Background: an optimization exercise with open tools, aiming at small area and a short achievable clock period. Do not read the settings as production practice. At most, simulation tests tie the RTL to the original design; equivalence was not proved. The series may have gaps, and a smaller design here may also do less where the tests do not look. Only the layout flow was run in runs 1 to 3; the RTL was not checked for function there. Power is estimated from default activity; no workload was simulated.

==> design.v <==
module Convolution_with_pipeline(clk, rst_n, in_valid, weight_valid, In_IFM_1, In_IFM_2, In_IFM_3, In_IFM_4, In_IFM_5, In_IFM_6, In_IFM_7, In_IFM_8, In_IFM_9, In_Weight_1, In_Weight_2, In_Weight_3, In_Weight_4, In_Weight_5, In_Weight_6, In_Weight_7, In_Weight_8, In_Weight_9, out_valid, Out_OFM);
input clk, rst_n, in_valid, weight_valid;
input [7:0] In_IFM_1;
input [7:0] In_IFM_2;
input [7:0] In_IFM_3;
input [7:0] In_IFM_4;
input [7:0] In_IFM_5;
input [7:0] In_IFM_6;
input [7:0] In_IFM_7;
input [7:0] In_IFM_8;
input [7:0] In_IFM_9;
input [7:0] In_Weight_1;
input [7:0] In_Weight_2;
input [7:0] In_Weight_3;
input [7:0] In_Weight_4;
input [7:0] In_Weight_5;
input [7:0] In_Weight_6;
input [7:0] In_Weight_7;
input [7:0] In_Weight_8;
input [7:0] In_Weight_9;
output out_valid;
output [20:0] Out_OFM;
reg v1, v2, v3;
always @(posedge clk or negedge rst_n)
  if (!rst_n) begin v1 <= 1'b0; v2 <= 1'b0; v3 <= 1'b0; end
  else begin v1 <= in_valid; v2 <= v1; v3 <= v2; end
assign out_valid = v3;
wire s1, c2;
wire s3, c4;
wire s5, c6;
wire s7, c8;
wire s9, c10;
wire s11, c12;
wire s13, c14;
wire s15, c16;
wire s17, c18;
wire s19, c20;
wire s21, c22;
wire s23, c24;
wire s25, c26;
wire s27, c28;
wire s29, c30;
wire s31, c32;
wire s33, c34;
wire s35, c36;
wire s37, c38;
wire s39, c40;
wire s41, c42;
wire s43, c44;
wire s45, c46;
wire s47, c48;
wire s49, c50;
wire s51, c52;
wire s53, c54;
wire s55, c56;
wire s57, c58;
wire s59, c60;
wire s61, c62;
wire s63, c64;
wire s65, c66;
wire s67, c68;
wire s69, c70;
wire s71, c72;
wire s73, c74;
wire s75, c76;
wire s77, c78;
wire s79, c80;
wire s81, c82;
wire s83, c84;
wire s85, c86;
wire s87, c88;
wire s89, c90;
wire s91, c92;
wire s93, c94;
wire s95, c96;
wire s97, c98;
wire s99, c100;
wire s101, c102;
wire s103, c104;
wire s105, c106;
wire s107, c108;
wire s109, c110;
wire s111, c112;
wire s113, c114;
wire s115, c116;
wire s117, c118;
wire s119, c120;
wire s121, c122;
wire s123, c124;
wire s125, c126;
wire s127, c128;
wire s129, c130;
wire s131, c132;
wire s133, c134;
wire s135, c136;
wire s137, c138;
wire s139, c140;
wire s141, c142;
wire s143, c144;
wire s145, c146;
wire s147, c148;
wire s149, c150;
wire s151, c152;
wire s153, c154;
wire s155, c156;
wire s157, c158;
wire s159, c160;
wire s161, c162;
wire s163, c164;
wire s165, c166;
wire s167, c168;
wire s169, c170;
wire s171, c172;
wire s173, c174;
wire s175, c176;
wire s177, c178;
wire s179, c180;
wire s181, c182;
wire s183, c184;
wire s185, c186;
wire s187, c188;
wire s189, c190;
wire s191, c192;
wire s193, c194;
wire s195, c196;
wire s197, c198;
wire s199, c200;
wire s201, c202;
wire s203, c204;
wire s205, c206;
wire s207, c208;
wire s209, c210;
wire s211, c212;
wire s213, c214;
wire s215, c216;
wire s217, c218;
wire s219, c220;
wire s221, c222;
wire s223, c224;
wire s225, c226;
wire s227, c228;
wire s229, c230;
wire s231, c232;
wire s233, c234;
wire s235, c236;
wire s237, c238;
wire s239, c240;
wire s241, c242;
wire s243, c244;
wire s245, c246;
wire s247, c248;
wire s249, c250;
wire s251, c252;
wire s253, c254;
wire s255, c256;
wire s257, c258;
wire s259, c260;
wire s261, c262;
wire s263, c264;
wire s265, c266;
wire s267, c268;
wire s269, c270;
wire s271, c272;
wire s273, c274;
wire s275, c276;
wire s277, c278;
wire s279, c280;
wire s281, c282;
wire s283, c284;
wire s285, c286;
wire s287, c288;
wire s289, c290;
wire s291, c292;
wire s293, c294;
wire s295, c296;
wire s297, c298;
wire s299, c300;
wire s301, c302;
wire s303, c304;
wire s305, c306;
wire s307, c308;
wire s309, c310;
wire s311, c312;
wire s313, c314;
wire s315, c316;
wire s317, c318;
wire s319, c320;
wire s321, c322;
wire s323, c324;
wire s325, c326;
wire s327, c328;
wire s329, c330;
wire s331, c332;
wire s333, c334;
wire s335, c336;
wire s337, c338;
wire s339, c340;
wire s341, c342;
wire s343, c344;
wire s345, c346;
wire s347, c348;
wire s349, c350;
wire s351, c352;
wire s353, c354;
wire s355, c356;
wire s357, c358;
wire s359, c360;
wire s361, c362;
wire s363, c364;
wire s365, c366;
wire s367, c368;
wire s369, c370;
wire s371, c372;
wire s373, c374;
wire s375, c376;
wire s377, c378;
wire s379, c380;
wire s381, c382;
wire s383, c384;
wire s385, c386;
wire s387, c388;
wire s389, c390;
wire s391, c392;
wire s393, c394;
wire s395, c396;
wire s397, c398;
wire s399, c400;
wire s401, c402;
wire s403, c404;
wire s405, c406;
wire s407, c408;
wire s409, c410;
wire s411, c412;
wire s413, c414;
wire s415, c416;
wire s417, c418;
wire s419, c420;
wire s421, c422;
wire s423, c424;
wire s425, c426;
wire s427, c428;
wire s429, c430;
wire s431, c432;
wire s433, c434;
wire s435, c436;
wire s437, c438;
wire s439, c440;
wire s441, c442;
wire s443, c444;
wire s445, c446;
wire s447, c448;
wire s449, c450;
wire s451, c452;
wire s453, c454;
wire s455, c456;
wire s457, c458;
wire s459, c460;
wire s461, c462;
wire s463, c464;
wire s465, c466;
wire s467, c468;
wire s469, c470;
wire s471, c472;
wire s473, c474;
wire s475, c476;
wire s477, c478;
wire s479, c480;
wire s481, c482;
wire s483, c484;
wire s485, c486;
wire s487, c488;
wire s489, c490;
wire s491, c492;
wire s493, c494;
wire s495, c496;
wire s497, c498;
wire s499, c500;
wire s501, c502;
wire s503, c504;
wire s505, c506;
wire s507, c508;
wire s509, c510;
wire s511, c512;
wire s513, c514;
wire s515, c516;
wire s517, c518;
wire s519, c520;
wire s521, c522;
wire s523, c524;
wire s525, c526;
wire s527, c528;
wire s529, c530;
wire s531, c532;
wire s533, c534;
wire s535, c536;
wire s537, c538;
wire s539, c540;
wire s541, c542;
wire s543, c544;
wire s545, c546;
wire s547, c548;
wire s549, c550;
wire s551, c552;
wire s553, c554;
wire s555, c556;
wire s557, c558;
wire s559, c560;
wire s561, c562;
wire s563, c564;
wire s565, c566;
wire s567, c568;
wire s569, c570;
wire s571, c572;
wire s573, c574;
wire s575, c576;
wire s577, c578;
wire s579, c580;
wire s581, c582;
wire s583, c584;
wire s585, c586;
wire s587, c588;
wire s589, c590;
wire s591, c592;
wire s593, c594;
wire s595, c596;
wire s597, c598;
wire s599, c600;
wire s601, c602;
wire s603, c604;
wire s605, c606;
wire s607, c608;
wire s609, c610;
wire s611, c612;
wire s613, c614;
wire s615, c616;
wire s617, c618;
wire s619, c620;
wire s621, c622;
wire s623, c624;
wire s625, c626;
wire s627, c628;
wire s629, c630;
wire s631, c632;
wire s633, c634;
wire s635, c636;
wire s637, c638;
wire s639, c640;
wire s641, c642;
wire s643, c644;
wire s645, c646;
wire s647, c648;
wire s649, c650;
wire s651, c652;
wire s653, c654;
wire s655, c656;
wire s657, c658;
wire s659, c660;
wire s661, c662;
wire s663, c664;
wire s665, c666;
wire s667, c668;
wire s669, c670;
wire s671, c672;
wire s673, c674;
wire s675, c676;
wire s677, c678;
wire s679, c680;
wire s681, c682;
wire s683, c684;
wire s685, c686;
wire s687, c688;
wire s689, c690;
wire s691, c692;
wire s693, c694;
wire s695, c696;
wire s697, c698;
wire s699, c700;
wire s701, c702;
wire s703, c704;
wire s705, c706;
wire s707, c708;
wire s709, c710;
wire s711, c712;
wire s713, c714;
wire s715, c716;
wire s717, c718;
wire s719, c720;
wire s721, c722;
wire s723, c724;
wire s725, c726;
wire s727, c728;
wire s729, c730;
wire s731, c732;
wire s733, c734;
wire s735, c736;
wire s737, c738;
wire s739, c740;
wire s741, c742;
wire s743, c744;
wire s745, c746;
wire s747, c748;
wire s749, c750;
wire s751, c752;
wire s753, c754;
wire s755, c756;
wire s757, c758;
wire s759, c760;
wire s761, c762;
wire s763, c764;
wire s765, c766;
wire s767, c768;
wire s769, c770;
wire s771, c772;
wire s773, c774;
wire s775, c776;
wire s777, c778;
wire s779, c780;
wire s781, c782;
wire s783, c784;
wire s785, c786;
wire s787, c788;
wire s789, c790;
wire s791, c792;
wire s793, c794;
wire s795, c796;
wire s797, c798;
wire s799, c800;
wire s801, c802;
wire s803, c804;
wire s805, c806;
wire s807, c808;
wire s809, c810;
wire s811, c812;
wire s813, c814;
wire s815, c816;
wire s817, c818;
wire s819, c820;
wire s821, c822;
wire s823, c824;
wire s825, c826;
wire s827, c828;
wire s829, c830;
wire s831, c832;
wire s833, c834;
wire s835, c836;
wire s837, c838;
wire s839, c840;
wire s841, c842;
wire s843, c844;
wire s845, c846;
wire s847, c848;
wire s849, c850;
wire s851, c852;
wire s853, c854;
wire s855, c856;
wire s857, c858;
wire s859, c860;
wire s861, c862;
wire s863, c864;
wire s865, c866;
wire s867, c868;
wire s869, c870;
wire s871, c872;
wire s873, c874;
wire s875, c876;
wire s877, c878;
wire s879, c880;
wire s881, c882;
wire s883, c884;
wire s885, c886;
wire s887, c888;
wire s889, c890;
wire s891, c892;
wire s893, c894;
wire s895, c896;
wire s897, c898;
wire s899, c900;
wire s901, c902;
wire s903, c904;
wire s905, c906;
wire s907, c908;
wire s909, c910;
wire s911, c912;
wire s913, c914;
wire s915, c916;
wire s917, c918;
wire s919, c920;
wire s921, c922;
wire s923, c924;
wire s925, c926;
wire s927, c928;
wire s929, c930;
wire s931, c932;
wire s933, c934;
wire s935, c936;
wire s937, c938;
wire s939, c940;
wire s941, c942;
wire s943, c944;
wire s945, c946;
wire s947, c948;
wire s949, c950;
wire s951, c952;
wire s953, c954;
wire s955, c956;
wire s957, c958;
wire s959, c960;
wire s961, c962;
wire s963, c964;
wire s965, c966;
wire s967, c968;
wire s969, c970;
wire s971, c972;
wire s973, c974;
wire s975, c976;
wire s977, c978;
wire s979, c980;
wire s981, c982;
wire s983, c984;
wire s985, c986;
wire s987, c988;
wire s989, c990;
wire s991, c992;
wire s993, c994;
wire s995, c996;
wire s997, c998;
wire s999, c1000;
wire s1001, c1002;
wire s1003, c1004;
wire s1005, c1006;
wire s1007, c1008;
wire s1009, c1010;
wire s1011, c1012;
wire s1013, c1014;
wire s1015, c1016;
wire s1017, c1018;
wire s1019, c1020;
wire s1021, c1022;
wire s1023, c1024;
wire s1025, c1026;
wire s1027, c1028;
wire s1029, c1030;
wire s1031, c1032;
wire s1033, c1034;
wire s1035, c1036;
wire s1037, c1038;
wire s1039, c1040;
wire s1041, c1042;
wire s1043, c1044;
wire s1045, c1046;
wire s1047, c1048;
wire s1049, c1050;
wire s1051, c1052;
wire s1053, c1054;
wire s1055, c1056;
wire s1057, c1058;
wire s1059, c1060;
wire s1061, c1062;
wire s1063, c1064;
wire s1065, c1066;
wire s1067, c1068;
wire s1069, c1070;
wire s1071, c1072;
wire s1073, c1074;
wire s1075, c1076;
wire s1077, c1078;
wire s1079, c1080;
wire s1081, c1082;
wire s1083, c1084;
wire s1085, c1086;
wire s1087, c1088;
wire s1089, c1090;
wire s1091, c1092;
wire s1093, c1094;
wire s1095, c1096;
wire s1097, c1098;
reg [7:0] w0, w1, w2, w3, w4, w5, w6, w7, w8;
always @(posedge clk) if (weight_valid) begin
  w0 <= In_Weight_1;
  w1 <= In_Weight_2;
  w2 <= In_Weight_3;
  w3 <= In_Weight_4;
  w4 <= In_Weight_5;
  w5 <= In_Weight_6;
  w6 <= In_Weight_7;
  w7 <= In_Weight_8;
  w8 <= In_Weight_9;
end
wire [7:0] we0 = weight_valid ? In_Weight_1 : w0;
wire [7:0] we1 = weight_valid ? In_Weight_2 : w1;
wire [7:0] we2 = weight_valid ? In_Weight_3 : w2;
wire [7:0] we3 = weight_valid ? In_Weight_4 : w3;
wire [7:0] we4 = weight_valid ? In_Weight_5 : w4;
wire [7:0] we5 = weight_valid ? In_Weight_6 : w5;
wire [7:0] we6 = weight_valid ? In_Weight_7 : w6;
wire [7:0] we7 = weight_valid ? In_Weight_8 : w7;
wire [7:0] we8 = weight_valid ? In_Weight_9 : w8;
wire p0_0_0 = ~(In_IFM_1[0] & we0[0]);
wire p0_0_1 = ~(In_IFM_1[0] & we0[1]);
wire p0_0_2 = ~(In_IFM_1[0] & we0[2]);
wire p0_0_3 = ~(In_IFM_1[0] & we0[3]);
wire p0_0_4 = ~(In_IFM_1[0] & we0[4]);
wire p0_0_5 = ~(In_IFM_1[0] & we0[5]);
wire p0_0_6 = ~(In_IFM_1[0] & we0[6]);
wire p0_0_7 = ~(In_IFM_1[0] & we0[7]);
wire p0_1_0 = ~(In_IFM_1[1] & we0[0]);
wire p0_1_1 = ~(In_IFM_1[1] & we0[1]);
wire p0_1_2 = ~(In_IFM_1[1] & we0[2]);
wire p0_1_3 = ~(In_IFM_1[1] & we0[3]);
wire p0_1_4 = ~(In_IFM_1[1] & we0[4]);
wire p0_1_5 = ~(In_IFM_1[1] & we0[5]);
wire p0_1_6 = ~(In_IFM_1[1] & we0[6]);
wire p0_1_7 = ~(In_IFM_1[1] & we0[7]);
wire p0_2_0 = ~(In_IFM_1[2] & we0[0]);
wire p0_2_1 = ~(In_IFM_1[2] & we0[1]);
wire p0_2_2 = ~(In_IFM_1[2] & we0[2]);
wire p0_2_3 = ~(In_IFM_1[2] & we0[3]);
wire p0_2_4 = ~(In_IFM_1[2] & we0[4]);
wire p0_2_5 = ~(In_IFM_1[2] & we0[5]);
wire p0_2_6 = ~(In_IFM_1[2] & we0[6]);
wire p0_2_7 = ~(In_IFM_1[2] & we0[7]);
wire p0_3_0 = ~(In_IFM_1[3] & we0[0]);
wire p0_3_1 = ~(In_IFM_1[3] & we0[1]);
wire p0_3_2 = ~(In_IFM_1[3] & we0[2]);
wire p0_3_3 = ~(In_IFM_1[3] & we0[3]);
wire p0_3_4 = ~(In_IFM_1[3] & we0[4]);
wire p0_3_5 = ~(In_IFM_1[3] & we0[5]);
wire p0_3_6 = ~(In_IFM_1[3] & we0[6]);
wire p0_3_7 = ~(In_IFM_1[3] & we0[7]);
wire p0_4_0 = ~(In_IFM_1[4] & we0[0]);
wire p0_4_1 = ~(In_IFM_1[4] & we0[1]);
wire p0_4_2 = ~(In_IFM_1[4] & we0[2]);
wire p0_4_3 = ~(In_IFM_1[4] & we0[3]);
wire p0_4_4 = ~(In_IFM_1[4] & we0[4]);
wire p0_4_5 = ~(In_IFM_1[4] & we0[5]);
wire p0_4_6 = ~(In_IFM_1[4] & we0[6]);
wire p0_4_7 = ~(In_IFM_1[4] & we0[7]);
wire p0_5_0 = ~(In_IFM_1[5] & we0[0]);
wire p0_5_1 = ~(In_IFM_1[5] & we0[1]);
wire p0_5_2 = ~(In_IFM_1[5] & we0[2]);
wire p0_5_3 = ~(In_IFM_1[5] & we0[3]);
wire p0_5_4 = ~(In_IFM_1[5] & we0[4]);
wire p0_5_5 = ~(In_IFM_1[5] & we0[5]);
wire p0_5_6 = ~(In_IFM_1[5] & we0[6]);
wire p0_5_7 = ~(In_IFM_1[5] & we0[7]);
wire p0_6_0 = ~(In_IFM_1[6] & we0[0]);
wire p0_6_1 = ~(In_IFM_1[6] & we0[1]);
wire p0_6_2 = ~(In_IFM_1[6] & we0[2]);
wire p0_6_3 = ~(In_IFM_1[6] & we0[3]);
wire p0_6_4 = ~(In_IFM_1[6] & we0[4]);
wire p0_6_5 = ~(In_IFM_1[6] & we0[5]);
wire p0_6_6 = ~(In_IFM_1[6] & we0[6]);
wire p0_6_7 = ~(In_IFM_1[6] & we0[7]);
wire p0_7_0 = ~(In_IFM_1[7] & we0[0]);
wire p0_7_1 = ~(In_IFM_1[7] & we0[1]);
wire p0_7_2 = ~(In_IFM_1[7] & we0[2]);
wire p0_7_3 = ~(In_IFM_1[7] & we0[3]);
wire p0_7_4 = ~(In_IFM_1[7] & we0[4]);
wire p0_7_5 = ~(In_IFM_1[7] & we0[5]);
wire p0_7_6 = ~(In_IFM_1[7] & we0[6]);
wire p0_7_7 = ~(In_IFM_1[7] & we0[7]);
wire p1_0_0 = ~(In_IFM_2[0] & we1[0]);
wire p1_0_1 = ~(In_IFM_2[0] & we1[1]);
wire p1_0_2 = ~(In_IFM_2[0] & we1[2]);
wire p1_0_3 = ~(In_IFM_2[0] & we1[3]);
wire p1_0_4 = ~(In_IFM_2[0] & we1[4]);
wire p1_0_5 = ~(In_IFM_2[0] & we1[5]);
wire p1_0_6 = ~(In_IFM_2[0] & we1[6]);
wire p1_0_7 = ~(In_IFM_2[0] & we1[7]);
wire p1_1_0 = ~(In_IFM_2[1] & we1[0]);
wire p1_1_1 = ~(In_IFM_2[1] & we1[1]);
wire p1_1_2 = ~(In_IFM_2[1] & we1[2]);
wire p1_1_3 = ~(In_IFM_2[1] & we1[3]);
wire p1_1_4 = ~(In_IFM_2[1] & we1[4]);
wire p1_1_5 = ~(In_IFM_2[1] & we1[5]);
wire p1_1_6 = ~(In_IFM_2[1] & we1[6]);
wire p1_1_7 = ~(In_IFM_2[1] & we1[7]);
wire p1_2_0 = ~(In_IFM_2[2] & we1[0]);
wire p1_2_1 = ~(In_IFM_2[2] & we1[1]);
wire p1_2_2 = ~(In_IFM_2[2] & we1[2]);
wire p1_2_3 = ~(In_IFM_2[2] & we1[3]);
wire p1_2_4 = ~(In_IFM_2[2] & we1[4]);
wire p1_2_5 = ~(In_IFM_2[2] & we1[5]);
wire p1_2_6 = ~(In_IFM_2[2] & we1[6]);
wire p1_2_7 = ~(In_IFM_2[2] & we1[7]);
wire p1_3_0 = ~(In_IFM_2[3] & we1[0]);
wire p1_3_1 = ~(In_IFM_2[3] & we1[1]);
wire p1_3_2 = ~(In_IFM_2[3] & we1[2]);
wire p1_3_3 = ~(In_IFM_2[3] & we1[3]);
wire p1_3_4 = ~(In_IFM_2[3] & we1[4]);
wire p1_3_5 = ~(In_IFM_2[3] & we1[5]);
wire p1_3_6 = ~(In_IFM_2[3] & we1[6]);
wire p1_3_7 = ~(In_IFM_2[3] & we1[7]);
wire p1_4_0 = ~(In_IFM_2[4] & we1[0]);
wire p1_4_1 = ~(In_IFM_2[4] & we1[1]);
wire p1_4_2 = ~(In_IFM_2[4] & we1[2]);
wire p1_4_3 = ~(In_IFM_2[4] & we1[3]);
wire p1_4_4 = ~(In_IFM_2[4] & we1[4]);
wire p1_4_5 = ~(In_IFM_2[4] & we1[5]);
wire p1_4_6 = ~(In_IFM_2[4] & we1[6]);
wire p1_4_7 = ~(In_IFM_2[4] & we1[7]);
wire p1_5_0 = ~(In_IFM_2[5] & we1[0]);
wire p1_5_1 = ~(In_IFM_2[5] & we1[1]);
wire p1_5_2 = ~(In_IFM_2[5] & we1[2]);
wire p1_5_3 = ~(In_IFM_2[5] & we1[3]);
wire p1_5_4 = ~(In_IFM_2[5] & we1[4]);
wire p1_5_5 = ~(In_IFM_2[5] & we1[5]);
wire p1_5_6 = ~(In_IFM_2[5] & we1[6]);
wire p1_5_7 = ~(In_IFM_2[5] & we1[7]);
wire p1_6_0 = ~(In_IFM_2[6] & we1[0]);
wire p1_6_1 = ~(In_IFM_2[6] & we1[1]);
wire p1_6_2 = ~(In_IFM_2[6] & we1[2]);
wire p1_6_3 = ~(In_IFM_2[6] & we1[3]);
wire p1_6_4 = ~(In_IFM_2[6] & we1[4]);
wire p1_6_5 = ~(In_IFM_2[6] & we1[5]);
wire p1_6_6 = ~(In_IFM_2[6] & we1[6]);
wire p1_6_7 = ~(In_IFM_2[6] & we1[7]);
wire p1_7_0 = ~(In_IFM_2[7] & we1[0]);
wire p1_7_1 = ~(In_IFM_2[7] & we1[1]);
wire p1_7_2 = ~(In_IFM_2[7] & we1[2]);
wire p1_7_3 = ~(In_IFM_2[7] & we1[3]);
wire p1_7_4 = ~(In_IFM_2[7] & we1[4]);
wire p1_7_5 = ~(In_IFM_2[7] & we1[5]);
wire p1_7_6 = ~(In_IFM_2[7] & we1[6]);
wire p1_7_7 = ~(In_IFM_2[7] & we1[7]);
wire p2_0_0 = ~(In_IFM_3[0] & we2[0]);
wire p2_0_1 = ~(In_IFM_3[0] & we2[1]);
wire p2_0_2 = ~(In_IFM_3[0] & we2[2]);
wire p2_0_3 = ~(In_IFM_3[0] & we2[3]);
wire p2_0_4 = ~(In_IFM_3[0] & we2[4]);
wire p2_0_5 = ~(In_IFM_3[0] & we2[5]);
wire p2_0_6 = ~(In_IFM_3[0] & we2[6]);
wire p2_0_7 = ~(In_IFM_3[0] & we2[7]);
wire p2_1_0 = ~(In_IFM_3[1] & we2[0]);
wire p2_1_1 = ~(In_IFM_3[1] & we2[1]);
wire p2_1_2 = ~(In_IFM_3[1] & we2[2]);
wire p2_1_3 = ~(In_IFM_3[1] & we2[3]);
wire p2_1_4 = ~(In_IFM_3[1] & we2[4]);
wire p2_1_5 = ~(In_IFM_3[1] & we2[5]);
wire p2_1_6 = ~(In_IFM_3[1] & we2[6]);
wire p2_1_7 = ~(In_IFM_3[1] & we2[7]);
wire p2_2_0 = ~(In_IFM_3[2] & we2[0]);
wire p2_2_1 = ~(In_IFM_3[2] & we2[1]);
wire p2_2_2 = ~(In_IFM_3[2] & we2[2]);
wire p2_2_3 = ~(In_IFM_3[2] & we2[3]);
wire p2_2_4 = ~(In_IFM_3[2] & we2[4]);
wire p2_2_5 = ~(In_IFM_3[2] & we2[5]);
wire p2_2_6 = ~(In_IFM_3[2] & we2[6]);
wire p2_2_7 = ~(In_IFM_3[2] & we2[7]);
wire p2_3_0 = ~(In_IFM_3[3] & we2[0]);
wire p2_3_1 = ~(In_IFM_3[3] & we2[1]);
wire p2_3_2 = ~(In_IFM_3[3] & we2[2]);
wire p2_3_3 = ~(In_IFM_3[3] & we2[3]);
wire p2_3_4 = ~(In_IFM_3[3] & we2[4]);
wire p2_3_5 = ~(In_IFM_3[3] & we2[5]);
wire p2_3_6 = ~(In_IFM_3[3] & we2[6]);
wire p2_3_7 = ~(In_IFM_3[3] & we2[7]);
wire p2_4_0 = ~(In_IFM_3[4] & we2[0]);
wire p2_4_1 = ~(In_IFM_3[4] & we2[1]);
wire p2_4_2 = ~(In_IFM_3[4] & we2[2]);
wire p2_4_3 = ~(In_IFM_3[4] & we2[3]);
wire p2_4_4 = ~(In_IFM_3[4] & we2[4]);
wire p2_4_5 = ~(In_IFM_3[4] & we2[5]);
wire p2_4_6 = ~(In_IFM_3[4] & we2[6]);
wire p2_4_7 = ~(In_IFM_3[4] & we2[7]);
wire p2_5_0 = ~(In_IFM_3[5] & we2[0]);
wire p2_5_1 = ~(In_IFM_3[5] & we2[1]);
wire p2_5_2 = ~(In_IFM_3[5] & we2[2]);
wire p2_5_3 = ~(In_IFM_3[5] & we2[3]);
wire p2_5_4 = ~(In_IFM_3[5] & we2[4]);
wire p2_5_5 = ~(In_IFM_3[5] & we2[5]);
wire p2_5_6 = ~(In_IFM_3[5] & we2[6]);
wire p2_5_7 = ~(In_IFM_3[5] & we2[7]);
wire p2_6_0 = ~(In_IFM_3[6] & we2[0]);
wire p2_6_1 = ~(In_IFM_3[6] & we2[1]);
wire p2_6_2 = ~(In_IFM_3[6] & we2[2]);
wire p2_6_3 = ~(In_IFM_3[6] & we2[3]);
wire p2_6_4 = ~(In_IFM_3[6] & we2[4]);
wire p2_6_5 = ~(In_IFM_3[6] & we2[5]);
wire p2_6_6 = ~(In_IFM_3[6] & we2[6]);
wire p2_6_7 = ~(In_IFM_3[6] & we2[7]);
wire p2_7_0 = ~(In_IFM_3[7] & we2[0]);
wire p2_7_1 = ~(In_IFM_3[7] & we2[1]);
wire p2_7_2 = ~(In_IFM_3[7] & we2[2]);
wire p2_7_3 = ~(In_IFM_3[7] & we2[3]);
wire p2_7_4 = ~(In_IFM_3[7] & we2[4]);
wire p2_7_5 = ~(In_IFM_3[7] & we2[5]);
wire p2_7_6 = ~(In_IFM_3[7] & we2[6]);
wire p2_7_7 = ~(In_IFM_3[7] & we2[7]);
wire p3_0_0 = ~(In_IFM_4[0] & we3[0]);
wire p3_0_1 = ~(In_IFM_4[0] & we3[1]);
wire p3_0_2 = ~(In_IFM_4[0] & we3[2]);
wire p3_0_3 = ~(In_IFM_4[0] & we3[3]);
wire p3_0_4 = ~(In_IFM_4[0] & we3[4]);
wire p3_0_5 = ~(In_IFM_4[0] & we3[5]);
wire p3_0_6 = ~(In_IFM_4[0] & we3[6]);
wire p3_0_7 = ~(In_IFM_4[0] & we3[7]);
wire p3_1_0 = ~(In_IFM_4[1] & we3[0]);
wire p3_1_1 = ~(In_IFM_4[1] & we3[1]);
wire p3_1_2 = ~(In_IFM_4[1] & we3[2]);
wire p3_1_3 = ~(In_IFM_4[1] & we3[3]);
wire p3_1_4 = ~(In_IFM_4[1] & we3[4]);
wire p3_1_5 = ~(In_IFM_4[1] & we3[5]);
wire p3_1_6 = ~(In_IFM_4[1] & we3[6]);
wire p3_1_7 = ~(In_IFM_4[1] & we3[7]);
wire p3_2_0 = ~(In_IFM_4[2] & we3[0]);
wire p3_2_1 = ~(In_IFM_4[2] & we3[1]);
wire p3_2_2 = ~(In_IFM_4[2] & we3[2]);
wire p3_2_3 = ~(In_IFM_4[2] & we3[3]);
wire p3_2_4 = ~(In_IFM_4[2] & we3[4]);
wire p3_2_5 = ~(In_IFM_4[2] & we3[5]);
wire p3_2_6 = ~(In_IFM_4[2] & we3[6]);
wire p3_2_7 = ~(In_IFM_4[2] & we3[7]);
wire p3_3_0 = ~(In_IFM_4[3] & we3[0]);
wire p3_3_1 = ~(In_IFM_4[3] & we3[1]);
wire p3_3_2 = ~(In_IFM_4[3] & we3[2]);
wire p3_3_3 = ~(In_IFM_4[3] & we3[3]);
wire p3_3_4 = ~(In_IFM_4[3] & we3[4]);
wire p3_3_5 = ~(In_IFM_4[3] & we3[5]);
wire p3_3_6 = ~(In_IFM_4[3] & we3[6]);
wire p3_3_7 = ~(In_IFM_4[3] & we3[7]);
wire p3_4_0 = ~(In_IFM_4[4] & we3[0]);
wire p3_4_1 = ~(In_IFM_4[4] & we3[1]);
wire p3_4_2 = ~(In_IFM_4[4] & we3[2]);
wire p3_4_3 = ~(In_IFM_4[4] & we3[3]);
wire p3_4_4 = ~(In_IFM_4[4] & we3[4]);
wire p3_4_5 = ~(In_IFM_4[4] & we3[5]);
wire p3_4_6 = ~(In_IFM_4[4] & we3[6]);
wire p3_4_7 = ~(In_IFM_4[4] & we3[7]);
wire p3_5_0 = ~(In_IFM_4[5] & we3[0]);
wire p3_5_1 = ~(In_IFM_4[5] & we3[1]);
wire p3_5_2 = ~(In_IFM_4[5] & we3[2]);
wire p3_5_3 = ~(In_IFM_4[5] & we3[3]);
wire p3_5_4 = ~(In_IFM_4[5] & we3[4]);
wire p3_5_5 = ~(In_IFM_4[5] & we3[5]);
wire p3_5_6 = ~(In_IFM_4[5] & we3[6]);
wire p3_5_7 = ~(In_IFM_4[5] & we3[7]);
wire p3_6_0 = ~(In_IFM_4[6] & we3[0]);
wire p3_6_1 = ~(In_IFM_4[6] & we3[1]);
wire p3_6_2 = ~(In_IFM_4[6] & we3[2]);
wire p3_6_3 = ~(In_IFM_4[6] & we3[3]);
wire p3_6_4 = ~(In_IFM_4[6] & we3[4]);
wire p3_6_5 = ~(In_IFM_4[6] & we3[5]);
wire p3_6_6 = ~(In_IFM_4[6] & we3[6]);
wire p3_6_7 = ~(In_IFM_4[6] & we3[7]);
wire p3_7_0 = ~(In_IFM_4[7] & we3[0]);
wire p3_7_1 = ~(In_IFM_4[7] & we3[1]);
wire p3_7_2 = ~(In_IFM_4[7] & we3[2]);
wire p3_7_3 = ~(In_IFM_4[7] & we3[3]);
wire p3_7_4 = ~(In_IFM_4[7] & we3[4]);
wire p3_7_5 = ~(In_IFM_4[7] & we3[5]);
wire p3_7_6 = ~(In_IFM_4[7] & we3[6]);
wire p3_7_7 = ~(In_IFM_4[7] & we3[7]);
wire p4_0_0 = ~(In_IFM_5[0] & we4[0]);
wire p4_0_1 = ~(In_IFM_5[0] & we4[1]);
wire p4_0_2 = ~(In_IFM_5[0] & we4[2]);
wire p4_0_3 = ~(In_IFM_5[0] & we4[3]);
wire p4_0_4 = ~(In_IFM_5[0] & we4[4]);
wire p4_0_5 = ~(In_IFM_5[0] & we4[5]);
wire p4_0_6 = ~(In_IFM_5[0] & we4[6]);
wire p4_0_7 = ~(In_IFM_5[0] & we4[7]);
wire p4_1_0 = ~(In_IFM_5[1] & we4[0]);
wire p4_1_1 = ~(In_IFM_5[1] & we4[1]);
wire p4_1_2 = ~(In_IFM_5[1] & we4[2]);
wire p4_1_3 = ~(In_IFM_5[1] & we4[3]);
wire p4_1_4 = ~(In_IFM_5[1] & we4[4]);
wire p4_1_5 = ~(In_IFM_5[1] & we4[5]);
wire p4_1_6 = ~(In_IFM_5[1] & we4[6]);
wire p4_1_7 = ~(In_IFM_5[1] & we4[7]);
wire p4_2_0 = ~(In_IFM_5[2] & we4[0]);
wire p4_2_1 = ~(In_IFM_5[2] & we4[1]);
wire p4_2_2 = ~(In_IFM_5[2] & we4[2]);
wire p4_2_3 = ~(In_IFM_5[2] & we4[3]);
wire p4_2_4 = ~(In_IFM_5[2] & we4[4]);
wire p4_2_5 = ~(In_IFM_5[2] & we4[5]);
wire p4_2_6 = ~(In_IFM_5[2] & we4[6]);
wire p4_2_7 = ~(In_IFM_5[2] & we4[7]);
wire p4_3_0 = ~(In_IFM_5[3] & we4[0]);
wire p4_3_1 = ~(In_IFM_5[3] & we4[1]);
wire p4_3_2 = ~(In_IFM_5[3] & we4[2]);
wire p4_3_3 = ~(In_IFM_5[3] & we4[3]);
wire p4_3_4 = ~(In_IFM_5[3] & we4[4]);
wire p4_3_5 = ~(In_IFM_5[3] & we4[5]);
wire p4_3_6 = ~(In_IFM_5[3] & we4[6]);
wire p4_3_7 = ~(In_IFM_5[3] & we4[7]);
wire p4_4_0 = ~(In_IFM_5[4] & we4[0]);
wire p4_4_1 = ~(In_IFM_5[4] & we4[1]);
wire p4_4_2 = ~(In_IFM_5[4] & we4[2]);
wire p4_4_3 = ~(In_IFM_5[4] & we4[3]);
wire p4_4_4 = ~(In_IFM_5[4] & we4[4]);
wire p4_4_5 = ~(In_IFM_5[4] & we4[5]);
wire p4_4_6 = ~(In_IFM_5[4] & we4[6]);
wire p4_4_7 = ~(In_IFM_5[4] & we4[7]);
wire p4_5_0 = ~(In_IFM_5[5] & we4[0]);
wire p4_5_1 = ~(In_IFM_5[5] & we4[1]);
wire p4_5_2 = ~(In_IFM_5[5] & we4[2]);
wire p4_5_3 = ~(In_IFM_5[5] & we4[3]);
wire p4_5_4 = ~(In_IFM_5[5] & we4[4]);
wire p4_5_5 = ~(In_IFM_5[5] & we4[5]);
wire p4_5_6 = ~(In_IFM_5[5] & we4[6]);
wire p4_5_7 = ~(In_IFM_5[5] & we4[7]);
wire p4_6_0 = ~(In_IFM_5[6] & we4[0]);
wire p4_6_1 = ~(In_IFM_5[6] & we4[1]);
wire p4_6_2 = ~(In_IFM_5[6] & we4[2]);
wire p4_6_3 = ~(In_IFM_5[6] & we4[3]);
wire p4_6_4 = ~(In_IFM_5[6] & we4[4]);
wire p4_6_5 = ~(In_IFM_5[6] & we4[5]);
wire p4_6_6 = ~(In_IFM_5[6] & we4[6]);
wire p4_6_7 = ~(In_IFM_5[6] & we4[7]);
wire p4_7_0 = ~(In_IFM_5[7] & we4[0]);
wire p4_7_1 = ~(In_IFM_5[7] & we4[1]);
wire p4_7_2 = ~(In_IFM_5[7] & we4[2]);
wire p4_7_3 = ~(In_IFM_5[7] & we4[3]);
wire p4_7_4 = ~(In_IFM_5[7] & we4[4]);
wire p4_7_5 = ~(In_IFM_5[7] & we4[5]);
wire p4_7_6 = ~(In_IFM_5[7] & we4[6]);
wire p4_7_7 = ~(In_IFM_5[7] & we4[7]);
wire p5_0_0 = ~(In_IFM_6[0] & we5[0]);
wire p5_0_1 = ~(In_IFM_6[0] & we5[1]);
wire p5_0_2 = ~(In_IFM_6[0] & we5[2]);
wire p5_0_3 = ~(In_IFM_6[0] & we5[3]);
wire p5_0_4 = ~(In_IFM_6[0] & we5[4]);
wire p5_0_5 = ~(In_IFM_6[0] & we5[5]);
wire p5_0_6 = ~(In_IFM_6[0] & we5[6]);
wire p5_0_7 = ~(In_IFM_6[0] & we5[7]);
wire p5_1_0 = ~(In_IFM_6[1] & we5[0]);
wire p5_1_1 = ~(In_IFM_6[1] & we5[1]);
wire p5_1_2 = ~(In_IFM_6[1] & we5[2]);
wire p5_1_3 = ~(In_IFM_6[1] & we5[3]);
wire p5_1_4 = ~(In_IFM_6[1] & we5[4]);
wire p5_1_5 = ~(In_IFM_6[1] & we5[5]);
wire p5_1_6 = ~(In_IFM_6[1] & we5[6]);
wire p5_1_7 = ~(In_IFM_6[1] & we5[7]);
wire p5_2_0 = ~(In_IFM_6[2] & we5[0]);
wire p5_2_1 = ~(In_IFM_6[2] & we5[1]);
wire p5_2_2 = ~(In_IFM_6[2] & we5[2]);
wire p5_2_3 = ~(In_IFM_6[2] & we5[3]);
wire p5_2_4 = ~(In_IFM_6[2] & we5[4]);
wire p5_2_5 = ~(In_IFM_6[2] & we5[5]);
wire p5_2_6 = ~(In_IFM_6[2] & we5[6]);
wire p5_2_7 = ~(In_IFM_6[2] & we5[7]);
wire p5_3_0 = ~(In_IFM_6[3] & we5[0]);
wire p5_3_1 = ~(In_IFM_6[3] & we5[1]);
wire p5_3_2 = ~(In_IFM_6[3] & we5[2]);
wire p5_3_3 = ~(In_IFM_6[3] & we5[3]);
wire p5_3_4 = ~(In_IFM_6[3] & we5[4]);
wire p5_3_5 = ~(In_IFM_6[3] & we5[5]);
wire p5_3_6 = ~(In_IFM_6[3] & we5[6]);
wire p5_3_7 = ~(In_IFM_6[3] & we5[7]);
wire p5_4_0 = ~(In_IFM_6[4] & we5[0]);
wire p5_4_1 = ~(In_IFM_6[4] & we5[1]);
wire p5_4_2 = ~(In_IFM_6[4] & we5[2]);
wire p5_4_3 = ~(In_IFM_6[4] & we5[3]);
wire p5_4_4 = ~(In_IFM_6[4] & we5[4]);
wire p5_4_5 = ~(In_IFM_6[4] & we5[5]);
wire p5_4_6 = ~(In_IFM_6[4] & we5[6]);
wire p5_4_7 = ~(In_IFM_6[4] & we5[7]);
wire p5_5_0 = ~(In_IFM_6[5] & we5[0]);
wire p5_5_1 = ~(In_IFM_6[5] & we5[1]);
wire p5_5_2 = ~(In_IFM_6[5] & we5[2]);
wire p5_5_3 = ~(In_IFM_6[5] & we5[3]);
wire p5_5_4 = ~(In_IFM_6[5] & we5[4]);
wire p5_5_5 = ~(In_IFM_6[5] & we5[5]);
wire p5_5_6 = ~(In_IFM_6[5] & we5[6]);
wire p5_5_7 = ~(In_IFM_6[5] & we5[7]);
wire p5_6_0 = ~(In_IFM_6[6] & we5[0]);
wire p5_6_1 = ~(In_IFM_6[6] & we5[1]);
wire p5_6_2 = ~(In_IFM_6[6] & we5[2]);
wire p5_6_3 = ~(In_IFM_6[6] & we5[3]);
wire p5_6_4 = ~(In_IFM_6[6] & we5[4]);
wire p5_6_5 = ~(In_IFM_6[6] & we5[5]);
wire p5_6_6 = ~(In_IFM_6[6] & we5[6]);
wire p5_6_7 = ~(In_IFM_6[6] & we5[7]);
wire p5_7_0 = ~(In_IFM_6[7] & we5[0]);
wire p5_7_1 = ~(In_IFM_6[7] & we5[1]);
wire p5_7_2 = ~(In_IFM_6[7] & we5[2]);
wire p5_7_3 = ~(In_IFM_6[7] & we5[3]);
wire p5_7_4 = ~(In_IFM_6[7] & we5[4]);
wire p5_7_5 = ~(In_IFM_6[7] & we5[5]);
wire p5_7_6 = ~(In_IFM_6[7] & we5[6]);
wire p5_7_7 = ~(In_IFM_6[7] & we5[7]);
wire p6_0_0 = ~(In_IFM_7[0] & we6[0]);
wire p6_0_1 = ~(In_IFM_7[0] & we6[1]);
wire p6_0_2 = ~(In_IFM_7[0] & we6[2]);
wire p6_0_3 = ~(In_IFM_7[0] & we6[3]);
wire p6_0_4 = ~(In_IFM_7[0] & we6[4]);
wire p6_0_5 = ~(In_IFM_7[0] & we6[5]);
wire p6_0_6 = ~(In_IFM_7[0] & we6[6]);
wire p6_0_7 = ~(In_IFM_7[0] & we6[7]);
wire p6_1_0 = ~(In_IFM_7[1] & we6[0]);
wire p6_1_1 = ~(In_IFM_7[1] & we6[1]);
wire p6_1_2 = ~(In_IFM_7[1] & we6[2]);
wire p6_1_3 = ~(In_IFM_7[1] & we6[3]);
wire p6_1_4 = ~(In_IFM_7[1] & we6[4]);
wire p6_1_5 = ~(In_IFM_7[1] & we6[5]);
wire p6_1_6 = ~(In_IFM_7[1] & we6[6]);
wire p6_1_7 = ~(In_IFM_7[1] & we6[7]);
wire p6_2_0 = ~(In_IFM_7[2] & we6[0]);
wire p6_2_1 = ~(In_IFM_7[2] & we6[1]);
wire p6_2_2 = ~(In_IFM_7[2] & we6[2]);
wire p6_2_3 = ~(In_IFM_7[2] & we6[3]);
wire p6_2_4 = ~(In_IFM_7[2] & we6[4]);
wire p6_2_5 = ~(In_IFM_7[2] & we6[5]);
wire p6_2_6 = ~(In_IFM_7[2] & we6[6]);
wire p6_2_7 = ~(In_IFM_7[2] & we6[7]);
wire p6_3_0 = ~(In_IFM_7[3] & we6[0]);
wire p6_3_1 = ~(In_IFM_7[3] & we6[1]);
wire p6_3_2 = ~(In_IFM_7[3] & we6[2]);
wire p6_3_3 = ~(In_IFM_7[3] & we6[3]);
wire p6_3_4 = ~(In_IFM_7[3] & we6[4]);
wire p6_3_5 = ~(In_IFM_7[3] & we6[5]);
wire p6_3_6 = ~(In_IFM_7[3] & we6[6]);
wire p6_3_7 = ~(In_IFM_7[3] & we6[7]);
wire p6_4_0 = ~(In_IFM_7[4] & we6[0]);
wire p6_4_1 = ~(In_IFM_7[4] & we6[1]);
wire p6_4_2 = ~(In_IFM_7[4] & we6[2]);
wire p6_4_3 = ~(In_IFM_7[4] & we6[3]);
wire p6_4_4 = ~(In_IFM_7[4] & we6[4]);
wire p6_4_5 = ~(In_IFM_7[4] & we6[5]);
wire p6_4_6 = ~(In_IFM_7[4] & we6[6]);
wire p6_4_7 = ~(In_IFM_7[4] & we6[7]);
wire p6_5_0 = ~(In_IFM_7[5] & we6[0]);
wire p6_5_1 = ~(In_IFM_7[5] & we6[1]);
wire p6_5_2 = ~(In_IFM_7[5] & we6[2]);
wire p6_5_3 = ~(In_IFM_7[5] & we6[3]);
wire p6_5_4 = ~(In_IFM_7[5] & we6[4]);
wire p6_5_5 = ~(In_IFM_7[5] & we6[5]);
wire p6_5_6 = ~(In_IFM_7[5] & we6[6]);
wire p6_5_7 = ~(In_IFM_7[5] & we6[7]);
wire p6_6_0 = ~(In_IFM_7[6] & we6[0]);
wire p6_6_1 = ~(In_IFM_7[6] & we6[1]);
wire p6_6_2 = ~(In_IFM_7[6] & we6[2]);
wire p6_6_3 = ~(In_IFM_7[6] & we6[3]);
wire p6_6_4 = ~(In_IFM_7[6] & we6[4]);
wire p6_6_5 = ~(In_IFM_7[6] & we6[5]);
wire p6_6_6 = ~(In_IFM_7[6] & we6[6]);
wire p6_6_7 = ~(In_IFM_7[6] & we6[7]);
wire p6_7_0 = ~(In_IFM_7[7] & we6[0]);
wire p6_7_1 = ~(In_IFM_7[7] & we6[1]);
wire p6_7_2 = ~(In_IFM_7[7] & we6[2]);
wire p6_7_3 = ~(In_IFM_7[7] & we6[3]);
wire p6_7_4 = ~(In_IFM_7[7] & we6[4]);
wire p6_7_5 = ~(In_IFM_7[7] & we6[5]);
wire p6_7_6 = ~(In_IFM_7[7] & we6[6]);
wire p6_7_7 = ~(In_IFM_7[7] & we6[7]);
wire p7_0_0 = ~(In_IFM_8[0] & we7[0]);
wire p7_0_1 = ~(In_IFM_8[0] & we7[1]);
wire p7_0_2 = ~(In_IFM_8[0] & we7[2]);
wire p7_0_3 = ~(In_IFM_8[0] & we7[3]);
wire p7_0_4 = ~(In_IFM_8[0] & we7[4]);
wire p7_0_5 = ~(In_IFM_8[0] & we7[5]);
wire p7_0_6 = ~(In_IFM_8[0] & we7[6]);
wire p7_0_7 = ~(In_IFM_8[0] & we7[7]);
wire p7_1_0 = ~(In_IFM_8[1] & we7[0]);
wire p7_1_1 = ~(In_IFM_8[1] & we7[1]);
wire p7_1_2 = ~(In_IFM_8[1] & we7[2]);
wire p7_1_3 = ~(In_IFM_8[1] & we7[3]);
wire p7_1_4 = ~(In_IFM_8[1] & we7[4]);
wire p7_1_5 = ~(In_IFM_8[1] & we7[5]);
wire p7_1_6 = ~(In_IFM_8[1] & we7[6]);
wire p7_1_7 = ~(In_IFM_8[1] & we7[7]);
wire p7_2_0 = ~(In_IFM_8[2] & we7[0]);
wire p7_2_1 = ~(In_IFM_8[2] & we7[1]);
wire p7_2_2 = ~(In_IFM_8[2] & we7[2]);
wire p7_2_3 = ~(In_IFM_8[2] & we7[3]);
wire p7_2_4 = ~(In_IFM_8[2] & we7[4]);
wire p7_2_5 = ~(In_IFM_8[2] & we7[5]);
wire p7_2_6 = ~(In_IFM_8[2] & we7[6]);
wire p7_2_7 = ~(In_IFM_8[2] & we7[7]);
wire p7_3_0 = ~(In_IFM_8[3] & we7[0]);
wire p7_3_1 = ~(In_IFM_8[3] & we7[1]);
wire p7_3_2 = ~(In_IFM_8[3] & we7[2]);
wire p7_3_3 = ~(In_IFM_8[3] & we7[3]);
wire p7_3_4 = ~(In_IFM_8[3] & we7[4]);
wire p7_3_5 = ~(In_IFM_8[3] & we7[5]);
wire p7_3_6 = ~(In_IFM_8[3] & we7[6]);
wire p7_3_7 = ~(In_IFM_8[3] & we7[7]);
wire p7_4_0 = ~(In_IFM_8[4] & we7[0]);
wire p7_4_1 = ~(In_IFM_8[4] & we7[1]);
wire p7_4_2 = ~(In_IFM_8[4] & we7[2]);
wire p7_4_3 = ~(In_IFM_8[4] & we7[3]);
wire p7_4_4 = ~(In_IFM_8[4] & we7[4]);
wire p7_4_5 = ~(In_IFM_8[4] & we7[5]);
wire p7_4_6 = ~(In_IFM_8[4] & we7[6]);
wire p7_4_7 = ~(In_IFM_8[4] & we7[7]);
wire p7_5_0 = ~(In_IFM_8[5] & we7[0]);
wire p7_5_1 = ~(In_IFM_8[5] & we7[1]);
wire p7_5_2 = ~(In_IFM_8[5] & we7[2]);
wire p7_5_3 = ~(In_IFM_8[5] & we7[3]);
wire p7_5_4 = ~(In_IFM_8[5] & we7[4]);
wire p7_5_5 = ~(In_IFM_8[5] & we7[5]);
wire p7_5_6 = ~(In_IFM_8[5] & we7[6]);
wire p7_5_7 = ~(In_IFM_8[5] & we7[7]);
wire p7_6_0 = ~(In_IFM_8[6] & we7[0]);
wire p7_6_1 = ~(In_IFM_8[6] & we7[1]);
wire p7_6_2 = ~(In_IFM_8[6] & we7[2]);
wire p7_6_3 = ~(In_IFM_8[6] & we7[3]);
wire p7_6_4 = ~(In_IFM_8[6] & we7[4]);
wire p7_6_5 = ~(In_IFM_8[6] & we7[5]);
wire p7_6_6 = ~(In_IFM_8[6] & we7[6]);
wire p7_6_7 = ~(In_IFM_8[6] & we7[7]);
wire p7_7_0 = ~(In_IFM_8[7] & we7[0]);
wire p7_7_1 = ~(In_IFM_8[7] & we7[1]);
wire p7_7_2 = ~(In_IFM_8[7] & we7[2]);
wire p7_7_3 = ~(In_IFM_8[7] & we7[3]);
wire p7_7_4 = ~(In_IFM_8[7] & we7[4]);
wire p7_7_5 = ~(In_IFM_8[7] & we7[5]);
wire p7_7_6 = ~(In_IFM_8[7] & we7[6]);
wire p7_7_7 = ~(In_IFM_8[7] & we7[7]);
wire p8_0_0 = ~(In_IFM_9[0] & we8[0]);
wire p8_0_1 = ~(In_IFM_9[0] & we8[1]);
wire p8_0_2 = ~(In_IFM_9[0] & we8[2]);
wire p8_0_3 = ~(In_IFM_9[0] & we8[3]);
wire p8_0_4 = ~(In_IFM_9[0] & we8[4]);
wire p8_0_5 = ~(In_IFM_9[0] & we8[5]);
wire p8_0_6 = ~(In_IFM_9[0] & we8[6]);
wire p8_0_7 = ~(In_IFM_9[0] & we8[7]);
wire p8_1_0 = ~(In_IFM_9[1] & we8[0]);
wire p8_1_1 = ~(In_IFM_9[1] & we8[1]);
wire p8_1_2 = ~(In_IFM_9[1] & we8[2]);
wire p8_1_3 = ~(In_IFM_9[1] & we8[3]);
wire p8_1_4 = ~(In_IFM_9[1] & we8[4]);
wire p8_1_5 = ~(In_IFM_9[1] & we8[5]);
wire p8_1_6 = ~(In_IFM_9[1] & we8[6]);
wire p8_1_7 = ~(In_IFM_9[1] & we8[7]);
wire p8_2_0 = ~(In_IFM_9[2] & we8[0]);
wire p8_2_1 = ~(In_IFM_9[2] & we8[1]);
wire p8_2_2 = ~(In_IFM_9[2] & we8[2]);
wire p8_2_3 = ~(In_IFM_9[2] & we8[3]);
wire p8_2_4 = ~(In_IFM_9[2] & we8[4]);
wire p8_2_5 = ~(In_IFM_9[2] & we8[5]);
wire p8_2_6 = ~(In_IFM_9[2] & we8[6]);
wire p8_2_7 = ~(In_IFM_9[2] & we8[7]);
wire p8_3_0 = ~(In_IFM_9[3] & we8[0]);
wire p8_3_1 = ~(In_IFM_9[3] & we8[1]);
wire p8_3_2 = ~(In_IFM_9[3] & we8[2]);
wire p8_3_3 = ~(In_IFM_9[3] & we8[3]);
wire p8_3_4 = ~(In_IFM_9[3] & we8[4]);
wire p8_3_5 = ~(In_IFM_9[3] & we8[5]);
wire p8_3_6 = ~(In_IFM_9[3] & we8[6]);
wire p8_3_7 = ~(In_IFM_9[3] & we8[7]);
wire p8_4_0 = ~(In_IFM_9[4] & we8[0]);
wire p8_4_1 = ~(In_IFM_9[4] & we8[1]);
wire p8_4_2 = ~(In_IFM_9[4] & we8[2]);
wire p8_4_3 = ~(In_IFM_9[4] & we8[3]);
wire p8_4_4 = ~(In_IFM_9[4] & we8[4]);
wire p8_4_5 = ~(In_IFM_9[4] & we8[5]);
wire p8_4_6 = ~(In_IFM_9[4] & we8[6]);
wire p8_4_7 = ~(In_IFM_9[4] & we8[7]);
wire p8_5_0 = ~(In_IFM_9[5] & we8[0]);
wire p8_5_1 = ~(In_IFM_9[5] & we8[1]);
wire p8_5_2 = ~(In_IFM_9[5] & we8[2]);
wire p8_5_3 = ~(In_IFM_9[5] & we8[3]);
wire p8_5_4 = ~(In_IFM_9[5] & we8[4]);
wire p8_5_5 = ~(In_IFM_9[5] & we8[5]);
wire p8_5_6 = ~(In_IFM_9[5] & we8[6]);
wire p8_5_7 = ~(In_IFM_9[5] & we8[7]);
wire p8_6_0 = ~(In_IFM_9[6] & we8[0]);
wire p8_6_1 = ~(In_IFM_9[6] & we8[1]);
wire p8_6_2 = ~(In_IFM_9[6] & we8[2]);
wire p8_6_3 = ~(In_IFM_9[6] & we8[3]);
wire p8_6_4 = ~(In_IFM_9[6] & we8[4]);
wire p8_6_5 = ~(In_IFM_9[6] & we8[5]);
wire p8_6_6 = ~(In_IFM_9[6] & we8[6]);
wire p8_6_7 = ~(In_IFM_9[6] & we8[7]);
wire p8_7_0 = ~(In_IFM_9[7] & we8[0]);
wire p8_7_1 = ~(In_IFM_9[7] & we8[1]);
wire p8_7_2 = ~(In_IFM_9[7] & we8[2]);
wire p8_7_3 = ~(In_IFM_9[7] & we8[3]);
wire p8_7_4 = ~(In_IFM_9[7] & we8[4]);
wire p8_7_5 = ~(In_IFM_9[7] & we8[5]);
wire p8_7_6 = ~(In_IFM_9[7] & we8[6]);
wire p8_7_7 = ~(In_IFM_9[7] & we8[7]);
cv_fa u1 (.a(p0_0_0), .b(p1_0_0), .c(p2_0_0), .s(s1), .co(c2));
cv_fa u3 (.a(p3_0_0), .b(p4_0_0), .c(p5_0_0), .s(s3), .co(c4));
cv_fa u5 (.a(p6_0_0), .b(p7_0_0), .c(p8_0_0), .s(s5), .co(c6));
cv_fa u7 (.a(s1), .b(s3), .c(s5), .s(s7), .co(c8));
cv_fa u9 (.a(p0_0_1), .b(p0_1_0), .c(p1_0_1), .s(s9), .co(c10));
cv_fa u11 (.a(p1_1_0), .b(p2_0_1), .c(p2_1_0), .s(s11), .co(c12));
cv_fa u13 (.a(p3_0_1), .b(p3_1_0), .c(p4_0_1), .s(s13), .co(c14));
cv_fa u15 (.a(p4_1_0), .b(p5_0_1), .c(p5_1_0), .s(s15), .co(c16));
cv_fa u17 (.a(p6_0_1), .b(p6_1_0), .c(p7_0_1), .s(s17), .co(c18));
cv_fa u19 (.a(p7_1_0), .b(p8_0_1), .c(p8_1_0), .s(s19), .co(c20));
cv_fa u21 (.a(c2), .b(c4), .c(c6), .s(s21), .co(c22));
cv_fa u23 (.a(s9), .b(s11), .c(s13), .s(s23), .co(c24));
cv_fa u25 (.a(s15), .b(s17), .c(s19), .s(s25), .co(c26));
cv_fa u27 (.a(p0_0_2), .b(p0_1_1), .c(p0_2_0), .s(s27), .co(c28));
cv_fa u29 (.a(p1_0_2), .b(p1_1_1), .c(p1_2_0), .s(s29), .co(c30));
cv_fa u31 (.a(p2_0_2), .b(p2_1_1), .c(p2_2_0), .s(s31), .co(c32));
cv_fa u33 (.a(p3_0_2), .b(p3_1_1), .c(p3_2_0), .s(s33), .co(c34));
cv_fa u35 (.a(p4_0_2), .b(p4_1_1), .c(p4_2_0), .s(s35), .co(c36));
cv_fa u37 (.a(p5_0_2), .b(p5_1_1), .c(p5_2_0), .s(s37), .co(c38));
cv_fa u39 (.a(p6_0_2), .b(p6_1_1), .c(p6_2_0), .s(s39), .co(c40));
cv_fa u41 (.a(p7_0_2), .b(p7_1_1), .c(p7_2_0), .s(s41), .co(c42));
cv_fa u43 (.a(p8_0_2), .b(p8_1_1), .c(p8_2_0), .s(s43), .co(c44));
cv_fa u45 (.a(c10), .b(c12), .c(c14), .s(s45), .co(c46));
cv_fa u47 (.a(c16), .b(c18), .c(c20), .s(s47), .co(c48));
cv_fa u49 (.a(s27), .b(s29), .c(s31), .s(s49), .co(c50));
cv_fa u51 (.a(s33), .b(s35), .c(s37), .s(s51), .co(c52));
cv_fa u53 (.a(s39), .b(s41), .c(s43), .s(s53), .co(c54));
cv_fa u55 (.a(p0_0_3), .b(p0_1_2), .c(p0_2_1), .s(s55), .co(c56));
cv_fa u57 (.a(p0_3_0), .b(p1_0_3), .c(p1_1_2), .s(s57), .co(c58));
cv_fa u59 (.a(p1_2_1), .b(p1_3_0), .c(p2_0_3), .s(s59), .co(c60));
cv_fa u61 (.a(p2_1_2), .b(p2_2_1), .c(p2_3_0), .s(s61), .co(c62));
cv_fa u63 (.a(p3_0_3), .b(p3_1_2), .c(p3_2_1), .s(s63), .co(c64));
cv_fa u65 (.a(p3_3_0), .b(p4_0_3), .c(p4_1_2), .s(s65), .co(c66));
cv_fa u67 (.a(p4_2_1), .b(p4_3_0), .c(p5_0_3), .s(s67), .co(c68));
cv_fa u69 (.a(p5_1_2), .b(p5_2_1), .c(p5_3_0), .s(s69), .co(c70));
cv_fa u71 (.a(p6_0_3), .b(p6_1_2), .c(p6_2_1), .s(s71), .co(c72));
cv_fa u73 (.a(p6_3_0), .b(p7_0_3), .c(p7_1_2), .s(s73), .co(c74));
cv_fa u75 (.a(p7_2_1), .b(p7_3_0), .c(p8_0_3), .s(s75), .co(c76));
cv_fa u77 (.a(p8_1_2), .b(p8_2_1), .c(p8_3_0), .s(s77), .co(c78));
cv_fa u79 (.a(c28), .b(c30), .c(c32), .s(s79), .co(c80));
cv_fa u81 (.a(c34), .b(c36), .c(c38), .s(s81), .co(c82));
cv_fa u83 (.a(c40), .b(c42), .c(c44), .s(s83), .co(c84));
cv_fa u85 (.a(s55), .b(s57), .c(s59), .s(s85), .co(c86));
cv_fa u87 (.a(s61), .b(s63), .c(s65), .s(s87), .co(c88));
cv_fa u89 (.a(s67), .b(s69), .c(s71), .s(s89), .co(c90));
cv_fa u91 (.a(s73), .b(s75), .c(s77), .s(s91), .co(c92));
cv_fa u93 (.a(p0_0_4), .b(p0_1_3), .c(p0_2_2), .s(s93), .co(c94));
cv_fa u95 (.a(p0_3_1), .b(p0_4_0), .c(p1_0_4), .s(s95), .co(c96));
cv_fa u97 (.a(p1_1_3), .b(p1_2_2), .c(p1_3_1), .s(s97), .co(c98));
cv_fa u99 (.a(p1_4_0), .b(p2_0_4), .c(p2_1_3), .s(s99), .co(c100));
cv_fa u101 (.a(p2_2_2), .b(p2_3_1), .c(p2_4_0), .s(s101), .co(c102));
cv_fa u103 (.a(p3_0_4), .b(p3_1_3), .c(p3_2_2), .s(s103), .co(c104));
cv_fa u105 (.a(p3_3_1), .b(p3_4_0), .c(p4_0_4), .s(s105), .co(c106));
cv_fa u107 (.a(p4_1_3), .b(p4_2_2), .c(p4_3_1), .s(s107), .co(c108));
cv_fa u109 (.a(p4_4_0), .b(p5_0_4), .c(p5_1_3), .s(s109), .co(c110));
cv_fa u111 (.a(p5_2_2), .b(p5_3_1), .c(p5_4_0), .s(s111), .co(c112));
cv_fa u113 (.a(p6_0_4), .b(p6_1_3), .c(p6_2_2), .s(s113), .co(c114));
cv_fa u115 (.a(p6_3_1), .b(p6_4_0), .c(p7_0_4), .s(s115), .co(c116));
cv_fa u117 (.a(p7_1_3), .b(p7_2_2), .c(p7_3_1), .s(s117), .co(c118));
cv_fa u119 (.a(p7_4_0), .b(p8_0_4), .c(p8_1_3), .s(s119), .co(c120));
cv_fa u121 (.a(p8_2_2), .b(p8_3_1), .c(p8_4_0), .s(s121), .co(c122));
cv_fa u123 (.a(c56), .b(c58), .c(c60), .s(s123), .co(c124));
cv_fa u125 (.a(c62), .b(c64), .c(c66), .s(s125), .co(c126));
cv_fa u127 (.a(c68), .b(c70), .c(c72), .s(s127), .co(c128));
cv_fa u129 (.a(c74), .b(c76), .c(c78), .s(s129), .co(c130));
cv_fa u131 (.a(s93), .b(s95), .c(s97), .s(s131), .co(c132));
cv_fa u133 (.a(s99), .b(s101), .c(s103), .s(s133), .co(c134));
cv_fa u135 (.a(s105), .b(s107), .c(s109), .s(s135), .co(c136));
cv_fa u137 (.a(s111), .b(s113), .c(s115), .s(s137), .co(c138));
cv_fa u139 (.a(s117), .b(s119), .c(s121), .s(s139), .co(c140));
cv_fa u141 (.a(p0_0_5), .b(p0_1_4), .c(p0_2_3), .s(s141), .co(c142));
cv_fa u143 (.a(p0_3_2), .b(p0_4_1), .c(p0_5_0), .s(s143), .co(c144));
cv_fa u145 (.a(p1_0_5), .b(p1_1_4), .c(p1_2_3), .s(s145), .co(c146));
cv_fa u147 (.a(p1_3_2), .b(p1_4_1), .c(p1_5_0), .s(s147), .co(c148));
cv_fa u149 (.a(p2_0_5), .b(p2_1_4), .c(p2_2_3), .s(s149), .co(c150));
cv_fa u151 (.a(p2_3_2), .b(p2_4_1), .c(p2_5_0), .s(s151), .co(c152));
cv_fa u153 (.a(p3_0_5), .b(p3_1_4), .c(p3_2_3), .s(s153), .co(c154));
cv_fa u155 (.a(p3_3_2), .b(p3_4_1), .c(p3_5_0), .s(s155), .co(c156));
cv_fa u157 (.a(p4_0_5), .b(p4_1_4), .c(p4_2_3), .s(s157), .co(c158));
cv_fa u159 (.a(p4_3_2), .b(p4_4_1), .c(p4_5_0), .s(s159), .co(c160));
cv_fa u161 (.a(p5_0_5), .b(p5_1_4), .c(p5_2_3), .s(s161), .co(c162));
cv_fa u163 (.a(p5_3_2), .b(p5_4_1), .c(p5_5_0), .s(s163), .co(c164));
cv_fa u165 (.a(p6_0_5), .b(p6_1_4), .c(p6_2_3), .s(s165), .co(c166));
cv_fa u167 (.a(p6_3_2), .b(p6_4_1), .c(p6_5_0), .s(s167), .co(c168));
cv_fa u169 (.a(p7_0_5), .b(p7_1_4), .c(p7_2_3), .s(s169), .co(c170));
cv_fa u171 (.a(p7_3_2), .b(p7_4_1), .c(p7_5_0), .s(s171), .co(c172));
cv_fa u173 (.a(p8_0_5), .b(p8_1_4), .c(p8_2_3), .s(s173), .co(c174));
cv_fa u175 (.a(p8_3_2), .b(p8_4_1), .c(p8_5_0), .s(s175), .co(c176));
cv_fa u177 (.a(c94), .b(c96), .c(c98), .s(s177), .co(c178));
cv_fa u179 (.a(c100), .b(c102), .c(c104), .s(s179), .co(c180));
cv_fa u181 (.a(c106), .b(c108), .c(c110), .s(s181), .co(c182));
cv_fa u183 (.a(c112), .b(c114), .c(c116), .s(s183), .co(c184));
cv_fa u185 (.a(c118), .b(c120), .c(c122), .s(s185), .co(c186));
cv_fa u187 (.a(s141), .b(s143), .c(s145), .s(s187), .co(c188));
cv_fa u189 (.a(s147), .b(s149), .c(s151), .s(s189), .co(c190));
cv_fa u191 (.a(s153), .b(s155), .c(s157), .s(s191), .co(c192));
cv_fa u193 (.a(s159), .b(s161), .c(s163), .s(s193), .co(c194));
cv_fa u195 (.a(s165), .b(s167), .c(s169), .s(s195), .co(c196));
cv_fa u197 (.a(s171), .b(s173), .c(s175), .s(s197), .co(c198));
cv_fa u199 (.a(p0_0_6), .b(p0_1_5), .c(p0_2_4), .s(s199), .co(c200));
cv_fa u201 (.a(p0_3_3), .b(p0_4_2), .c(p0_5_1), .s(s201), .co(c202));
cv_fa u203 (.a(p0_6_0), .b(p1_0_6), .c(p1_1_5), .s(s203), .co(c204));
cv_fa u205 (.a(p1_2_4), .b(p1_3_3), .c(p1_4_2), .s(s205), .co(c206));
cv_fa u207 (.a(p1_5_1), .b(p1_6_0), .c(p2_0_6), .s(s207), .co(c208));
cv_fa u209 (.a(p2_1_5), .b(p2_2_4), .c(p2_3_3), .s(s209), .co(c210));
cv_fa u211 (.a(p2_4_2), .b(p2_5_1), .c(p2_6_0), .s(s211), .co(c212));
cv_fa u213 (.a(p3_0_6), .b(p3_1_5), .c(p3_2_4), .s(s213), .co(c214));
cv_fa u215 (.a(p3_3_3), .b(p3_4_2), .c(p3_5_1), .s(s215), .co(c216));
cv_fa u217 (.a(p3_6_0), .b(p4_0_6), .c(p4_1_5), .s(s217), .co(c218));
cv_fa u219 (.a(p4_2_4), .b(p4_3_3), .c(p4_4_2), .s(s219), .co(c220));
cv_fa u221 (.a(p4_5_1), .b(p4_6_0), .c(p5_0_6), .s(s221), .co(c222));
cv_fa u223 (.a(p5_1_5), .b(p5_2_4), .c(p5_3_3), .s(s223), .co(c224));
cv_fa u225 (.a(p5_4_2), .b(p5_5_1), .c(p5_6_0), .s(s225), .co(c226));
cv_fa u227 (.a(p6_0_6), .b(p6_1_5), .c(p6_2_4), .s(s227), .co(c228));
cv_fa u229 (.a(p6_3_3), .b(p6_4_2), .c(p6_5_1), .s(s229), .co(c230));
cv_fa u231 (.a(p6_6_0), .b(p7_0_6), .c(p7_1_5), .s(s231), .co(c232));
cv_fa u233 (.a(p7_2_4), .b(p7_3_3), .c(p7_4_2), .s(s233), .co(c234));
cv_fa u235 (.a(p7_5_1), .b(p7_6_0), .c(p8_0_6), .s(s235), .co(c236));
cv_fa u237 (.a(p8_1_5), .b(p8_2_4), .c(p8_3_3), .s(s237), .co(c238));
cv_fa u239 (.a(p8_4_2), .b(p8_5_1), .c(p8_6_0), .s(s239), .co(c240));
cv_fa u241 (.a(c142), .b(c144), .c(c146), .s(s241), .co(c242));
cv_fa u243 (.a(c148), .b(c150), .c(c152), .s(s243), .co(c244));
cv_fa u245 (.a(c154), .b(c156), .c(c158), .s(s245), .co(c246));
cv_fa u247 (.a(c160), .b(c162), .c(c164), .s(s247), .co(c248));
cv_fa u249 (.a(c166), .b(c168), .c(c170), .s(s249), .co(c250));
cv_fa u251 (.a(c172), .b(c174), .c(c176), .s(s251), .co(c252));
cv_fa u253 (.a(s199), .b(s201), .c(s203), .s(s253), .co(c254));
cv_fa u255 (.a(s205), .b(s207), .c(s209), .s(s255), .co(c256));
cv_fa u257 (.a(s211), .b(s213), .c(s215), .s(s257), .co(c258));
cv_fa u259 (.a(s217), .b(s219), .c(s221), .s(s259), .co(c260));
cv_fa u261 (.a(s223), .b(s225), .c(s227), .s(s261), .co(c262));
cv_fa u263 (.a(s229), .b(s231), .c(s233), .s(s263), .co(c264));
cv_fa u265 (.a(s235), .b(s237), .c(s239), .s(s265), .co(c266));
cv_fa u267 (.a(p0_0_7), .b(p0_1_6), .c(p0_2_5), .s(s267), .co(c268));
cv_fa u269 (.a(p0_3_4), .b(p0_4_3), .c(p0_5_2), .s(s269), .co(c270));
cv_fa u271 (.a(p0_6_1), .b(p0_7_0), .c(p1_0_7), .s(s271), .co(c272));
cv_fa u273 (.a(p1_1_6), .b(p1_2_5), .c(p1_3_4), .s(s273), .co(c274));
cv_fa u275 (.a(p1_4_3), .b(p1_5_2), .c(p1_6_1), .s(s275), .co(c276));
cv_fa u277 (.a(p1_7_0), .b(p2_0_7), .c(p2_1_6), .s(s277), .co(c278));
cv_fa u279 (.a(p2_2_5), .b(p2_3_4), .c(p2_4_3), .s(s279), .co(c280));
cv_fa u281 (.a(p2_5_2), .b(p2_6_1), .c(p2_7_0), .s(s281), .co(c282));
cv_fa u283 (.a(p3_0_7), .b(p3_1_6), .c(p3_2_5), .s(s283), .co(c284));
cv_fa u285 (.a(p3_3_4), .b(p3_4_3), .c(p3_5_2), .s(s285), .co(c286));
cv_fa u287 (.a(p3_6_1), .b(p3_7_0), .c(p4_0_7), .s(s287), .co(c288));
cv_fa u289 (.a(p4_1_6), .b(p4_2_5), .c(p4_3_4), .s(s289), .co(c290));
cv_fa u291 (.a(p4_4_3), .b(p4_5_2), .c(p4_6_1), .s(s291), .co(c292));
cv_fa u293 (.a(p4_7_0), .b(p5_0_7), .c(p5_1_6), .s(s293), .co(c294));
cv_fa u295 (.a(p5_2_5), .b(p5_3_4), .c(p5_4_3), .s(s295), .co(c296));
cv_fa u297 (.a(p5_5_2), .b(p5_6_1), .c(p5_7_0), .s(s297), .co(c298));
cv_fa u299 (.a(p6_0_7), .b(p6_1_6), .c(p6_2_5), .s(s299), .co(c300));
cv_fa u301 (.a(p6_3_4), .b(p6_4_3), .c(p6_5_2), .s(s301), .co(c302));
cv_fa u303 (.a(p6_6_1), .b(p6_7_0), .c(p7_0_7), .s(s303), .co(c304));
cv_fa u305 (.a(p7_1_6), .b(p7_2_5), .c(p7_3_4), .s(s305), .co(c306));
cv_fa u307 (.a(p7_4_3), .b(p7_5_2), .c(p7_6_1), .s(s307), .co(c308));
cv_fa u309 (.a(p7_7_0), .b(p8_0_7), .c(p8_1_6), .s(s309), .co(c310));
cv_fa u311 (.a(p8_2_5), .b(p8_3_4), .c(p8_4_3), .s(s311), .co(c312));
cv_fa u313 (.a(p8_5_2), .b(p8_6_1), .c(p8_7_0), .s(s313), .co(c314));
cv_fa u315 (.a(c200), .b(c202), .c(c204), .s(s315), .co(c316));
cv_fa u317 (.a(c206), .b(c208), .c(c210), .s(s317), .co(c318));
cv_fa u319 (.a(c212), .b(c214), .c(c216), .s(s319), .co(c320));
cv_fa u321 (.a(c218), .b(c220), .c(c222), .s(s321), .co(c322));
cv_fa u323 (.a(c224), .b(c226), .c(c228), .s(s323), .co(c324));
cv_fa u325 (.a(c230), .b(c232), .c(c234), .s(s325), .co(c326));
cv_fa u327 (.a(c236), .b(c238), .c(c240), .s(s327), .co(c328));
cv_fa u329 (.a(s267), .b(s269), .c(s271), .s(s329), .co(c330));
cv_fa u331 (.a(s273), .b(s275), .c(s277), .s(s331), .co(c332));
cv_fa u333 (.a(s279), .b(s281), .c(s283), .s(s333), .co(c334));
cv_fa u335 (.a(s285), .b(s287), .c(s289), .s(s335), .co(c336));
cv_fa u337 (.a(s291), .b(s293), .c(s295), .s(s337), .co(c338));
cv_fa u339 (.a(s297), .b(s299), .c(s301), .s(s339), .co(c340));
cv_fa u341 (.a(s303), .b(s305), .c(s307), .s(s341), .co(c342));
cv_fa u343 (.a(s309), .b(s311), .c(s313), .s(s343), .co(c344));
cv_fa u345 (.a(p0_1_7), .b(p0_2_6), .c(p0_3_5), .s(s345), .co(c346));
cv_fa u347 (.a(p0_4_4), .b(p0_5_3), .c(p0_6_2), .s(s347), .co(c348));
cv_fa u349 (.a(p0_7_1), .b(p1_1_7), .c(p1_2_6), .s(s349), .co(c350));
cv_fa u351 (.a(p1_3_5), .b(p1_4_4), .c(p1_5_3), .s(s351), .co(c352));
cv_fa u353 (.a(p1_6_2), .b(p1_7_1), .c(p2_1_7), .s(s353), .co(c354));
cv_fa u355 (.a(p2_2_6), .b(p2_3_5), .c(p2_4_4), .s(s355), .co(c356));
cv_fa u357 (.a(p2_5_3), .b(p2_6_2), .c(p2_7_1), .s(s357), .co(c358));
cv_fa u359 (.a(p3_1_7), .b(p3_2_6), .c(p3_3_5), .s(s359), .co(c360));
cv_fa u361 (.a(p3_4_4), .b(p3_5_3), .c(p3_6_2), .s(s361), .co(c362));
cv_fa u363 (.a(p3_7_1), .b(p4_1_7), .c(p4_2_6), .s(s363), .co(c364));
cv_fa u365 (.a(p4_3_5), .b(p4_4_4), .c(p4_5_3), .s(s365), .co(c366));
cv_fa u367 (.a(p4_6_2), .b(p4_7_1), .c(p5_1_7), .s(s367), .co(c368));
cv_fa u369 (.a(p5_2_6), .b(p5_3_5), .c(p5_4_4), .s(s369), .co(c370));
cv_fa u371 (.a(p5_5_3), .b(p5_6_2), .c(p5_7_1), .s(s371), .co(c372));
cv_fa u373 (.a(p6_1_7), .b(p6_2_6), .c(p6_3_5), .s(s373), .co(c374));
cv_fa u375 (.a(p6_4_4), .b(p6_5_3), .c(p6_6_2), .s(s375), .co(c376));
cv_fa u377 (.a(p6_7_1), .b(p7_1_7), .c(p7_2_6), .s(s377), .co(c378));
cv_fa u379 (.a(p7_3_5), .b(p7_4_4), .c(p7_5_3), .s(s379), .co(c380));
cv_fa u381 (.a(p7_6_2), .b(p7_7_1), .c(p8_1_7), .s(s381), .co(c382));
cv_fa u383 (.a(p8_2_6), .b(p8_3_5), .c(p8_4_4), .s(s383), .co(c384));
cv_fa u385 (.a(p8_5_3), .b(p8_6_2), .c(p8_7_1), .s(s385), .co(c386));
cv_fa u387 (.a(c268), .b(c270), .c(c272), .s(s387), .co(c388));
cv_fa u389 (.a(c274), .b(c276), .c(c278), .s(s389), .co(c390));
cv_fa u391 (.a(c280), .b(c282), .c(c284), .s(s391), .co(c392));
cv_fa u393 (.a(c286), .b(c288), .c(c290), .s(s393), .co(c394));
cv_fa u395 (.a(c292), .b(c294), .c(c296), .s(s395), .co(c396));
cv_fa u397 (.a(c298), .b(c300), .c(c302), .s(s397), .co(c398));
cv_fa u399 (.a(c304), .b(c306), .c(c308), .s(s399), .co(c400));
cv_fa u401 (.a(c310), .b(c312), .c(c314), .s(s401), .co(c402));
cv_fa u403 (.a(s345), .b(s347), .c(s349), .s(s403), .co(c404));
cv_fa u405 (.a(s351), .b(s353), .c(s355), .s(s405), .co(c406));
cv_fa u407 (.a(s357), .b(s359), .c(s361), .s(s407), .co(c408));
cv_fa u409 (.a(s363), .b(s365), .c(s367), .s(s409), .co(c410));
cv_fa u411 (.a(s369), .b(s371), .c(s373), .s(s411), .co(c412));
cv_fa u413 (.a(s375), .b(s377), .c(s379), .s(s413), .co(c414));
cv_fa u415 (.a(s381), .b(s383), .c(s385), .s(s415), .co(c416));
cv_fa u417 (.a(p0_2_7), .b(p0_3_6), .c(p0_4_5), .s(s417), .co(c418));
cv_fa u419 (.a(p0_5_4), .b(p0_6_3), .c(p0_7_2), .s(s419), .co(c420));
cv_fa u421 (.a(p1_2_7), .b(p1_3_6), .c(p1_4_5), .s(s421), .co(c422));
cv_fa u423 (.a(p1_5_4), .b(p1_6_3), .c(p1_7_2), .s(s423), .co(c424));
cv_fa u425 (.a(p2_2_7), .b(p2_3_6), .c(p2_4_5), .s(s425), .co(c426));
cv_fa u427 (.a(p2_5_4), .b(p2_6_3), .c(p2_7_2), .s(s427), .co(c428));
cv_fa u429 (.a(p3_2_7), .b(p3_3_6), .c(p3_4_5), .s(s429), .co(c430));
cv_fa u431 (.a(p3_5_4), .b(p3_6_3), .c(p3_7_2), .s(s431), .co(c432));
cv_fa u433 (.a(p4_2_7), .b(p4_3_6), .c(p4_4_5), .s(s433), .co(c434));
cv_fa u435 (.a(p4_5_4), .b(p4_6_3), .c(p4_7_2), .s(s435), .co(c436));
cv_fa u437 (.a(p5_2_7), .b(p5_3_6), .c(p5_4_5), .s(s437), .co(c438));
cv_fa u439 (.a(p5_5_4), .b(p5_6_3), .c(p5_7_2), .s(s439), .co(c440));
cv_fa u441 (.a(p6_2_7), .b(p6_3_6), .c(p6_4_5), .s(s441), .co(c442));
cv_fa u443 (.a(p6_5_4), .b(p6_6_3), .c(p6_7_2), .s(s443), .co(c444));
cv_fa u445 (.a(p7_2_7), .b(p7_3_6), .c(p7_4_5), .s(s445), .co(c446));
cv_fa u447 (.a(p7_5_4), .b(p7_6_3), .c(p7_7_2), .s(s447), .co(c448));
cv_fa u449 (.a(p8_2_7), .b(p8_3_6), .c(p8_4_5), .s(s449), .co(c450));
cv_fa u451 (.a(p8_5_4), .b(p8_6_3), .c(p8_7_2), .s(s451), .co(c452));
cv_fa u453 (.a(c346), .b(c348), .c(c350), .s(s453), .co(c454));
cv_fa u455 (.a(c352), .b(c354), .c(c356), .s(s455), .co(c456));
cv_fa u457 (.a(c358), .b(c360), .c(c362), .s(s457), .co(c458));
cv_fa u459 (.a(c364), .b(c366), .c(c368), .s(s459), .co(c460));
cv_fa u461 (.a(c370), .b(c372), .c(c374), .s(s461), .co(c462));
cv_fa u463 (.a(c376), .b(c378), .c(c380), .s(s463), .co(c464));
cv_fa u465 (.a(c382), .b(c384), .c(c386), .s(s465), .co(c466));
cv_fa u467 (.a(s417), .b(s419), .c(s421), .s(s467), .co(c468));
cv_fa u469 (.a(s423), .b(s425), .c(s427), .s(s469), .co(c470));
cv_fa u471 (.a(s429), .b(s431), .c(s433), .s(s471), .co(c472));
cv_fa u473 (.a(s435), .b(s437), .c(s439), .s(s473), .co(c474));
cv_fa u475 (.a(s441), .b(s443), .c(s445), .s(s475), .co(c476));
cv_fa u477 (.a(s447), .b(s449), .c(s451), .s(s477), .co(c478));
cv_fa u479 (.a(p0_3_7), .b(p0_4_6), .c(p0_5_5), .s(s479), .co(c480));
cv_fa u481 (.a(p0_6_4), .b(p0_7_3), .c(p1_3_7), .s(s481), .co(c482));
cv_fa u483 (.a(p1_4_6), .b(p1_5_5), .c(p1_6_4), .s(s483), .co(c484));
cv_fa u485 (.a(p1_7_3), .b(p2_3_7), .c(p2_4_6), .s(s485), .co(c486));
cv_fa u487 (.a(p2_5_5), .b(p2_6_4), .c(p2_7_3), .s(s487), .co(c488));
cv_fa u489 (.a(p3_3_7), .b(p3_4_6), .c(p3_5_5), .s(s489), .co(c490));
cv_fa u491 (.a(p3_6_4), .b(p3_7_3), .c(p4_3_7), .s(s491), .co(c492));
cv_fa u493 (.a(p4_4_6), .b(p4_5_5), .c(p4_6_4), .s(s493), .co(c494));
cv_fa u495 (.a(p4_7_3), .b(p5_3_7), .c(p5_4_6), .s(s495), .co(c496));
cv_fa u497 (.a(p5_5_5), .b(p5_6_4), .c(p5_7_3), .s(s497), .co(c498));
cv_fa u499 (.a(p6_3_7), .b(p6_4_6), .c(p6_5_5), .s(s499), .co(c500));
cv_fa u501 (.a(p6_6_4), .b(p6_7_3), .c(p7_3_7), .s(s501), .co(c502));
cv_fa u503 (.a(p7_4_6), .b(p7_5_5), .c(p7_6_4), .s(s503), .co(c504));
cv_fa u505 (.a(p7_7_3), .b(p8_3_7), .c(p8_4_6), .s(s505), .co(c506));
cv_fa u507 (.a(p8_5_5), .b(p8_6_4), .c(p8_7_3), .s(s507), .co(c508));
cv_fa u509 (.a(c418), .b(c420), .c(c422), .s(s509), .co(c510));
cv_fa u511 (.a(c424), .b(c426), .c(c428), .s(s511), .co(c512));
cv_fa u513 (.a(c430), .b(c432), .c(c434), .s(s513), .co(c514));
cv_fa u515 (.a(c436), .b(c438), .c(c440), .s(s515), .co(c516));
cv_fa u517 (.a(c442), .b(c444), .c(c446), .s(s517), .co(c518));
cv_fa u519 (.a(c448), .b(c450), .c(c452), .s(s519), .co(c520));
cv_fa u521 (.a(s479), .b(s481), .c(s483), .s(s521), .co(c522));
cv_fa u523 (.a(s485), .b(s487), .c(s489), .s(s523), .co(c524));
cv_fa u525 (.a(s491), .b(s493), .c(s495), .s(s525), .co(c526));
cv_fa u527 (.a(s497), .b(s499), .c(s501), .s(s527), .co(c528));
cv_fa u529 (.a(s503), .b(s505), .c(s507), .s(s529), .co(c530));
cv_fa u531 (.a(p0_4_7), .b(p0_5_6), .c(p0_6_5), .s(s531), .co(c532));
cv_fa u533 (.a(p0_7_4), .b(p1_4_7), .c(p1_5_6), .s(s533), .co(c534));
cv_fa u535 (.a(p1_6_5), .b(p1_7_4), .c(p2_4_7), .s(s535), .co(c536));
cv_fa u537 (.a(p2_5_6), .b(p2_6_5), .c(p2_7_4), .s(s537), .co(c538));
cv_fa u539 (.a(p3_4_7), .b(p3_5_6), .c(p3_6_5), .s(s539), .co(c540));
cv_fa u541 (.a(p3_7_4), .b(p4_4_7), .c(p4_5_6), .s(s541), .co(c542));
cv_fa u543 (.a(p4_6_5), .b(p4_7_4), .c(p5_4_7), .s(s543), .co(c544));
cv_fa u545 (.a(p5_5_6), .b(p5_6_5), .c(p5_7_4), .s(s545), .co(c546));
cv_fa u547 (.a(p6_4_7), .b(p6_5_6), .c(p6_6_5), .s(s547), .co(c548));
cv_fa u549 (.a(p6_7_4), .b(p7_4_7), .c(p7_5_6), .s(s549), .co(c550));
cv_fa u551 (.a(p7_6_5), .b(p7_7_4), .c(p8_4_7), .s(s551), .co(c552));
cv_fa u553 (.a(p8_5_6), .b(p8_6_5), .c(p8_7_4), .s(s553), .co(c554));
cv_fa u555 (.a(c480), .b(c482), .c(c484), .s(s555), .co(c556));
cv_fa u557 (.a(c486), .b(c488), .c(c490), .s(s557), .co(c558));
cv_fa u559 (.a(c492), .b(c494), .c(c496), .s(s559), .co(c560));
cv_fa u561 (.a(c498), .b(c500), .c(c502), .s(s561), .co(c562));
cv_fa u563 (.a(c504), .b(c506), .c(c508), .s(s563), .co(c564));
cv_fa u565 (.a(s531), .b(s533), .c(s535), .s(s565), .co(c566));
cv_fa u567 (.a(s537), .b(s539), .c(s541), .s(s567), .co(c568));
cv_fa u569 (.a(s543), .b(s545), .c(s547), .s(s569), .co(c570));
cv_fa u571 (.a(s549), .b(s551), .c(s553), .s(s571), .co(c572));
cv_fa u573 (.a(p0_5_7), .b(p0_6_6), .c(p0_7_5), .s(s573), .co(c574));
cv_fa u575 (.a(p1_5_7), .b(p1_6_6), .c(p1_7_5), .s(s575), .co(c576));
cv_fa u577 (.a(p2_5_7), .b(p2_6_6), .c(p2_7_5), .s(s577), .co(c578));
cv_fa u579 (.a(p3_5_7), .b(p3_6_6), .c(p3_7_5), .s(s579), .co(c580));
cv_fa u581 (.a(p4_5_7), .b(p4_6_6), .c(p4_7_5), .s(s581), .co(c582));
cv_fa u583 (.a(p5_5_7), .b(p5_6_6), .c(p5_7_5), .s(s583), .co(c584));
cv_fa u585 (.a(p6_5_7), .b(p6_6_6), .c(p6_7_5), .s(s585), .co(c586));
cv_fa u587 (.a(p7_5_7), .b(p7_6_6), .c(p7_7_5), .s(s587), .co(c588));
cv_fa u589 (.a(p8_5_7), .b(p8_6_6), .c(p8_7_5), .s(s589), .co(c590));
cv_fa u591 (.a(c532), .b(c534), .c(c536), .s(s591), .co(c592));
cv_fa u593 (.a(c538), .b(c540), .c(c542), .s(s593), .co(c594));
cv_fa u595 (.a(c544), .b(c546), .c(c548), .s(s595), .co(c596));
cv_fa u597 (.a(c550), .b(c552), .c(c554), .s(s597), .co(c598));
cv_fa u599 (.a(s573), .b(s575), .c(s577), .s(s599), .co(c600));
cv_fa u601 (.a(s579), .b(s581), .c(s583), .s(s601), .co(c602));
cv_fa u603 (.a(s585), .b(s587), .c(s589), .s(s603), .co(c604));
cv_fa u605 (.a(p0_6_7), .b(p0_7_6), .c(p1_6_7), .s(s605), .co(c606));
cv_fa u607 (.a(p1_7_6), .b(p2_6_7), .c(p2_7_6), .s(s607), .co(c608));
cv_fa u609 (.a(p3_6_7), .b(p3_7_6), .c(p4_6_7), .s(s609), .co(c610));
cv_fa u611 (.a(p4_7_6), .b(p5_6_7), .c(p5_7_6), .s(s611), .co(c612));
cv_fa u613 (.a(p6_6_7), .b(p6_7_6), .c(p7_6_7), .s(s613), .co(c614));
cv_fa u615 (.a(p7_7_6), .b(p8_6_7), .c(p8_7_6), .s(s615), .co(c616));
cv_fa u617 (.a(c574), .b(c576), .c(c578), .s(s617), .co(c618));
cv_fa u619 (.a(c580), .b(c582), .c(c584), .s(s619), .co(c620));
cv_fa u621 (.a(c586), .b(c588), .c(c590), .s(s621), .co(c622));
cv_fa u623 (.a(s605), .b(s607), .c(s609), .s(s623), .co(c624));
cv_fa u625 (.a(s611), .b(s613), .c(s615), .s(s625), .co(c626));
cv_fa u627 (.a(p0_7_7), .b(p1_7_7), .c(p2_7_7), .s(s627), .co(c628));
cv_fa u629 (.a(p3_7_7), .b(p4_7_7), .c(p5_7_7), .s(s629), .co(c630));
cv_fa u631 (.a(p6_7_7), .b(p7_7_7), .c(p8_7_7), .s(s631), .co(c632));
cv_fa u633 (.a(c606), .b(c608), .c(c610), .s(s633), .co(c634));
cv_fa u635 (.a(c612), .b(c614), .c(c616), .s(s635), .co(c636));
cv_fa u637 (.a(s627), .b(s629), .c(s631), .s(s637), .co(c638));
cv_fa u639 (.a(c628), .b(c630), .c(c632), .s(s639), .co(c640));
reg [255:0] r1;
always @(posedge clk) begin
  r1[0] <= s7;
  r1[1] <= c8;
  r1[2] <= s21;
  r1[3] <= s23;
  r1[4] <= s25;
  r1[5] <= c22;
  r1[6] <= c24;
  r1[7] <= c26;
  r1[8] <= s45;
  r1[9] <= s47;
  r1[10] <= s49;
  r1[11] <= s51;
  r1[12] <= s53;
  r1[13] <= c46;
  r1[14] <= c48;
  r1[15] <= c50;
  r1[16] <= c52;
  r1[17] <= c54;
  r1[18] <= s79;
  r1[19] <= s81;
  r1[20] <= s83;
  r1[21] <= s85;
  r1[22] <= s87;
  r1[23] <= s89;
  r1[24] <= s91;
  r1[25] <= c80;
  r1[26] <= c82;
  r1[27] <= c84;
  r1[28] <= c86;
  r1[29] <= c88;
  r1[30] <= c90;
  r1[31] <= c92;
  r1[32] <= s123;
  r1[33] <= s125;
  r1[34] <= s127;
  r1[35] <= s129;
  r1[36] <= s131;
  r1[37] <= s133;
  r1[38] <= s135;
  r1[39] <= s137;
  r1[40] <= s139;
  r1[41] <= c124;
  r1[42] <= c126;
  r1[43] <= c128;
  r1[44] <= c130;
  r1[45] <= c132;
  r1[46] <= c134;
  r1[47] <= c136;
  r1[48] <= c138;
  r1[49] <= c140;
  r1[50] <= s177;
  r1[51] <= s179;
  r1[52] <= s181;
  r1[53] <= s183;
  r1[54] <= s185;
  r1[55] <= s187;
  r1[56] <= s189;
  r1[57] <= s191;
  r1[58] <= s193;
  r1[59] <= s195;
  r1[60] <= s197;
  r1[61] <= c178;
  r1[62] <= c180;
  r1[63] <= c182;
  r1[64] <= c184;
  r1[65] <= c186;
  r1[66] <= c188;
  r1[67] <= c190;
  r1[68] <= c192;
  r1[69] <= c194;
  r1[70] <= c196;
  r1[71] <= c198;
  r1[72] <= s241;
  r1[73] <= s243;
  r1[74] <= s245;
  r1[75] <= s247;
  r1[76] <= s249;
  r1[77] <= s251;
  r1[78] <= s253;
  r1[79] <= s255;
  r1[80] <= s257;
  r1[81] <= s259;
  r1[82] <= s261;
  r1[83] <= s263;
  r1[84] <= s265;
  r1[85] <= c242;
  r1[86] <= c244;
  r1[87] <= c246;
  r1[88] <= c248;
  r1[89] <= c250;
  r1[90] <= c252;
  r1[91] <= c254;
  r1[92] <= c256;
  r1[93] <= c258;
  r1[94] <= c260;
  r1[95] <= c262;
  r1[96] <= c264;
  r1[97] <= c266;
  r1[98] <= s315;
  r1[99] <= s317;
  r1[100] <= s319;
  r1[101] <= s321;
  r1[102] <= s323;
  r1[103] <= s325;
  r1[104] <= s327;
  r1[105] <= s329;
  r1[106] <= s331;
  r1[107] <= s333;
  r1[108] <= s335;
  r1[109] <= s337;
  r1[110] <= s339;
  r1[111] <= s341;
  r1[112] <= s343;
  r1[113] <= c316;
  r1[114] <= c318;
  r1[115] <= c320;
  r1[116] <= c322;
  r1[117] <= c324;
  r1[118] <= c326;
  r1[119] <= c328;
  r1[120] <= c330;
  r1[121] <= c332;
  r1[122] <= c334;
  r1[123] <= c336;
  r1[124] <= c338;
  r1[125] <= c340;
  r1[126] <= c342;
  r1[127] <= c344;
  r1[128] <= s387;
  r1[129] <= s389;
  r1[130] <= s391;
  r1[131] <= s393;
  r1[132] <= s395;
  r1[133] <= s397;
  r1[134] <= s399;
  r1[135] <= s401;
  r1[136] <= s403;
  r1[137] <= s405;
  r1[138] <= s407;
  r1[139] <= s409;
  r1[140] <= s411;
  r1[141] <= s413;
  r1[142] <= s415;
  r1[143] <= c388;
  r1[144] <= c390;
  r1[145] <= c392;
  r1[146] <= c394;
  r1[147] <= c396;
  r1[148] <= c398;
  r1[149] <= c400;
  r1[150] <= c402;
  r1[151] <= c404;
  r1[152] <= c406;
  r1[153] <= c408;
  r1[154] <= c410;
  r1[155] <= c412;
  r1[156] <= c414;
  r1[157] <= c416;
  r1[158] <= s453;
  r1[159] <= s455;
  r1[160] <= s457;
  r1[161] <= s459;
  r1[162] <= s461;
  r1[163] <= s463;
  r1[164] <= s465;
  r1[165] <= s467;
  r1[166] <= s469;
  r1[167] <= s471;
  r1[168] <= s473;
  r1[169] <= s475;
  r1[170] <= s477;
  r1[171] <= c454;
  r1[172] <= c456;
  r1[173] <= c458;
  r1[174] <= c460;
  r1[175] <= c462;
  r1[176] <= c464;
  r1[177] <= c466;
  r1[178] <= c468;
  r1[179] <= c470;
  r1[180] <= c472;
  r1[181] <= c474;
  r1[182] <= c476;
  r1[183] <= c478;
  r1[184] <= s509;
  r1[185] <= s511;
  r1[186] <= s513;
  r1[187] <= s515;
  r1[188] <= s517;
  r1[189] <= s519;
  r1[190] <= s521;
  r1[191] <= s523;
  r1[192] <= s525;
  r1[193] <= s527;
  r1[194] <= s529;
  r1[195] <= c510;
  r1[196] <= c512;
  r1[197] <= c514;
  r1[198] <= c516;
  r1[199] <= c518;
  r1[200] <= c520;
  r1[201] <= c522;
  r1[202] <= c524;
  r1[203] <= c526;
  r1[204] <= c528;
  r1[205] <= c530;
  r1[206] <= s555;
  r1[207] <= s557;
  r1[208] <= s559;
  r1[209] <= s561;
  r1[210] <= s563;
  r1[211] <= s565;
  r1[212] <= s567;
  r1[213] <= s569;
  r1[214] <= s571;
  r1[215] <= c556;
  r1[216] <= c558;
  r1[217] <= c560;
  r1[218] <= c562;
  r1[219] <= c564;
  r1[220] <= c566;
  r1[221] <= c568;
  r1[222] <= c570;
  r1[223] <= c572;
  r1[224] <= s591;
  r1[225] <= s593;
  r1[226] <= s595;
  r1[227] <= s597;
  r1[228] <= s599;
  r1[229] <= s601;
  r1[230] <= s603;
  r1[231] <= c592;
  r1[232] <= c594;
  r1[233] <= c596;
  r1[234] <= c598;
  r1[235] <= c600;
  r1[236] <= c602;
  r1[237] <= c604;
  r1[238] <= s617;
  r1[239] <= s619;
  r1[240] <= s621;
  r1[241] <= s623;
  r1[242] <= s625;
  r1[243] <= c618;
  r1[244] <= c620;
  r1[245] <= c622;
  r1[246] <= c624;
  r1[247] <= c626;
  r1[248] <= s633;
  r1[249] <= s635;
  r1[250] <= s637;
  r1[251] <= c634;
  r1[252] <= c636;
  r1[253] <= c638;
  r1[254] <= s639;
  r1[255] <= c640;
end
cv_fa u641 (.a(r1[1]), .b(r1[2]), .c(r1[3]), .s(s641), .co(c642));
cv_fa u643 (.a(r1[5]), .b(r1[6]), .c(r1[7]), .s(s643), .co(c644));
cv_fa u645 (.a(r1[8]), .b(r1[9]), .c(r1[10]), .s(s645), .co(c646));
cv_fa u647 (.a(r1[11]), .b(r1[12]), .c(c642), .s(s647), .co(c648));
cv_fa u649 (.a(s643), .b(s645), .c(s647), .s(s649), .co(c650));
cv_fa u651 (.a(r1[13]), .b(r1[14]), .c(r1[15]), .s(s651), .co(c652));
cv_fa u653 (.a(r1[16]), .b(r1[17]), .c(r1[18]), .s(s653), .co(c654));
cv_fa u655 (.a(r1[19]), .b(r1[20]), .c(r1[21]), .s(s655), .co(c656));
cv_fa u657 (.a(r1[22]), .b(r1[23]), .c(r1[24]), .s(s657), .co(c658));
cv_fa u659 (.a(c644), .b(c646), .c(s651), .s(s659), .co(c660));
cv_fa u661 (.a(s653), .b(s655), .c(s657), .s(s661), .co(c662));
cv_fa u663 (.a(c648), .b(s659), .c(s661), .s(s663), .co(c664));
cv_fa u665 (.a(r1[25]), .b(r1[26]), .c(r1[27]), .s(s665), .co(c666));
cv_fa u667 (.a(r1[28]), .b(r1[29]), .c(r1[30]), .s(s667), .co(c668));
cv_fa u669 (.a(r1[31]), .b(r1[32]), .c(r1[33]), .s(s669), .co(c670));
cv_fa u671 (.a(r1[34]), .b(r1[35]), .c(r1[36]), .s(s671), .co(c672));
cv_fa u673 (.a(r1[37]), .b(r1[38]), .c(r1[39]), .s(s673), .co(c674));
cv_fa u675 (.a(r1[40]), .b(c652), .c(c654), .s(s675), .co(c676));
cv_fa u677 (.a(c656), .b(c658), .c(s665), .s(s677), .co(c678));
cv_fa u679 (.a(s667), .b(s669), .c(s671), .s(s679), .co(c680));
cv_fa u681 (.a(s673), .b(c660), .c(c662), .s(s681), .co(c682));
cv_fa u683 (.a(s675), .b(s677), .c(s679), .s(s683), .co(c684));
cv_fa u685 (.a(r1[41]), .b(r1[42]), .c(r1[43]), .s(s685), .co(c686));
cv_fa u687 (.a(r1[44]), .b(r1[45]), .c(r1[46]), .s(s687), .co(c688));
cv_fa u689 (.a(r1[47]), .b(r1[48]), .c(r1[49]), .s(s689), .co(c690));
cv_fa u691 (.a(r1[50]), .b(r1[51]), .c(r1[52]), .s(s691), .co(c692));
cv_fa u693 (.a(r1[53]), .b(r1[54]), .c(r1[55]), .s(s693), .co(c694));
cv_fa u695 (.a(r1[56]), .b(r1[57]), .c(r1[58]), .s(s695), .co(c696));
cv_fa u697 (.a(r1[59]), .b(r1[60]), .c(c666), .s(s697), .co(c698));
cv_fa u699 (.a(c668), .b(c670), .c(c672), .s(s699), .co(c700));
cv_fa u701 (.a(c674), .b(s685), .c(s687), .s(s701), .co(c702));
cv_fa u703 (.a(s689), .b(s691), .c(s693), .s(s703), .co(c704));
cv_fa u705 (.a(s695), .b(s697), .c(c676), .s(s705), .co(c706));
cv_fa u707 (.a(c678), .b(c680), .c(s699), .s(s707), .co(c708));
cv_fa u709 (.a(s701), .b(s703), .c(s705), .s(s709), .co(c710));
cv_fa u711 (.a(r1[61]), .b(r1[62]), .c(r1[63]), .s(s711), .co(c712));
cv_fa u713 (.a(r1[64]), .b(r1[65]), .c(r1[66]), .s(s713), .co(c714));
cv_fa u715 (.a(r1[67]), .b(r1[68]), .c(r1[69]), .s(s715), .co(c716));
cv_fa u717 (.a(r1[70]), .b(r1[71]), .c(r1[72]), .s(s717), .co(c718));
cv_fa u719 (.a(r1[73]), .b(r1[74]), .c(r1[75]), .s(s719), .co(c720));
cv_fa u721 (.a(r1[76]), .b(r1[77]), .c(r1[78]), .s(s721), .co(c722));
cv_fa u723 (.a(r1[79]), .b(r1[80]), .c(r1[81]), .s(s723), .co(c724));
cv_fa u725 (.a(r1[82]), .b(r1[83]), .c(r1[84]), .s(s725), .co(c726));
cv_fa u727 (.a(c686), .b(c688), .c(c690), .s(s727), .co(c728));
cv_fa u729 (.a(c692), .b(c694), .c(c696), .s(s729), .co(c730));
cv_fa u731 (.a(s711), .b(s713), .c(s715), .s(s731), .co(c732));
cv_fa u733 (.a(s717), .b(s719), .c(s721), .s(s733), .co(c734));
cv_fa u735 (.a(s723), .b(s725), .c(c698), .s(s735), .co(c736));
cv_fa u737 (.a(c700), .b(c702), .c(c704), .s(s737), .co(c738));
cv_fa u739 (.a(s727), .b(s729), .c(s731), .s(s739), .co(c740));
cv_fa u741 (.a(s733), .b(s735), .c(c706), .s(s741), .co(c742));
cv_fa u743 (.a(r1[85]), .b(r1[86]), .c(r1[87]), .s(s743), .co(c744));
cv_fa u745 (.a(r1[88]), .b(r1[89]), .c(r1[90]), .s(s745), .co(c746));
cv_fa u747 (.a(r1[91]), .b(r1[92]), .c(r1[93]), .s(s747), .co(c748));
cv_fa u749 (.a(r1[94]), .b(r1[95]), .c(r1[96]), .s(s749), .co(c750));
cv_fa u751 (.a(r1[97]), .b(r1[98]), .c(r1[99]), .s(s751), .co(c752));
cv_fa u753 (.a(r1[100]), .b(r1[101]), .c(r1[102]), .s(s753), .co(c754));
cv_fa u755 (.a(r1[103]), .b(r1[104]), .c(r1[105]), .s(s755), .co(c756));
cv_fa u757 (.a(r1[106]), .b(r1[107]), .c(r1[108]), .s(s757), .co(c758));
cv_fa u759 (.a(r1[109]), .b(r1[110]), .c(r1[111]), .s(s759), .co(c760));
cv_fa u761 (.a(r1[112]), .b(c712), .c(c714), .s(s761), .co(c762));
cv_fa u763 (.a(c716), .b(c718), .c(c720), .s(s763), .co(c764));
cv_fa u765 (.a(c722), .b(c724), .c(c726), .s(s765), .co(c766));
cv_fa u767 (.a(s743), .b(s745), .c(s747), .s(s767), .co(c768));
cv_fa u769 (.a(s749), .b(s751), .c(s753), .s(s769), .co(c770));
cv_fa u771 (.a(s755), .b(s757), .c(s759), .s(s771), .co(c772));
cv_fa u773 (.a(c728), .b(c730), .c(c732), .s(s773), .co(c774));
cv_fa u775 (.a(c734), .b(s761), .c(s763), .s(s775), .co(c776));
cv_fa u777 (.a(s765), .b(s767), .c(s769), .s(s777), .co(c778));
cv_fa u779 (.a(r1[113]), .b(r1[114]), .c(r1[115]), .s(s779), .co(c780));
cv_fa u781 (.a(r1[116]), .b(r1[117]), .c(r1[118]), .s(s781), .co(c782));
cv_fa u783 (.a(r1[119]), .b(r1[120]), .c(r1[121]), .s(s783), .co(c784));
cv_fa u785 (.a(r1[122]), .b(r1[123]), .c(r1[124]), .s(s785), .co(c786));
cv_fa u787 (.a(r1[125]), .b(r1[126]), .c(r1[127]), .s(s787), .co(c788));
cv_fa u789 (.a(r1[128]), .b(r1[129]), .c(r1[130]), .s(s789), .co(c790));
cv_fa u791 (.a(r1[131]), .b(r1[132]), .c(r1[133]), .s(s791), .co(c792));
cv_fa u793 (.a(r1[134]), .b(r1[135]), .c(r1[136]), .s(s793), .co(c794));
cv_fa u795 (.a(r1[137]), .b(r1[138]), .c(r1[139]), .s(s795), .co(c796));
cv_fa u797 (.a(r1[140]), .b(r1[141]), .c(r1[142]), .s(s797), .co(c798));
cv_fa u799 (.a(c744), .b(c746), .c(c748), .s(s799), .co(c800));
cv_fa u801 (.a(c750), .b(c752), .c(c754), .s(s801), .co(c802));
cv_fa u803 (.a(c756), .b(c758), .c(c760), .s(s803), .co(c804));
cv_fa u805 (.a(s779), .b(s781), .c(s783), .s(s805), .co(c806));
cv_fa u807 (.a(s785), .b(s787), .c(s789), .s(s807), .co(c808));
cv_fa u809 (.a(s791), .b(s793), .c(s795), .s(s809), .co(c810));
cv_fa u811 (.a(s797), .b(c762), .c(c764), .s(s811), .co(c812));
cv_fa u813 (.a(c766), .b(c768), .c(c770), .s(s813), .co(c814));
cv_fa u815 (.a(c772), .b(s799), .c(s801), .s(s815), .co(c816));
cv_fa u817 (.a(s803), .b(s805), .c(s807), .s(s817), .co(c818));
cv_fa u819 (.a(r1[143]), .b(r1[144]), .c(r1[145]), .s(s819), .co(c820));
cv_fa u821 (.a(r1[146]), .b(r1[147]), .c(r1[148]), .s(s821), .co(c822));
cv_fa u823 (.a(r1[149]), .b(r1[150]), .c(r1[151]), .s(s823), .co(c824));
cv_fa u825 (.a(r1[152]), .b(r1[153]), .c(r1[154]), .s(s825), .co(c826));
cv_fa u827 (.a(r1[155]), .b(r1[156]), .c(r1[157]), .s(s827), .co(c828));
cv_fa u829 (.a(r1[158]), .b(r1[159]), .c(r1[160]), .s(s829), .co(c830));
cv_fa u831 (.a(r1[161]), .b(r1[162]), .c(r1[163]), .s(s831), .co(c832));
cv_fa u833 (.a(r1[164]), .b(r1[165]), .c(r1[166]), .s(s833), .co(c834));
cv_fa u835 (.a(r1[167]), .b(r1[168]), .c(r1[169]), .s(s835), .co(c836));
cv_fa u837 (.a(r1[170]), .b(c780), .c(c782), .s(s837), .co(c838));
cv_fa u839 (.a(c784), .b(c786), .c(c788), .s(s839), .co(c840));
cv_fa u841 (.a(c790), .b(c792), .c(c794), .s(s841), .co(c842));
cv_fa u843 (.a(c796), .b(c798), .c(s819), .s(s843), .co(c844));
cv_fa u845 (.a(s821), .b(s823), .c(s825), .s(s845), .co(c846));
cv_fa u847 (.a(s827), .b(s829), .c(s831), .s(s847), .co(c848));
cv_fa u849 (.a(s833), .b(s835), .c(c800), .s(s849), .co(c850));
cv_fa u851 (.a(c802), .b(c804), .c(c806), .s(s851), .co(c852));
cv_fa u853 (.a(c808), .b(c810), .c(s837), .s(s853), .co(c854));
cv_fa u855 (.a(s839), .b(s841), .c(s843), .s(s855), .co(c856));
cv_fa u857 (.a(s845), .b(s847), .c(s849), .s(s857), .co(c858));
cv_fa u859 (.a(r1[171]), .b(r1[172]), .c(r1[173]), .s(s859), .co(c860));
cv_fa u861 (.a(r1[174]), .b(r1[175]), .c(r1[176]), .s(s861), .co(c862));
cv_fa u863 (.a(r1[177]), .b(r1[178]), .c(r1[179]), .s(s863), .co(c864));
cv_fa u865 (.a(r1[180]), .b(r1[181]), .c(r1[182]), .s(s865), .co(c866));
cv_fa u867 (.a(r1[183]), .b(r1[184]), .c(r1[185]), .s(s867), .co(c868));
cv_fa u869 (.a(r1[186]), .b(r1[187]), .c(r1[188]), .s(s869), .co(c870));
cv_fa u871 (.a(r1[189]), .b(r1[190]), .c(r1[191]), .s(s871), .co(c872));
cv_fa u873 (.a(r1[192]), .b(r1[193]), .c(r1[194]), .s(s873), .co(c874));
cv_fa u875 (.a(c820), .b(c822), .c(c824), .s(s875), .co(c876));
cv_fa u877 (.a(c826), .b(c828), .c(c830), .s(s877), .co(c878));
cv_fa u879 (.a(c832), .b(c834), .c(c836), .s(s879), .co(c880));
cv_fa u881 (.a(s859), .b(s861), .c(s863), .s(s881), .co(c882));
cv_fa u883 (.a(s865), .b(s867), .c(s869), .s(s883), .co(c884));
cv_fa u885 (.a(s871), .b(s873), .c(c838), .s(s885), .co(c886));
cv_fa u887 (.a(c840), .b(c842), .c(c844), .s(s887), .co(c888));
cv_fa u889 (.a(c846), .b(c848), .c(s875), .s(s889), .co(c890));
cv_fa u891 (.a(s877), .b(s879), .c(s881), .s(s891), .co(c892));
cv_fa u893 (.a(r1[195]), .b(r1[196]), .c(r1[197]), .s(s893), .co(c894));
cv_fa u895 (.a(r1[198]), .b(r1[199]), .c(r1[200]), .s(s895), .co(c896));
cv_fa u897 (.a(r1[201]), .b(r1[202]), .c(r1[203]), .s(s897), .co(c898));
cv_fa u899 (.a(r1[204]), .b(r1[205]), .c(r1[206]), .s(s899), .co(c900));
cv_fa u901 (.a(r1[207]), .b(r1[208]), .c(r1[209]), .s(s901), .co(c902));
cv_fa u903 (.a(r1[210]), .b(r1[211]), .c(r1[212]), .s(s903), .co(c904));
cv_fa u905 (.a(r1[213]), .b(r1[214]), .c(c860), .s(s905), .co(c906));
cv_fa u907 (.a(c862), .b(c864), .c(c866), .s(s907), .co(c908));
cv_fa u909 (.a(c868), .b(c870), .c(c872), .s(s909), .co(c910));
cv_fa u911 (.a(c874), .b(s893), .c(s895), .s(s911), .co(c912));
cv_fa u913 (.a(s897), .b(s899), .c(s901), .s(s913), .co(c914));
cv_fa u915 (.a(s903), .b(s905), .c(c876), .s(s915), .co(c916));
cv_fa u917 (.a(c878), .b(c880), .c(c882), .s(s917), .co(c918));
cv_fa u919 (.a(c884), .b(s907), .c(s909), .s(s919), .co(c920));
cv_fa u921 (.a(s911), .b(s913), .c(c886), .s(s921), .co(c922));
cv_fa u923 (.a(r1[215]), .b(r1[216]), .c(r1[217]), .s(s923), .co(c924));
cv_fa u925 (.a(r1[218]), .b(r1[219]), .c(r1[220]), .s(s925), .co(c926));
cv_fa u927 (.a(r1[221]), .b(r1[222]), .c(r1[223]), .s(s927), .co(c928));
cv_fa u929 (.a(r1[224]), .b(r1[225]), .c(r1[226]), .s(s929), .co(c930));
cv_fa u931 (.a(r1[227]), .b(r1[228]), .c(r1[229]), .s(s931), .co(c932));
cv_fa u933 (.a(r1[230]), .b(c894), .c(c896), .s(s933), .co(c934));
cv_fa u935 (.a(c898), .b(c900), .c(c902), .s(s935), .co(c936));
cv_fa u937 (.a(c904), .b(s923), .c(s925), .s(s937), .co(c938));
cv_fa u939 (.a(s927), .b(s929), .c(s931), .s(s939), .co(c940));
cv_fa u941 (.a(c906), .b(c908), .c(c910), .s(s941), .co(c942));
cv_fa u943 (.a(c912), .b(c914), .c(s933), .s(s943), .co(c944));
cv_fa u945 (.a(s935), .b(s937), .c(s939), .s(s945), .co(c946));
cv_fa u947 (.a(r1[231]), .b(r1[232]), .c(r1[233]), .s(s947), .co(c948));
cv_fa u949 (.a(r1[234]), .b(r1[235]), .c(r1[236]), .s(s949), .co(c950));
cv_fa u951 (.a(r1[237]), .b(r1[238]), .c(r1[239]), .s(s951), .co(c952));
cv_fa u953 (.a(r1[240]), .b(r1[241]), .c(r1[242]), .s(s953), .co(c954));
cv_fa u955 (.a(c924), .b(c926), .c(c928), .s(s955), .co(c956));
cv_fa u957 (.a(c930), .b(c932), .c(s947), .s(s957), .co(c958));
cv_fa u959 (.a(s949), .b(s951), .c(s953), .s(s959), .co(c960));
cv_fa u961 (.a(c934), .b(c936), .c(c938), .s(s961), .co(c962));
cv_fa u963 (.a(c940), .b(s955), .c(s957), .s(s963), .co(c964));
cv_fa u965 (.a(r1[243]), .b(r1[244]), .c(r1[245]), .s(s965), .co(c966));
cv_fa u967 (.a(r1[246]), .b(r1[247]), .c(r1[248]), .s(s967), .co(c968));
cv_fa u969 (.a(r1[249]), .b(r1[250]), .c(c948), .s(s969), .co(c970));
cv_fa u971 (.a(c950), .b(c952), .c(c954), .s(s971), .co(c972));
cv_fa u973 (.a(s965), .b(s967), .c(s969), .s(s973), .co(c974));
cv_fa u975 (.a(c956), .b(c958), .c(c960), .s(s975), .co(c976));
cv_fa u977 (.a(r1[251]), .b(r1[252]), .c(r1[253]), .s(s977), .co(c978));
cv_fa u979 (.a(r1[254]), .b(c966), .c(c968), .s(s979), .co(c980));
cv_fa u981 (.a(s977), .b(c970), .c(c972), .s(s981), .co(c982));
cv_fa u983 (.a(s979), .b(c974), .c(s981), .s(s983), .co(c984));
cv_fa u985 (.a(r1[255]), .b(c978), .c(c980), .s(s985), .co(c986));
reg [82:0] r2;
always @(posedge clk) begin
  r2[0] <= r1[0];
  r2[1] <= r1[4];
  r2[2] <= s641;
  r2[3] <= s649;
  r2[4] <= c650;
  r2[5] <= s663;
  r2[6] <= c664;
  r2[7] <= s681;
  r2[8] <= s683;
  r2[9] <= c682;
  r2[10] <= c684;
  r2[11] <= s707;
  r2[12] <= s709;
  r2[13] <= c708;
  r2[14] <= s737;
  r2[15] <= s739;
  r2[16] <= c710;
  r2[17] <= s741;
  r2[18] <= s771;
  r2[19] <= c736;
  r2[20] <= c738;
  r2[21] <= c740;
  r2[22] <= s773;
  r2[23] <= s775;
  r2[24] <= c742;
  r2[25] <= s777;
  r2[26] <= s809;
  r2[27] <= c774;
  r2[28] <= c776;
  r2[29] <= c778;
  r2[30] <= s811;
  r2[31] <= s813;
  r2[32] <= s815;
  r2[33] <= s817;
  r2[34] <= c812;
  r2[35] <= c814;
  r2[36] <= c816;
  r2[37] <= c818;
  r2[38] <= s851;
  r2[39] <= s853;
  r2[40] <= s855;
  r2[41] <= s857;
  r2[42] <= s883;
  r2[43] <= c850;
  r2[44] <= s885;
  r2[45] <= c852;
  r2[46] <= c854;
  r2[47] <= c856;
  r2[48] <= s887;
  r2[49] <= s889;
  r2[50] <= c858;
  r2[51] <= s891;
  r2[52] <= s915;
  r2[53] <= c888;
  r2[54] <= c890;
  r2[55] <= c892;
  r2[56] <= s917;
  r2[57] <= s919;
  r2[58] <= s921;
  r2[59] <= c916;
  r2[60] <= c918;
  r2[61] <= c920;
  r2[62] <= s941;
  r2[63] <= s943;
  r2[64] <= c922;
  r2[65] <= s945;
  r2[66] <= s959;
  r2[67] <= c942;
  r2[68] <= c944;
  r2[69] <= c946;
  r2[70] <= s961;
  r2[71] <= s963;
  r2[72] <= s971;
  r2[73] <= s973;
  r2[74] <= c962;
  r2[75] <= c964;
  r2[76] <= s975;
  r2[77] <= c976;
  r2[78] <= s983;
  r2[79] <= c982;
  r2[80] <= c984;
  r2[81] <= s985;
  r2[82] <= c986;
end
cv_fa u987 (.a(r2[6]), .b(r2[7]), .c(r2[8]), .s(s987), .co(c988));
cv_fa u989 (.a(r2[9]), .b(r2[10]), .c(r2[11]), .s(s989), .co(c990));
cv_fa u991 (.a(r2[12]), .b(c988), .c(s989), .s(s991), .co(c992));
cv_fa u993 (.a(r2[13]), .b(r2[14]), .c(r2[15]), .s(s993), .co(c994));
cv_fa u995 (.a(r2[16]), .b(r2[17]), .c(c990), .s(s995), .co(c996));
cv_fa u997 (.a(s993), .b(s995), .c(c992), .s(s997), .co(c998));
cv_fa u999 (.a(r2[18]), .b(r2[19]), .c(r2[20]), .s(s999), .co(c1000));
cv_fa u1001 (.a(r2[21]), .b(r2[22]), .c(r2[23]), .s(s1001), .co(c1002));
cv_fa u1003 (.a(r2[24]), .b(r2[25]), .c(c994), .s(s1003), .co(c1004));
cv_fa u1005 (.a(s999), .b(s1001), .c(c996), .s(s1005), .co(c1006));
cv_fa u1007 (.a(s1003), .b(s1005), .c(c998), .s(s1007), .co(c1008));
cv_fa u1009 (.a(r2[26]), .b(r2[27]), .c(r2[28]), .s(s1009), .co(c1010));
cv_fa u1011 (.a(r2[29]), .b(r2[30]), .c(r2[31]), .s(s1011), .co(c1012));
cv_fa u1013 (.a(r2[32]), .b(r2[33]), .c(c1000), .s(s1013), .co(c1014));
cv_fa u1015 (.a(c1002), .b(s1009), .c(s1011), .s(s1015), .co(c1016));
cv_fa u1017 (.a(c1004), .b(s1013), .c(s1015), .s(s1017), .co(c1018));
cv_fa u1019 (.a(r2[34]), .b(r2[35]), .c(r2[36]), .s(s1019), .co(c1020));
cv_fa u1021 (.a(r2[37]), .b(r2[38]), .c(r2[39]), .s(s1021), .co(c1022));
cv_fa u1023 (.a(r2[40]), .b(r2[41]), .c(c1010), .s(s1023), .co(c1024));
cv_fa u1025 (.a(c1012), .b(s1019), .c(s1021), .s(s1025), .co(c1026));
cv_fa u1027 (.a(c1014), .b(s1023), .c(c1016), .s(s1027), .co(c1028));
cv_fa u1029 (.a(r2[42]), .b(r2[43]), .c(r2[44]), .s(s1029), .co(c1030));
cv_fa u1031 (.a(r2[45]), .b(r2[46]), .c(r2[47]), .s(s1031), .co(c1032));
cv_fa u1033 (.a(r2[48]), .b(r2[49]), .c(r2[50]), .s(s1033), .co(c1034));
cv_fa u1035 (.a(r2[51]), .b(c1020), .c(c1022), .s(s1035), .co(c1036));
cv_fa u1037 (.a(s1029), .b(s1031), .c(s1033), .s(s1037), .co(c1038));
cv_fa u1039 (.a(c1024), .b(c1026), .c(s1035), .s(s1039), .co(c1040));
cv_fa u1041 (.a(r2[52]), .b(r2[53]), .c(r2[54]), .s(s1041), .co(c1042));
cv_fa u1043 (.a(r2[55]), .b(r2[56]), .c(r2[57]), .s(s1043), .co(c1044));
cv_fa u1045 (.a(r2[58]), .b(c1030), .c(c1032), .s(s1045), .co(c1046));
cv_fa u1047 (.a(c1034), .b(s1041), .c(s1043), .s(s1047), .co(c1048));
cv_fa u1049 (.a(c1036), .b(c1038), .c(s1045), .s(s1049), .co(c1050));
cv_fa u1051 (.a(r2[59]), .b(r2[60]), .c(r2[61]), .s(s1051), .co(c1052));
cv_fa u1053 (.a(r2[62]), .b(r2[63]), .c(r2[64]), .s(s1053), .co(c1054));
cv_fa u1055 (.a(r2[65]), .b(c1042), .c(c1044), .s(s1055), .co(c1056));
cv_fa u1057 (.a(s1051), .b(s1053), .c(c1046), .s(s1057), .co(c1058));
cv_fa u1059 (.a(c1048), .b(s1055), .c(s1057), .s(s1059), .co(c1060));
cv_fa u1061 (.a(r2[66]), .b(r2[67]), .c(r2[68]), .s(s1061), .co(c1062));
cv_fa u1063 (.a(r2[69]), .b(r2[70]), .c(r2[71]), .s(s1063), .co(c1064));
cv_fa u1065 (.a(c1052), .b(c1054), .c(s1061), .s(s1065), .co(c1066));
cv_fa u1067 (.a(s1063), .b(c1056), .c(s1065), .s(s1067), .co(c1068));
cv_fa u1069 (.a(r2[72]), .b(r2[73]), .c(r2[74]), .s(s1069), .co(c1070));
cv_fa u1071 (.a(r2[75]), .b(r2[76]), .c(c1062), .s(s1071), .co(c1072));
cv_fa u1073 (.a(c1064), .b(s1069), .c(s1071), .s(s1073), .co(c1074));
cv_fa u1075 (.a(r2[77]), .b(r2[78]), .c(c1070), .s(s1075), .co(c1076));
cv_fa u1077 (.a(c1072), .b(s1075), .c(c1074), .s(s1077), .co(c1078));
cv_fa u1079 (.a(r2[79]), .b(r2[80]), .c(r2[81]), .s(s1079), .co(c1080));
cv_fa u1081 (.a(c1006), .b(s1017), .c(c1008), .s(s1081), .co(c1082));
cv_fa u1083 (.a(s1025), .b(c1018), .c(s1027), .s(s1083), .co(c1084));
cv_fa u1085 (.a(s1037), .b(c1028), .c(s1039), .s(s1085), .co(c1086));
cv_fa u1087 (.a(s1047), .b(c1040), .c(s1049), .s(s1087), .co(c1088));
cv_fa u1089 (.a(c1050), .b(s1059), .c(c1088), .s(s1089), .co(c1090));
cv_fa u1091 (.a(c1058), .b(s1067), .c(c1060), .s(s1091), .co(c1092));
cv_fa u1093 (.a(c1066), .b(s1073), .c(c1068), .s(s1093), .co(c1094));
cv_fa u1095 (.a(s1079), .b(c1076), .c(c1078), .s(s1095), .co(c1096));
cv_fa u1097 (.a(r2[82]), .b(c1080), .c(c1096), .s(s1097), .co(c1098));
wire [10:0] lo1099 = {1'b0, ~{c1082, s1081, s1007, s997, s991, s987, r2[4], r2[3], r2[1], r2[0]}} + {1'b0, ~{s1083, 1'b1, 1'b1, 1'b1, 1'b1, 1'b1, r2[5], 1'b1, r2[2], 1'b1}};
reg [24:0] r3;
always @(posedge clk) begin
  r3[0] <= lo1099[0];
  r3[1] <= lo1099[1];
  r3[2] <= lo1099[2];
  r3[3] <= lo1099[3];
  r3[4] <= lo1099[4];
  r3[5] <= lo1099[5];
  r3[6] <= lo1099[6];
  r3[7] <= lo1099[7];
  r3[8] <= lo1099[8];
  r3[9] <= lo1099[9];
  r3[10] <= lo1099[10];
  r3[11] <= c1084;
  r3[12] <= c1086;
  r3[13] <= s1089;
  r3[14] <= c1090;
  r3[15] <= c1092;
  r3[16] <= s1077;
  r3[17] <= s1095;
  r3[18] <= s1097;
  r3[19] <= c1098;
  r3[20] <= s1085;
  r3[21] <= s1087;
  r3[22] <= s1091;
  r3[23] <= s1093;
  r3[24] <= c1094;
end
wire [9:0] hi1100 = ~{1'b1, r3[19], r3[18], r3[17], r3[16], r3[15], r3[14], r3[13], r3[12], r3[11]} + ~{1'b1, 1'b1, 1'b1, 1'b1, r3[24], r3[23], r3[22], 1'b1, r3[21], r3[20]} + r3[10];
assign Out_OFM = {1'b0, {hi1100, r3[9], r3[8], r3[7], r3[6], r3[5], r3[4], r3[3], r3[2], r3[1], r3[0]}};
endmodule
module cv_fa(input a, input b, input c, output s, output co);
assign s = a ^ b ^ c;
assign co = (a & b) | (a & c) | (b & c);
endmodule
==> flow/run.sh <==
#!/bin/bash
# The standard layout, with plain buffers on the ports instead of the
# delay cells buffer_ports picks by default. Each tool's log stays in orfs/logs;
# make's own output goes to standard.log.
set -euo pipefail
export BUFFER_PORTS_ARGS="-buffer_cell sky130_fd_sc_hd__buf_2"
export CTS_ARGS="-sink_clustering_enable -repair_clock_nets -dont_use_dummy_load -sink_clustering_size 20 -sink_clustering_max_diameter 100"
bash standard.sh > standard.log 2>&1
==> standard.sh <==
#!/bin/bash
# synth_recipe.tcl (not shown) runs the flow's synth.tcl, then flattens the netlist and writes it again
# the make line also repeats each setting of config.mk as NAME=value (left out here)
make -C /OpenROAD-flow-scripts/flow DESIGN_CONFIG=/design/flow/config.mk WORK_HOME=/design/flow/orfs CLKGATE_MAP_FILE= SYNTH_SCRIPT=/design/flow/synth_recipe.tcl "${@:-finish}"
==> config.mk <==
export PLATFORM = sky130hd
export DESIGN_NAME = Convolution_with_pipeline
export DESIGN_NICKNAME = Convolution_with_pipeline
export VERILOG_FILES = /design/flow/design.v
export SDC_FILE = /design/flow/constraint.sdc
export NUM_CORES = 4
export LEC_CHECK = 0
export CAP_MARGIN = 20
export CORE_MARGIN = 2
export CORE_UTILIZATION = 60
export PLACE_DENSITY = 0.75
export SETUP_SLACK_MARGIN = 2.3
export SLEW_MARGIN = 20
export SYNTH_HIERARCHICAL = 1
==> constraint.sdc <==
create_clock -name core_clock -period 5.0 [get_ports {clk}]
set_input_delay 1.0000 -clock core_clock [delete_from_list [all_inputs] [get_ports {clk}]]
set_output_delay 1.0000 -clock core_clock [all_outputs]
set_load 0.01 [all_outputs]
==> run_1/io_fan.png <==
(2 px per um)
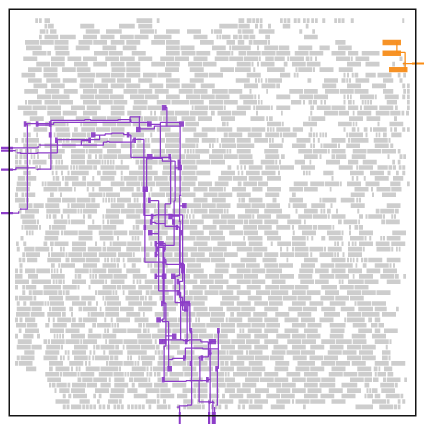
Key: orange = rst_n [bits 1, direction input, end cells 3, buffers 1, wire 24.2 um]; purple = In_IFM_5 [bits 8, direction input, end cells 64, buffers 8, wire 1470 um]

==> run_1/wires.png <==
(2 px per um) Two of the layers only.
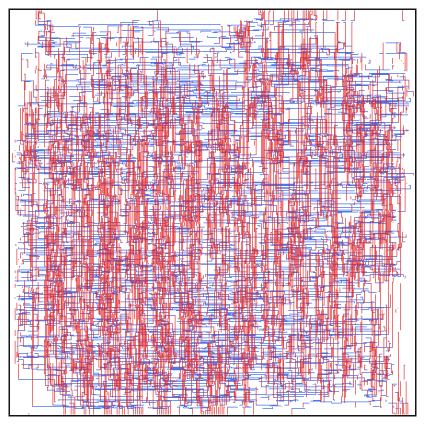
Key: red = metal 2 [wire length 31.0 mm]; blue = metal 1 [wire length 24.6 mm]

==> impl_results.html, run 1 <==
<table>
<tr><th>Metric</th><th>Value</th></tr>
<tr><th colspan="2">Run status</th></tr>
<tr><td>Outcome</td><td>complete, no violations</td></tr>
<tr><th colspan="2">Clocking</th></tr>
<tr><td>CTS buffer count</td><td>25</td></tr>
<tr><td>Insertion delay to the later sink of the worst-skew pair</td><td>between 500 and 600 ps</td></tr>
<tr><td>Clock tree sinks</td><td>roughly 440</td></tr>
<tr><td>Clock slew seen by the registers of the worst setup and hold paths</td><td>~90 ps</td></tr>
<tr><td>Clock Root Buffer</td><td>sky130_fd_sc_hd__clkbuf_16</td></tr>
<tr><td>TritonCTS clock tree</td><td>yes</td></tr>
<tr><td>Number of H-tree branching levels</td><td>1</td></tr>
<tr><td>Number of setup buffers added after CTS</td><td>2</td></tr>
<tr><td>Max Buffers Root-to-Sink</td><td>3</td></tr>
<tr><td>Number of instances resized during post-cts repair</td><td>29</td></tr>
<tr><td>Hold buffer count at cts</td><td>0</td></tr>
<tr><th colspan="2">Timing</th></tr>
<tr><td>Count of final hold-check violations</td><td>0</td></tr>
<tr><td>Min cycle time layout</td><td>about 3500 ps</td></tr>
<tr><td>RSZ-0062 raised after global routing</td><td>true</td></tr>
<tr><td>Layout Skew</td><td>38.10 ps</td></tr>
<tr><td>Final-layout setup total negative slack</td><td>0 ps</td></tr>
<tr><td>Max Clk Rate</td><td>around 0.28 GHz</td></tr>
<tr><td>Final Setup Violations</td><td>0</td></tr>
<tr><td>Worst hold margin</td><td>227.1 ps</td></tr>
<tr><td>Post-route worst setup slack</td><td>approximately 1500 ps</td></tr>
<tr><td>Final-report max-slew violation count</td><td>0</td></tr>
<tr><td>Period utilization</td><td>0.7047</td></tr>
<tr><th colspan="2">Logic synthesis</th></tr>
<tr><td>Post-synthesis instance area</td><td>between 20000 and 25000 um2</td></tr>
<tr><td>Post-synth EDFFs</td><td>0</td></tr>
<tr><td>Yosys reg bits</td><td>roughly 440</td></tr>
<tr><td>Most used flip-flop cell after synthesis</td><td>sky130_fd_sc_hd__dfxtp_1</td></tr>
<tr><td>Fraction of synthesized cell area taken by the top area cell type</td><td>0.4664</td></tr>
<tr><td>Post-synth cell types</td><td>27</td></tr>
<tr><td>Syn. warnings</td><td>7</td></tr>
<tr><td>Most frequent cells after synthesis</td><td>sky130_fd_sc_hd__nand2_1, sky130_fd_sc_hd__fa_1, sky130_fd_sc_hd__dfxtp_1, sky130_fd_sc_hd__buf_1, sky130_fd_sc_hd__mux2_2</td></tr>
<tr><td>Dominant cell type by area after synthesis</td><td>sky130_fd_sc_hd__fa_1</td></tr>
<tr><td>Portion of the post-synthesis area used by sequential elements</td><td>0.3723</td></tr>
<tr><td>Most common cell in the synthesized netlist</td><td>sky130_fd_sc_hd__nand2_1</td></tr>
<tr><td>Post-synthesis async set-or-reset flop share</td><td>0.006834</td></tr>
<tr><td>Cells after synthesis</td><td>1793</td></tr>
<tr><td>Mean instance size in the synthesized netlist</td><td>between 10 and 15 um2</td></tr>
<tr><td>Leading post-synthesis cells by cell area</td><td>sky130_fd_sc_hd__fa_1, sky130_fd_sc_hd__dfxtp_1, sky130_fd_sc_hd__nand2_1</td></tr>
<tr><th colspan="2">Power and ir drop</th></tr>
<tr><td>Peak supply drop</td><td>0.0008807 V</td></tr>
<tr><td>Switch Pwr</td><td>between 7 and 8 mW</td></tr>
<tr><td>Internal power contribution</td><td>around 11 mW</td></tr>
<tr><td>Leakage Power</td><td>9.858 nW</td></tr>
<tr><td>Power per unit of standard cell area</td><td>680.6 nW/um2</td></tr>
<tr><td>Switching share of power</td><td>0.4038</td></tr>
<tr><td>Power drawn by the clock network</td><td>slightly above 2 mW</td></tr>
<tr><td>Part of the power in registers</td><td>0.321</td></tr>
<tr><td>Post-route total power</td><td>roughly 18 mW</td></tr>
<tr><td>Top contributor to total power</td><td>combinational cells</td></tr>
<tr><td>Clock network fraction of design power</td><td>0.114</td></tr>
<tr><td>Seq. pwr</td><td>between 5 and 6 mW</td></tr>
<tr><td>Combinational cell fraction of total power</td><td>0.565</td></tr>
<tr><td>Combinational group power</td><td>a little over 10 mW</td></tr>
<tr><th colspan="2">Critical path</th></tr>
<tr><td>Crit path launch type</td><td>flip-flop</td></tr>
<tr><td>Delay contributed by the slowest stage of the critical path</td><td>roughly 430 ps</td></tr>
<tr><td>Start of the worst register-to-register path</td><td>r2[9]</td></tr>
<tr><td>CP Class</td><td>flip-flop to output pin</td></tr>
<tr><td>Cell repeated most along the worst path</td><td>sky130_fd_sc_hd__fa_2</td></tr>
<tr><td>Largest fanout on the critical path</td><td>2</td></tr>
<tr><td>Crit path capture type</td><td>output pin</td></tr>
<tr><td>Cell with the largest stage delay on the worst path</td><td>sky130_fd_sc_hd__fa_2</td></tr>
<tr><td>Path length in cells of the critical path</td><td>7</td></tr>
<tr><td>Capture point of the critical path</td><td>Out_OFM[18]</td></tr>
<tr><td>Category of cells accounting for the largest share of critical-path delay</td><td>adder cells</td></tr>
<tr><td>Buffers plus inverters on the worst setup path</td><td>2</td></tr>
<tr><td>Worst path arrival time</td><td>2520 ps</td></tr>
<tr><td>Reg-to-reg endpoint</td><td>r3[8]</td></tr>
<tr><td>Reg-to-reg slack, setup</td><td>2050 ps</td></tr>
<tr><td>Worst Reg2Reg Path Length in Cells</td><td>7</td></tr>
<tr><td>Cells along the critical path</td><td>inv_2 -&gt; fa_2 -&gt; fa_2 -&gt; a221oi_4 -&gt; nor3_2 -&gt; xnor2_1 -&gt; buf_2</td></tr>
<tr><td>Critical path required time</td><td>approximately 4000 ps</td></tr>
<tr><td>Worst setup path startpoint</td><td>r3[20]</td></tr>
<tr><th colspan="2">Routing</th></tr>
<tr><td>Wire per inst</td><td>about 27 um</td></tr>
<tr><td>DR DRC count</td><td>0</td></tr>
<tr><td>Drt initial violations</td><td>about 1100</td></tr>
<tr><td>Number of vias in the routed layout</td><td>about 14000</td></tr>
<tr><td>Iteration count of the initial detailed-routing pass</td><td>5</td></tr>
<tr><td>Final antenna-violating net count</td><td>0</td></tr>
<tr><td>Final wirelength</td><td>between 60 and 70 mm</td></tr>
<tr><td>Vias/cell</td><td>about 5.6</td></tr>
<tr><th colspan="2">Floorplan</th></tr>
<tr><td>Die Wd</td><td>202.5 um</td></tr>
<tr><td>Cell row count</td><td>a little over 70</td></tr>
<tr><td>Core Footprint</td><td>between 30000 and 40000 um2</td></tr>
<tr><td>Starting Density</td><td>0.6105</td></tr>
<tr><th colspan="2">Placed design</th></tr>
<tr><td>Estimated wirelength of the detail-placed design</td><td>52.83 mm</td></tr>
<tr><td>Setup WS pre-CTS</td><td>about 1500 ps</td></tr>
<tr><td>RePlAce Congestion</td><td>just over 0.9</td></tr>
<tr><td>Inst Count DP</td><td>around 2400</td></tr>
<tr><td>Dpl cell area</td><td>25420 um2</td></tr>
<tr><td>Buffers on Ports</td><td>about 170</td></tr>
<tr><th colspan="2">Run</th></tr>
<tr><td>Count of max-cap constraint violations</td><td>0</td></tr>
<tr><th colspan="2">Global routing</th></tr>
<tr><td>Total grt overflow</td><td>0</td></tr>
<tr><td>Initial antenna violation count</td><td>3</td></tr>
<tr><td>Total global-route track usage</td><td>0.3348</td></tr>
<tr><td>First-pass GRT wire length</td><td>around 100 mm</td></tr>
<tr><td>Vias in the first global route</td><td>roughly 16000</td></tr>
<tr><td>Largest net degree at the start of global routing</td><td>25</td></tr>
<tr><th colspan="2">Final layout</th></tr>
<tr><td>Total non-filler cell area in the finished layout</td><td>roughly 26000 um2</td></tr>
<tr><td>Fraction of final layout cells sized beyond drive strength 1</td><td>0.2351</td></tr>
<tr><td>Most flops, register</td><td>r1</td></tr>
<tr><td>Count of fill cells added during filler insertion</td><td>2758</td></tr>
<tr><td>Flip-flop count of the largest register, all copies and words added</td><td>approximately 260</td></tr>
<tr><td>Most used cells in the layout excluding fill and tap cells</td><td>sky130_fd_sc_hd__fa_1, sky130_fd_sc_hd__nand2_1, sky130_fd_sc_hd__dfxtp_1</td></tr>
<tr><td>Post-synthesis to final-layout area growth</td><td>10.89%</td></tr>
<tr><td>Most common cell after layout, fill and taps aside</td><td>sky130_fd_sc_hd__fa_1</td></tr>
<tr><td>Registers with the highest flip-flop counts</td><td>r1 x256, r2 x83, r3 x25</td></tr>
<tr><td>Number of nets in the final layout</td><td>~2600</td></tr>
<tr><td>Diode count</td><td>0</td></tr>
<tr><th colspan="2">Hold path</th></tr>
<tr><td>Worst hold path class</td><td>primary input to async pin</td></tr>
</table>
==> run_1/layout.png <==
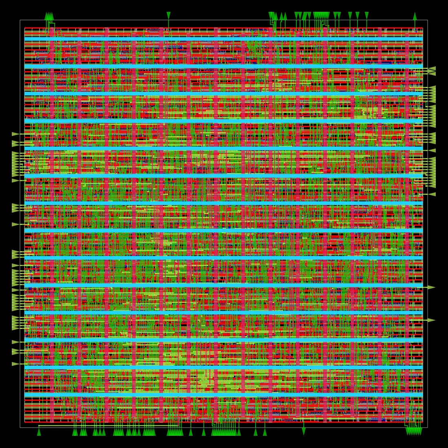
Non-Filler Instances: 2419
top-level I/O count: 170
die height: 202.5 um
Total Die Area: 41020 um2
core utilization of the finished layout: 0.6770

## run 1: cells by family (layout without fill, tap and decap cells)
logic type / after synthesis / after routing / share of synthesized area
AND/OR/NAND/NOR: 590 / 590 / 0.09518
adder cells (fa/ha/maj): 559 / 559 / 0.4707
flip-flops: 439 / 439 / 0.3723
buffers and inverters: 109 / 217 / 0.01947
multiplexers: 72 / 72 / 0.03428
XOR/XNOR: 14 / 14 / 0.005185
AO/OA/AOI/OAI: 9 / 9 / 0.002804
other: 1 / 1 / 0.0001586
## run 1: layer usage
| metal | share of wire | GRT usage | wire length [um] | up-vias |
|---|---|---|---|---|
| met3 | 0.097 | 0.09262 | 6271 | 144 |
| met1 | 0.38 | 0.4357 | 24560 | 7191 |
| met4 | 0.040 | 0.1108 | 2545 | 0 |
| li1 | - | - | - | 5603 |
| met2 | 0.48 | 0.5510 | 30990 | 658 |
| met5 | 0 | 0 | 0 | - |
## run 1: area by class of cell
class	count	area, um2	share of cell area
multi-input combinational	1245	15120	0.5765
sequential	439	8811	0.3360
timing repair buffer	174	954.7	0.03640
tap	518	648.1	0.02471
clock buffer	25	625.6	0.02385
inverter	18	67.56	0.002576
==> run 1 -> run 2 <==
--- a/design.v
+++ b/design.v
@@ -574,6 +574,82 @@
 wire s1093, c1094;
 wire s1095, c1096;
 wire s1097, c1098;
+wire g1100, p1101;
+wire g1102, p1103;
+wire g1104, p1105;
+wire g1106, p1107;
+wire g1108, p1109;
+wire g1110, p1111;
+wire g1112, p1113;
+wire g1114, p1115;
+wire g1116, p1117;
+wire g1118, p1119;
+wire g1120, p1121;
+wire G1122, P1123;
+wire G1124, P1125;
+wire G1126, P1127;
+wire G1128, P1129;
+wire G1130, P1131;
+wire G1132, P1133;
+wire G1134, P1135;
+wire G1136, P1137;
+wire G1138, P1139;
+wire G1140, P1141;
+wire G1142, P1143;
+wire G1144, P1145;
+wire G1146, P1147;
+wire G1148, P1149;
+wire G1150, P1151;
+wire G1152, P1153;
+wire G1154, P1155;
+wire G1156, P1157;
+wire G1158, P1159;
+wire G1160, P1161;
+wire G1162, P1163;
+wire G1164, P1165;
+wire G1166, P1167;
+wire G1168, P1169;
+wire G1170, P1171;
+wire G1172, P1173;
+wire G1174, P1175;
+wire G1176, P1177;
+wire G1178, P1179;
+wire g1181, p1182;
+wire g1183, p1184;
+wire g1185, p1186;
+wire g1187, p1188;
+wire g1189, p1190;
+wire g1191, p1192;
+wire g1193, p1194;
+wire g1195, p1196;
+wire g1197, p1198;
+wire g1199, p1200;
+wire g1201;
+wire G1202, P1203;
+wire G1204, P1205;
+wire G1206, P1207;
+wire G1208, P1209;
+wire G1210, P1211;
+wire G1212, P1213;
+wire G1214, P1215;
+wire G1216, P1217;
+wire G1218, P1219;
+wire G1220, P1221;
+wire G1222, P1223;
+wire G1224, P1225;
+wire G1226, P1227;
+wire G1228, P1229;
+wire G1230, P1231;
+wire G1232, P1233;
+wire G1234, P1235;
+wire G1236, P1237;
+wire G1238, P1239;
+wire G1240, P1241;
+wire G1242, P1243;
+wire G1244, P1245;
+wire G1246, P1247;
+wire G1248, P1249;
+wire G1250, P1251;
 reg [7:0] w0, w1, w2, w3, w4, w5, w6, w7, w8;
 always @(posedge clk) if (weight_valid) begin
   w0 <= In_Weight_1;
@@ -2065,7 +2141,87 @@
 cv_fa u1093 (.a(c1066), .b(s1073), .c(c1068), .s(s1093), .co(c1094));
 cv_fa u1095 (.a(s1079), .b(c1076), .c(c1078), .s(s1095), .co(c1096));
 cv_fa u1097 (.a(r2[82]), .b(c1080), .c(c1096), .s(s1097), .co(c1098));
-wire [10:0] lo1099 = {1'b0, ~{c1082, s1081, s1007, s997, s991, s987, r2[4], r2[3], r2[1], r2[0]}} + {1'b0, ~{s1083, 1'b1, 1'b1, 1'b1, 1'b1, 1'b1, r2[5], 1'b1, r2[2], 1'b1}};
+cv_g ug1100 (.an(r2[0]), .bn(1'b1), .g(g1100));
+cv_p up1101 (.an(r2[0]), .bn(1'b1), .p(p1101));
+cv_g ug1102 (.an(r2[1]), .bn(r2[2]), .g(g1102));
+cv_p up1103 (.an(r2[1]), .bn(r2[2]), .p(p1103));
+cv_g ug1104 (.an(r2[3]), .bn(1'b1), .g(g1104));
+cv_p up1105 (.an(r2[3]), .bn(1'b1), .p(p1105));
+cv_g ug1106 (.an(r2[4]), .bn(r2[5]), .g(g1106));
+cv_p up1107 (.an(r2[4]), .bn(r2[5]), .p(p1107));
+cv_g ug1108 (.an(s987), .bn(1'b1), .g(g1108));
+cv_p up1109 (.an(s987), .bn(1'b1), .p(p1109));
+cv_g ug1110 (.an(s991), .bn(1'b1), .g(g1110));
+cv_p up1111 (.an(s991), .bn(1'b1), .p(p1111));
+cv_g ug1112 (.an(s997), .bn(1'b1), .g(g1112));
+cv_p up1113 (.an(s997), .bn(1'b1), .p(p1113));
+cv_g ug1114 (.an(s1007), .bn(1'b1), .g(g1114));
+cv_p up1115 (.an(s1007), .bn(1'b1), .p(p1115));
+cv_g ug1116 (.an(s1081), .bn(1'b1), .g(g1116));
+cv_p up1117 (.an(s1081), .bn(1'b1), .p(p1117));
+cv_g ug1118 (.an(c1082), .bn(s1083), .g(g1118));
+cv_p up1119 (.an(c1082), .bn(s1083), .p(p1119));
+cv_g ug1120 (.an(1'b1), .bn(1'b1), .g(g1120));
+cv_p up1121 (.an(1'b1), .bn(1'b1), .p(p1121));
+assign G1122 = g1102 | (p1103 & g1100);
+assign P1123 = p1103 & p1101;
+assign G1124 = g1104 | (p1105 & g1102);
+assign P1125 = p1105 & p1103;
+assign G1126 = g1106 | (p1107 & g1104);
+assign P1127 = p1107 & p1105;
+assign G1128 = g1108 | (p1109 & g1106);
+assign P1129 = p1109 & p1107;
+assign G1130 = g1110 | (p1111 & g1108);
+assign P1131 = p1111 & p1109;
+assign G1132 = g1112 | (p1113 & g1110);
+assign P1133 = p1113 & p1111;
+assign G1134 = g1114 | (p1115 & g1112);
+assign P1135 = p1115 & p1113;
+assign G1136 = g1116 | (p1117 & g1114);
+assign P1137 = p1117 & p1115;
+assign G1138 = g1118 | (p1119 & g1116);
+assign P1139 = p1119 & p1117;
+assign G1140 = g1120 | (p1121 & g1118);
+assign P1141 = p1121 & p1119;
+assign G1142 = G1124 | (P1125 & g1100);
+assign P1143 = P1125 & p1101;
+assign G1144 = G1126 | (P1127 & G1122);
+assign P1145 = P1127 & P1123;
+assign G1146 = G1128 | (P1129 & G1124);
+assign P1147 = P1129 & P1125;
+assign G1148 = G1130 | (P1131 & G1126);
+assign P1149 = P1131 & P1127;
+assign G1150 = G1132 | (P1133 & G1128);
+assign P1151 = P1133 & P1129;
+assign G1152 = G1134 | (P1135 & G1130);
+assign P1153 = P1135 & P1131;
+assign G1154 = G1136 | (P1137 & G1132);
+assign P1155 = P1137 & P1133;
+assign G1156 = G1138 | (P1139 & G1134);
+assign P1157 = P1139 & P1135;
+assign G1158 = G1140 | (P1141 & G1136);
+assign P1159 = P1141 & P1137;
+assign G1160 = G1146 | (P1147 & g1100);
+assign P1161 = P1147 & p1101;
+assign G1162 = G1148 | (P1149 & G1122);
+assign P1163 = P1149 & P1123;
+assign G1164 = G1150 | (P1151 & G1142);
+assign P1165 = P1151 & P1143;
+assign G1166 = G1152 | (P1153 & G1144);
+assign P1167 = P1153 & P1145;
+assign G1168 = G1154 | (P1155 & G1146);
+assign P1169 = P1155 & P1147;
+assign G1170 = G1156 | (P1157 & G1148);
+assign P1171 = P1157 & P1149;
+assign G1172 = G1158 | (P1159 & G1150);
+assign P1173 = P1159 & P1151;
+assign G1174 = G1168 | (P1169 & g1100);
+assign P1175 = P1169 & p1101;
+assign G1176 = G1170 | (P1171 & G1122);
+assign P1177 = P1171 & P1123;
+assign G1178 = G1172 | (P1173 & G1142);
+assign P1179 = P1173 & P1143;
+wire [10:0] lo1099 = {(p1121 ^ G1176), (p1119 ^ G1174), (p1117 ^ G1166), (p1115 ^ G1164), (p1113 ^ G1162), (p1111 ^ G1160), (p1109 ^ G1144), (p1107 ^ G1142), (p1105 ^ G1122), (p1103 ^ g1100), p1101};
 reg [24:0] r3;
 always @(posedge clk) begin
   r3[0] <= lo1099[0];
@@ -2094,10 +2250,87 @@
   r3[23] <= s1093;
   r3[24] <= c1094;
 end
-wire [9:0] hi1100 = ~{1'b1, r3[19], r3[18], r3[17], r3[16], r3[15], r3[14], r3[13], r3[12], r3[11]} + ~{1'b1, 1'b1, 1'b1, 1'b1, r3[24], r3[23], r3[22], 1'b1, r3[21], r3[20]} + r3[10];
-assign Out_OFM = {1'b0, {hi1100, r3[9], r3[8], r3[7], r3[6], r3[5], r3[4], r3[3], r3[2], r3[1], r3[0]}};
+cv_g ug1181 (.an(r3[11]), .bn(r3[20]), .g(g1181));
+cv_p up1182 (.an(r3[11]), .bn(r3[20]), .p(p1182));
+cv_g ug1183 (.an(r3[12]), .bn(r3[21]), .g(g1183));
+cv_p up1184 (.an(r3[12]), .bn(r3[21]), .p(p1184));
+cv_g ug1185 (.an(r3[13]), .bn(1'b1), .g(g1185));
+cv_p up1186 (.an(r3[13]), .bn(1'b1), .p(p1186));
+cv_g ug1187 (.an(r3[14]), .bn(r3[22]), .g(g1187));
+cv_p up1188 (.an(r3[14]), .bn(r3[22]), .p(p1188));
+cv_g ug1189 (.an(r3[15]), .bn(r3[23]), .g(g1189));
+cv_p up1190 (.an(r3[15]), .bn(r3[23]), .p(p1190));
+cv_g ug1191 (.an(r3[16]), .bn(r3[24]), .g(g1191));
+cv_p up1192 (.an(r3[16]), .bn(r3[24]), .p(p1192));
+cv_g ug1193 (.an(r3[17]), .bn(1'b1), .g(g1193));
+cv_p up1194 (.an(r3[17]), .bn(1'b1), .p(p1194));
+cv_g ug1195 (.an(r3[18]), .bn(1'b1), .g(g1195));
+cv_p up1196 (.an(r3[18]), .bn(1'b1), .p(p1196));
+cv_g ug1197 (.an(r3[19]), .bn(1'b1), .g(g1197));
+cv_p up1198 (.an(r3[19]), .bn(1'b1), .p(p1198));
+cv_g ug1199 (.an(1'b1), .bn(1'b1), .g(g1199));
+cv_p up1200 (.an(1'b1), .bn(1'b1), .p(p1200));
+assign g1201 = g1181 | (p1182 & r3[10]);
+assign G1202 = g1183 | (p1184 & g1201);
+assign P1203 = p1184 & p1182;
+assign G1204 = g1185 | (p1186 & g1183);
+assign P1205 = p1186 & p1184;
+assign G1206 = g1187 | (p1188 & g1185);
+assign P1207 = p1188 & p1186;
+assign G1208 = g1189 | (p1190 & g1187);
+assign P1209 = p1190 & p1188;
+assign G1210 = g1191 | (p1192 & g1189);
+assign P1211 = p1192 & p1190;
+assign G1212 = g1193 | (p1194 & g1191);
+assign P1213 = p1194 & p1192;
+assign G1214 = g1195 | (p1196 & g1193);
+assign P1215 = p1196 & p1194;
+assign G1216 = g1197 | (p1198 & g1195);
+assign P1217 = p1198 & p1196;
+assign G1218 = g1199 | (p1200 & g1197);
+assign P1219 = p1200 & p1198;
+assign G1220 = G1204 | (P1205 & g1201);
+assign P1221 = P1205 & p1182;
+assign G1222 = G1206 | (P1207 & G1202);
+assign P1223 = P1207 & P1203;
+assign G1224 = G1208 | (P1209 & G1204);
+assign P1225 = P1209 & P1205;
+assign G1226 = G1210 | (P1211 & G1206);
+assign P1227 = P1211 & P1207;
+assign G1228 = G1212 | (P1213 & G1208);
+assign P1229 = P1213 & P1209;
+assign G1230 = G1214 | (P1215 & G1210);
+assign P1231 = P1215 & P1211;
+assign G1232 = G1216 | (P1217 & G1212);
+assign P1233 = P1217 & P1213;
+assign G1234 = G1218 | (P1219 & G1214);
+assign P1235 = P1219 & P1215;
+assign G1236 = G1224 | (P1225 & g1201);
+assign P1237 = P1225 & p1182;
+assign G1238 = G1226 | (P1227 & G1202);
+assign P1239 = P1227 & P1203;
+assign G1240 = G1228 | (P1229 & G1220);
+assign P1241 = P1229 & P1221;
+assign G1242 = G1230 | (P1231 & G1222);
+assign P1243 = P1231 & P1223;
+assign G1244 = G1232 | (P1233 & G1224);
+assign P1245 = P1233 & P1225;
+assign G1246 = G1234 | (P1235 & G1226);
+assign P1247 = P1235 & P1227;
+assign G1248 = G1244 | (P1245 & g1201);
+assign P1249 = P1245 & p1182;
+assign G1250 = G1246 | (P1247 & G1202);
+assign P1251 = P1247 & P1203;
+wire [9:0] hi1180 = {(p1200 ^ G1248), (p1198 ^ G1242), (p1196 ^ G1240), (p1194 ^ G1238), (p1192 ^ G1236), (p1190 ^ G1222), (p1188 ^ G1220), (p1186 ^ G1202), (p1184 ^ g1201), (p1182 ^ r3[10])};
+assign Out_OFM = {1'b0, {hi1180, r3[9], r3[8], r3[7], r3[6], r3[5], r3[4], r3[3], r3[2], r3[1], r3[0]}};
 endmodule
 module cv_fa(input a, input b, input c, output s, output co);
 assign s = a ^ b ^ c;
 assign co = (a & b) | (a & c) | (b & c);
 endmodule
+module cv_g(input an, input bn, output g);
+assign g = ~(an | bn);
+endmodule
+module cv_p(input an, input bn, output p);
+assign p = an ^ bn;
+endmodule
==> run_2/wires.png <==
(2 px per um) Two of the layers only.
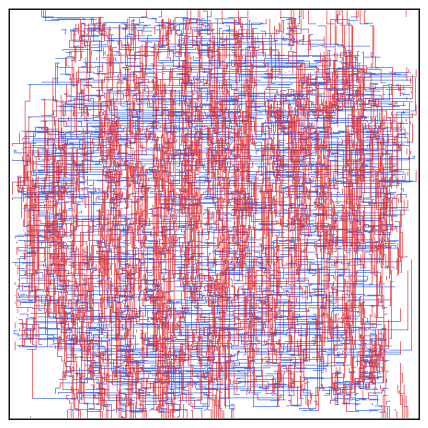
Key: red = metal 2 [wire length 32.0 mm]; blue = metal 1 [wire length 26.6 mm]

==> run_2/layout.png <==
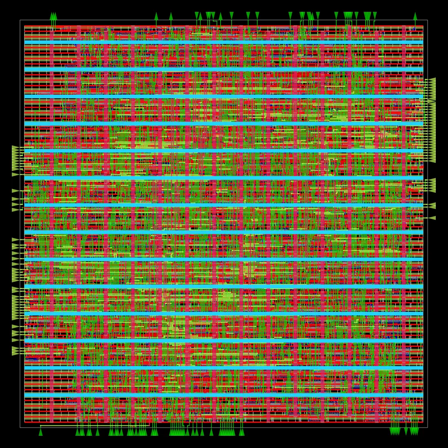
Die Wd: 204.2 um
Total Die Area: 41720 um2
total non-filler cell area in the finished layout: 26890 um2
final wirelength: 66.67 mm

==> impl_results.html, run 2 <==
<table>
<tr><th>Metric</th><th>Value</th></tr>
<tr><th colspan="2">Clocking</th></tr>
<tr><td>Insertion delay to the later sink of the worst-skew pair</td><td>580 ps (about the same)</td></tr>
<tr><td>Clock slew seen by the registers of the worst setup and hold paths</td><td>80 ps (was 90 ps)</td></tr>
<tr><td>CTS buffer count</td><td>25 (unchanged)</td></tr>
<tr><td>Number of setup buffers added after CTS</td><td>6 (was 2)</td></tr>
<tr><td>Number of H-tree branching levels</td><td>1 (unchanged)</td></tr>
<tr><td>Clock Root Buffer</td><td>sky130_fd_sc_hd__clkbuf_16 (unchanged)</td></tr>
<tr><td>Number of instances resized during post-cts repair</td><td>42 (was 29)</td></tr>
<tr><td>TritonCTS clock tree</td><td>yes (unchanged)</td></tr>
<tr><td>Max Buffers Root-to-Sink</td><td>3 (unchanged)</td></tr>
<tr><td>Clock tree sinks</td><td>439 (unchanged)</td></tr>
<tr><td>Hold buffer count at cts</td><td>0 (unchanged)</td></tr>
<tr><th colspan="2">Power and ir drop</th></tr>
<tr><td>Switching share of power</td><td>0.4226 (was 0.4038)</td></tr>
<tr><td>Power drawn by the clock network</td><td>2.04 mW (about the same)</td></tr>
<tr><td>Switch Pwr</td><td>8.762 mW (was 7.207 mW)</td></tr>
<tr><td>Part of the power in registers</td><td>0.281 (was 0.321)</td></tr>
<tr><td>Seq. pwr</td><td>5.84 mW (was 5.73 mW)</td></tr>
<tr><td>Internal power contribution</td><td>11.97 mW (was 10.64 mW)</td></tr>
<tr><td>Combinational group power</td><td>12.9 mW (was 10.1 mW)</td></tr>
<tr><td>Top contributor to total power</td><td>combinational cells (unchanged)</td></tr>
<tr><td>Leakage Power</td><td>10.10 nW (was 9.858 nW)</td></tr>
<tr><th colspan="2">Logic synthesis</th></tr>
<tr><td>Most used flip-flop cell after synthesis</td><td>sky130_fd_sc_hd__dfxtp_1 (unchanged)</td></tr>
<tr><td>Synthesized-area fraction occupied by xor and xnor cells</td><td>0.01238 (was 0.005185)</td></tr>
<tr><td>Compound-Gate Fraction of Synth Area</td><td>0.01040 (was 0.002804)</td></tr>
<tr><td>Mean instance size in the synthesized netlist</td><td>12.90 um2 (was 13.19 um2)</td></tr>
<tr><td>Multiplexer area fraction after synthesis</td><td>0.03453 (was 0.03428)</td></tr>
<tr><td>Portion of the post-synthesis area used by sequential elements</td><td>0.3659 (was 0.3723)</td></tr>
<tr><td>Main combinational cell family by area after synthesis</td><td>adder cells (unchanged)</td></tr>
<tr><td>Fraction of synthesized cell area taken by the top area cell type</td><td>0.4568 (was 0.4664)</td></tr>
<tr><td>Post-synth cell types</td><td>46 (was 27)</td></tr>
<tr><td>Syn. warnings</td><td>7 (unchanged)</td></tr>
<tr><td>Adder-Cell Fraction of Synth Area</td><td>0.4584 (was 0.4707)</td></tr>
<tr><th colspan="2">Routing</th></tr>
<tr><td>Iteration count of the initial detailed-routing pass</td><td>5 (unchanged)</td></tr>
<tr><td>Wire per inst</td><td>26.35 um (was 26.61 um)</td></tr>
<tr><td>Drt initial violations</td><td>1141 (was 1086)</td></tr>
<tr><td>DR DRC count</td><td>0 (unchanged)</td></tr>
<tr><th colspan="2">Placed design</th></tr>
<tr><td>Buffers on Ports</td><td>168 (unchanged)</td></tr>
<tr><td>Estimated wirelength of the detail-placed design</td><td>54.15 mm (was 52.83 mm)</td></tr>
<tr><td>Setup WS pre-CTS</td><td>1375 ps (was 1511 ps)</td></tr>
<tr><th colspan="2">Timing</th></tr>
<tr><td>Layout Skew</td><td>16.85 ps (was 38.10 ps)</td></tr>
<tr><td>Post-route worst setup slack</td><td>1253 ps (was 1477 ps)</td></tr>
<tr><td>Max Clk Rate</td><td>0.2669 GHz (was 0.2838 GHz)</td></tr>
<tr><td>Final-layout setup total negative slack</td><td>0 ps (unchanged)</td></tr>
<tr><td>RSZ-0062 raised after global routing</td><td>true (unchanged)</td></tr>
<tr><th colspan="2">Critical path</th></tr>
<tr><td>Worst Reg2Reg Path Length in Cells</td><td>11 (was 7)</td></tr>
<tr><td>Crit path capture type</td><td>output pin (unchanged)</td></tr>
<tr><td>Critical path required time</td><td>4000 ps (about the same)</td></tr>
<tr><td>Crit path launch type</td><td>flip-flop (unchanged)</td></tr>
<tr><td>Cell with the largest stage delay on the worst path</td><td>sky130_fd_sc_hd__dfxtp_2 (was sky130_fd_sc_hd__fa_2)</td></tr>
<tr><td>Cells along the critical path</td><td>xor2_1 -&gt; ha_2 -&gt; or2_4 -&gt; ha_4 -&gt; o21a_1 -&gt; nor2_4 -&gt; o211ai_2 -&gt; nor4b_1 -&gt; or3_1 -&gt; buf_2 (was inv_2 -&gt; fa_2 -&gt; fa_2 -&gt; a221oi_4 -&gt; nor3_2 -&gt; xnor2_1 -&gt; buf_2)</td></tr>
<tr><td>Worst path arrival time</td><td>2750 ps (was 2520 ps)</td></tr>
<tr><td>Buffers plus inverters on the worst setup path</td><td>1 (was 2)</td></tr>
<tr><td>Largest fanout on the critical path</td><td>3 (was 2)</td></tr>
<tr><td>Category of cells accounting for the largest share of critical-path delay</td><td>simple AND/OR/NAND/NOR gates (was adder cells)</td></tr>
<tr><td>Delay contributed by the slowest stage of the critical path</td><td>330 ps (was 430 ps)</td></tr>
<tr><th colspan="2">Final layout</th></tr>
<tr><td>Number of nets in the final layout</td><td>2707 (was 2610)</td></tr>
<tr><td>Core utilization of the finished layout</td><td>0.6783 (was 0.6770)</td></tr>
<tr><td>Non-Filler Instances</td><td>2530 (was 2419)</td></tr>
<tr><td>Count of fill cells added during filler insertion</td><td>2821 (was 2758)</td></tr>
<tr><td>Most used cells in the layout excluding fill and tap cells</td><td>sky130_fd_sc_hd__fa_1, sky130_fd_sc_hd__nand2_1, sky130_fd_sc_hd__dfxtp_1 (unchanged)</td></tr>
<tr><td>Most common cell after layout, fill and taps aside</td><td>sky130_fd_sc_hd__fa_1 (unchanged)</td></tr>
<tr><td>Diode count</td><td>0 (unchanged)</td></tr>
<tr><th colspan="2">Run</th></tr>
<tr><td>Count of max-cap constraint violations</td><td>0 (unchanged)</td></tr>
<tr><th colspan="2">Hold path</th></tr>
<tr><td>Worst hold path class</td><td>primary input to async pin (unchanged)</td></tr>
<tr><th colspan="2">Floorplan</th></tr>
<tr><td>Core Footprint</td><td>39640 um2 (was 38740 um2)</td></tr>
<tr><th colspan="2">Global routing</th></tr>
<tr><td>Total grt overflow</td><td>0 (unchanged)</td></tr>
<tr><td>Largest net degree at the start of global routing</td><td>38 (was 25)</td></tr>
<tr><td>Vias in the first global route</td><td>16150 (was 15860)</td></tr>
<tr><th colspan="2">Run status</th></tr>
<tr><td>Outcome</td><td>complete, no violations (unchanged)</td></tr>
</table>
==> run_2/routing.png <==
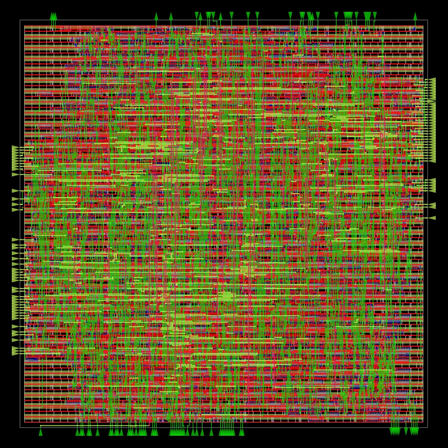
total global-route track usage: 0.3343
number of vias in the routed layout: 14490
highest metal layer with signal wires: met4

[run 2: path summary, 6_finish.rpt]
kind	startpoint	endpoint	slack, ps
hold / removal	rst_n	v3	210
hold reg to reg	v1	v2	360
max in group asynchronous	rst_n	v1	4690
min in group core_clock	v1	v2	360
setup / recovery	r3[11]	Out_OFM[18]	1250
setup reg to reg	r2[11]	r3[10]	1600
[run 2: layer usage]
metal,up-vias,global-route usage,share of wire,routed length [um]
met5,-,0,0,0
met4,0,0.1058,0.040,2663
met3,157,0.05341,0.080,5350
met2,756,0.5493,0.48,32010
met1,7688,0.4636,0.40,26640
li1,5893,-,-,-
[run 2: area by class of cell]
class,count,area (um2),share of cell area
clock buffers,25,625.6,0.02327
inverters,6,22.52,0.0008376
multi-input cells,1353,15750,0.5857
flip-flops and latches,439,8815,0.3278
well taps,525,656.9,0.02443
repair buffers,182,1020,0.03793
[run 2: per-module statistics from Yosys, one instance, submodules excluded]
module | cell area, um2 | flops+latches
cv_fa | 20.02 | 0
cv_p | 8.758 | 0
Convolution_with_pipeline | 12810 | 439
cv_g | 3.754 | 0
==> run 2 -> run 3 <==
--- a/design.v
+++ b/design.v
@@ -614,22 +614,27 @@
 wire G1174, P1175;
 wire G1176, P1177;
 wire G1178, P1179;
-wire g1181, p1182;
-wire g1183, p1184;
-wire g1185, p1186;
-wire g1187, p1188;
-wire g1189, p1190;
+wire x1180;
+wire x1181;
+wire x1182;
+wire x1183;
+wire x1184;
+wire x1185;
+wire x1186;
+wire x1187;
+wire x1188;
+wire x1189;
 wire g1191, p1192;
 wire g1193, p1194;
 wire g1195, p1196;
 wire g1197, p1198;
 wire g1199, p1200;
-wire g1201;
-wire G1202, P1203;
-wire G1204, P1205;
-wire G1206, P1207;
-wire G1208, P1209;
-wire G1210, P1211;
+wire g1201, p1202;
+wire g1203, p1204;
+wire g1205, p1206;
+wire g1207, p1208;
+wire g1209, p1210;
+wire g1211;
 wire G1212, P1213;
 wire G1214, P1215;
 wire G1216, P1217;
@@ -650,6 +655,21 @@
 wire G1246, P1247;
 wire G1248, P1249;
 wire G1250, P1251;
+wire G1252, P1253;
+wire G1254, P1255;
+wire G1256, P1257;
+wire G1258, P1259;
+wire G1260, P1261;
+wire x1262;
+wire x1263;
+wire x1264;
+wire x1265;
+wire x1266;
+wire x1267;
+wire x1268;
+wire x1269;
+wire x1270;
+wire x1271;
 reg [7:0] w0, w1, w2, w3, w4, w5, w6, w7, w8;
 always @(posedge clk) if (weight_valid) begin
   w0 <= In_Weight_1;
@@ -2221,7 +2241,17 @@
 assign P1177 = P1171 & P1123;
 assign G1178 = G1172 | (P1173 & G1142);
 assign P1179 = P1173 & P1143;
-wire [10:0] lo1099 = {(p1121 ^ G1176), (p1119 ^ G1174), (p1117 ^ G1166), (p1115 ^ G1164), (p1113 ^ G1162), (p1111 ^ G1160), (p1109 ^ G1144), (p1107 ^ G1142), (p1105 ^ G1122), (p1103 ^ g1100), p1101};
+cv_x ux1180 (.a(p1103), .b(g1100), .y(x1180));
+cv_x ux1181 (.a(p1105), .b(G1122), .y(x1181));
+cv_x ux1182 (.a(p1107), .b(G1142), .y(x1182));
+cv_x ux1183 (.a(p1109), .b(G1144), .y(x1183));
+cv_x ux1184 (.a(p1111), .b(G1160), .y(x1184));
+cv_x ux1185 (.a(p1113), .b(G1162), .y(x1185));
+cv_x ux1186 (.a(p1115), .b(G1164), .y(x1186));
+cv_x ux1187 (.a(p1117), .b(G1166), .y(x1187));
+cv_x ux1188 (.a(p1119), .b(G1174), .y(x1188));
+cv_x ux1189 (.a(p1121), .b(G1176), .y(x1189));
+wire [10:0] lo1099 = {x1189, x1188, x1187, x1186, x1185, x1184, x1183, x1182, x1181, x1180, p1101};
 reg [24:0] r3;
 always @(posedge clk) begin
   r3[0] <= lo1099[0];
@@ -2250,38 +2280,28 @@
   r3[23] <= s1093;
   r3[24] <= c1094;
 end
-cv_g ug1181 (.an(r3[11]), .bn(r3[20]), .g(g1181));
-cv_p up1182 (.an(r3[11]), .bn(r3[20]), .p(p1182));
-cv_g ug1183 (.an(r3[12]), .bn(r3[21]), .g(g1183));
-cv_p up1184 (.an(r3[12]), .bn(r3[21]), .p(p1184));
-cv_g ug1185 (.an(r3[13]), .bn(1'b1), .g(g1185));
-cv_p up1186 (.an(r3[13]), .bn(1'b1), .p(p1186));
-cv_g ug1187 (.an(r3[14]), .bn(r3[22]), .g(g1187));
-cv_p up1188 (.an(r3[14]), .bn(r3[22]), .p(p1188));
-cv_g ug1189 (.an(r3[15]), .bn(r3[23]), .g(g1189));
-cv_p up1190 (.an(r3[15]), .bn(r3[23]), .p(p1190));
-cv_g ug1191 (.an(r3[16]), .bn(r3[24]), .g(g1191));
-cv_p up1192 (.an(r3[16]), .bn(r3[24]), .p(p1192));
-cv_g ug1193 (.an(r3[17]), .bn(1'b1), .g(g1193));
-cv_p up1194 (.an(r3[17]), .bn(1'b1), .p(p1194));
-cv_g ug1195 (.an(r3[18]), .bn(1'b1), .g(g1195));
-cv_p up1196 (.an(r3[18]), .bn(1'b1), .p(p1196));
-cv_g ug1197 (.an(r3[19]), .bn(1'b1), .g(g1197));
-cv_p up1198 (.an(r3[19]), .bn(1'b1), .p(p1198));
-cv_g ug1199 (.an(1'b1), .bn(1'b1), .g(g1199));
-cv_p up1200 (.an(1'b1), .bn(1'b1), .p(p1200));
-assign g1201 = g1181 | (p1182 & r3[10]);
-assign G1202 = g1183 | (p1184 & g1201);
-assign P1203 = p1184 & p1182;
-assign G1204 = g1185 | (p1186 & g1183);
-assign P1205 = p1186 & p1184;
-assign G1206 = g1187 | (p1188 & g1185);
-assign P1207 = p1188 & p1186;
-assign G1208 = g1189 | (p1190 & g1187);
-assign P1209 = p1190 & p1188;
-assign G1210 = g1191 | (p1192 & g1189);
-assign P1211 = p1192 & p1190;
-assign G1212 = g1193 | (p1194 & g1191);
+cv_g ug1191 (.an(r3[11]), .bn(r3[20]), .g(g1191));
+cv_p up1192 (.an(r3[11]), .bn(r3[20]), .p(p1192));
+cv_g ug1193 (.an(r3[12]), .bn(r3[21]), .g(g1193));
+cv_p up1194 (.an(r3[12]), .bn(r3[21]), .p(p1194));
+cv_g ug1195 (.an(r3[13]), .bn(1'b1), .g(g1195));
+cv_p up1196 (.an(r3[13]), .bn(1'b1), .p(p1196));
+cv_g ug1197 (.an(r3[14]), .bn(r3[22]), .g(g1197));
+cv_p up1198 (.an(r3[14]), .bn(r3[22]), .p(p1198));
+cv_g ug1199 (.an(r3[15]), .bn(r3[23]), .g(g1199));
+cv_p up1200 (.an(r3[15]), .bn(r3[23]), .p(p1200));
+cv_g ug1201 (.an(r3[16]), .bn(r3[24]), .g(g1201));
+cv_p up1202 (.an(r3[16]), .bn(r3[24]), .p(p1202));
+cv_g ug1203 (.an(r3[17]), .bn(1'b1), .g(g1203));
+cv_p up1204 (.an(r3[17]), .bn(1'b1), .p(p1204));
+cv_g ug1205 (.an(r3[18]), .bn(1'b1), .g(g1205));
+cv_p up1206 (.an(r3[18]), .bn(1'b1), .p(p1206));
+cv_g ug1207 (.an(r3[19]), .bn(1'b1), .g(g1207));
+cv_p up1208 (.an(r3[19]), .bn(1'b1), .p(p1208));
+cv_g ug1209 (.an(1'b1), .bn(1'b1), .g(g1209));
+cv_p up1210 (.an(1'b1), .bn(1'b1), .p(p1210));
+assign g1211 = g1191 | (p1192 & r3[10]);
+assign G1212 = g1193 | (p1194 & g1211);
 assign P1213 = p1194 & p1192;
 assign G1214 = g1195 | (p1196 & g1193);
 assign P1215 = p1196 & p1194;
@@ -2289,40 +2309,60 @@
 assign P1217 = p1198 & p1196;
 assign G1218 = g1199 | (p1200 & g1197);
 assign P1219 = p1200 & p1198;
-assign G1220 = G1204 | (P1205 & g1201);
-assign P1221 = P1205 & p1182;
-assign G1222 = G1206 | (P1207 & G1202);
-assign P1223 = P1207 & P1203;
-assign G1224 = G1208 | (P1209 & G1204);
-assign P1225 = P1209 & P1205;
-assign G1226 = G1210 | (P1211 & G1206);
-assign P1227 = P1211 & P1207;
-assign G1228 = G1212 | (P1213 & G1208);
-assign P1229 = P1213 & P1209;
-assign G1230 = G1214 | (P1215 & G1210);
-assign P1231 = P1215 & P1211;
+assign G1220 = g1201 | (p1202 & g1199);
+assign P1221 = p1202 & p1200;
+assign G1222 = g1203 | (p1204 & g1201);
+assign P1223 = p1204 & p1202;
+assign G1224 = g1205 | (p1206 & g1203);
+assign P1225 = p1206 & p1204;
+assign G1226 = g1207 | (p1208 & g1205);
+assign P1227 = p1208 & p1206;
+assign G1228 = g1209 | (p1210 & g1207);
+assign P1229 = p1210 & p1208;
+assign G1230 = G1214 | (P1215 & g1211);
+assign P1231 = P1215 & p1192;
 assign G1232 = G1216 | (P1217 & G1212);
 assign P1233 = P1217 & P1213;
 assign G1234 = G1218 | (P1219 & G1214);
 assign P1235 = P1219 & P1215;
-assign G1236 = G1224 | (P1225 & g1201);
-assign P1237 = P1225 & p1182;
-assign G1238 = G1226 | (P1227 & G1202);
-assign P1239 = P1227 & P1203;
-assign G1240 = G1228 | (P1229 & G1220);
-assign P1241 = P1229 & P1221;
-assign G1242 = G1230 | (P1231 & G1222);
-assign P1243 = P1231 & P1223;
-assign G1244 = G1232 | (P1233 & G1224);
-assign P1245 = P1233 & P1225;
-assign G1246 = G1234 | (P1235 & G1226);
-assign P1247 = P1235 & P1227;
-assign G1248 = G1244 | (P1245 & g1201);
-assign P1249 = P1245 & p1182;
-assign G1250 = G1246 | (P1247 & G1202);
-assign P1251 = P1247 & P1203;
-wire [9:0] hi1180 = {(p1200 ^ G1248), (p1198 ^ G1242), (p1196 ^ G1240), (p1194 ^ G1238), (p1192 ^ G1236), (p1190 ^ G1222), (p1188 ^ G1220), (p1186 ^ G1202), (p1184 ^ g1201), (p1182 ^ r3[10])};
-assign Out_OFM = {1'b0, {hi1180, r3[9], r3[8], r3[7], r3[6], r3[5], r3[4], r3[3], r3[2], r3[1], r3[0]}};
+assign G1236 = G1220 | (P1221 & G1216);
+assign P1237 = P1221 & P1217;
+assign G1238 = G1222 | (P1223 & G1218);
+assign P1239 = P1223 & P1219;
+assign G1240 = G1224 | (P1225 & G1220);
+assign P1241 = P1225 & P1221;
+assign G1242 = G1226 | (P1227 & G1222);
+assign P1243 = P1227 & P1223;
+assign G1244 = G1228 | (P1229 & G1224);
+assign P1245 = P1229 & P1225;
+assign G1246 = G1234 | (P1235 & g1211);
+assign P1247 = P1235 & p1192;
+assign G1248 = G1236 | (P1237 & G1212);
+assign P1249 = P1237 & P1213;
+assign G1250 = G1238 | (P1239 & G1230);
+assign P1251 = P1239 & P1231;
+assign G1252 = G1240 | (P1241 & G1232);
+assign P1253 = P1241 & P1233;
+assign G1254 = G1242 | (P1243 & G1234);
+assign P1255 = P1243 & P1235;
+assign G1256 = G1244 | (P1245 & G1236);
+assign P1257 = P1245 & P1237;
+assign G1258 = G1254 | (P1255 & g1211);
+assign P1259 = P1255 & p1192;
+assign G1260 = G1256 | (P1257 & G1212);
+assign P1261 = P1257 & P1213;
+cv_x ux1262 (.a(p1192), .b(r3[10]), .y(x1262));
+cv_x ux1263 (.a(p1194), .b(g1211), .y(x1263));
+cv_x ux1264 (.a(p1196), .b(G1212), .y(x1264));
+cv_x ux1265 (.a(p1198), .b(G1230), .y(x1265));
+cv_x ux1266 (.a(p1200), .b(G1232), .y(x1266));
+cv_x ux1267 (.a(p1202), .b(G1246), .y(x1267));
+cv_x ux1268 (.a(p1204), .b(G1248), .y(x1268));
+cv_x ux1269 (.a(p1206), .b(G1250), .y(x1269));
+cv_x ux1270 (.a(p1208), .b(G1252), .y(x1270));
+cv_x ux1271 (.a(p1210), .b(G1258), .y(x1271));
+wire [9:0] hi1190 = {x1271, x1270, x1269, x1268, x1267, x1266, x1265, x1264, x1263, x1262};
+assign Out_OFM = {1'b0, {hi1190, r3[9], r3[8], r3[7], r3[6], r3[5], r3[4], r3[3], r3[2], r3[1], r3[0]}};
 endmodule
 module cv_fa(input a, input b, input c, output s, output co);
 assign s = a ^ b ^ c;
@@ -2334,3 +2374,6 @@
 module cv_p(input an, input bn, output p);
 assign p = an ^ bn;
 endmodule
+module cv_x(input a, input b, output y);
+assign y = a ^ b;
+endmodule
--- a/config.mk
+++ b/config.mk
@@ -5,6 +5,7 @@
 export SDC_FILE = /design/flow/constraint.sdc
 export NUM_CORES = 4
 export LEC_CHECK = 0
+export ABC_CLOCK_PERIOD_IN_PS = 1000
 export CAP_MARGIN = 20
 export CORE_MARGIN = 2
 export CORE_UTILIZATION = 60
==> run_3/layout.png <==
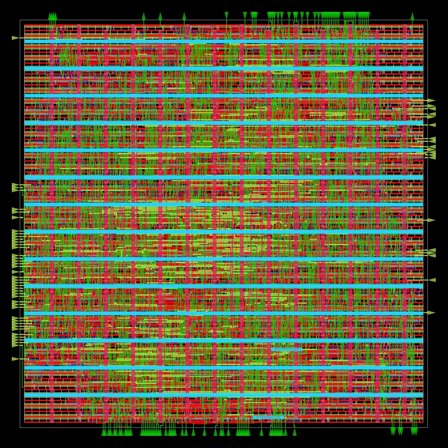
Die Wd: 203.8 um
total non-filler cell area in the finished layout: 26520 um2

==> run_3/cell_density.png <==
(2 px per um) 20 x 20 tiles, from dark purple (low) to yellow (high), 0 to 100% covered.
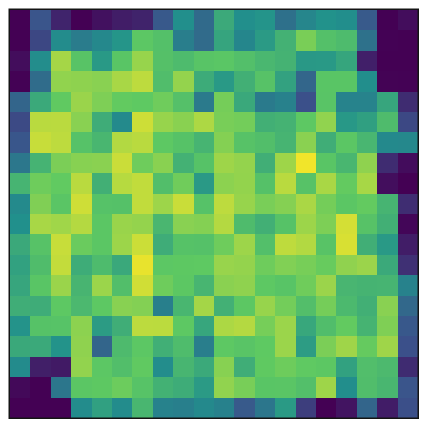
34% of the tiles are over 75% full. The mean over all tiles is 62%. The fullest tile reaches 98%. 4.5% of the tiles are nearly empty. The emptiest ninth of the die: north-east.

==> impl_results.html, run 3 <==
<table>
<tr><th>Metric</th><th>Value</th></tr>
<tr><th colspan="2">Logic synthesis</th></tr>
<tr><td>Post-synthesis instance area</td><td>23950 um2 (was 24060 um2)</td></tr>
<tr><td>Portion of the post-synthesis area used by sequential elements</td><td>0.3676 (was 0.3659)</td></tr>
<tr><td>Mean instance size in the synthesized netlist</td><td>13.02 um2 (was 12.90 um2)</td></tr>
<tr><td>Most frequent cells after synthesis</td><td>sky130_fd_sc_hd__nand2_1, sky130_fd_sc_hd__fa_1, sky130_fd_sc_hd__dfxtp_1, sky130_fd_sc_hd__buf_1, sky130_fd_sc_hd__mux2_2 (unchanged)</td></tr>
<tr><td>Yosys reg bits</td><td>439 (unchanged)</td></tr>
<tr><td>Dominant cell type by area after synthesis</td><td>sky130_fd_sc_hd__fa_1 (unchanged)</td></tr>
<tr><td>Post-synth EDFFs</td><td>0 (unchanged)</td></tr>
<tr><td>Post-synthesis async set-or-reset flop share</td><td>0.006834 (unchanged)</td></tr>
<tr><td>Most common cell in the synthesized netlist</td><td>sky130_fd_sc_hd__nand2_1 (unchanged)</td></tr>
<tr><td>Post-synth cell types</td><td>26 (was 46)</td></tr>
<tr><td>Fraction of synthesized cell area taken by the top area cell type</td><td>0.4589 (was 0.4568)</td></tr>
<tr><td>Syn. warnings</td><td>7 (unchanged)</td></tr>
<tr><td>Cells after synthesis</td><td>1839 (was 1865)</td></tr>
<tr><td>Most used flip-flop cell after synthesis</td><td>sky130_fd_sc_hd__dfxtp_1 (unchanged)</td></tr>
<tr><td>Leading post-synthesis cells by cell area</td><td>sky130_fd_sc_hd__fa_1, sky130_fd_sc_hd__dfxtp_1, sky130_fd_sc_hd__nand2_1 (unchanged)</td></tr>
<tr><th colspan="2">Timing</th></tr>
<tr><td>Period utilization</td><td>0.6873 (was 0.7493)</td></tr>
<tr><td>Worst hold margin</td><td>214.6 ps (was 205.6 ps)</td></tr>
<tr><td>Count of final hold-check violations</td><td>0 (unchanged)</td></tr>
<tr><td>Min cycle time layout</td><td>3436 ps (was 3747 ps)</td></tr>
<tr><td>Final-layout setup total negative slack</td><td>0 ps (unchanged)</td></tr>
<tr><td>Final Setup Violations</td><td>0 (unchanged)</td></tr>
<tr><td>RSZ-0062 raised after global routing</td><td>true (unchanged)</td></tr>
<tr><td>Max Clk Rate</td><td>0.2910 GHz (was 0.2669 GHz)</td></tr>
<tr><td>Final-report max-slew violation count</td><td>0 (unchanged)</td></tr>
<tr><td>Layout Skew</td><td>25.44 ps (was 16.85 ps)</td></tr>
<tr><td>Post-route worst setup slack</td><td>1564 ps (was 1253 ps)</td></tr>
<tr><th colspan="2">Power and ir drop</th></tr>
<tr><td>Combinational group power</td><td>11.3 mW (was 12.9 mW)</td></tr>
<tr><td>Peak supply drop</td><td>0.0007446 V (was 0.001166 V)</td></tr>
<tr><td>Switch Pwr</td><td>7.875 mW (was 8.762 mW)</td></tr>
<tr><td>Top contributor to total power</td><td>combinational cells (unchanged)</td></tr>
<tr><td>Post-route total power</td><td>19.11 mW (was 20.73 mW)</td></tr>
<tr><td>Combinational cell fraction of total power</td><td>0.592 (was 0.620)</td></tr>
<tr><td>Switching share of power</td><td>0.4121 (was 0.4226)</td></tr>
<tr><td>Power per unit of standard cell area</td><td>720.6 nW/um2 (was 771.2 nW/um2)</td></tr>
<tr><td>Seq. pwr</td><td>5.76 mW (was 5.84 mW)</td></tr>
<tr><td>Internal power contribution</td><td>11.24 mW (was 11.97 mW)</td></tr>
<tr><td>Leakage Power</td><td>10.07 nW (was 10.10 nW)</td></tr>
<tr><td>Power drawn by the clock network</td><td>2.03 mW (was 2.04 mW)</td></tr>
<tr><th colspan="2">Final layout</th></tr>
<tr><td>Registers with the highest flip-flop counts</td><td>r1 x256, r2 x83, r3 x25 (unchanged)</td></tr>
<tr><td>Fraction of final layout cells sized beyond drive strength 1</td><td>0.2226 (was 0.2304)</td></tr>
<tr><td>Fraction of area in registers</td><td>0.3323 (was 0.3278)</td></tr>
<tr><td>Number of nets in the final layout</td><td>2667 (was 2707)</td></tr>
<tr><td>Most common cell after layout, fill and taps aside</td><td>sky130_fd_sc_hd__fa_1 (unchanged)</td></tr>
<tr><td>Number of ordinary inverters in the final layout</td><td>2 (was 6)</td></tr>
<tr><td>Multi-input gates</td><td>1322 (was 1353)</td></tr>
<tr><td>Cell type taking the most area</td><td>multi-input gates (unchanged)</td></tr>
<tr><td>Sequential cell area</td><td>8812 um2 (was 8815 um2)</td></tr>
<tr><td>Diode count</td><td>1 (was 0)</td></tr>
<tr><td>Sequential cell count</td><td>439 (unchanged)</td></tr>
<tr><td>Core utilization of the finished layout</td><td>0.6705 (was 0.6783)</td></tr>
<tr><td>Clock network contribution to total cell area</td><td>0.02359 (was 0.02327)</td></tr>
<tr><td>Non-clock buffering overhead</td><td>0.03741 (was 0.03793)</td></tr>
<tr><td>Count of fill cells added during filler insertion</td><td>2830 (was 2821)</td></tr>
<tr><td>Most flops, register</td><td>r1 (unchanged)</td></tr>
<tr><td>Post-synthesis to final-layout area growth</td><td>10.73% (was 11.75%)</td></tr>
<tr><td>Combined area of the multi-input logic cells</td><td>15420 um2 (was 15750 um2)</td></tr>
<tr><td>Non-Filler Instances</td><td>2494 (was 2530)</td></tr>
<tr><td>Fraction of area in multi-input gates</td><td>0.5816 (was 0.5857)</td></tr>
<tr><th colspan="2">Floorplan</th></tr>
<tr><td>Top-level I/O count</td><td>170 (unchanged)</td></tr>
<tr><td>Starting Density</td><td>0.6056 (was 0.6069)</td></tr>
<tr><td>Cell row count</td><td>73 (unchanged)</td></tr>
<tr><td>Inserted tap cell count</td><td>525 (unchanged)</td></tr>
<tr><td>Core Footprint</td><td>39550 um2 (was 39640 um2)</td></tr>
<tr><td>Total Die Area</td><td>41530 um2 (was 41720 um2)</td></tr>
<tr><th colspan="2">Critical path</th></tr>
<tr><td>Worst Reg2Reg Path Length in Cells</td><td>10 (was 11)</td></tr>
<tr><td>Start of the worst register-to-register path</td><td>r2[11] (unchanged)</td></tr>
<tr><td>Reg-to-reg endpoint</td><td>r3[9] (was r3[10])</td></tr>
<tr><td>CP Class</td><td>flip-flop to output pin (unchanged)</td></tr>
<tr><td>Critical path required time</td><td>4000 ps (about the same)</td></tr>
<tr><td>Cells along the critical path</td><td>xor2_2 -&gt; a211oi_2 -&gt; nor2_2 -&gt; buf_6 -&gt; o41a_1 -&gt; a31o_1 -&gt; xor2_1 -&gt; buf_2 (was xor2_1 -&gt; ha_2 -&gt; or2_4 -&gt; ha_4 -&gt; o21a_1 -&gt; nor2_4 -&gt; o211ai_2 -&gt; nor4b_1 -&gt; or3_1 -&gt; buf_2)</td></tr>
<tr><td>Worst path arrival time</td><td>2440 ps (was 2750 ps)</td></tr>
<tr><td>Reg-to-reg slack, setup</td><td>1840 ps (was 1600 ps)</td></tr>
<tr><td>Largest fanout on the critical path</td><td>3 (unchanged)</td></tr>
<tr><td>Cell with the largest stage delay on the worst path</td><td>sky130_fd_sc_hd__o41a_1 (was sky130_fd_sc_hd__dfxtp_2)</td></tr>
<tr><td>Category of cells accounting for the largest share of critical-path delay</td><td>compound AO/OA/AOI/OAI gates (was simple AND/OR/NAND/NOR gates)</td></tr>
<tr><td>Crit path capture type</td><td>output pin (unchanged)</td></tr>
<tr><td>Crit path launch type</td><td>flip-flop (unchanged)</td></tr>
<tr><td>Buffers plus inverters on the worst setup path</td><td>2 (was 1)</td></tr>
<tr><th colspan="2">Global routing</th></tr>
<tr><td>First-pass GRT wire length</td><td>96.58 mm (was 100.4 mm)</td></tr>
<tr><td>Met3 global-route usage</td><td>0.05545 (was 0.05341)</td></tr>
<tr><td>Total global-route track usage</td><td>0.3251 (was 0.3343)</td></tr>
<tr><td>Gr busiest metal</td><td>met2 (unchanged)</td></tr>
<tr><td>Initial antenna violation count</td><td>3 (was 2)</td></tr>
<tr><td>Global-route met1 utilization</td><td>0.4271 (was 0.4636)</td></tr>
<tr><td>Total grt overflow</td><td>0 (unchanged)</td></tr>
<tr><td>Largest net degree at the start of global routing</td><td>23 (was 38)</td></tr>
<tr><td>Vias in the first global route</td><td>15920 (was 16150)</td></tr>
<tr><td>Met2 capacity usage during global routing</td><td>0.5481 (was 0.5493)</td></tr>
<tr><th colspan="2">Run</th></tr>
<tr><td>Count of max-cap constraint violations</td><td>0 (unchanged)</td></tr>
<tr><th colspan="2">Clocking</th></tr>
<tr><td>Clock Root Buffer</td><td>sky130_fd_sc_hd__clkbuf_16 (unchanged)</td></tr>
<tr><td>CTS buffer count</td><td>25 (unchanged)</td></tr>
<tr><td>Clock slew seen by the registers of the worst setup and hold paths</td><td>90 ps (was 80 ps)</td></tr>
<tr><td>Clock tree sinks</td><td>439 (unchanged)</td></tr>
<tr><td>Number of H-tree branching levels</td><td>1 (unchanged)</td></tr>
<tr><td>TritonCTS clock tree</td><td>yes (unchanged)</td></tr>
<tr><th colspan="2">Placed design</th></tr>
<tr><td>Setup WS pre-CTS</td><td>1499 ps (was 1375 ps)</td></tr>
<tr><td>Estimated wirelength of the detail-placed design</td><td>52.59 mm (was 54.15 mm)</td></tr>
<tr><td>RePlAce Congestion</td><td>0.9126 (was 0.9580)</td></tr>
<tr><td>Buffers on Ports</td><td>168 (unchanged)</td></tr>
<tr><td>Inst Count DP</td><td>2458 (was 2492)</td></tr>
<tr><td>Dpl cell area</td><td>25720 um2 (was 25900 um2)</td></tr>
<tr><th colspan="2">Routing</th></tr>
<tr><td>Drt initial violations</td><td>1084 (was 1141)</td></tr>
<tr><td>Number of vias in the routed layout</td><td>14070 (was 14490)</td></tr>
<tr><td>DR DRC count</td><td>0 (unchanged)</td></tr>
<tr><td>Iteration count of the initial detailed-routing pass</td><td>5 (unchanged)</td></tr>
<tr><td>Vias/cell</td><td>5.642 (was 5.729)</td></tr>
<tr><td>Final wirelength</td><td>63.71 mm (was 66.67 mm)</td></tr>
<tr><td>Final antenna-violating net count</td><td>0 (unchanged)</td></tr>
<tr><th colspan="2">Run status</th></tr>
<tr><td>Outcome</td><td>complete, no violations (unchanged)</td></tr>
<tr><th colspan="2">Hold path</th></tr>
<tr><td>Worst hold path class</td><td>primary input to async pin (unchanged)</td></tr>
</table>
==> run_3/routing.png <==
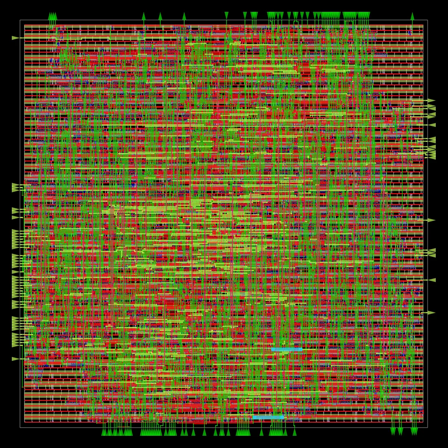
routed metal-1 wirelength: 23.68 mm
wire per inst: 25.55 um
highest metal layer with signal wires: met5
DR WL met2: 31.76 mm
met3 wire len: 5.314 mm

-- run 3: what timing repair did --
| action | in CTS | in global routing |
|---|---|---|
| gates resized for setup | 22 | 7 |
| setup endpoints to repair | 103 | 19 |
| pin swaps | 17 | 8 |
| buffers inserted | 6 | 3 |
| gates cloned | 1 | 0 |
| hold buffers | 0 | 0 |
-- run 3: logic make-up after synthesis --
group / after synthesis / synth area share
other: 2 / 0.0003136
adder cells (fa/ha/maj): 549 / 0.4589
XOR/XNOR: 41 / 0.01499
AO/OA/AOI/OAI: 30 / 0.009508
buffers and inverters: 103 / 0.01985
flip-flops: 439 / 0.3676
AND/OR/NAND/NOR: 603 / 0.09498
multiplexers: 72 / 0.03385
-- run 3: worst max-delay path by stage --
stage / end / cells past startpoint / startpoint
after CTS: Out_OFM[17] / 8 / r3[11]
final: Out_OFM[17] / 8 / r3[11]
after floorplan: r3[10] / 8 / r2[9]
after global routing: Out_OFM[16] / 8 / r3[11]
after detailed placement: r1[4] / 6 / weight_valid
after global placement: r1[4] / 6 / weight_valid
-- run 3: metal layers --
metal | part of all wire | vias up
met5 | 0.00042 | -
met1 | 0.37 | 7453
met4 | 0.046 | 4
met2 | 0.50 | 705
li1 | - | 5779
met3 | 0.083 | 129
## Run 4: large edit since run 3, in outline
design.v: 2379 -> 1973 lines; modules unchanged: 1
  Convolution_with_pipeline: edited, 2366 -> 1969 lines
  removed: cv_g, cv_p, cv_x
==> run.sh (new file) <==
#!/bin/bash
# synth_recipe.tcl (not shown) runs the flow's synth.tcl, then flattens the netlist and writes it again
# the make line also repeats each setting of config.mk as NAME=value (left out here)
make -C /OpenROAD-flow-scripts/flow DESIGN_CONFIG=/design/flow/config.mk WORK_HOME=/design/flow/orfs CLKGATE_MAP_FILE= SYNTH_SCRIPT=/design/flow/synth_recipe.tcl finish
--- a/config.mk
+++ b/config.mk
@@ -6,9 +6,7 @@
 export NUM_CORES = 4
 export LEC_CHECK = 0
-export ABC_CLOCK_PERIOD_IN_PS = 1000
 export CAP_MARGIN = 20
 export CORE_MARGIN = 2
-export CORE_UTILIZATION = 60
-export PLACE_DENSITY = 0.75
+export CORE_UTILIZATION = 40
 export SETUP_SLACK_MARGIN = 2.3
 export SLEW_MARGIN = 20
removed: flow/run.sh
removed: standard.sh
==> run_4/wires.png <==
(1.5 px per um) Two of the layers only.
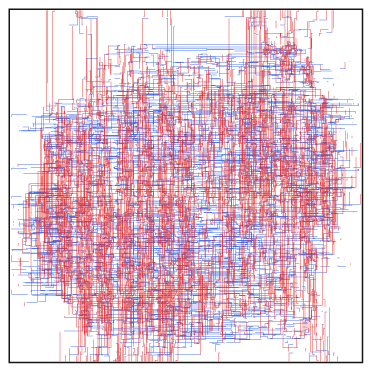
Key: blue = metal 1 [wire length 29.2 mm]; red = metal 2 [wire length 37.4 mm]

==> run_4/io_fan.png <==
(2 px per um)
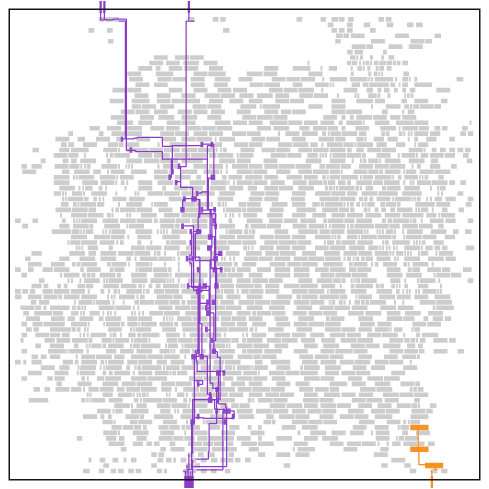
Key: orange = rst_n [bits 1, direction input, end cells 3, buffers 1, wire 33.2 um]; purple = In_IFM_5 [bits 8, direction input, end cells 64, buffers 8, wire 1450 um]

==> impl_results.html, run 4 <==
<table>
<tr><th>Metric</th><th>Value</th></tr>
<tr><th colspan="2">Logic synthesis</th></tr>
<tr><td>Syn. warnings</td><td>7 (unchanged)</td></tr>
<tr><td>Compound-Gate Fraction of Synth Area</td><td>0.008415 (was 0.009508)</td></tr>
<tr><td>Mean instance size in the synthesized netlist</td><td>12.51 um2 (was 13.02 um2)</td></tr>
<tr><td>Most frequent cells after synthesis</td><td>sky130_fd_sc_hd__nand2_1, sky130_fd_sc_hd__fa_1, sky130_fd_sc_hd__dfxtp_1, sky130_fd_sc_hd__buf_1, sky130_fd_sc_hd__mux2_2 (unchanged)</td></tr>
<tr><td>Most common cell in the synthesized netlist</td><td>sky130_fd_sc_hd__nand2_1 (unchanged)</td></tr>
<tr><td>Most used flip-flop cell after synthesis</td><td>sky130_fd_sc_hd__dfxtp_1 (unchanged)</td></tr>
<tr><td>Adder-Cell Fraction of Synth Area</td><td>0.5222 (was 0.4589)</td></tr>
<tr><td>Portion of the post-synthesis area used by sequential elements</td><td>0.2926 (was 0.3676)</td></tr>
<tr><td>Leading post-synthesis cells by cell area</td><td>sky130_fd_sc_hd__fa_1, sky130_fd_sc_hd__dfxtp_1, sky130_fd_sc_hd__nand2_1 (unchanged)</td></tr>
<tr><td>Yosys reg bits</td><td>310 (was 439)</td></tr>
<tr><td>Post-synthesis async set-or-reset flop share</td><td>0.009677 (was 0.006834)</td></tr>
<tr><td>Synthesized-area fraction occupied by xor and xnor cells</td><td>0.004943 (was 0.01499)</td></tr>
<tr><td>Cells after synthesis</td><td>1700 (was 1839)</td></tr>
<tr><td>Post-synth cell types</td><td>50 (was 26)</td></tr>
<tr><td>Post-synthesis instance area</td><td>21260 um2 (was 23950 um2)</td></tr>
<tr><td>Dominant cell type by area after synthesis</td><td>sky130_fd_sc_hd__fa_1 (unchanged)</td></tr>
<tr><td>Area fraction in and, or, nand and nor cells after synthesis</td><td>0.1139 (was 0.09498)</td></tr>
<tr><td>Multiplexer area fraction after synthesis</td><td>0.03813 (was 0.03385)</td></tr>
<tr><td>Post-synth EDFFs</td><td>0 (unchanged)</td></tr>
<tr><td>Main combinational cell family by area after synthesis</td><td>adder cells (unchanged)</td></tr>
<tr><td>Fraction of synthesized cell area taken by the top area cell type</td><td>0.5169 (was 0.4589)</td></tr>
<tr><th colspan="2">Routing</th></tr>
<tr><td>Vias/cell</td><td>5.634 (was 5.642)</td></tr>
<tr><td>DR WL met2</td><td>37.41 mm (was 31.76 mm)</td></tr>
<tr><td>Highest metal layer with signal wires</td><td>met5 (unchanged)</td></tr>
<tr><td>Final antenna-violating net count</td><td>0 (unchanged)</td></tr>
<tr><td>Wire per inst</td><td>29.89 um (was 25.55 um)</td></tr>
<tr><td>DR DRC count</td><td>0 (unchanged)</td></tr>
<tr><td>Number of vias in the routed layout</td><td>15050 (was 14070)</td></tr>
<tr><td>Iteration count of the initial detailed-routing pass</td><td>5 (unchanged)</td></tr>
<tr><td>Routed metal-1 wirelength</td><td>29.21 mm (was 23.68 mm)</td></tr>
<tr><td>Final wirelength</td><td>79.87 mm (was 63.71 mm)</td></tr>
<tr><td>Drt initial violations</td><td>1437 (was 1084)</td></tr>
<tr><td>Met3 wire len</td><td>7.287 mm (was 5.314 mm)</td></tr>
<tr><th colspan="2">Clocking</th></tr>
<tr><td>Insertion delay to the later sink of the worst-skew pair</td><td>580 ps (was 570 ps)</td></tr>
<tr><td>Max Buffers Root-to-Sink</td><td>3 (unchanged)</td></tr>
<tr><td>Clock slew seen by the registers of the worst setup and hold paths</td><td>60 ps (was 90 ps)</td></tr>
<tr><td>TritonCTS clock tree</td><td>yes (unchanged)</td></tr>
<tr><td>Number of setup buffers added after CTS</td><td>39 (was 6)</td></tr>
<tr><td>Clock tree sinks</td><td>310 (was 439)</td></tr>
<tr><td>CTS buffer count</td><td>39 (was 25)</td></tr>
<tr><td>Number of instances resized during post-cts repair</td><td>496 (was 22)</td></tr>
<tr><td>Hold buffer count at cts</td><td>0 (unchanged)</td></tr>
<tr><td>Number of H-tree branching levels</td><td>2 (was 1)</td></tr>
<tr><td>Clock Root Buffer</td><td>sky130_fd_sc_hd__clkbuf_16 (unchanged)</td></tr>
<tr><th colspan="2">Power and ir drop</th></tr>
<tr><td>Power drawn by the clock network</td><td>2.99 mW (was 2.03 mW)</td></tr>
<tr><td>Switching share of power</td><td>0.4264 (was 0.4121)</td></tr>
<tr><td>Clock network fraction of design power</td><td>0.147 (was 0.106)</td></tr>
<tr><td>Seq. pwr</td><td>4.35 mW (was 5.76 mW)</td></tr>
<tr><td>Peak supply drop</td><td>0.0007706 V (was 0.0007446 V)</td></tr>
<tr><td>Part of the power in registers</td><td>0.215 (was 0.302)</td></tr>
<tr><td>Leakage Power</td><td>10.44 nW (was 10.07 nW)</td></tr>
<tr><td>Top contributor to total power</td><td>combinational cells (unchanged)</td></tr>
<tr><td>Switch Pwr</td><td>8.644 mW (was 7.875 mW)</td></tr>
<tr><td>Internal power contribution</td><td>11.63 mW (was 11.24 mW)</td></tr>
<tr><td>Combinational group power</td><td>12.9 mW (was 11.3 mW)</td></tr>
<tr><td>Combinational cell fraction of total power</td><td>0.638 (was 0.592)</td></tr>
<tr><td>Power per unit of standard cell area</td><td>714.1 nW/um2 (was 720.6 nW/um2)</td></tr>
<tr><td>Post-route total power</td><td>20.27 mW (was 19.11 mW)</td></tr>
<tr><th colspan="2">Run status</th></tr>
<tr><td>Outcome</td><td>complete, no violations (unchanged)</td></tr>
<tr><th colspan="2">Timing</th></tr>
<tr><td>Layout Skew</td><td>23.95 ps (was 25.44 ps)</td></tr>
<tr><td>Post-route worst setup slack</td><td>1988 ps (was 1564 ps)</td></tr>
<tr><td>Final Setup Violations</td><td>0 (unchanged)</td></tr>
<tr><td>Max Clk Rate</td><td>0.3320 GHz (was 0.2910 GHz)</td></tr>
<tr><td>Min cycle time layout</td><td>3012 ps (was 3436 ps)</td></tr>
<tr><td>Final-layout setup total negative slack</td><td>0 ps (unchanged)</td></tr>
<tr><td>Period utilization</td><td>0.6024 (was 0.6873)</td></tr>
<tr><td>Final-report max-slew violation count</td><td>0 (unchanged)</td></tr>
<tr><td>RSZ-0062 raised after global routing</td><td>true (unchanged)</td></tr>
<tr><td>Slew at the pin closest to its max-slew limit</td><td>1133 ps</td></tr>
<tr><td>Relative slew slack</td><td>0.2444</td></tr>
<tr><td>Worst hold margin</td><td>325.8 ps (was 214.6 ps)</td></tr>
<tr><td>Count of final hold-check violations</td><td>0 (unchanged)</td></tr>
<tr><th colspan="2">Final layout</th></tr>
<tr><td>Flip-flop count of the largest register, all copies and words added</td><td>176 (was 256)</td></tr>
<tr><td>Non-Filler Instances</td><td>2672 (was 2494)</td></tr>
<tr><td>Most flops, register</td><td>r1 (unchanged)</td></tr>
<tr><td>Count of fill cells added during filler insertion</td><td>4347 (was 2830)</td></tr>
<tr><td>Registers with the highest flip-flop counts</td><td>r1 x176, r2 x39, r3 x20 (was r1 x256, r2 x83, r3 x25)</td></tr>
<tr><td>Fraction of final layout cells sized beyond drive strength 1</td><td>0.4234 (was 0.2226)</td></tr>
<tr><td>Diode count</td><td>0 (was 1)</td></tr>
<tr><td>Total non-filler cell area in the finished layout</td><td>28390 um2 (was 26520 um2)</td></tr>
<tr><td>Most common cell after layout, fill and taps aside</td><td>sky130_fd_sc_hd__nand2_1 (was sky130_fd_sc_hd__fa_1)</td></tr>
<tr><td>Core utilization of the finished layout</td><td>0.5402 (was 0.6705)</td></tr>
<tr><td>Number of nets in the final layout</td><td>2659 (was 2667)</td></tr>
<tr><td>Post-synthesis to final-layout area growth</td><td>33.51% (was 10.73%)</td></tr>
<tr><td>Most used cells in the layout excluding fill and tap cells</td><td>sky130_fd_sc_hd__nand2_1, sky130_fd_sc_hd__fa_2, sky130_fd_sc_hd__dfxtp_1 (was sky130_fd_sc_hd__fa_1, sky130_fd_sc_hd__nand2_1, sky130_fd_sc_hd__dfxtp_1)</td></tr>
<tr><th colspan="2">Floorplan</th></tr>
<tr><td>Die Wd</td><td>234.6 um (was 203.8 um)</td></tr>
<tr><td>Total Die Area</td><td>55020 um2 (was 41530 um2)</td></tr>
<tr><td>Core Footprint</td><td>52550 um2 (was 39550 um2)</td></tr>
<tr><td>Top-level I/O count</td><td>170 (unchanged)</td></tr>
<tr><td>Cell row count</td><td>84 (was 73)</td></tr>
<tr><td>Starting Density</td><td>0.4046 (was 0.6056)</td></tr>
<tr><td>Die height</td><td>234.6 um (was 203.8 um)</td></tr>
<tr><th colspan="2">Placed design</th></tr>
<tr><td>RePlAce Congestion</td><td>0.9207 (was 0.9126)</td></tr>
<tr><td>Setup WS pre-CTS</td><td>980.9 ps (was 1499 ps)</td></tr>
<tr><td>Buffers on Ports</td><td>168 (unchanged)</td></tr>
<tr><td>Estimated wirelength of the detail-placed design</td><td>56.48 mm (was 52.59 mm)</td></tr>
<tr><td>Inst Count DP</td><td>2475 (was 2458)</td></tr>
<tr><td>Dpl cell area</td><td>24170 um2 (was 25720 um2)</td></tr>
<tr><th colspan="2">Critical path</th></tr>
<tr><td>Largest fanout on the critical path</td><td>6 (was 3)</td></tr>
<tr><td>CP Class</td><td>primary input to flip-flop (was flip-flop to output pin)</td></tr>
<tr><td>Critical path required time</td><td>5450 ps (was 4000 ps)</td></tr>
<tr><td>Crit path launch type</td><td>primary input (was flip-flop)</td></tr>
<tr><td>Cell repeated most along the worst path</td><td>sky130_fd_sc_hd__fa_2</td></tr>
<tr><td>Delay contributed by the slowest stage of the critical path</td><td>650 ps (was 370 ps)</td></tr>
<tr><td>Category of cells accounting for the largest share of critical-path delay</td><td>adder cells (was compound AO/OA/AOI/OAI gates)</td></tr>
<tr><td>Worst path arrival time</td><td>3460 ps (was 2440 ps)</td></tr>
<tr><td>Cells along the critical path</td><td>buf_16 -&gt; buf_8 -&gt; buf_16 -&gt; mux2_4 -&gt; nand2_2 -&gt; fa_2 -&gt; fa_2 -&gt; fa_2 (was xor2_2 -&gt; a211oi_2 -&gt; nor2_2 -&gt; buf_6 -&gt; o41a_1 -&gt; a31o_1 -&gt; xor2_1 -&gt; buf_2)</td></tr>
<tr><td>Crit path capture type</td><td>flip-flop (was output pin)</td></tr>
<tr><td>Buffers plus inverters on the worst setup path</td><td>3 (was 2)</td></tr>
<tr><td>Cell with the largest stage delay on the worst path</td><td>sky130_fd_sc_hd__fa_2 (was sky130_fd_sc_hd__o41a_1)</td></tr>
<tr><th colspan="2">Global routing</th></tr>
<tr><td>Vias in the first global route</td><td>17160 (was 15920)</td></tr>
<tr><td>First-pass GRT wire length</td><td>115.3 mm (was 96.58 mm)</td></tr>
<tr><td>Total global-route track usage</td><td>0.2997 (was 0.3251)</td></tr>
<tr><td>Largest net degree at the start of global routing</td><td>22 (was 23)</td></tr>
<tr><td>Total grt overflow</td><td>0 (unchanged)</td></tr>
<tr><td>Initial antenna violation count</td><td>2 (was 3)</td></tr>
<tr><th colspan="2">Run</th></tr>
<tr><td>Count of max-cap constraint violations</td><td>0 (unchanged)</td></tr>
<tr><th colspan="2">Hold path</th></tr>
<tr><td>Worst hold path class</td><td>flip-flop to flip-flop (was primary input to async pin)</td></tr>
</table>
==> run_4/cell_density.png <==
(1.5 px per um) 23 x 23 tiles, from dark purple (low) to yellow (high), 0 to 100% covered.
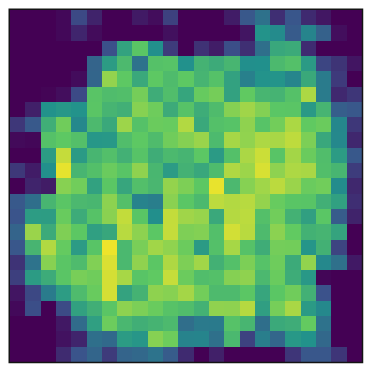
The fullest tile reaches 97%. The emptiest ninth of the die: north-west. 25% of the tiles are over 75% full.

## run 4: changes by cell type in the layout (fill, tap and decap cells not counted), sizes merged, moves of 24 or more
cell and change:
conb -26, xor2 -36, inv +24, clkbuf +34, dlygate4sd2 +121, mux2 +59, dfxtp -129, buf -111
## run 4: metal layers
metal | up-vias | GRT usage
met5 | - | 0
met4 | 2 | 0.1710
met3 | 345 | 0.07086
met2 | 1070 | 0.4898
met1 | 7789 | 0.3651
li1 | 5847 | -
## run 4: worst paths after layout
check                             start  endpoint  slack [ps]  cells past startpoint
max                        weight_valid    r1[66]        1990                      8
min                               r1[2]     r2[2]         330                      0
max reg2reg                      r1[70]    r2[16]        2100                      5
min reg2reg                       r1[2]     r2[2]         330                      0
max in group asynchronous         rst_n        v1        4250                      1
min in group asynchronous         rst_n        v3         610                      1
## run 4: final cells by class
| cell class | count | area, um2 | area share |
|---|---|---|---|
| sequential | 310 | 6259 | 0.2205 |
| timing repair buffer | 236 | 2545 | 0.08965 |
| inverter | 23 | 86.33 | 0.003041 |
| clock inverter | 20 | 251.5 | 0.008859 |
| clock buffer | 52 | 1095 | 0.03856 |
| tap | 688 | 860.8 | 0.03032 |
| multi-input combinational | 1343 | 17290 | 0.6091 |
==> run 4 -> run 5 <==
==> flow/run.sh (new file) <==
#!/bin/bash
# The standard layout, with plain buffers on the ports instead of the
# delay cells buffer_ports picks by default. Each tool's log stays in orfs/logs;
# make's own output goes to standard.log.
set -euo pipefail
export BUFFER_PORTS_ARGS="-buffer_cell sky130_fd_sc_hd__buf_2"
bash standard.sh > standard.log 2>&1
==> standard.sh (new file) <==
#!/bin/bash
# synth_recipe.tcl (not shown) runs the flow's synth.tcl, then flattens the netlist and writes it again
# the make line also repeats each setting of config.mk as NAME=value (left out here)
make -C /OpenROAD-flow-scripts/flow DESIGN_CONFIG=/design/flow/config.mk WORK_HOME=/design/flow/orfs CLKGATE_MAP_FILE= SYNTH_SCRIPT=/design/flow/synth_recipe.tcl "${@:-finish}"
removed: run.sh
==> run_5/sizes.png <==
(2 px per um)
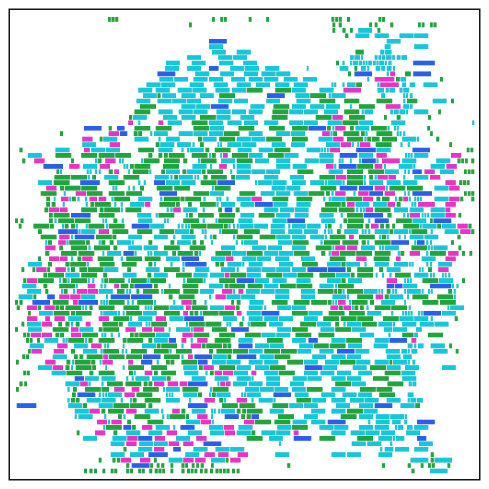
Key: magenta = _3 and _4 cells [cells 185]; green = _2 cells [cells 693]; cyan = _0 and _1 cells [cells 1002]; blue = _6 and larger [cells 89]

==> run_5/wires.png <==
(1.5 px per um) Two of the layers only.
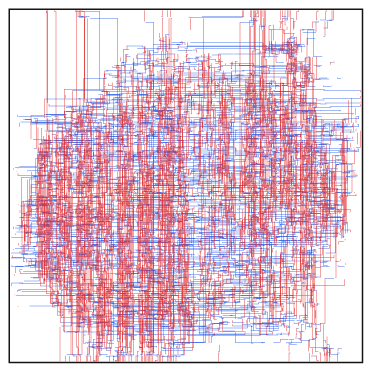
Key: blue = metal 1 [wire length 29.8 mm]; red = metal 2 [wire length 37.1 mm]

==> impl_results.html, run 5 <==
<table>
<tr><th>Metric</th><th>Value</th></tr>
<tr><th colspan="2">Placed design</th></tr>
<tr><td>RePlAce Congestion</td><td>0.9203 (was 0.9207)</td></tr>
<tr><td>Inst Count DP</td><td>2478 (was 2475)</td></tr>
<tr><td>Buffers on Ports</td><td>168 (unchanged)</td></tr>
<tr><td>Estimated wirelength of the detail-placed design</td><td>56.19 mm (was 56.48 mm)</td></tr>
<tr><th colspan="2">Global routing</th></tr>
<tr><td>Initial antenna violation count</td><td>1 (was 2)</td></tr>
<tr><td>First-pass GRT wire length</td><td>112.5 mm (was 115.3 mm)</td></tr>
<tr><td>Met2 capacity usage during global routing</td><td>0.4860 (was 0.4898)</td></tr>
<tr><td>Gr busiest metal</td><td>met2 (unchanged)</td></tr>
<tr><td>Total global-route track usage</td><td>0.2951 (was 0.2997)</td></tr>
<tr><th colspan="2">Final layout</th></tr>
<tr><td>Number of clock-tree buffers in the layout</td><td>51 (was 52)</td></tr>
<tr><td>Sequential cell count</td><td>310 (unchanged)</td></tr>
<tr><td>Number of ordinary inverters in the final layout</td><td>23 (unchanged)</td></tr>
<tr><td>Multi-input gates</td><td>1338 (was 1343)</td></tr>
<tr><td>Fraction of area in multi-input gates</td><td>0.6250 (was 0.6091)</td></tr>
<tr><td>Clock network contribution to total cell area</td><td>0.04731 (was 0.04742)</td></tr>
<tr><td>Non-clock buffering overhead</td><td>0.06600 (was 0.08965)</td></tr>
<tr><td>Fraction of final layout cells sized beyond drive strength 1</td><td>0.4911 (was 0.4234)</td></tr>
<tr><td>Post-synthesis to final-layout area growth</td><td>29.37% (was 33.51%)</td></tr>
<tr><td>Fraction of area in registers</td><td>0.2272 (was 0.2205)</td></tr>
<tr><td>Sequential cell area</td><td>6250 um2 (was 6259 um2)</td></tr>
<tr><td>Flip-flop count of the largest register, all copies and words added</td><td>176 (unchanged)</td></tr>
<tr><th colspan="2">Clocking</th></tr>
<tr><td>Number of setup buffers added after CTS</td><td>27 (was 39)</td></tr>
<tr><td>Clock Root Buffer</td><td>sky130_fd_sc_hd__clkbuf_16 (unchanged)</td></tr>
<tr><td>Clock slew seen by the registers of the worst setup and hold paths</td><td>60 ps (about the same)</td></tr>
<tr><td>Number of instances resized during post-cts repair</td><td>315 (was 496)</td></tr>
<tr><td>CTS buffer count</td><td>38 (was 39)</td></tr>
<tr><th colspan="2">Timing</th></tr>
<tr><td>Final-report max-slew violation count</td><td>0 (unchanged)</td></tr>
<tr><td>Final Setup Violations</td><td>0 (unchanged)</td></tr>
<tr><td>Worst hold margin</td><td>214.2 ps (was 325.8 ps)</td></tr>
<tr><td>Final-layout setup total negative slack</td><td>0 ps (unchanged)</td></tr>
<tr><td>Slew at the pin closest to its max-slew limit</td><td>1024 ps (was 1133 ps)</td></tr>
<tr><td>Relative slew slack</td><td>0.3174 (was 0.2444)</td></tr>
<tr><td>Min cycle time layout</td><td>2962 ps (was 3012 ps)</td></tr>
<tr><td>Period utilization</td><td>0.5924 (was 0.6024)</td></tr>
<tr><td>RSZ-0062 raised after global routing</td><td>true (unchanged)</td></tr>
<tr><th colspan="2">Routing</th></tr>
<tr><td>Iteration count of the initial detailed-routing pass</td><td>5 (unchanged)</td></tr>
<tr><td>Wire per inst</td><td>29.58 um (was 29.89 um)</td></tr>
<tr><td>Routed metal-1 wirelength</td><td>29.77 mm (was 29.21 mm)</td></tr>
<tr><td>DR DRC count</td><td>0 (unchanged)</td></tr>
<tr><td>Vias/cell</td><td>5.549 (was 5.634)</td></tr>
<tr><td>Final antenna-violating net count</td><td>0 (unchanged)</td></tr>
<tr><td>Final wirelength</td><td>78.64 mm (was 79.87 mm)</td></tr>
<tr><td>Highest metal layer with signal wires</td><td>met4 (was met5)</td></tr>
<tr><th colspan="2">Power and ir drop</th></tr>
<tr><td>Peak supply drop</td><td>0.0004765 V (was 0.0007706 V)</td></tr>
<tr><td>Switching share of power</td><td>0.4253 (was 0.4264)</td></tr>
<tr><td>Combinational cell fraction of total power</td><td>0.632 (was 0.638)</td></tr>
<tr><td>Leakage Power</td><td>10.18 nW (was 10.44 nW)</td></tr>
<tr><td>Power per unit of standard cell area</td><td>716.2 nW/um2 (was 714.1 nW/um2)</td></tr>
<tr><td>Post-route total power</td><td>19.70 mW (was 20.27 mW)</td></tr>
<tr><td>Part of the power in registers</td><td>0.220 (was 0.215)</td></tr>
<tr><th colspan="2">Floorplan</th></tr>
<tr><td>Total Die Area</td><td>55020 um2 (unchanged)</td></tr>
<tr><td>Die height</td><td>234.6 um (unchanged)</td></tr>
<tr><td>Top-level I/O count</td><td>170 (unchanged)</td></tr>
<tr><td>Starting Density</td><td>0.4046 (unchanged)</td></tr>
<tr><td>Core Footprint</td><td>52550 um2 (unchanged)</td></tr>
<tr><th colspan="2">Logic synthesis</th></tr>
<tr><td>Portion of the post-synthesis area used by sequential elements</td><td>0.2926 (unchanged)</td></tr>
<tr><td>Post-synthesis async set-or-reset flop share</td><td>0.009677 (unchanged)</td></tr>
<tr><td>Dominant cell type by area after synthesis</td><td>sky130_fd_sc_hd__fa_1 (unchanged)</td></tr>
<tr><td>Most used flip-flop cell after synthesis</td><td>sky130_fd_sc_hd__dfxtp_1 (unchanged)</td></tr>
<tr><td>Most common cell in the synthesized netlist</td><td>sky130_fd_sc_hd__nand2_1 (unchanged)</td></tr>
<tr><td>Mean instance size in the synthesized netlist</td><td>12.51 um2 (unchanged)</td></tr>
<tr><td>Cells after synthesis</td><td>1700 (unchanged)</td></tr>
<tr><td>Most frequent cells after synthesis</td><td>sky130_fd_sc_hd__nand2_1, sky130_fd_sc_hd__fa_1, sky130_fd_sc_hd__dfxtp_1, sky130_fd_sc_hd__buf_1, sky130_fd_sc_hd__mux2_2 (unchanged)</td></tr>
<tr><th colspan="2">Critical path</th></tr>
<tr><td>Largest fanout on the critical path</td><td>7 (was 6)</td></tr>
<tr><td>Crit path launch type</td><td>primary input (unchanged)</td></tr>
<tr><td>Worst path arrival time</td><td>3410 ps (was 3460 ps)</td></tr>
<tr><td>Cells along the critical path</td><td>buf_16 -&gt; buf_16 -&gt; mux2_4 -&gt; nand2_2 -&gt; fa_2 -&gt; fa_2 -&gt; fa_2 (was buf_16 -&gt; buf_8 -&gt; buf_16 -&gt; mux2_4 -&gt; nand2_2 -&gt; fa_2 -&gt; fa_2 -&gt; fa_2)</td></tr>
<tr><td>Path length in cells of the critical path</td><td>7 (was 8)</td></tr>
<tr><td>Buffers plus inverters on the worst setup path</td><td>2 (was 3)</td></tr>
<tr><td>Category of cells accounting for the largest share of critical-path delay</td><td>adder cells (unchanged)</td></tr>
<tr><td>Cell repeated most along the worst path</td><td>sky130_fd_sc_hd__fa_2 (unchanged)</td></tr>
<tr><td>Reg-to-reg slack, setup</td><td>2130 ps (was 2100 ps)</td></tr>
<tr><td>Worst Reg2Reg Path Length in Cells</td><td>5 (unchanged)</td></tr>
<tr><th colspan="2">Hold path</th></tr>
<tr><td>Worst hold path class</td><td>primary input to async pin (was flip-flop to flip-flop)</td></tr>
<tr><th colspan="2">Run status</th></tr>
<tr><td>Outcome</td><td>complete, no violations (unchanged)</td></tr>
</table>
==> run_5/cell_density.png <==
(1.5 px per um) 23 x 23 tiles, from dark purple (low) to yellow (high), 0 to 100% covered.
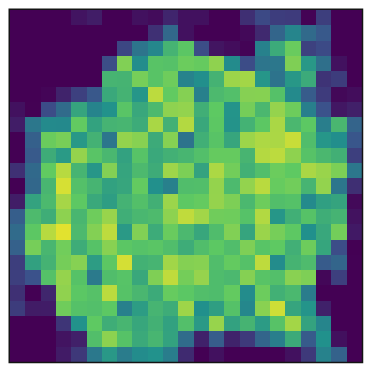
22% of the tiles are over 75% full. The fullest tile reaches 96%. 16% of the tiles are nearly empty. The densest ninth of the die: centre. The emptiest ninth of the die: north-west.

-- run 5: cell counts after synthesis --
No cell type changed its count.
-- run 5: power groups by stage --
stage	clock network, mW	registers (mW)	logic, mW
6_report	2.91	4.34	12.4
5_1_grt	3.04	4.43	13.8
4_1_cts	2.94	4.33	12.1
3_5_place_dp	0	4.34	11.3
3_3_place_gp	0	4.33	11.0
2_1_floorplan	0	4.18	7.42
-- run 5: cell families (layout without fill, tap and decap cells) --
group,Yosys count,count (layout),synth area share
simple gates,616,616,0.1139
buf+inv,106,321,0.01971
xor+xnor,12,12,0.004943
other cells,1,2,0.0001764
flops,310,310,0.2926
compound gates,25,25,0.008415
mux,72,126,0.03813
fa+ha+maj,558,558,0.5222
-- run 5: final timing paths --
| check | startpoint | to |
|---|---|---|
| max | weight_valid | r1[66] |
| min in group core_clock | r1[1] | r2[1] |
| max in group asynchronous | rst_n | v1 |
| min reg2reg | r1[1] | r2[1] |
| min | rst_n | v2 |
| max reg2reg | r1[69] | r2[16] |
==> run 5 -> run 6 <==
--- a/config.mk
+++ b/config.mk
@@ -5,9 +5,10 @@
 export SDC_FILE = /design/flow/constraint.sdc
 export NUM_CORES = 4
 export LEC_CHECK = 0
+export ABC_CLOCK_PERIOD_IN_PS = 2000
 export CAP_MARGIN = 20
 export CORE_MARGIN = 2
 export CORE_UTILIZATION = 40
-export SETUP_SLACK_MARGIN = 2.3
+export SETUP_SLACK_MARGIN = 2.1
 export SLEW_MARGIN = 20
 export SYNTH_HIERARCHICAL = 1
==> run_6/cell_density.png <==
(1.5 px per um) 23 x 23 tiles, from dark purple (low) to yellow (high), 0 to 100% covered.
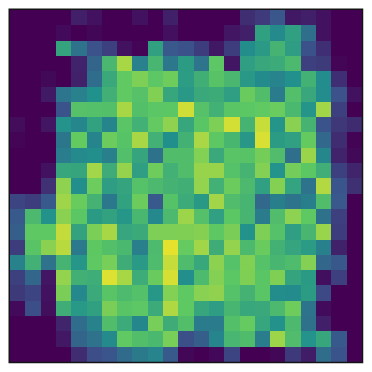
17% of the tiles are over 75% full. The densest ninth of the die: centre. The mean over all tiles is 45%. The emptiest ninth of the die: north-west. The fullest tile reaches 96%. 17% of the tiles are nearly empty.

==> run_6/sizes.png <==
(2 px per um)
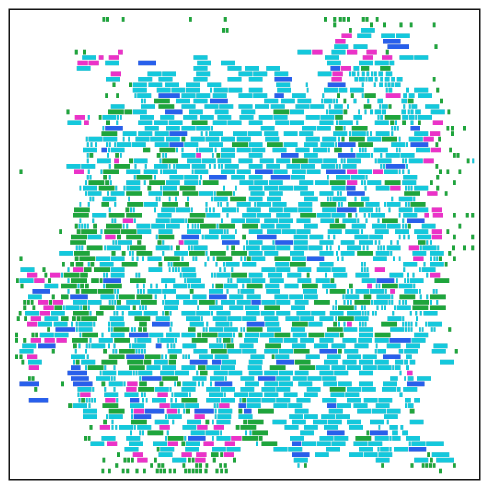
Key: magenta = _3 and _4 cells [cells 88]; blue = _6 and larger [cells 75]; green = _2 cells [cells 420]; cyan = _0 and _1 cells [cells 1331]

==> impl_results.html, run 6 <==
<table>
<tr><th>Metric</th><th>Value</th></tr>
<tr><th colspan="2">Power and ir drop</th></tr>
<tr><td>Power per unit of standard cell area</td><td>718.6 nW/um2 (was 716.2 nW/um2)</td></tr>
<tr><td>Peak supply drop</td><td>0.0005681 V (was 0.0004765 V)</td></tr>
<tr><td>Switching share of power</td><td>0.4240 (was 0.4253)</td></tr>
<tr><td>Top contributor to total power</td><td>combinational cells (unchanged)</td></tr>
<tr><td>Combinational cell fraction of total power</td><td>0.606 (was 0.632)</td></tr>
<tr><td>Switch Pwr</td><td>7.830 mW (was 8.379 mW)</td></tr>
<tr><td>Combinational group power</td><td>11.2 mW (was 12.4 mW)</td></tr>
<tr><td>Power drawn by the clock network</td><td>2.93 mW (was 2.91 mW)</td></tr>
<tr><td>Part of the power in registers</td><td>0.235 (was 0.220)</td></tr>
<tr><td>Clock network fraction of design power</td><td>0.159 (was 0.148)</td></tr>
<tr><td>Internal power contribution</td><td>10.64 mW (was 11.32 mW)</td></tr>
<tr><td>Seq. pwr</td><td>4.34 mW (about the same)</td></tr>
<tr><td>Leakage Power</td><td>9.544 nW (was 10.18 nW)</td></tr>
<tr><th colspan="2">Final layout</th></tr>
<tr><td>Most common cell after layout, fill and taps aside</td><td>sky130_fd_sc_hd__nand2_1 (unchanged)</td></tr>
<tr><td>Sequential cell area</td><td>6227 um2 (was 6250 um2)</td></tr>
<tr><td>Count of fill cells added during filler insertion</td><td>4620 (was 4345)</td></tr>
<tr><td>Combined area of the multi-input logic cells</td><td>15800 um2 (was 17190 um2)</td></tr>
<tr><td>Most used cells in the layout excluding fill and tap cells</td><td>sky130_fd_sc_hd__nand2_1, sky130_fd_sc_hd__fa_1, sky130_fd_sc_hd__dfxtp_1 (was sky130_fd_sc_hd__nand2_1, sky130_fd_sc_hd__fa_2, sky130_fd_sc_hd__dfxtp_1)</td></tr>
<tr><td>Flip-flop count of the largest register, all copies and words added</td><td>176 (unchanged)</td></tr>
<tr><td>Fraction of final layout cells sized beyond drive strength 1</td><td>0.3046 (was 0.4911)</td></tr>
<tr><td>Number of nets in the final layout</td><td>2590 (was 2647)</td></tr>
<tr><td>Registers with the highest flip-flop counts</td><td>r1 x176, r2 x39, r3 x20 (unchanged)</td></tr>
<tr><td>Most flops, register</td><td>r1 (unchanged)</td></tr>
<tr><td>Post-synthesis to final-layout area growth</td><td>20.86% (was 29.37%)</td></tr>
<tr><th colspan="2">Logic synthesis</th></tr>
<tr><td>Fraction of synthesized cell area taken by the top area cell type</td><td>0.5169 (unchanged)</td></tr>
<tr><td>Synthesized-area fraction occupied by xor and xnor cells</td><td>0.004943 (unchanged)</td></tr>
<tr><td>Most common cell in the synthesized netlist</td><td>sky130_fd_sc_hd__nand2_1 (unchanged)</td></tr>
<tr><td>Area fraction in and, or, nand and nor cells after synthesis</td><td>0.1139 (unchanged)</td></tr>
<tr><td>Leading post-synthesis cells by cell area</td><td>sky130_fd_sc_hd__fa_1, sky130_fd_sc_hd__dfxtp_1, sky130_fd_sc_hd__nand2_1 (unchanged)</td></tr>
<tr><td>Most frequent cells after synthesis</td><td>sky130_fd_sc_hd__nand2_1, sky130_fd_sc_hd__fa_1, sky130_fd_sc_hd__dfxtp_1, sky130_fd_sc_hd__buf_1, sky130_fd_sc_hd__mux2_2 (unchanged)</td></tr>
<tr><td>Post-synthesis instance area</td><td>21260 um2 (unchanged)</td></tr>
<tr><td>Cells after synthesis</td><td>1700 (unchanged)</td></tr>
<tr><td>Multiplexer area fraction after synthesis</td><td>0.03813 (unchanged)</td></tr>
<tr><td>Post-synth cell types</td><td>50 (unchanged)</td></tr>
<tr><td>Syn. warnings</td><td>7 (unchanged)</td></tr>
<tr><td>Most used flip-flop cell after synthesis</td><td>sky130_fd_sc_hd__dfxtp_1 (unchanged)</td></tr>
<tr><td>Main combinational cell family by area after synthesis</td><td>adder cells (unchanged)</td></tr>
<tr><td>Compound-Gate Fraction of Synth Area</td><td>0.008415 (unchanged)</td></tr>
<tr><td>Yosys reg bits</td><td>310 (unchanged)</td></tr>
<tr><td>Post-synthesis async set-or-reset flop share</td><td>0.009677 (unchanged)</td></tr>
<tr><td>Dominant cell type by area after synthesis</td><td>sky130_fd_sc_hd__fa_1 (unchanged)</td></tr>
<tr><td>Post-synth EDFFs</td><td>0 (unchanged)</td></tr>
<tr><td>Mean instance size in the synthesized netlist</td><td>12.51 um2 (unchanged)</td></tr>
<tr><td>Portion of the post-synthesis area used by sequential elements</td><td>0.2926 (unchanged)</td></tr>
<tr><td>Adder-Cell Fraction of Synth Area</td><td>0.5222 (unchanged)</td></tr>
<tr><th colspan="2">Timing</th></tr>
<tr><td>Max Clk Rate</td><td>0.3406 GHz (was 0.3376 GHz)</td></tr>
<tr><td>Post-route worst setup slack</td><td>2064 ps (was 2038 ps)</td></tr>
<tr><td>Period utilization</td><td>0.5872 (was 0.5924)</td></tr>
<tr><td>Slew at the pin closest to its max-slew limit</td><td>1088 ps (was 1024 ps)</td></tr>
<tr><td>RSZ-0062 raised after global routing</td><td>true (unchanged)</td></tr>
<tr><td>Final-layout setup total negative slack</td><td>0 ps (unchanged)</td></tr>
<tr><td>Worst hold margin</td><td>219.1 ps (was 214.2 ps)</td></tr>
<tr><td>Final Setup Violations</td><td>0 (unchanged)</td></tr>
<tr><td>Final-report max-slew violation count</td><td>0 (unchanged)</td></tr>
<tr><td>Relative slew slack</td><td>0.2747 (was 0.3174)</td></tr>
<tr><td>Min cycle time layout</td><td>2936 ps (was 2962 ps)</td></tr>
<tr><td>Count of final hold-check violations</td><td>0 (unchanged)</td></tr>
<tr><td>Layout Skew</td><td>27.81 ps (was 18.50 ps)</td></tr>
<tr><th colspan="2">Clocking</th></tr>
<tr><td>Hold buffer count at cts</td><td>0 (unchanged)</td></tr>
<tr><td>Number of instances resized during post-cts repair</td><td>48 (was 315)</td></tr>
<tr><td>Number of H-tree branching levels</td><td>2 (unchanged)</td></tr>
<tr><td>Insertion delay to the later sink of the worst-skew pair</td><td>570 ps (about the same)</td></tr>
<tr><td>Max Buffers Root-to-Sink</td><td>3 (unchanged)</td></tr>
<tr><td>Number of setup buffers added after CTS</td><td>7 (was 27)</td></tr>
<tr><td>TritonCTS clock tree</td><td>yes (unchanged)</td></tr>
<tr><td>CTS buffer count</td><td>38 (unchanged)</td></tr>
<tr><td>Clock slew seen by the registers of the worst setup and hold paths</td><td>60 ps (about the same)</td></tr>
<tr><td>Clock Root Buffer</td><td>sky130_fd_sc_hd__clkbuf_16 (unchanged)</td></tr>
<tr><td>Clock tree sinks</td><td>310 (unchanged)</td></tr>
<tr><th colspan="2">Critical path</th></tr>
<tr><td>Crit path capture type</td><td>flip-flop (unchanged)</td></tr>
<tr><td>Cell with the largest stage delay on the worst path</td><td>sky130_fd_sc_hd__fa_1 (was sky130_fd_sc_hd__fa_2)</td></tr>
<tr><td>Category of cells accounting for the largest share of critical-path delay</td><td>adder cells (unchanged)</td></tr>
<tr><td>Cells along the critical path</td><td>buf_16 -&gt; buf_16 -&gt; mux2_4 -&gt; nand2_1 -&gt; fa_1 -&gt; fa_1 -&gt; fa_1 (was buf_16 -&gt; buf_16 -&gt; mux2_4 -&gt; nand2_2 -&gt; fa_2 -&gt; fa_2 -&gt; fa_2)</td></tr>
<tr><td>Largest fanout on the critical path</td><td>6 (was 7)</td></tr>
<tr><td>Path length in cells of the critical path</td><td>7 (unchanged)</td></tr>
<tr><td>Worst Reg2Reg Path Length in Cells</td><td>5 (unchanged)</td></tr>
<tr><td>Delay contributed by the slowest stage of the critical path</td><td>610 ps (was 680 ps)</td></tr>
<tr><td>Buffers plus inverters on the worst setup path</td><td>2 (unchanged)</td></tr>
<tr><td>Critical path required time</td><td>5440 ps (was 5450 ps)</td></tr>
<tr><td>CP Class</td><td>primary input to flip-flop (unchanged)</td></tr>
<tr><td>Crit path launch type</td><td>primary input (unchanged)</td></tr>
<tr><td>Worst path arrival time</td><td>3380 ps (was 3410 ps)</td></tr>
<tr><td>Cell repeated most along the worst path</td><td>sky130_fd_sc_hd__fa_1 (was sky130_fd_sc_hd__fa_2)</td></tr>
<tr><th colspan="2">Global routing</th></tr>
<tr><td>Largest net degree at the start of global routing</td><td>14 (was 16)</td></tr>
<tr><td>Vias in the first global route</td><td>15610 (was 16450)</td></tr>
<tr><td>Total grt overflow</td><td>0 (unchanged)</td></tr>
<tr><td>Met3 global-route usage</td><td>0.05535 (was 0.05414)</td></tr>
<tr><td>Global-route met1 utilization</td><td>0.3491 (was 0.3671)</td></tr>
<tr><td>Initial antenna violation count</td><td>2 (was 1)</td></tr>
<tr><td>Total global-route track usage</td><td>0.2647 (was 0.2951)</td></tr>
<tr><td>Gr busiest metal</td><td>met2 (unchanged)</td></tr>
<tr><td>First-pass GRT wire length</td><td>102.7 mm (was 112.5 mm)</td></tr>
<tr><td>Met2 capacity usage during global routing</td><td>0.4321 (was 0.4860)</td></tr>
<tr><th colspan="2">Floorplan</th></tr>
<tr><td>Die height</td><td>234.6 um (unchanged)</td></tr>
<tr><td>Die Wd</td><td>234.6 um (unchanged)</td></tr>
<tr><td>Starting Density</td><td>0.4046 (unchanged)</td></tr>
<tr><td>Core Footprint</td><td>52550 um2 (unchanged)</td></tr>
<tr><td>Top-level I/O count</td><td>170 (unchanged)</td></tr>
<tr><th colspan="2">Routing</th></tr>
<tr><td>Routed metal-1 wirelength</td><td>28.72 mm (was 29.77 mm)</td></tr>
<tr><td>Wire per inst</td><td>28.12 um (was 29.58 um)</td></tr>
<tr><td>Met3 wire len</td><td>6.541 mm (was 6.317 mm)</td></tr>
<tr><td>DR DRC count</td><td>0 (unchanged)</td></tr>
<tr><td>Number of vias in the routed layout</td><td>14020 (was 14750)</td></tr>
<tr><td>Drt initial violations</td><td>1208 (was 1231)</td></tr>
<tr><td>Vias/cell</td><td>5.385 (was 5.549)</td></tr>
<tr><td>DR WL met2</td><td>33.98 mm (was 37.13 mm)</td></tr>
<tr><td>Iteration count of the initial detailed-routing pass</td><td>5 (unchanged)</td></tr>
<tr><td>Final antenna-violating net count</td><td>0 (unchanged)</td></tr>
<tr><td>Highest metal layer with signal wires</td><td>met5 (was met4)</td></tr>
<tr><th colspan="2">Run status</th></tr>
<tr><td>Outcome</td><td>complete, no violations (unchanged)</td></tr>
<tr><th colspan="2">Placed design</th></tr>
<tr><td>Buffers on Ports</td><td>168 (unchanged)</td></tr>
<tr><td>RePlAce Congestion</td><td>0.9465 (was 0.9203)</td></tr>
<tr><td>Inst Count DP</td><td>2476 (was 2478)</td></tr>
<tr><td>Setup WS pre-CTS</td><td>1229 ps (was 980.5 ps)</td></tr>
<tr><td>Estimated wirelength of the detail-placed design</td><td>55.43 mm (was 56.19 mm)</td></tr>
<tr><th colspan="2">Run</th></tr>
<tr><td>Count of max-cap constraint violations</td><td>0 (unchanged)</td></tr>
<tr><th colspan="2">Hold path</th></tr>
<tr><td>Worst hold path class</td><td>primary input to async pin (unchanged)</td></tr>
</table>
==> run_6/layout.png <==
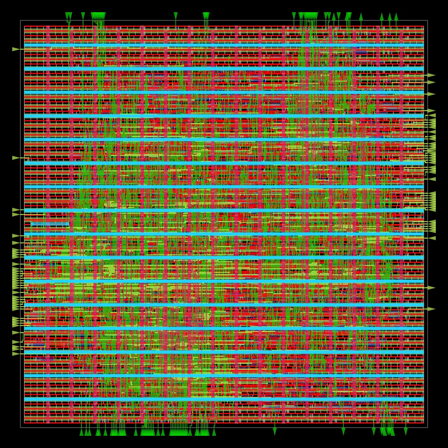
final wirelength: 73.21 mm
cell row count: 84
Non-Filler Instances: 2603
Total Die Area: 55020 um2
total non-filler cell area in the finished layout: 25700 um2

## run 6: cell counts after synthesis
Identical to the previous run, type by type.
## run 6: final timing paths
kind,start,to,slack [ps]
setup / recovery,weight_valid,r1[23],2060
hold / removal,rst_n,v1,220
setup reg to reg,r1[51],r2[13],2140
hold reg to reg,r1[1],r2[1],320
max in group asynchronous,rst_n,v2,4680
min in group core_clock,r1[1],r2[1],320
## run 6: layout make-up
| type | count | area share |
|---|---|---|
| Antenna cell | 1 | 0.00009738 |
| Clock inverter | 16 | 0.007352 |
| Tap cell | 688 | 0.03350 |
| Sequential cell | 310 | 0.2423 |
| Multi-Input combinational cell | 1317 | 0.6150 |
| Clock buffer | 54 | 0.04406 |
| Timing Repair Buffer | 194 | 0.05434 |
| Inverter | 23 | 0.003359 |
## run 6: stage by stage
step / total power [mW] / utilization / cell area (um2)
after CTS: 18.45 / 0.4813 / 25290
after global placement: 14.93 / 0.4433 / 23300
after floorplan: 11.54 / - / 21980
final: 18.47 / 0.4890 / 25700
after global routing: 20.16 / 0.4890 / 25700
after detailed placement: 15.26 / 0.4433 / 23300
==> run 6 -> run 7 <==
--- a/config.mk
+++ b/config.mk
@@ -5,10 +5,11 @@
 export SDC_FILE = /design/flow/constraint.sdc
 export NUM_CORES = 4
 export LEC_CHECK = 0
-export ABC_CLOCK_PERIOD_IN_PS = 2000
 export CAP_MARGIN = 20
 export CORE_MARGIN = 2
 export CORE_UTILIZATION = 40
-export SETUP_SLACK_MARGIN = 2.1
+export CTS_BUF_LIST = sky130_fd_sc_hd__clkbuf_8
+export CTS_CLUSTER_SIZE = 30
+export SETUP_SLACK_MARGIN = 2.3
 export SLEW_MARGIN = 20
 export SYNTH_HIERARCHICAL = 1
==> run_7/cell_density.png <==
(1.5 px per um) 23 x 23 tiles, from dark purple (low) to yellow (high), 0 to 100% covered.
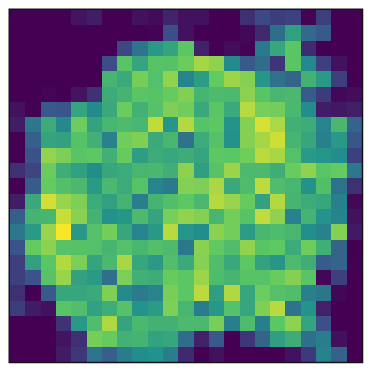
The emptiest ninth of the die: north-west. 17% of the tiles are nearly empty. 18% of the tiles are over 75% full. The densest ninth of the die: centre.

==> run_7/routing.png <==
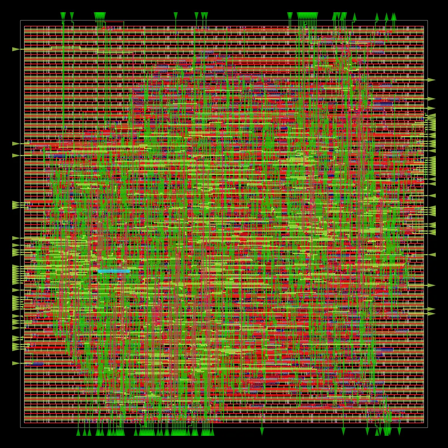
total global-route track usage: 0.2822
number of vias in the routed layout: 14600
routed metal-1 wirelength: 29.17 mm
met3 wire len: 6.523 mm
DR WL met2: 36.33 mm

==> impl_results.html, run 7 <==
<table>
<tr><th>Metric</th><th>Value</th></tr>
<tr><th colspan="2">Final layout</th></tr>
<tr><td>Post-synthesis to final-layout area growth</td><td>25.07% (was 20.86%)</td></tr>
<tr><td>Most flops, register</td><td>r1 (unchanged)</td></tr>
<tr><td>Diode count</td><td>0 (was 1)</td></tr>
<tr><td>Most common cell after layout, fill and taps aside</td><td>sky130_fd_sc_hd__nand2_1 (unchanged)</td></tr>
<tr><td>Registers with the highest flip-flop counts</td><td>r1 x176, r2 x39, r3 x20 (unchanged)</td></tr>
<tr><td>Count of fill cells added during filler insertion</td><td>4455 (was 4620)</td></tr>
<tr><td>Non-Filler Instances</td><td>2662 (was 2603)</td></tr>
<tr><td>Number of nets in the final layout</td><td>2638 (was 2590)</td></tr>
<tr><td>Total non-filler cell area in the finished layout</td><td>26590 um2 (was 25700 um2)</td></tr>
<tr><th colspan="2">Critical path</th></tr>
<tr><td>Start of the worst register-to-register path</td><td>r1[70] (was r1[51])</td></tr>
<tr><td>Crit path capture type</td><td>flip-flop (unchanged)</td></tr>
<tr><td>Delay contributed by the slowest stage of the critical path</td><td>650 ps (was 610 ps)</td></tr>
<tr><td>Worst setup path startpoint</td><td>weight_valid (unchanged)</td></tr>
<tr><td>CP Class</td><td>primary input to flip-flop (unchanged)</td></tr>
<tr><td>Category of cells accounting for the largest share of critical-path delay</td><td>adder cells (unchanged)</td></tr>
<tr><td>Largest fanout on the critical path</td><td>8 (was 6)</td></tr>
<tr><td>Buffers plus inverters on the worst setup path</td><td>3 (was 2)</td></tr>
<tr><td>Cell with the largest stage delay on the worst path</td><td>sky130_fd_sc_hd__fa_2 (was sky130_fd_sc_hd__fa_1)</td></tr>
<tr><td>Cell repeated most along the worst path</td><td>sky130_fd_sc_hd__fa_2 (was sky130_fd_sc_hd__fa_1)</td></tr>
<tr><td>Cells along the critical path</td><td>buf_16 -&gt; buf_12 -&gt; buf_16 -&gt; mux2_4 -&gt; nand2_4 -&gt; fa_2 -&gt; fa_2 -&gt; fa_2 (was buf_16 -&gt; buf_16 -&gt; mux2_4 -&gt; nand2_1 -&gt; fa_1 -&gt; fa_1 -&gt; fa_1)</td></tr>
<tr><th colspan="2">Logic synthesis</th></tr>
<tr><td>Most frequent cells after synthesis</td><td>sky130_fd_sc_hd__nand2_1, sky130_fd_sc_hd__fa_1, sky130_fd_sc_hd__dfxtp_1, sky130_fd_sc_hd__buf_1, sky130_fd_sc_hd__mux2_2 (unchanged)</td></tr>
<tr><td>Post-synth cell types</td><td>50 (unchanged)</td></tr>
<tr><td>Leading post-synthesis cells by cell area</td><td>sky130_fd_sc_hd__fa_1, sky130_fd_sc_hd__dfxtp_1, sky130_fd_sc_hd__nand2_1 (unchanged)</td></tr>
<tr><td>Portion of the post-synthesis area used by sequential elements</td><td>0.2926 (unchanged)</td></tr>
<tr><td>Yosys reg bits</td><td>310 (unchanged)</td></tr>
<tr><td>Post-synthesis async set-or-reset flop share</td><td>0.009677 (unchanged)</td></tr>
<tr><td>Most used flip-flop cell after synthesis</td><td>sky130_fd_sc_hd__dfxtp_1 (unchanged)</td></tr>
<tr><td>Mean instance size in the synthesized netlist</td><td>12.51 um2 (unchanged)</td></tr>
<tr><td>Multiplexer area fraction after synthesis</td><td>0.03813 (unchanged)</td></tr>
<tr><td>Synthesized-area fraction occupied by xor and xnor cells</td><td>0.004943 (unchanged)</td></tr>
<tr><td>Fraction of synthesized cell area taken by the top area cell type</td><td>0.5169 (unchanged)</td></tr>
<tr><td>Compound-Gate Fraction of Synth Area</td><td>0.008415 (unchanged)</td></tr>
<tr><td>Dominant cell type by area after synthesis</td><td>sky130_fd_sc_hd__fa_1 (unchanged)</td></tr>
<tr><td>Cells after synthesis</td><td>1700 (unchanged)</td></tr>
<tr><td>Post-synth EDFFs</td><td>0 (unchanged)</td></tr>
<tr><td>Post-synthesis instance area</td><td>21260 um2 (unchanged)</td></tr>
<tr><th colspan="2">Placed design</th></tr>
<tr><td>Inst Count DP</td><td>2478 (was 2476)</td></tr>
<tr><td>RePlAce Congestion</td><td>0.9203 (was 0.9465)</td></tr>
<tr><td>Estimated wirelength of the detail-placed design</td><td>56.19 mm (was 55.43 mm)</td></tr>
<tr><td>Buffers on Ports</td><td>168 (unchanged)</td></tr>
<tr><th colspan="2">Run</th></tr>
<tr><td>Count of max-cap constraint violations</td><td>0 (unchanged)</td></tr>
<tr><th colspan="2">Clocking</th></tr>
<tr><td>Insertion delay to the later sink of the worst-skew pair</td><td>690 ps (was 570 ps)</td></tr>
<tr><td>TritonCTS clock tree</td><td>yes (unchanged)</td></tr>
<tr><td>Hold buffer count at cts</td><td>0 (unchanged)</td></tr>
<tr><td>Clock tree sinks</td><td>310 (unchanged)</td></tr>
<tr><td>Max Buffers Root-to-Sink</td><td>3 (unchanged)</td></tr>
<tr><td>CTS buffer count</td><td>57 (was 38)</td></tr>
<tr><td>Clock slew seen by the registers of the worst setup and hold paths</td><td>60 ps (about the same)</td></tr>
<tr><td>Number of setup buffers added after CTS</td><td>15 (was 7)</td></tr>
<tr><th colspan="2">Timing</th></tr>
<tr><td>Relative slew slack</td><td>0.3112 (was 0.2747)</td></tr>
<tr><td>Final-layout setup total negative slack</td><td>0 ps (unchanged)</td></tr>
<tr><td>Max Clk Rate</td><td>0.3443 GHz (was 0.3406 GHz)</td></tr>
<tr><td>Layout Skew</td><td>46.02 ps (was 27.81 ps)</td></tr>
<tr><td>Final-report max-slew violation count</td><td>0 (unchanged)</td></tr>
<tr><td>Min cycle time layout</td><td>2905 ps (was 2936 ps)</td></tr>
<tr><td>Final Setup Violations</td><td>0 (unchanged)</td></tr>
<tr><td>Count of final hold-check violations</td><td>0 (unchanged)</td></tr>
<tr><td>Slew at the pin closest to its max-slew limit</td><td>1033 ps (was 1088 ps)</td></tr>
<tr><td>RSZ-0062 raised after global routing</td><td>true (unchanged)</td></tr>
<tr><td>Period utilization</td><td>0.5809 (was 0.5872)</td></tr>
<tr><td>Worst hold margin</td><td>97.68 ps (was 219.1 ps)</td></tr>
<tr><th colspan="2">Global routing</th></tr>
<tr><td>Largest net degree at the start of global routing</td><td>17 (was 14)</td></tr>
<tr><td>First-pass GRT wire length</td><td>108.4 mm (was 102.7 mm)</td></tr>
<tr><td>Initial antenna violation count</td><td>1 (was 2)</td></tr>
<tr><td>Vias in the first global route</td><td>16120 (was 15610)</td></tr>
<tr><td>Total grt overflow</td><td>0 (unchanged)</td></tr>
<tr><th colspan="2">Power and ir drop</th></tr>
<tr><td>Power per unit of standard cell area</td><td>721.8 nW/um2 (was 718.6 nW/um2)</td></tr>
<tr><td>Leakage Power</td><td>9.909 nW (was 9.544 nW)</td></tr>
<tr><td>Clock network fraction of design power</td><td>0.140 (was 0.159)</td></tr>
<tr><td>Power drawn by the clock network</td><td>2.70 mW (was 2.93 mW)</td></tr>
<tr><td>Combinational cell fraction of total power</td><td>0.633 (was 0.606)</td></tr>
<tr><td>Seq. pwr</td><td>4.34 mW (about the same)</td></tr>
<tr><td>Part of the power in registers</td><td>0.226 (was 0.235)</td></tr>
<tr><td>Switching share of power</td><td>0.4293 (was 0.4240)</td></tr>
<tr><td>Combinational group power</td><td>12.2 mW (was 11.2 mW)</td></tr>
<tr><td>Top contributor to total power</td><td>combinational cells (unchanged)</td></tr>
<tr><th colspan="2">Floorplan</th></tr>
<tr><td>Die height</td><td>234.6 um (unchanged)</td></tr>
<tr><td>Die Wd</td><td>234.6 um (unchanged)</td></tr>
<tr><td>Core Footprint</td><td>52550 um2 (unchanged)</td></tr>
<tr><td>Total Die Area</td><td>55020 um2 (unchanged)</td></tr>
<tr><td>Cell row count</td><td>84 (unchanged)</td></tr>
<tr><td>Top-level I/O count</td><td>170 (unchanged)</td></tr>
<tr><td>Starting Density</td><td>0.4046 (unchanged)</td></tr>
<tr><th colspan="2">Routing</th></tr>
<tr><td>Highest metal layer with signal wires</td><td>met5 (unchanged)</td></tr>
<tr><td>Final wirelength</td><td>76.27 mm (was 73.21 mm)</td></tr>
<tr><td>DR DRC count</td><td>0 (unchanged)</td></tr>
<tr><td>Wire per inst</td><td>28.65 um (was 28.12 um)</td></tr>
<tr><td>Drt initial violations</td><td>1197 (was 1208)</td></tr>
<tr><td>Vias/cell</td><td>5.483 (was 5.385)</td></tr>
<tr><td>Iteration count of the initial detailed-routing pass</td><td>5 (unchanged)</td></tr>
<tr><th colspan="2">Run status</th></tr>
<tr><td>Outcome</td><td>complete, no violations (unchanged)</td></tr>
</table>
==> run_7/io_fan.png <==
(2 px per um)
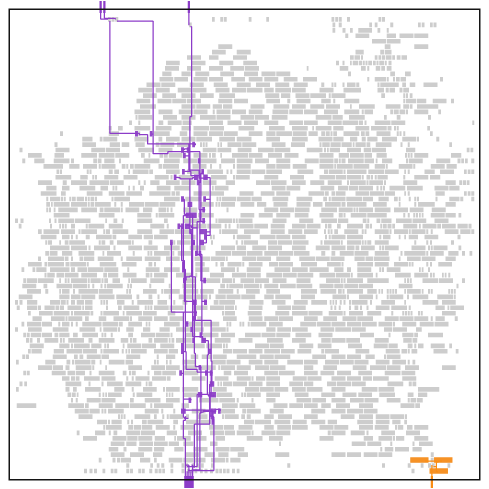
Key: purple = In_IFM_5 [bits 8, direction input, end cells 64, buffers 8, wire 1410 um]; orange = rst_n [bits 1, direction input, end cells 3, buffers 1, wire 22.5 um]

-- run 7: cell counts after synthesis --
Identical to the previous run, type by type.
-- run 7: through the flow --
stage | total power [mW] | utilization | setup WS [ps]
CTS | 18.83 | 0.4952 | 2149
global placement | 15.32 | 0.4444 | 995.2
floorplan | 11.60 | - | 1731
global route | 20.83 | 0.5061 | 2077
detailed placement | 15.62 | 0.4444 | 980.5
finish | 19.20 | 0.5061 | 2095
-- run 7: final timing paths --
| path | end | slack (ps) | depth (start not counted) |
|---|---|---|---|
| setup reg to reg | r2[16] | 2110 | 5 |
| min in group core_clock | r2[1] | 330 | 0 |
| max in group asynchronous | v1 | 4800 | 1 |
| setup / recovery | r1[66] | 2100 | 8 |
| hold / removal | v2 | 100 | 1 |
| hold reg to reg | r2[1] | 330 | 0 |
-- run 7: cell type report --
type	count	area (um2)	area share
Tap cell	688	860.8	0.03237
Timing Repair Buffer	210	1590	0.05980
Inverter	23	86.33	0.003246
Clock inverter	31	279.0	0.01049
Clock buffer	70	963.4	0.03623
Multi-Input combinational cell	1330	16560	0.6228
Sequential cell	310	6251	0.2351
==> run 7 -> run 8 <==
--- a/flow/run.sh
+++ b/flow/run.sh
@@ -4,4 +4,5 @@
 # make's own output goes to standard.log.
 set -euo pipefail
 export BUFFER_PORTS_ARGS="-buffer_cell sky130_fd_sc_hd__buf_2"
+export CTS_ARGS="-sink_clustering_enable -repair_clock_nets -dont_use_dummy_load -sink_clustering_size 30 -sink_clustering_max_diameter 150"
 bash standard.sh > standard.log 2>&1
--- a/config.mk
+++ b/config.mk
@@ -8,8 +8,6 @@
 export CAP_MARGIN = 20
 export CORE_MARGIN = 2
 export CORE_UTILIZATION = 40
-export CTS_BUF_LIST = sky130_fd_sc_hd__clkbuf_8
-export CTS_CLUSTER_SIZE = 30
-export SETUP_SLACK_MARGIN = 2.3
+export SETUP_SLACK_MARGIN = 2.1
 export SLEW_MARGIN = 20
 export SYNTH_HIERARCHICAL = 1
==> run_8/routing.png <==
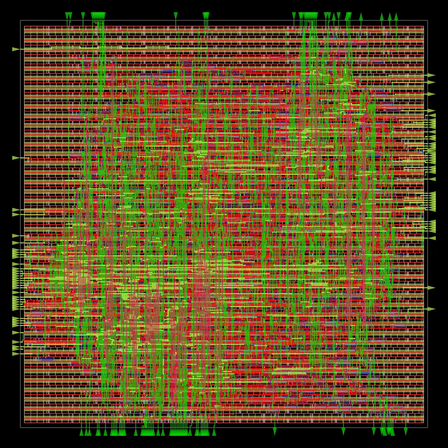
highest metal layer with signal wires: met4
final wirelength: 75.39 mm

==> run_8/io_fan.png <==
(2 px per um)
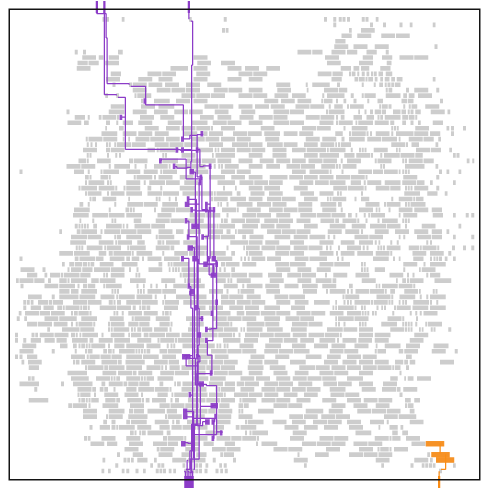
Key: purple = In_IFM_5 [bits 8, direction input, end cells 64, buffers 8, wire 1450 um]; orange = rst_n [bits 1, direction input, end cells 3, buffers 1, wire 18.4 um]

==> impl_results.html, run 8 <==
<table>
<tr><th>Metric</th><th>Value</th></tr>
<tr><th colspan="2">Final layout</th></tr>
<tr><td>Non-Filler Instances</td><td>2570 (was 2662)</td></tr>
<tr><td>Fraction of final layout cells sized beyond drive strength 1</td><td>0.3317 (was 0.4144)</td></tr>
<tr><td>Most common cell after layout, fill and taps aside</td><td>sky130_fd_sc_hd__nand2_1 (unchanged)</td></tr>
<tr><td>Registers with the highest flip-flop counts</td><td>r1 x176, r2 x39, r3 x20 (unchanged)</td></tr>
<tr><td>Total non-filler cell area in the finished layout</td><td>25330 um2 (was 26590 um2)</td></tr>
<tr><td>Count of fill cells added during filler insertion</td><td>4625 (was 4455)</td></tr>
<tr><td>Most flops, register</td><td>r1 (unchanged)</td></tr>
<tr><td>Number of nets in the final layout</td><td>2589 (was 2638)</td></tr>
<tr><td>Most used cells in the layout excluding fill and tap cells</td><td>sky130_fd_sc_hd__nand2_1, sky130_fd_sc_hd__fa_1, sky130_fd_sc_hd__dfxtp_1 (unchanged)</td></tr>
<tr><td>Core utilization of the finished layout</td><td>0.4821 (was 0.5061)</td></tr>
<tr><td>Post-synthesis to final-layout area growth</td><td>19.15% (was 25.07%)</td></tr>
<tr><td>Flip-flop count of the largest register, all copies and words added</td><td>176 (unchanged)</td></tr>
<tr><th colspan="2">Run</th></tr>
<tr><td>Count of max-cap constraint violations</td><td>0 (unchanged)</td></tr>
<tr><th colspan="2">Timing</th></tr>
<tr><td>Layout Skew</td><td>36.99 ps (was 46.02 ps)</td></tr>
<tr><td>RSZ-0062 raised after global routing</td><td>true (unchanged)</td></tr>
<tr><td>Min cycle time layout</td><td>3028 ps (was 2905 ps)</td></tr>
<tr><td>Period utilization</td><td>0.6055 (was 0.5809)</td></tr>
<tr><td>Final Setup Violations</td><td>0 (unchanged)</td></tr>
<tr><td>Max Clk Rate</td><td>0.3303 GHz (was 0.3443 GHz)</td></tr>
<tr><td>Worst hold margin</td><td>234.3 ps (was 97.68 ps)</td></tr>
<tr><td>Relative slew slack</td><td>0.2739 (was 0.3112)</td></tr>
<tr><td>Post-route worst setup slack</td><td>1972 ps (was 2095 ps)</td></tr>
<tr><td>Final-report max-slew violation count</td><td>0 (unchanged)</td></tr>
<tr><td>Slew at the pin closest to its max-slew limit</td><td>1089 ps (was 1033 ps)</td></tr>
<tr><td>Count of final hold-check violations</td><td>0 (unchanged)</td></tr>
<tr><td>Final-layout setup total negative slack</td><td>0 ps (unchanged)</td></tr>
<tr><th colspan="2">Global routing</th></tr>
<tr><td>Global-route met1 utilization</td><td>0.3500 (was 0.3607)</td></tr>
<tr><td>Initial antenna violation count</td><td>1 (unchanged)</td></tr>
<tr><td>First-pass GRT wire length</td><td>104.8 mm (was 108.4 mm)</td></tr>
<tr><td>Total global-route track usage</td><td>0.2714 (was 0.2822)</td></tr>
<tr><td>Vias in the first global route</td><td>15700 (was 16120)</td></tr>
<tr><td>Total grt overflow</td><td>0 (unchanged)</td></tr>
<tr><td>Met3 global-route usage</td><td>0.04857 (was 0.05245)</td></tr>
<tr><td>Largest net degree at the start of global routing</td><td>31 (was 17)</td></tr>
<tr><td>Met2 capacity usage during global routing</td><td>0.4445 (was 0.4723)</td></tr>
<tr><td>Gr busiest metal</td><td>met2 (unchanged)</td></tr>
<tr><th colspan="2">Logic synthesis</th></tr>
<tr><td>Post-synth EDFFs</td><td>0 (unchanged)</td></tr>
<tr><td>Syn. warnings</td><td>7 (unchanged)</td></tr>
<tr><td>Compound-Gate Fraction of Synth Area</td><td>0.008415 (unchanged)</td></tr>
<tr><td>Yosys reg bits</td><td>310 (unchanged)</td></tr>
<tr><td>Post-synthesis instance area</td><td>21260 um2 (unchanged)</td></tr>
<tr><td>Most used flip-flop cell after synthesis</td><td>sky130_fd_sc_hd__dfxtp_1 (unchanged)</td></tr>
<tr><td>Dominant cell type by area after synthesis</td><td>sky130_fd_sc_hd__fa_1 (unchanged)</td></tr>
<tr><td>Most common cell in the synthesized netlist</td><td>sky130_fd_sc_hd__nand2_1 (unchanged)</td></tr>
<tr><td>Multiplexer area fraction after synthesis</td><td>0.03813 (unchanged)</td></tr>
<tr><td>Main combinational cell family by area after synthesis</td><td>adder cells (unchanged)</td></tr>
<tr><td>Fraction of synthesized cell area taken by the top area cell type</td><td>0.5169 (unchanged)</td></tr>
<tr><td>Leading post-synthesis cells by cell area</td><td>sky130_fd_sc_hd__fa_1, sky130_fd_sc_hd__dfxtp_1, sky130_fd_sc_hd__nand2_1 (unchanged)</td></tr>
<tr><td>Most frequent cells after synthesis</td><td>sky130_fd_sc_hd__nand2_1, sky130_fd_sc_hd__fa_1, sky130_fd_sc_hd__dfxtp_1, sky130_fd_sc_hd__buf_1, sky130_fd_sc_hd__mux2_2 (unchanged)</td></tr>
<tr><td>Adder-Cell Fraction of Synth Area</td><td>0.5222 (unchanged)</td></tr>
<tr><td>Area fraction in and, or, nand and nor cells after synthesis</td><td>0.1139 (unchanged)</td></tr>
<tr><td>Synthesized-area fraction occupied by xor and xnor cells</td><td>0.004943 (unchanged)</td></tr>
<tr><td>Cells after synthesis</td><td>1700 (unchanged)</td></tr>
<tr><td>Mean instance size in the synthesized netlist</td><td>12.51 um2 (unchanged)</td></tr>
<tr><td>Portion of the post-synthesis area used by sequential elements</td><td>0.2926 (unchanged)</td></tr>
<tr><td>Post-synthesis async set-or-reset flop share</td><td>0.009677 (unchanged)</td></tr>
<tr><td>Post-synth cell types</td><td>50 (unchanged)</td></tr>
<tr><th colspan="2">Power and ir drop</th></tr>
<tr><td>Part of the power in registers</td><td>0.254 (was 0.226)</td></tr>
<tr><td>Combinational cell fraction of total power</td><td>0.668 (was 0.633)</td></tr>
<tr><td>Switch Pwr</td><td>7.565 mW (was 8.240 mW)</td></tr>
<tr><td>Power drawn by the clock network</td><td>1.34 mW (was 2.70 mW)</td></tr>
<tr><td>Internal power contribution</td><td>9.533 mW (was 10.96 mW)</td></tr>
<tr><td>Peak supply drop</td><td>0.0006268 V (was 0.0004793 V)</td></tr>
<tr><td>Top contributor to total power</td><td>combinational cells (unchanged)</td></tr>
<tr><td>Switching share of power</td><td>0.4424 (was 0.4293)</td></tr>
<tr><td>Clock network fraction of design power</td><td>0.078 (was 0.140)</td></tr>
<tr><td>Seq. pwr</td><td>4.34 mW (about the same)</td></tr>
<tr><td>Power per unit of standard cell area</td><td>674.9 nW/um2 (was 721.8 nW/um2)</td></tr>
<tr><td>Leakage Power</td><td>9.337 nW (was 9.909 nW)</td></tr>
<tr><td>Combinational group power</td><td>11.4 mW (was 12.2 mW)</td></tr>
<tr><td>Post-route total power</td><td>17.10 mW (was 19.20 mW)</td></tr>
<tr><th colspan="2">Placed design</th></tr>
<tr><td>Dpl cell area</td><td>23300 um2 (was 23350 um2)</td></tr>
<tr><td>Inst Count DP</td><td>2476 (was 2478)</td></tr>
<tr><td>RePlAce Congestion</td><td>0.9465 (was 0.9203)</td></tr>
<tr><td>Estimated wirelength of the detail-placed design</td><td>55.43 mm (was 56.19 mm)</td></tr>
<tr><td>Setup WS pre-CTS</td><td>1229 ps (was 980.5 ps)</td></tr>
<tr><td>Buffers on Ports</td><td>168 (unchanged)</td></tr>
<tr><th colspan="2">Routing</th></tr>
<tr><td>Routed metal-1 wirelength</td><td>29.26 mm (was 29.17 mm)</td></tr>
<tr><td>Vias/cell</td><td>5.551 (was 5.483)</td></tr>
<tr><td>Wire per inst</td><td>29.33 um (was 28.65 um)</td></tr>
<tr><td>Iteration count of the initial detailed-routing pass</td><td>5 (unchanged)</td></tr>
<tr><td>Drt initial violations</td><td>1223 (was 1197)</td></tr>
<tr><td>Number of vias in the routed layout</td><td>14270 (was 14600)</td></tr>
<tr><td>Met3 wire len</td><td>5.980 mm (was 6.523 mm)</td></tr>
<tr><td>DR WL met2</td><td>34.79 mm (was 36.33 mm)</td></tr>
<tr><td>Final antenna-violating net count</td><td>0 (unchanged)</td></tr>
<tr><td>DR DRC count</td><td>0 (unchanged)</td></tr>
<tr><th colspan="2">Critical path</th></tr>
<tr><td>Crit path launch type</td><td>primary input (unchanged)</td></tr>
<tr><td>Critical path required time</td><td>5420 ps (was 5560 ps)</td></tr>
<tr><td>Delay contributed by the slowest stage of the critical path</td><td>640 ps (was 650 ps)</td></tr>
<tr><td>Cells along the critical path</td><td>buf_16 -&gt; buf_12 -&gt; buf_16 -&gt; mux2_4 -&gt; nand2_4 -&gt; fa_2 -&gt; fa_2 -&gt; fa_1 (was buf_16 -&gt; buf_12 -&gt; buf_16 -&gt; mux2_4 -&gt; nand2_4 -&gt; fa_2 -&gt; fa_2 -&gt; fa_2)</td></tr>
<tr><td>Crit path capture type</td><td>flip-flop (unchanged)</td></tr>
<tr><td>CP Class</td><td>primary input to flip-flop (unchanged)</td></tr>
<tr><td>Worst path arrival time</td><td>3450 ps (was 3470 ps)</td></tr>
<tr><td>Reg-to-reg slack, setup</td><td>2130 ps (was 2110 ps)</td></tr>
<tr><td>Category of cells accounting for the largest share of critical-path delay</td><td>adder cells (unchanged)</td></tr>
<tr><td>Buffers plus inverters on the worst setup path</td><td>3 (unchanged)</td></tr>
<tr><td>Largest fanout on the critical path</td><td>7 (was 8)</td></tr>
<tr><td>Cell with the largest stage delay on the worst path</td><td>sky130_fd_sc_hd__fa_2 (unchanged)</td></tr>
<tr><th colspan="2">Floorplan</th></tr>
<tr><td>Total Die Area</td><td>55020 um2 (unchanged)</td></tr>
<tr><td>Die Wd</td><td>234.6 um (unchanged)</td></tr>
<tr><td>Die height</td><td>234.6 um (unchanged)</td></tr>
<tr><td>Core Footprint</td><td>52550 um2 (unchanged)</td></tr>
<tr><td>Cell row count</td><td>84 (unchanged)</td></tr>
<tr><td>Top-level I/O count</td><td>170 (unchanged)</td></tr>
<tr><td>Starting Density</td><td>0.4046 (unchanged)</td></tr>
<tr><th colspan="2">Hold path</th></tr>
<tr><td>Worst hold path class</td><td>primary input to async pin (unchanged)</td></tr>
<tr><th colspan="2">Clocking</th></tr>
<tr><td>Max Buffers Root-to-Sink</td><td>3 (unchanged)</td></tr>
<tr><td>Clock slew seen by the registers of the worst setup and hold paths</td><td>110 ps (was 60 ps)</td></tr>
<tr><td>Hold buffer count at cts</td><td>0 (unchanged)</td></tr>
<tr><td>Insertion delay to the later sink of the worst-skew pair</td><td>540 ps (was 690 ps)</td></tr>
<tr><td>TritonCTS clock tree</td><td>yes (unchanged)</td></tr>
<tr><td>Clock Root Buffer</td><td>sky130_fd_sc_hd__clkbuf_16 (was sky130_fd_sc_hd__clkbuf_8)</td></tr>
<tr><td>Number of instances resized during post-cts repair</td><td>86 (was 156)</td></tr>
<tr><td>CTS buffer count</td><td>14 (was 57)</td></tr>
<tr><td>Number of H-tree branching levels</td><td>1 (was 2)</td></tr>
<tr><td>Number of setup buffers added after CTS</td><td>12 (was 15)</td></tr>
<tr><td>Clock tree sinks</td><td>310 (unchanged)</td></tr>
<tr><th colspan="2">Run status</th></tr>
<tr><td>Outcome</td><td>complete, no violations (unchanged)</td></tr>
</table>
==> run_8/sizes.png <==
(2 px per um)
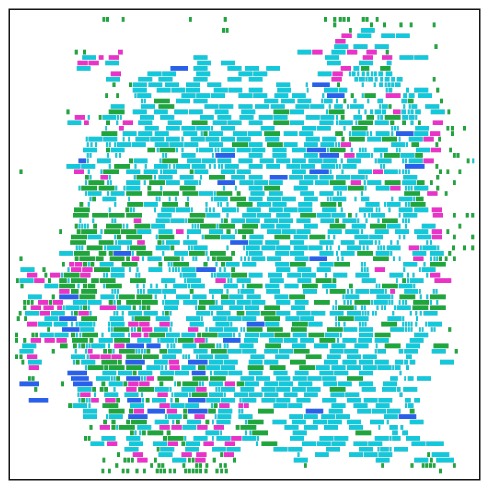
Key: cyan = _0 and _1 cells [cells 1257]; green = _2 cells [cells 464]; blue = _6 and larger [cells 39]; magenta = _3 and _4 cells [cells 121]

[run 8: cell count changes in the layout (fill, tap and decap cells not counted), moves of 16 or more]
| cell | previous run | this run |
|---|---|---|
| sky130_fd_sc_hd__clkbuf_16 | 0 | 19 |
| sky130_fd_sc_hd__fa_2 | 235 | 171 |
| sky130_fd_sc_hd__inv_1 | 39 | 23 |
| sky130_fd_sc_hd__fa_1 | 314 | 378 |
| sky130_fd_sc_hd__nand2_1 | 444 | 484 |
| sky130_fd_sc_hd__nand2_2 | 124 | 90 |
| sky130_fd_sc_hd__clkbuf_8 | 70 | 0 |
[run 8: worst paths after layout]
| path | from | end | cells past startpoint |
|---|---|---|---|
| setup / recovery | weight_valid | r1[23] | 8 |
| hold / removal | rst_n | v3 | 1 |
| setup reg to reg | r1[57] | r2[13] | 5 |
| hold reg to reg | r1[2] | r2[2] | 0 |
| max in group asynchronous | rst_n | v1 | 1 |
| min in group core_clock | r1[2] | r2[2] | 0 |
[run 8: cell type report]
type                       count  area, um2  area share
inverter                      23      86.33    0.003408
sequential                   310       6240      0.2463
antenna                        1      2.502  0.00009878
clock buffer                  14      350.3     0.01383
timing repair buffer         203       1548     0.06109
tap                          688      860.8     0.03398
multi-input combinational   1331      16250      0.6413
==> run 8 -> run 9 <==
==> flow/run.sh (replaced) <==
#!/bin/bash
# The standard layout, with plain buffers on the ports instead of the
# delay cells buffer_ports picks by default. Each tool's log stays in orfs/logs;
# make's own output goes to standard.log.
set -euo pipefail
export BUFFER_PORTS_ARGS="-buffer_cell sky130_fd_sc_hd__buf_2"
export CTS_ARGS="-sink_clustering_enable -repair_clock_nets -dont_use_dummy_load"
bash standard.sh > standard.log 2>&1
==> run_9/sizes.png <==
(2 px per um)
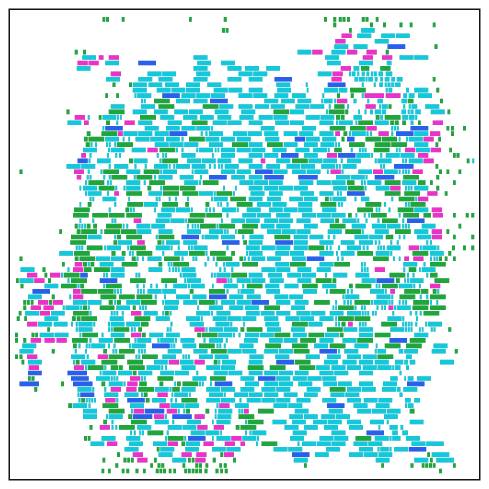
Key: blue = _6 and larger [cells 55]; cyan = _0 and _1 cells [cells 1264]; green = _2 cells [cells 455]; magenta = _3 and _4 cells [cells 114]

==> run_9/wires.png <==
(1.5 px per um) Two of the layers only.
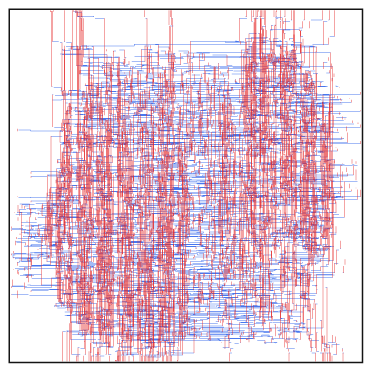
Key: red = metal 2 [wire length 34.1 mm]; blue = metal 1 [wire length 28.1 mm]

==> impl_results.html, run 9 <==
<table>
<tr><th>Metric</th><th>Value</th></tr>
<tr><th colspan="2">Run status</th></tr>
<tr><td>Outcome</td><td>complete, no violations (unchanged)</td></tr>
<tr><th colspan="2">Critical path</th></tr>
<tr><td>Buffers plus inverters on the worst setup path</td><td>3 (unchanged)</td></tr>
<tr><td>Delay contributed by the slowest stage of the critical path</td><td>570 ps (was 640 ps)</td></tr>
<tr><td>CP Class</td><td>primary input to flip-flop (unchanged)</td></tr>
<tr><td>Cell with the largest stage delay on the worst path</td><td>sky130_fd_sc_hd__fa_2 (unchanged)</td></tr>
<tr><td>Worst path arrival time</td><td>3450 ps (about the same)</td></tr>
<tr><td>Crit path launch type</td><td>primary input (unchanged)</td></tr>
<tr><td>Largest fanout on the critical path</td><td>14 (was 7)</td></tr>
<tr><td>Cells along the critical path</td><td>buf_16 -&gt; buf_8 -&gt; buf_16 -&gt; mux2_4 -&gt; nand2_2 -&gt; fa_2 -&gt; fa_2 -&gt; fa_2 (was buf_16 -&gt; buf_12 -&gt; buf_16 -&gt; mux2_4 -&gt; nand2_4 -&gt; fa_2 -&gt; fa_2 -&gt; fa_1)</td></tr>
<tr><th colspan="2">Power and ir drop</th></tr>
<tr><td>Top contributor to total power</td><td>combinational cells (unchanged)</td></tr>
<tr><td>Power drawn by the clock network</td><td>2.36 mW (was 1.34 mW)</td></tr>
<tr><td>Combinational group power</td><td>11.3 mW (was 11.4 mW)</td></tr>
<tr><td>Peak supply drop</td><td>0.0005577 V (was 0.0006268 V)</td></tr>
<tr><td>Combinational cell fraction of total power</td><td>0.627 (was 0.668)</td></tr>
<tr><td>Leakage Power</td><td>9.442 nW (was 9.337 nW)</td></tr>
<tr><td>Clock network fraction of design power</td><td>0.131 (was 0.078)</td></tr>
<tr><td>Switching share of power</td><td>0.4286 (was 0.4424)</td></tr>
<tr><td>Post-route total power</td><td>17.97 mW (was 17.10 mW)</td></tr>
<tr><td>Switch Pwr</td><td>7.702 mW (was 7.565 mW)</td></tr>
<tr><td>Part of the power in registers</td><td>0.241 (was 0.254)</td></tr>
<tr><td>Seq. pwr</td><td>4.34 mW (about the same)</td></tr>
<tr><th colspan="2">Logic synthesis</th></tr>
<tr><td>Synthesized-area fraction occupied by xor and xnor cells</td><td>0.004943 (unchanged)</td></tr>
<tr><td>Compound-Gate Fraction of Synth Area</td><td>0.008415 (unchanged)</td></tr>
<tr><td>Syn. warnings</td><td>7 (unchanged)</td></tr>
<tr><td>Cells after synthesis</td><td>1700 (unchanged)</td></tr>
<tr><td>Main combinational cell family by area after synthesis</td><td>adder cells (unchanged)</td></tr>
<tr><td>Dominant cell type by area after synthesis</td><td>sky130_fd_sc_hd__fa_1 (unchanged)</td></tr>
<tr><td>Post-synth EDFFs</td><td>0 (unchanged)</td></tr>
<tr><td>Most used flip-flop cell after synthesis</td><td>sky130_fd_sc_hd__dfxtp_1 (unchanged)</td></tr>
<tr><td>Portion of the post-synthesis area used by sequential elements</td><td>0.2926 (unchanged)</td></tr>
<tr><td>Adder-Cell Fraction of Synth Area</td><td>0.5222 (unchanged)</td></tr>
<tr><td>Yosys reg bits</td><td>310 (unchanged)</td></tr>
<tr><td>Leading post-synthesis cells by cell area</td><td>sky130_fd_sc_hd__fa_1, sky130_fd_sc_hd__dfxtp_1, sky130_fd_sc_hd__nand2_1 (unchanged)</td></tr>
<tr><td>Post-synthesis instance area</td><td>21260 um2 (unchanged)</td></tr>
<tr><td>Post-synth cell types</td><td>50 (unchanged)</td></tr>
<tr><td>Area fraction in and, or, nand and nor cells after synthesis</td><td>0.1139 (unchanged)</td></tr>
<tr><td>Most common cell in the synthesized netlist</td><td>sky130_fd_sc_hd__nand2_1 (unchanged)</td></tr>
<tr><td>Post-synthesis async set-or-reset flop share</td><td>0.009677 (unchanged)</td></tr>
<tr><td>Multiplexer area fraction after synthesis</td><td>0.03813 (unchanged)</td></tr>
<tr><th colspan="2">Timing</th></tr>
<tr><td>Final Setup Violations</td><td>0 (unchanged)</td></tr>
<tr><td>Max Clk Rate</td><td>0.3265 GHz (was 0.3303 GHz)</td></tr>
<tr><td>Period utilization</td><td>0.6125 (was 0.6055)</td></tr>
<tr><td>Layout Skew</td><td>58.79 ps (was 36.99 ps)</td></tr>
<tr><td>Slew at the pin closest to its max-slew limit</td><td>1089 ps (about the same)</td></tr>
<tr><td>Final-report max-slew violation count</td><td>0 (unchanged)</td></tr>
<tr><td>Final-layout setup total negative slack</td><td>0 ps (unchanged)</td></tr>
<tr><td>Count of final hold-check violations</td><td>0 (unchanged)</td></tr>
<tr><th colspan="2">Floorplan</th></tr>
<tr><td>Starting Density</td><td>0.4046 (unchanged)</td></tr>
<tr><td>Total Die Area</td><td>55020 um2 (unchanged)</td></tr>
<tr><td>Cell row count</td><td>84 (unchanged)</td></tr>
<tr><td>Top-level I/O count</td><td>170 (unchanged)</td></tr>
<tr><td>Inserted tap cell count</td><td>688 (unchanged)</td></tr>
<tr><td>Die Wd</td><td>234.6 um (unchanged)</td></tr>
<tr><td>Die height</td><td>234.6 um (unchanged)</td></tr>
<tr><th colspan="2">Global routing</th></tr>
<tr><td>Total global-route track usage</td><td>0.2649 (was 0.2714)</td></tr>
<tr><td>Vias in the first global route</td><td>15710 (was 15700)</td></tr>
<tr><td>Total grt overflow</td><td>0 (unchanged)</td></tr>
<tr><th colspan="2">Routing</th></tr>
<tr><td>DR DRC count</td><td>0 (unchanged)</td></tr>
<tr><td>Number of vias in the routed layout</td><td>14010 (was 14270)</td></tr>
<tr><td>Final antenna-violating net count</td><td>0 (unchanged)</td></tr>
<tr><td>Drt initial violations</td><td>1135 (was 1223)</td></tr>
<tr><td>Iteration count of the initial detailed-routing pass</td><td>6 (was 5)</td></tr>
<tr><th colspan="2">Final layout</th></tr>
<tr><td>Number of ordinary inverters in the final layout</td><td>23 (unchanged)</td></tr>
<tr><td>Multi-input gates</td><td>1319 (was 1331)</td></tr>
<tr><td>Combined area of the multi-input logic cells</td><td>16080 um2 (was 16250 um2)</td></tr>
<tr><td>Number of clock-tree buffers in the layout</td><td>38 (was 14)</td></tr>
<tr><td>Number of nets in the final layout</td><td>2596 (was 2589)</td></tr>
<tr><td>Count of fill cells added during filler insertion</td><td>4617 (was 4625)</td></tr>
<tr><td>Sequential cell count</td><td>310 (unchanged)</td></tr>
<tr><td>Sequential cell area</td><td>6227 um2 (was 6240 um2)</td></tr>
<tr><td>Fraction of final layout cells sized beyond drive strength 1</td><td>0.3305 (was 0.3317)</td></tr>
<tr><td>Post-synthesis to final-layout area growth</td><td>20.14% (was 19.15%)</td></tr>
<tr><td>Cell type taking the most area</td><td>multi-input gates (unchanged)</td></tr>
<tr><td>Non-clock buffering overhead</td><td>0.05221 (was 0.06109)</td></tr>
<tr><td>Most used cells in the layout excluding fill and tap cells</td><td>sky130_fd_sc_hd__nand2_1, sky130_fd_sc_hd__fa_1, sky130_fd_sc_hd__dfxtp_1 (unchanged)</td></tr>
<tr><td>Most common cell after layout, fill and taps aside</td><td>sky130_fd_sc_hd__nand2_1 (unchanged)</td></tr>
<tr><td>Diode count</td><td>2 (was 1)</td></tr>
<tr><td>Flip-flop count of the largest register, all copies and words added</td><td>176 (unchanged)</td></tr>
<tr><th colspan="2">Placed design</th></tr>
<tr><td>Inst Count DP</td><td>2476 (unchanged)</td></tr>
<tr><td>Setup WS pre-CTS</td><td>1229 ps (unchanged)</td></tr>
<tr><td>Buffers on Ports</td><td>168 (unchanged)</td></tr>
<tr><td>Estimated wirelength of the detail-placed design</td><td>55.43 mm (unchanged)</td></tr>
<tr><td>RePlAce Congestion</td><td>0.9465 (unchanged)</td></tr>
<tr><th colspan="2">Clocking</th></tr>
<tr><td>Clock slew seen by the registers of the worst setup and hold paths</td><td>60 ps (was 110 ps)</td></tr>
<tr><td>Max Buffers Root-to-Sink</td><td>3 (unchanged)</td></tr>
<tr><td>CTS buffer count</td><td>38 (was 14)</td></tr>
<tr><td>Clock Root Buffer</td><td>sky130_fd_sc_hd__clkbuf_16 (unchanged)</td></tr>
<tr><td>Insertion delay to the later sink of the worst-skew pair</td><td>560 ps (was 540 ps)</td></tr>
<tr><td>Clock tree sinks</td><td>310 (unchanged)</td></tr>
<tr><td>TritonCTS clock tree</td><td>yes (unchanged)</td></tr>
<tr><th colspan="2">Hold path</th></tr>
<tr><td>Worst hold path class</td><td>primary input to async pin (unchanged)</td></tr>
<tr><th colspan="2">Run</th></tr>
<tr><td>Count of max-cap constraint violations</td><td>0 (unchanged)</td></tr>
</table>
==> run_9/layout.png <==
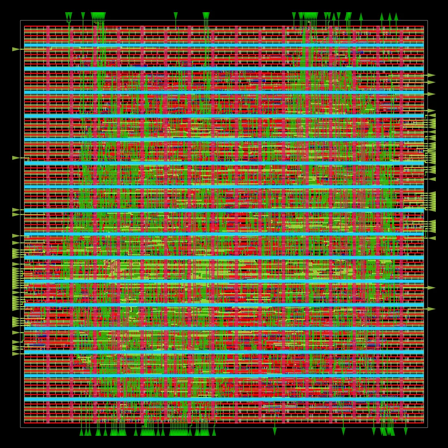
total non-filler cell area in the finished layout: 25540 um2
final wirelength: 71.86 mm
Non-Filler Instances: 2578

## run 9: cell counts after synthesis
No cell type changed its count.
## run 9: timing repair
action | CTS | global route
cloned | 29 | 14
gates resized for setup | 89 | 96
setup endpoints to repair | 135 | 104
hold buffers | 0 | 0
buffers inserted | 15 | 4
pin swaps | 37 | 51
## run 9: metrics by stage
stage / cell area (um2) / hold WS [ps] / util
3_3_place_gp: 23300 / 312.4 / 0.4433
2_1_floorplan: 21980 / 309.6 / -
6_report: 25540 / 218.7 / 0.4861
4_1_cts: 25070 / 196.6 / 0.4770
3_5_place_dp: 23300 / 312.1 / 0.4433
5_1_grt: 25540 / 211.7 / 0.4860
## run 9: final timing paths
check | start | endpoint | slack (ps) | cells after the start
worst max-delay path | weight_valid | r1[161] | 1940 | 8
worst min-delay path | rst_n | v3 | 220 | 1
worst max register to register | r1[108] | r2[22] | 2100 | 5
worst min register to register | r1[1] | r2[1] | 320 | 0
max in group asynchronous | rst_n | v1 | 4680 | 1
min in group core_clock | r1[1] | r2[1] | 320 | 0
## run 9: metal layers
layer  track usage  vias up  part of all wire
li1              -     5639                 -
met1        0.3407     7418              0.39
met2        0.4382      749              0.47
met3       0.05862      203             0.085
met4        0.1032        0             0.049
met5             0        -                 0

==> gallery <==
Cell sizes after repair.
(2 px per um)
shot_01.png
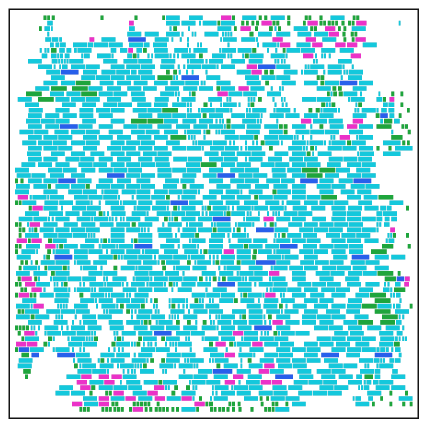
shot_02.png
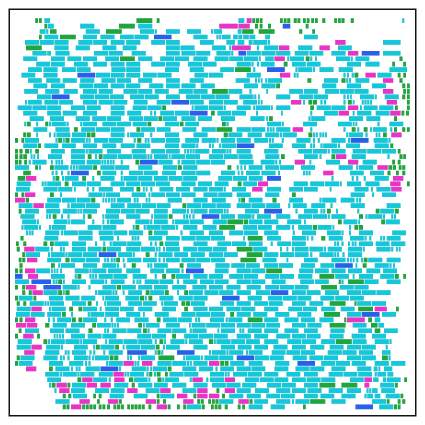
shot_03.png
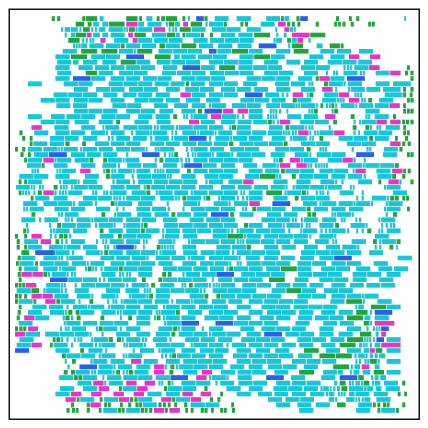
shot_04.png
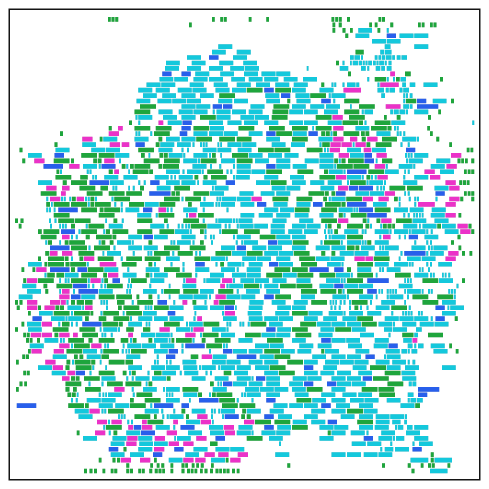
shot_02.png: run 1
shot_04.png: run 7
shot_01.png: run 3
shot_03.png: run 2
Of these, largest die: shot_04.png

Key to shot_02.png:
Key: blue = _6 and larger [cells 31]; green = _2 cells [cells 338]; magenta = _3 and _4 cells [cells 78]; cyan = _0 and _1 cells [cells 1454]


==> screenshots <==
Wires after detailed routing.
(a)
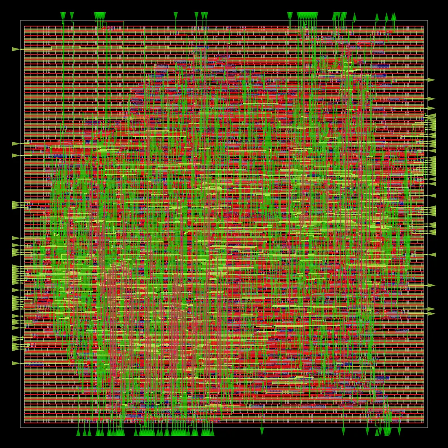
(b)
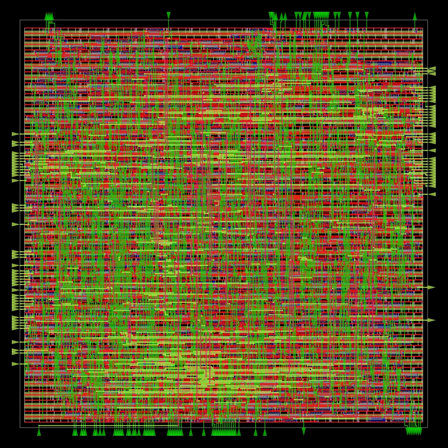
The one with the most wire is (a).
run 5 -> (a)
run 1 -> (b)

[static timing again, ports no longer ideal]
The flow's constraints put no driver on any port. The routed layouts listed below were extracted and timed again, unchanged, in two steps.
Step 1 (the two cells are an assumption about what drives the block):
set clk [get_ports {clk}]
set_driving_cell -lib_cell sky130_fd_sc_hd__clkbuf_16 $clk
set_driving_cell -lib_cell sky130_fd_sc_hd__buf_2 [delete_from_list [all_inputs] $clk]
Step 2 times the ports against the registers' clock, not the clock port: input delays grow and output delays shrink by t, the midpoint of the rising clock arrivals with the driver on.
a / b / c = ideal ports / drivers / drivers and shift; a / b = the first two.
run	t (ns)	setup WS [ns]	worst setup path at the end
run 1	0.619	1.477 / 1.422 / 1.727	input to register
run 2	0.623	1.253 / 1.199 / 1.602	register to register
run 3	0.611	1.564 / 1.508 / 1.675	input to register
run 4	0.627	1.988 / 1.700 / 1.073	input to register
run 5	0.623	2.038 / 1.684 / 1.061	input to register
run 6	0.615	2.064 / 1.880 / 1.265	input to register
run 7	0.724	2.095 / 1.758 / 1.035	input to register
run 8	0.578	1.972 / 1.782 / 1.204	input to register
run 9	0.589	1.938 / 1.907 / 1.319	input to register
After both steps setup and hold are still met in every run listed. For run 7, which loses most, drivers alone change the setup slack by -0.337 ns; drivers and shift together by -1.060 ns.
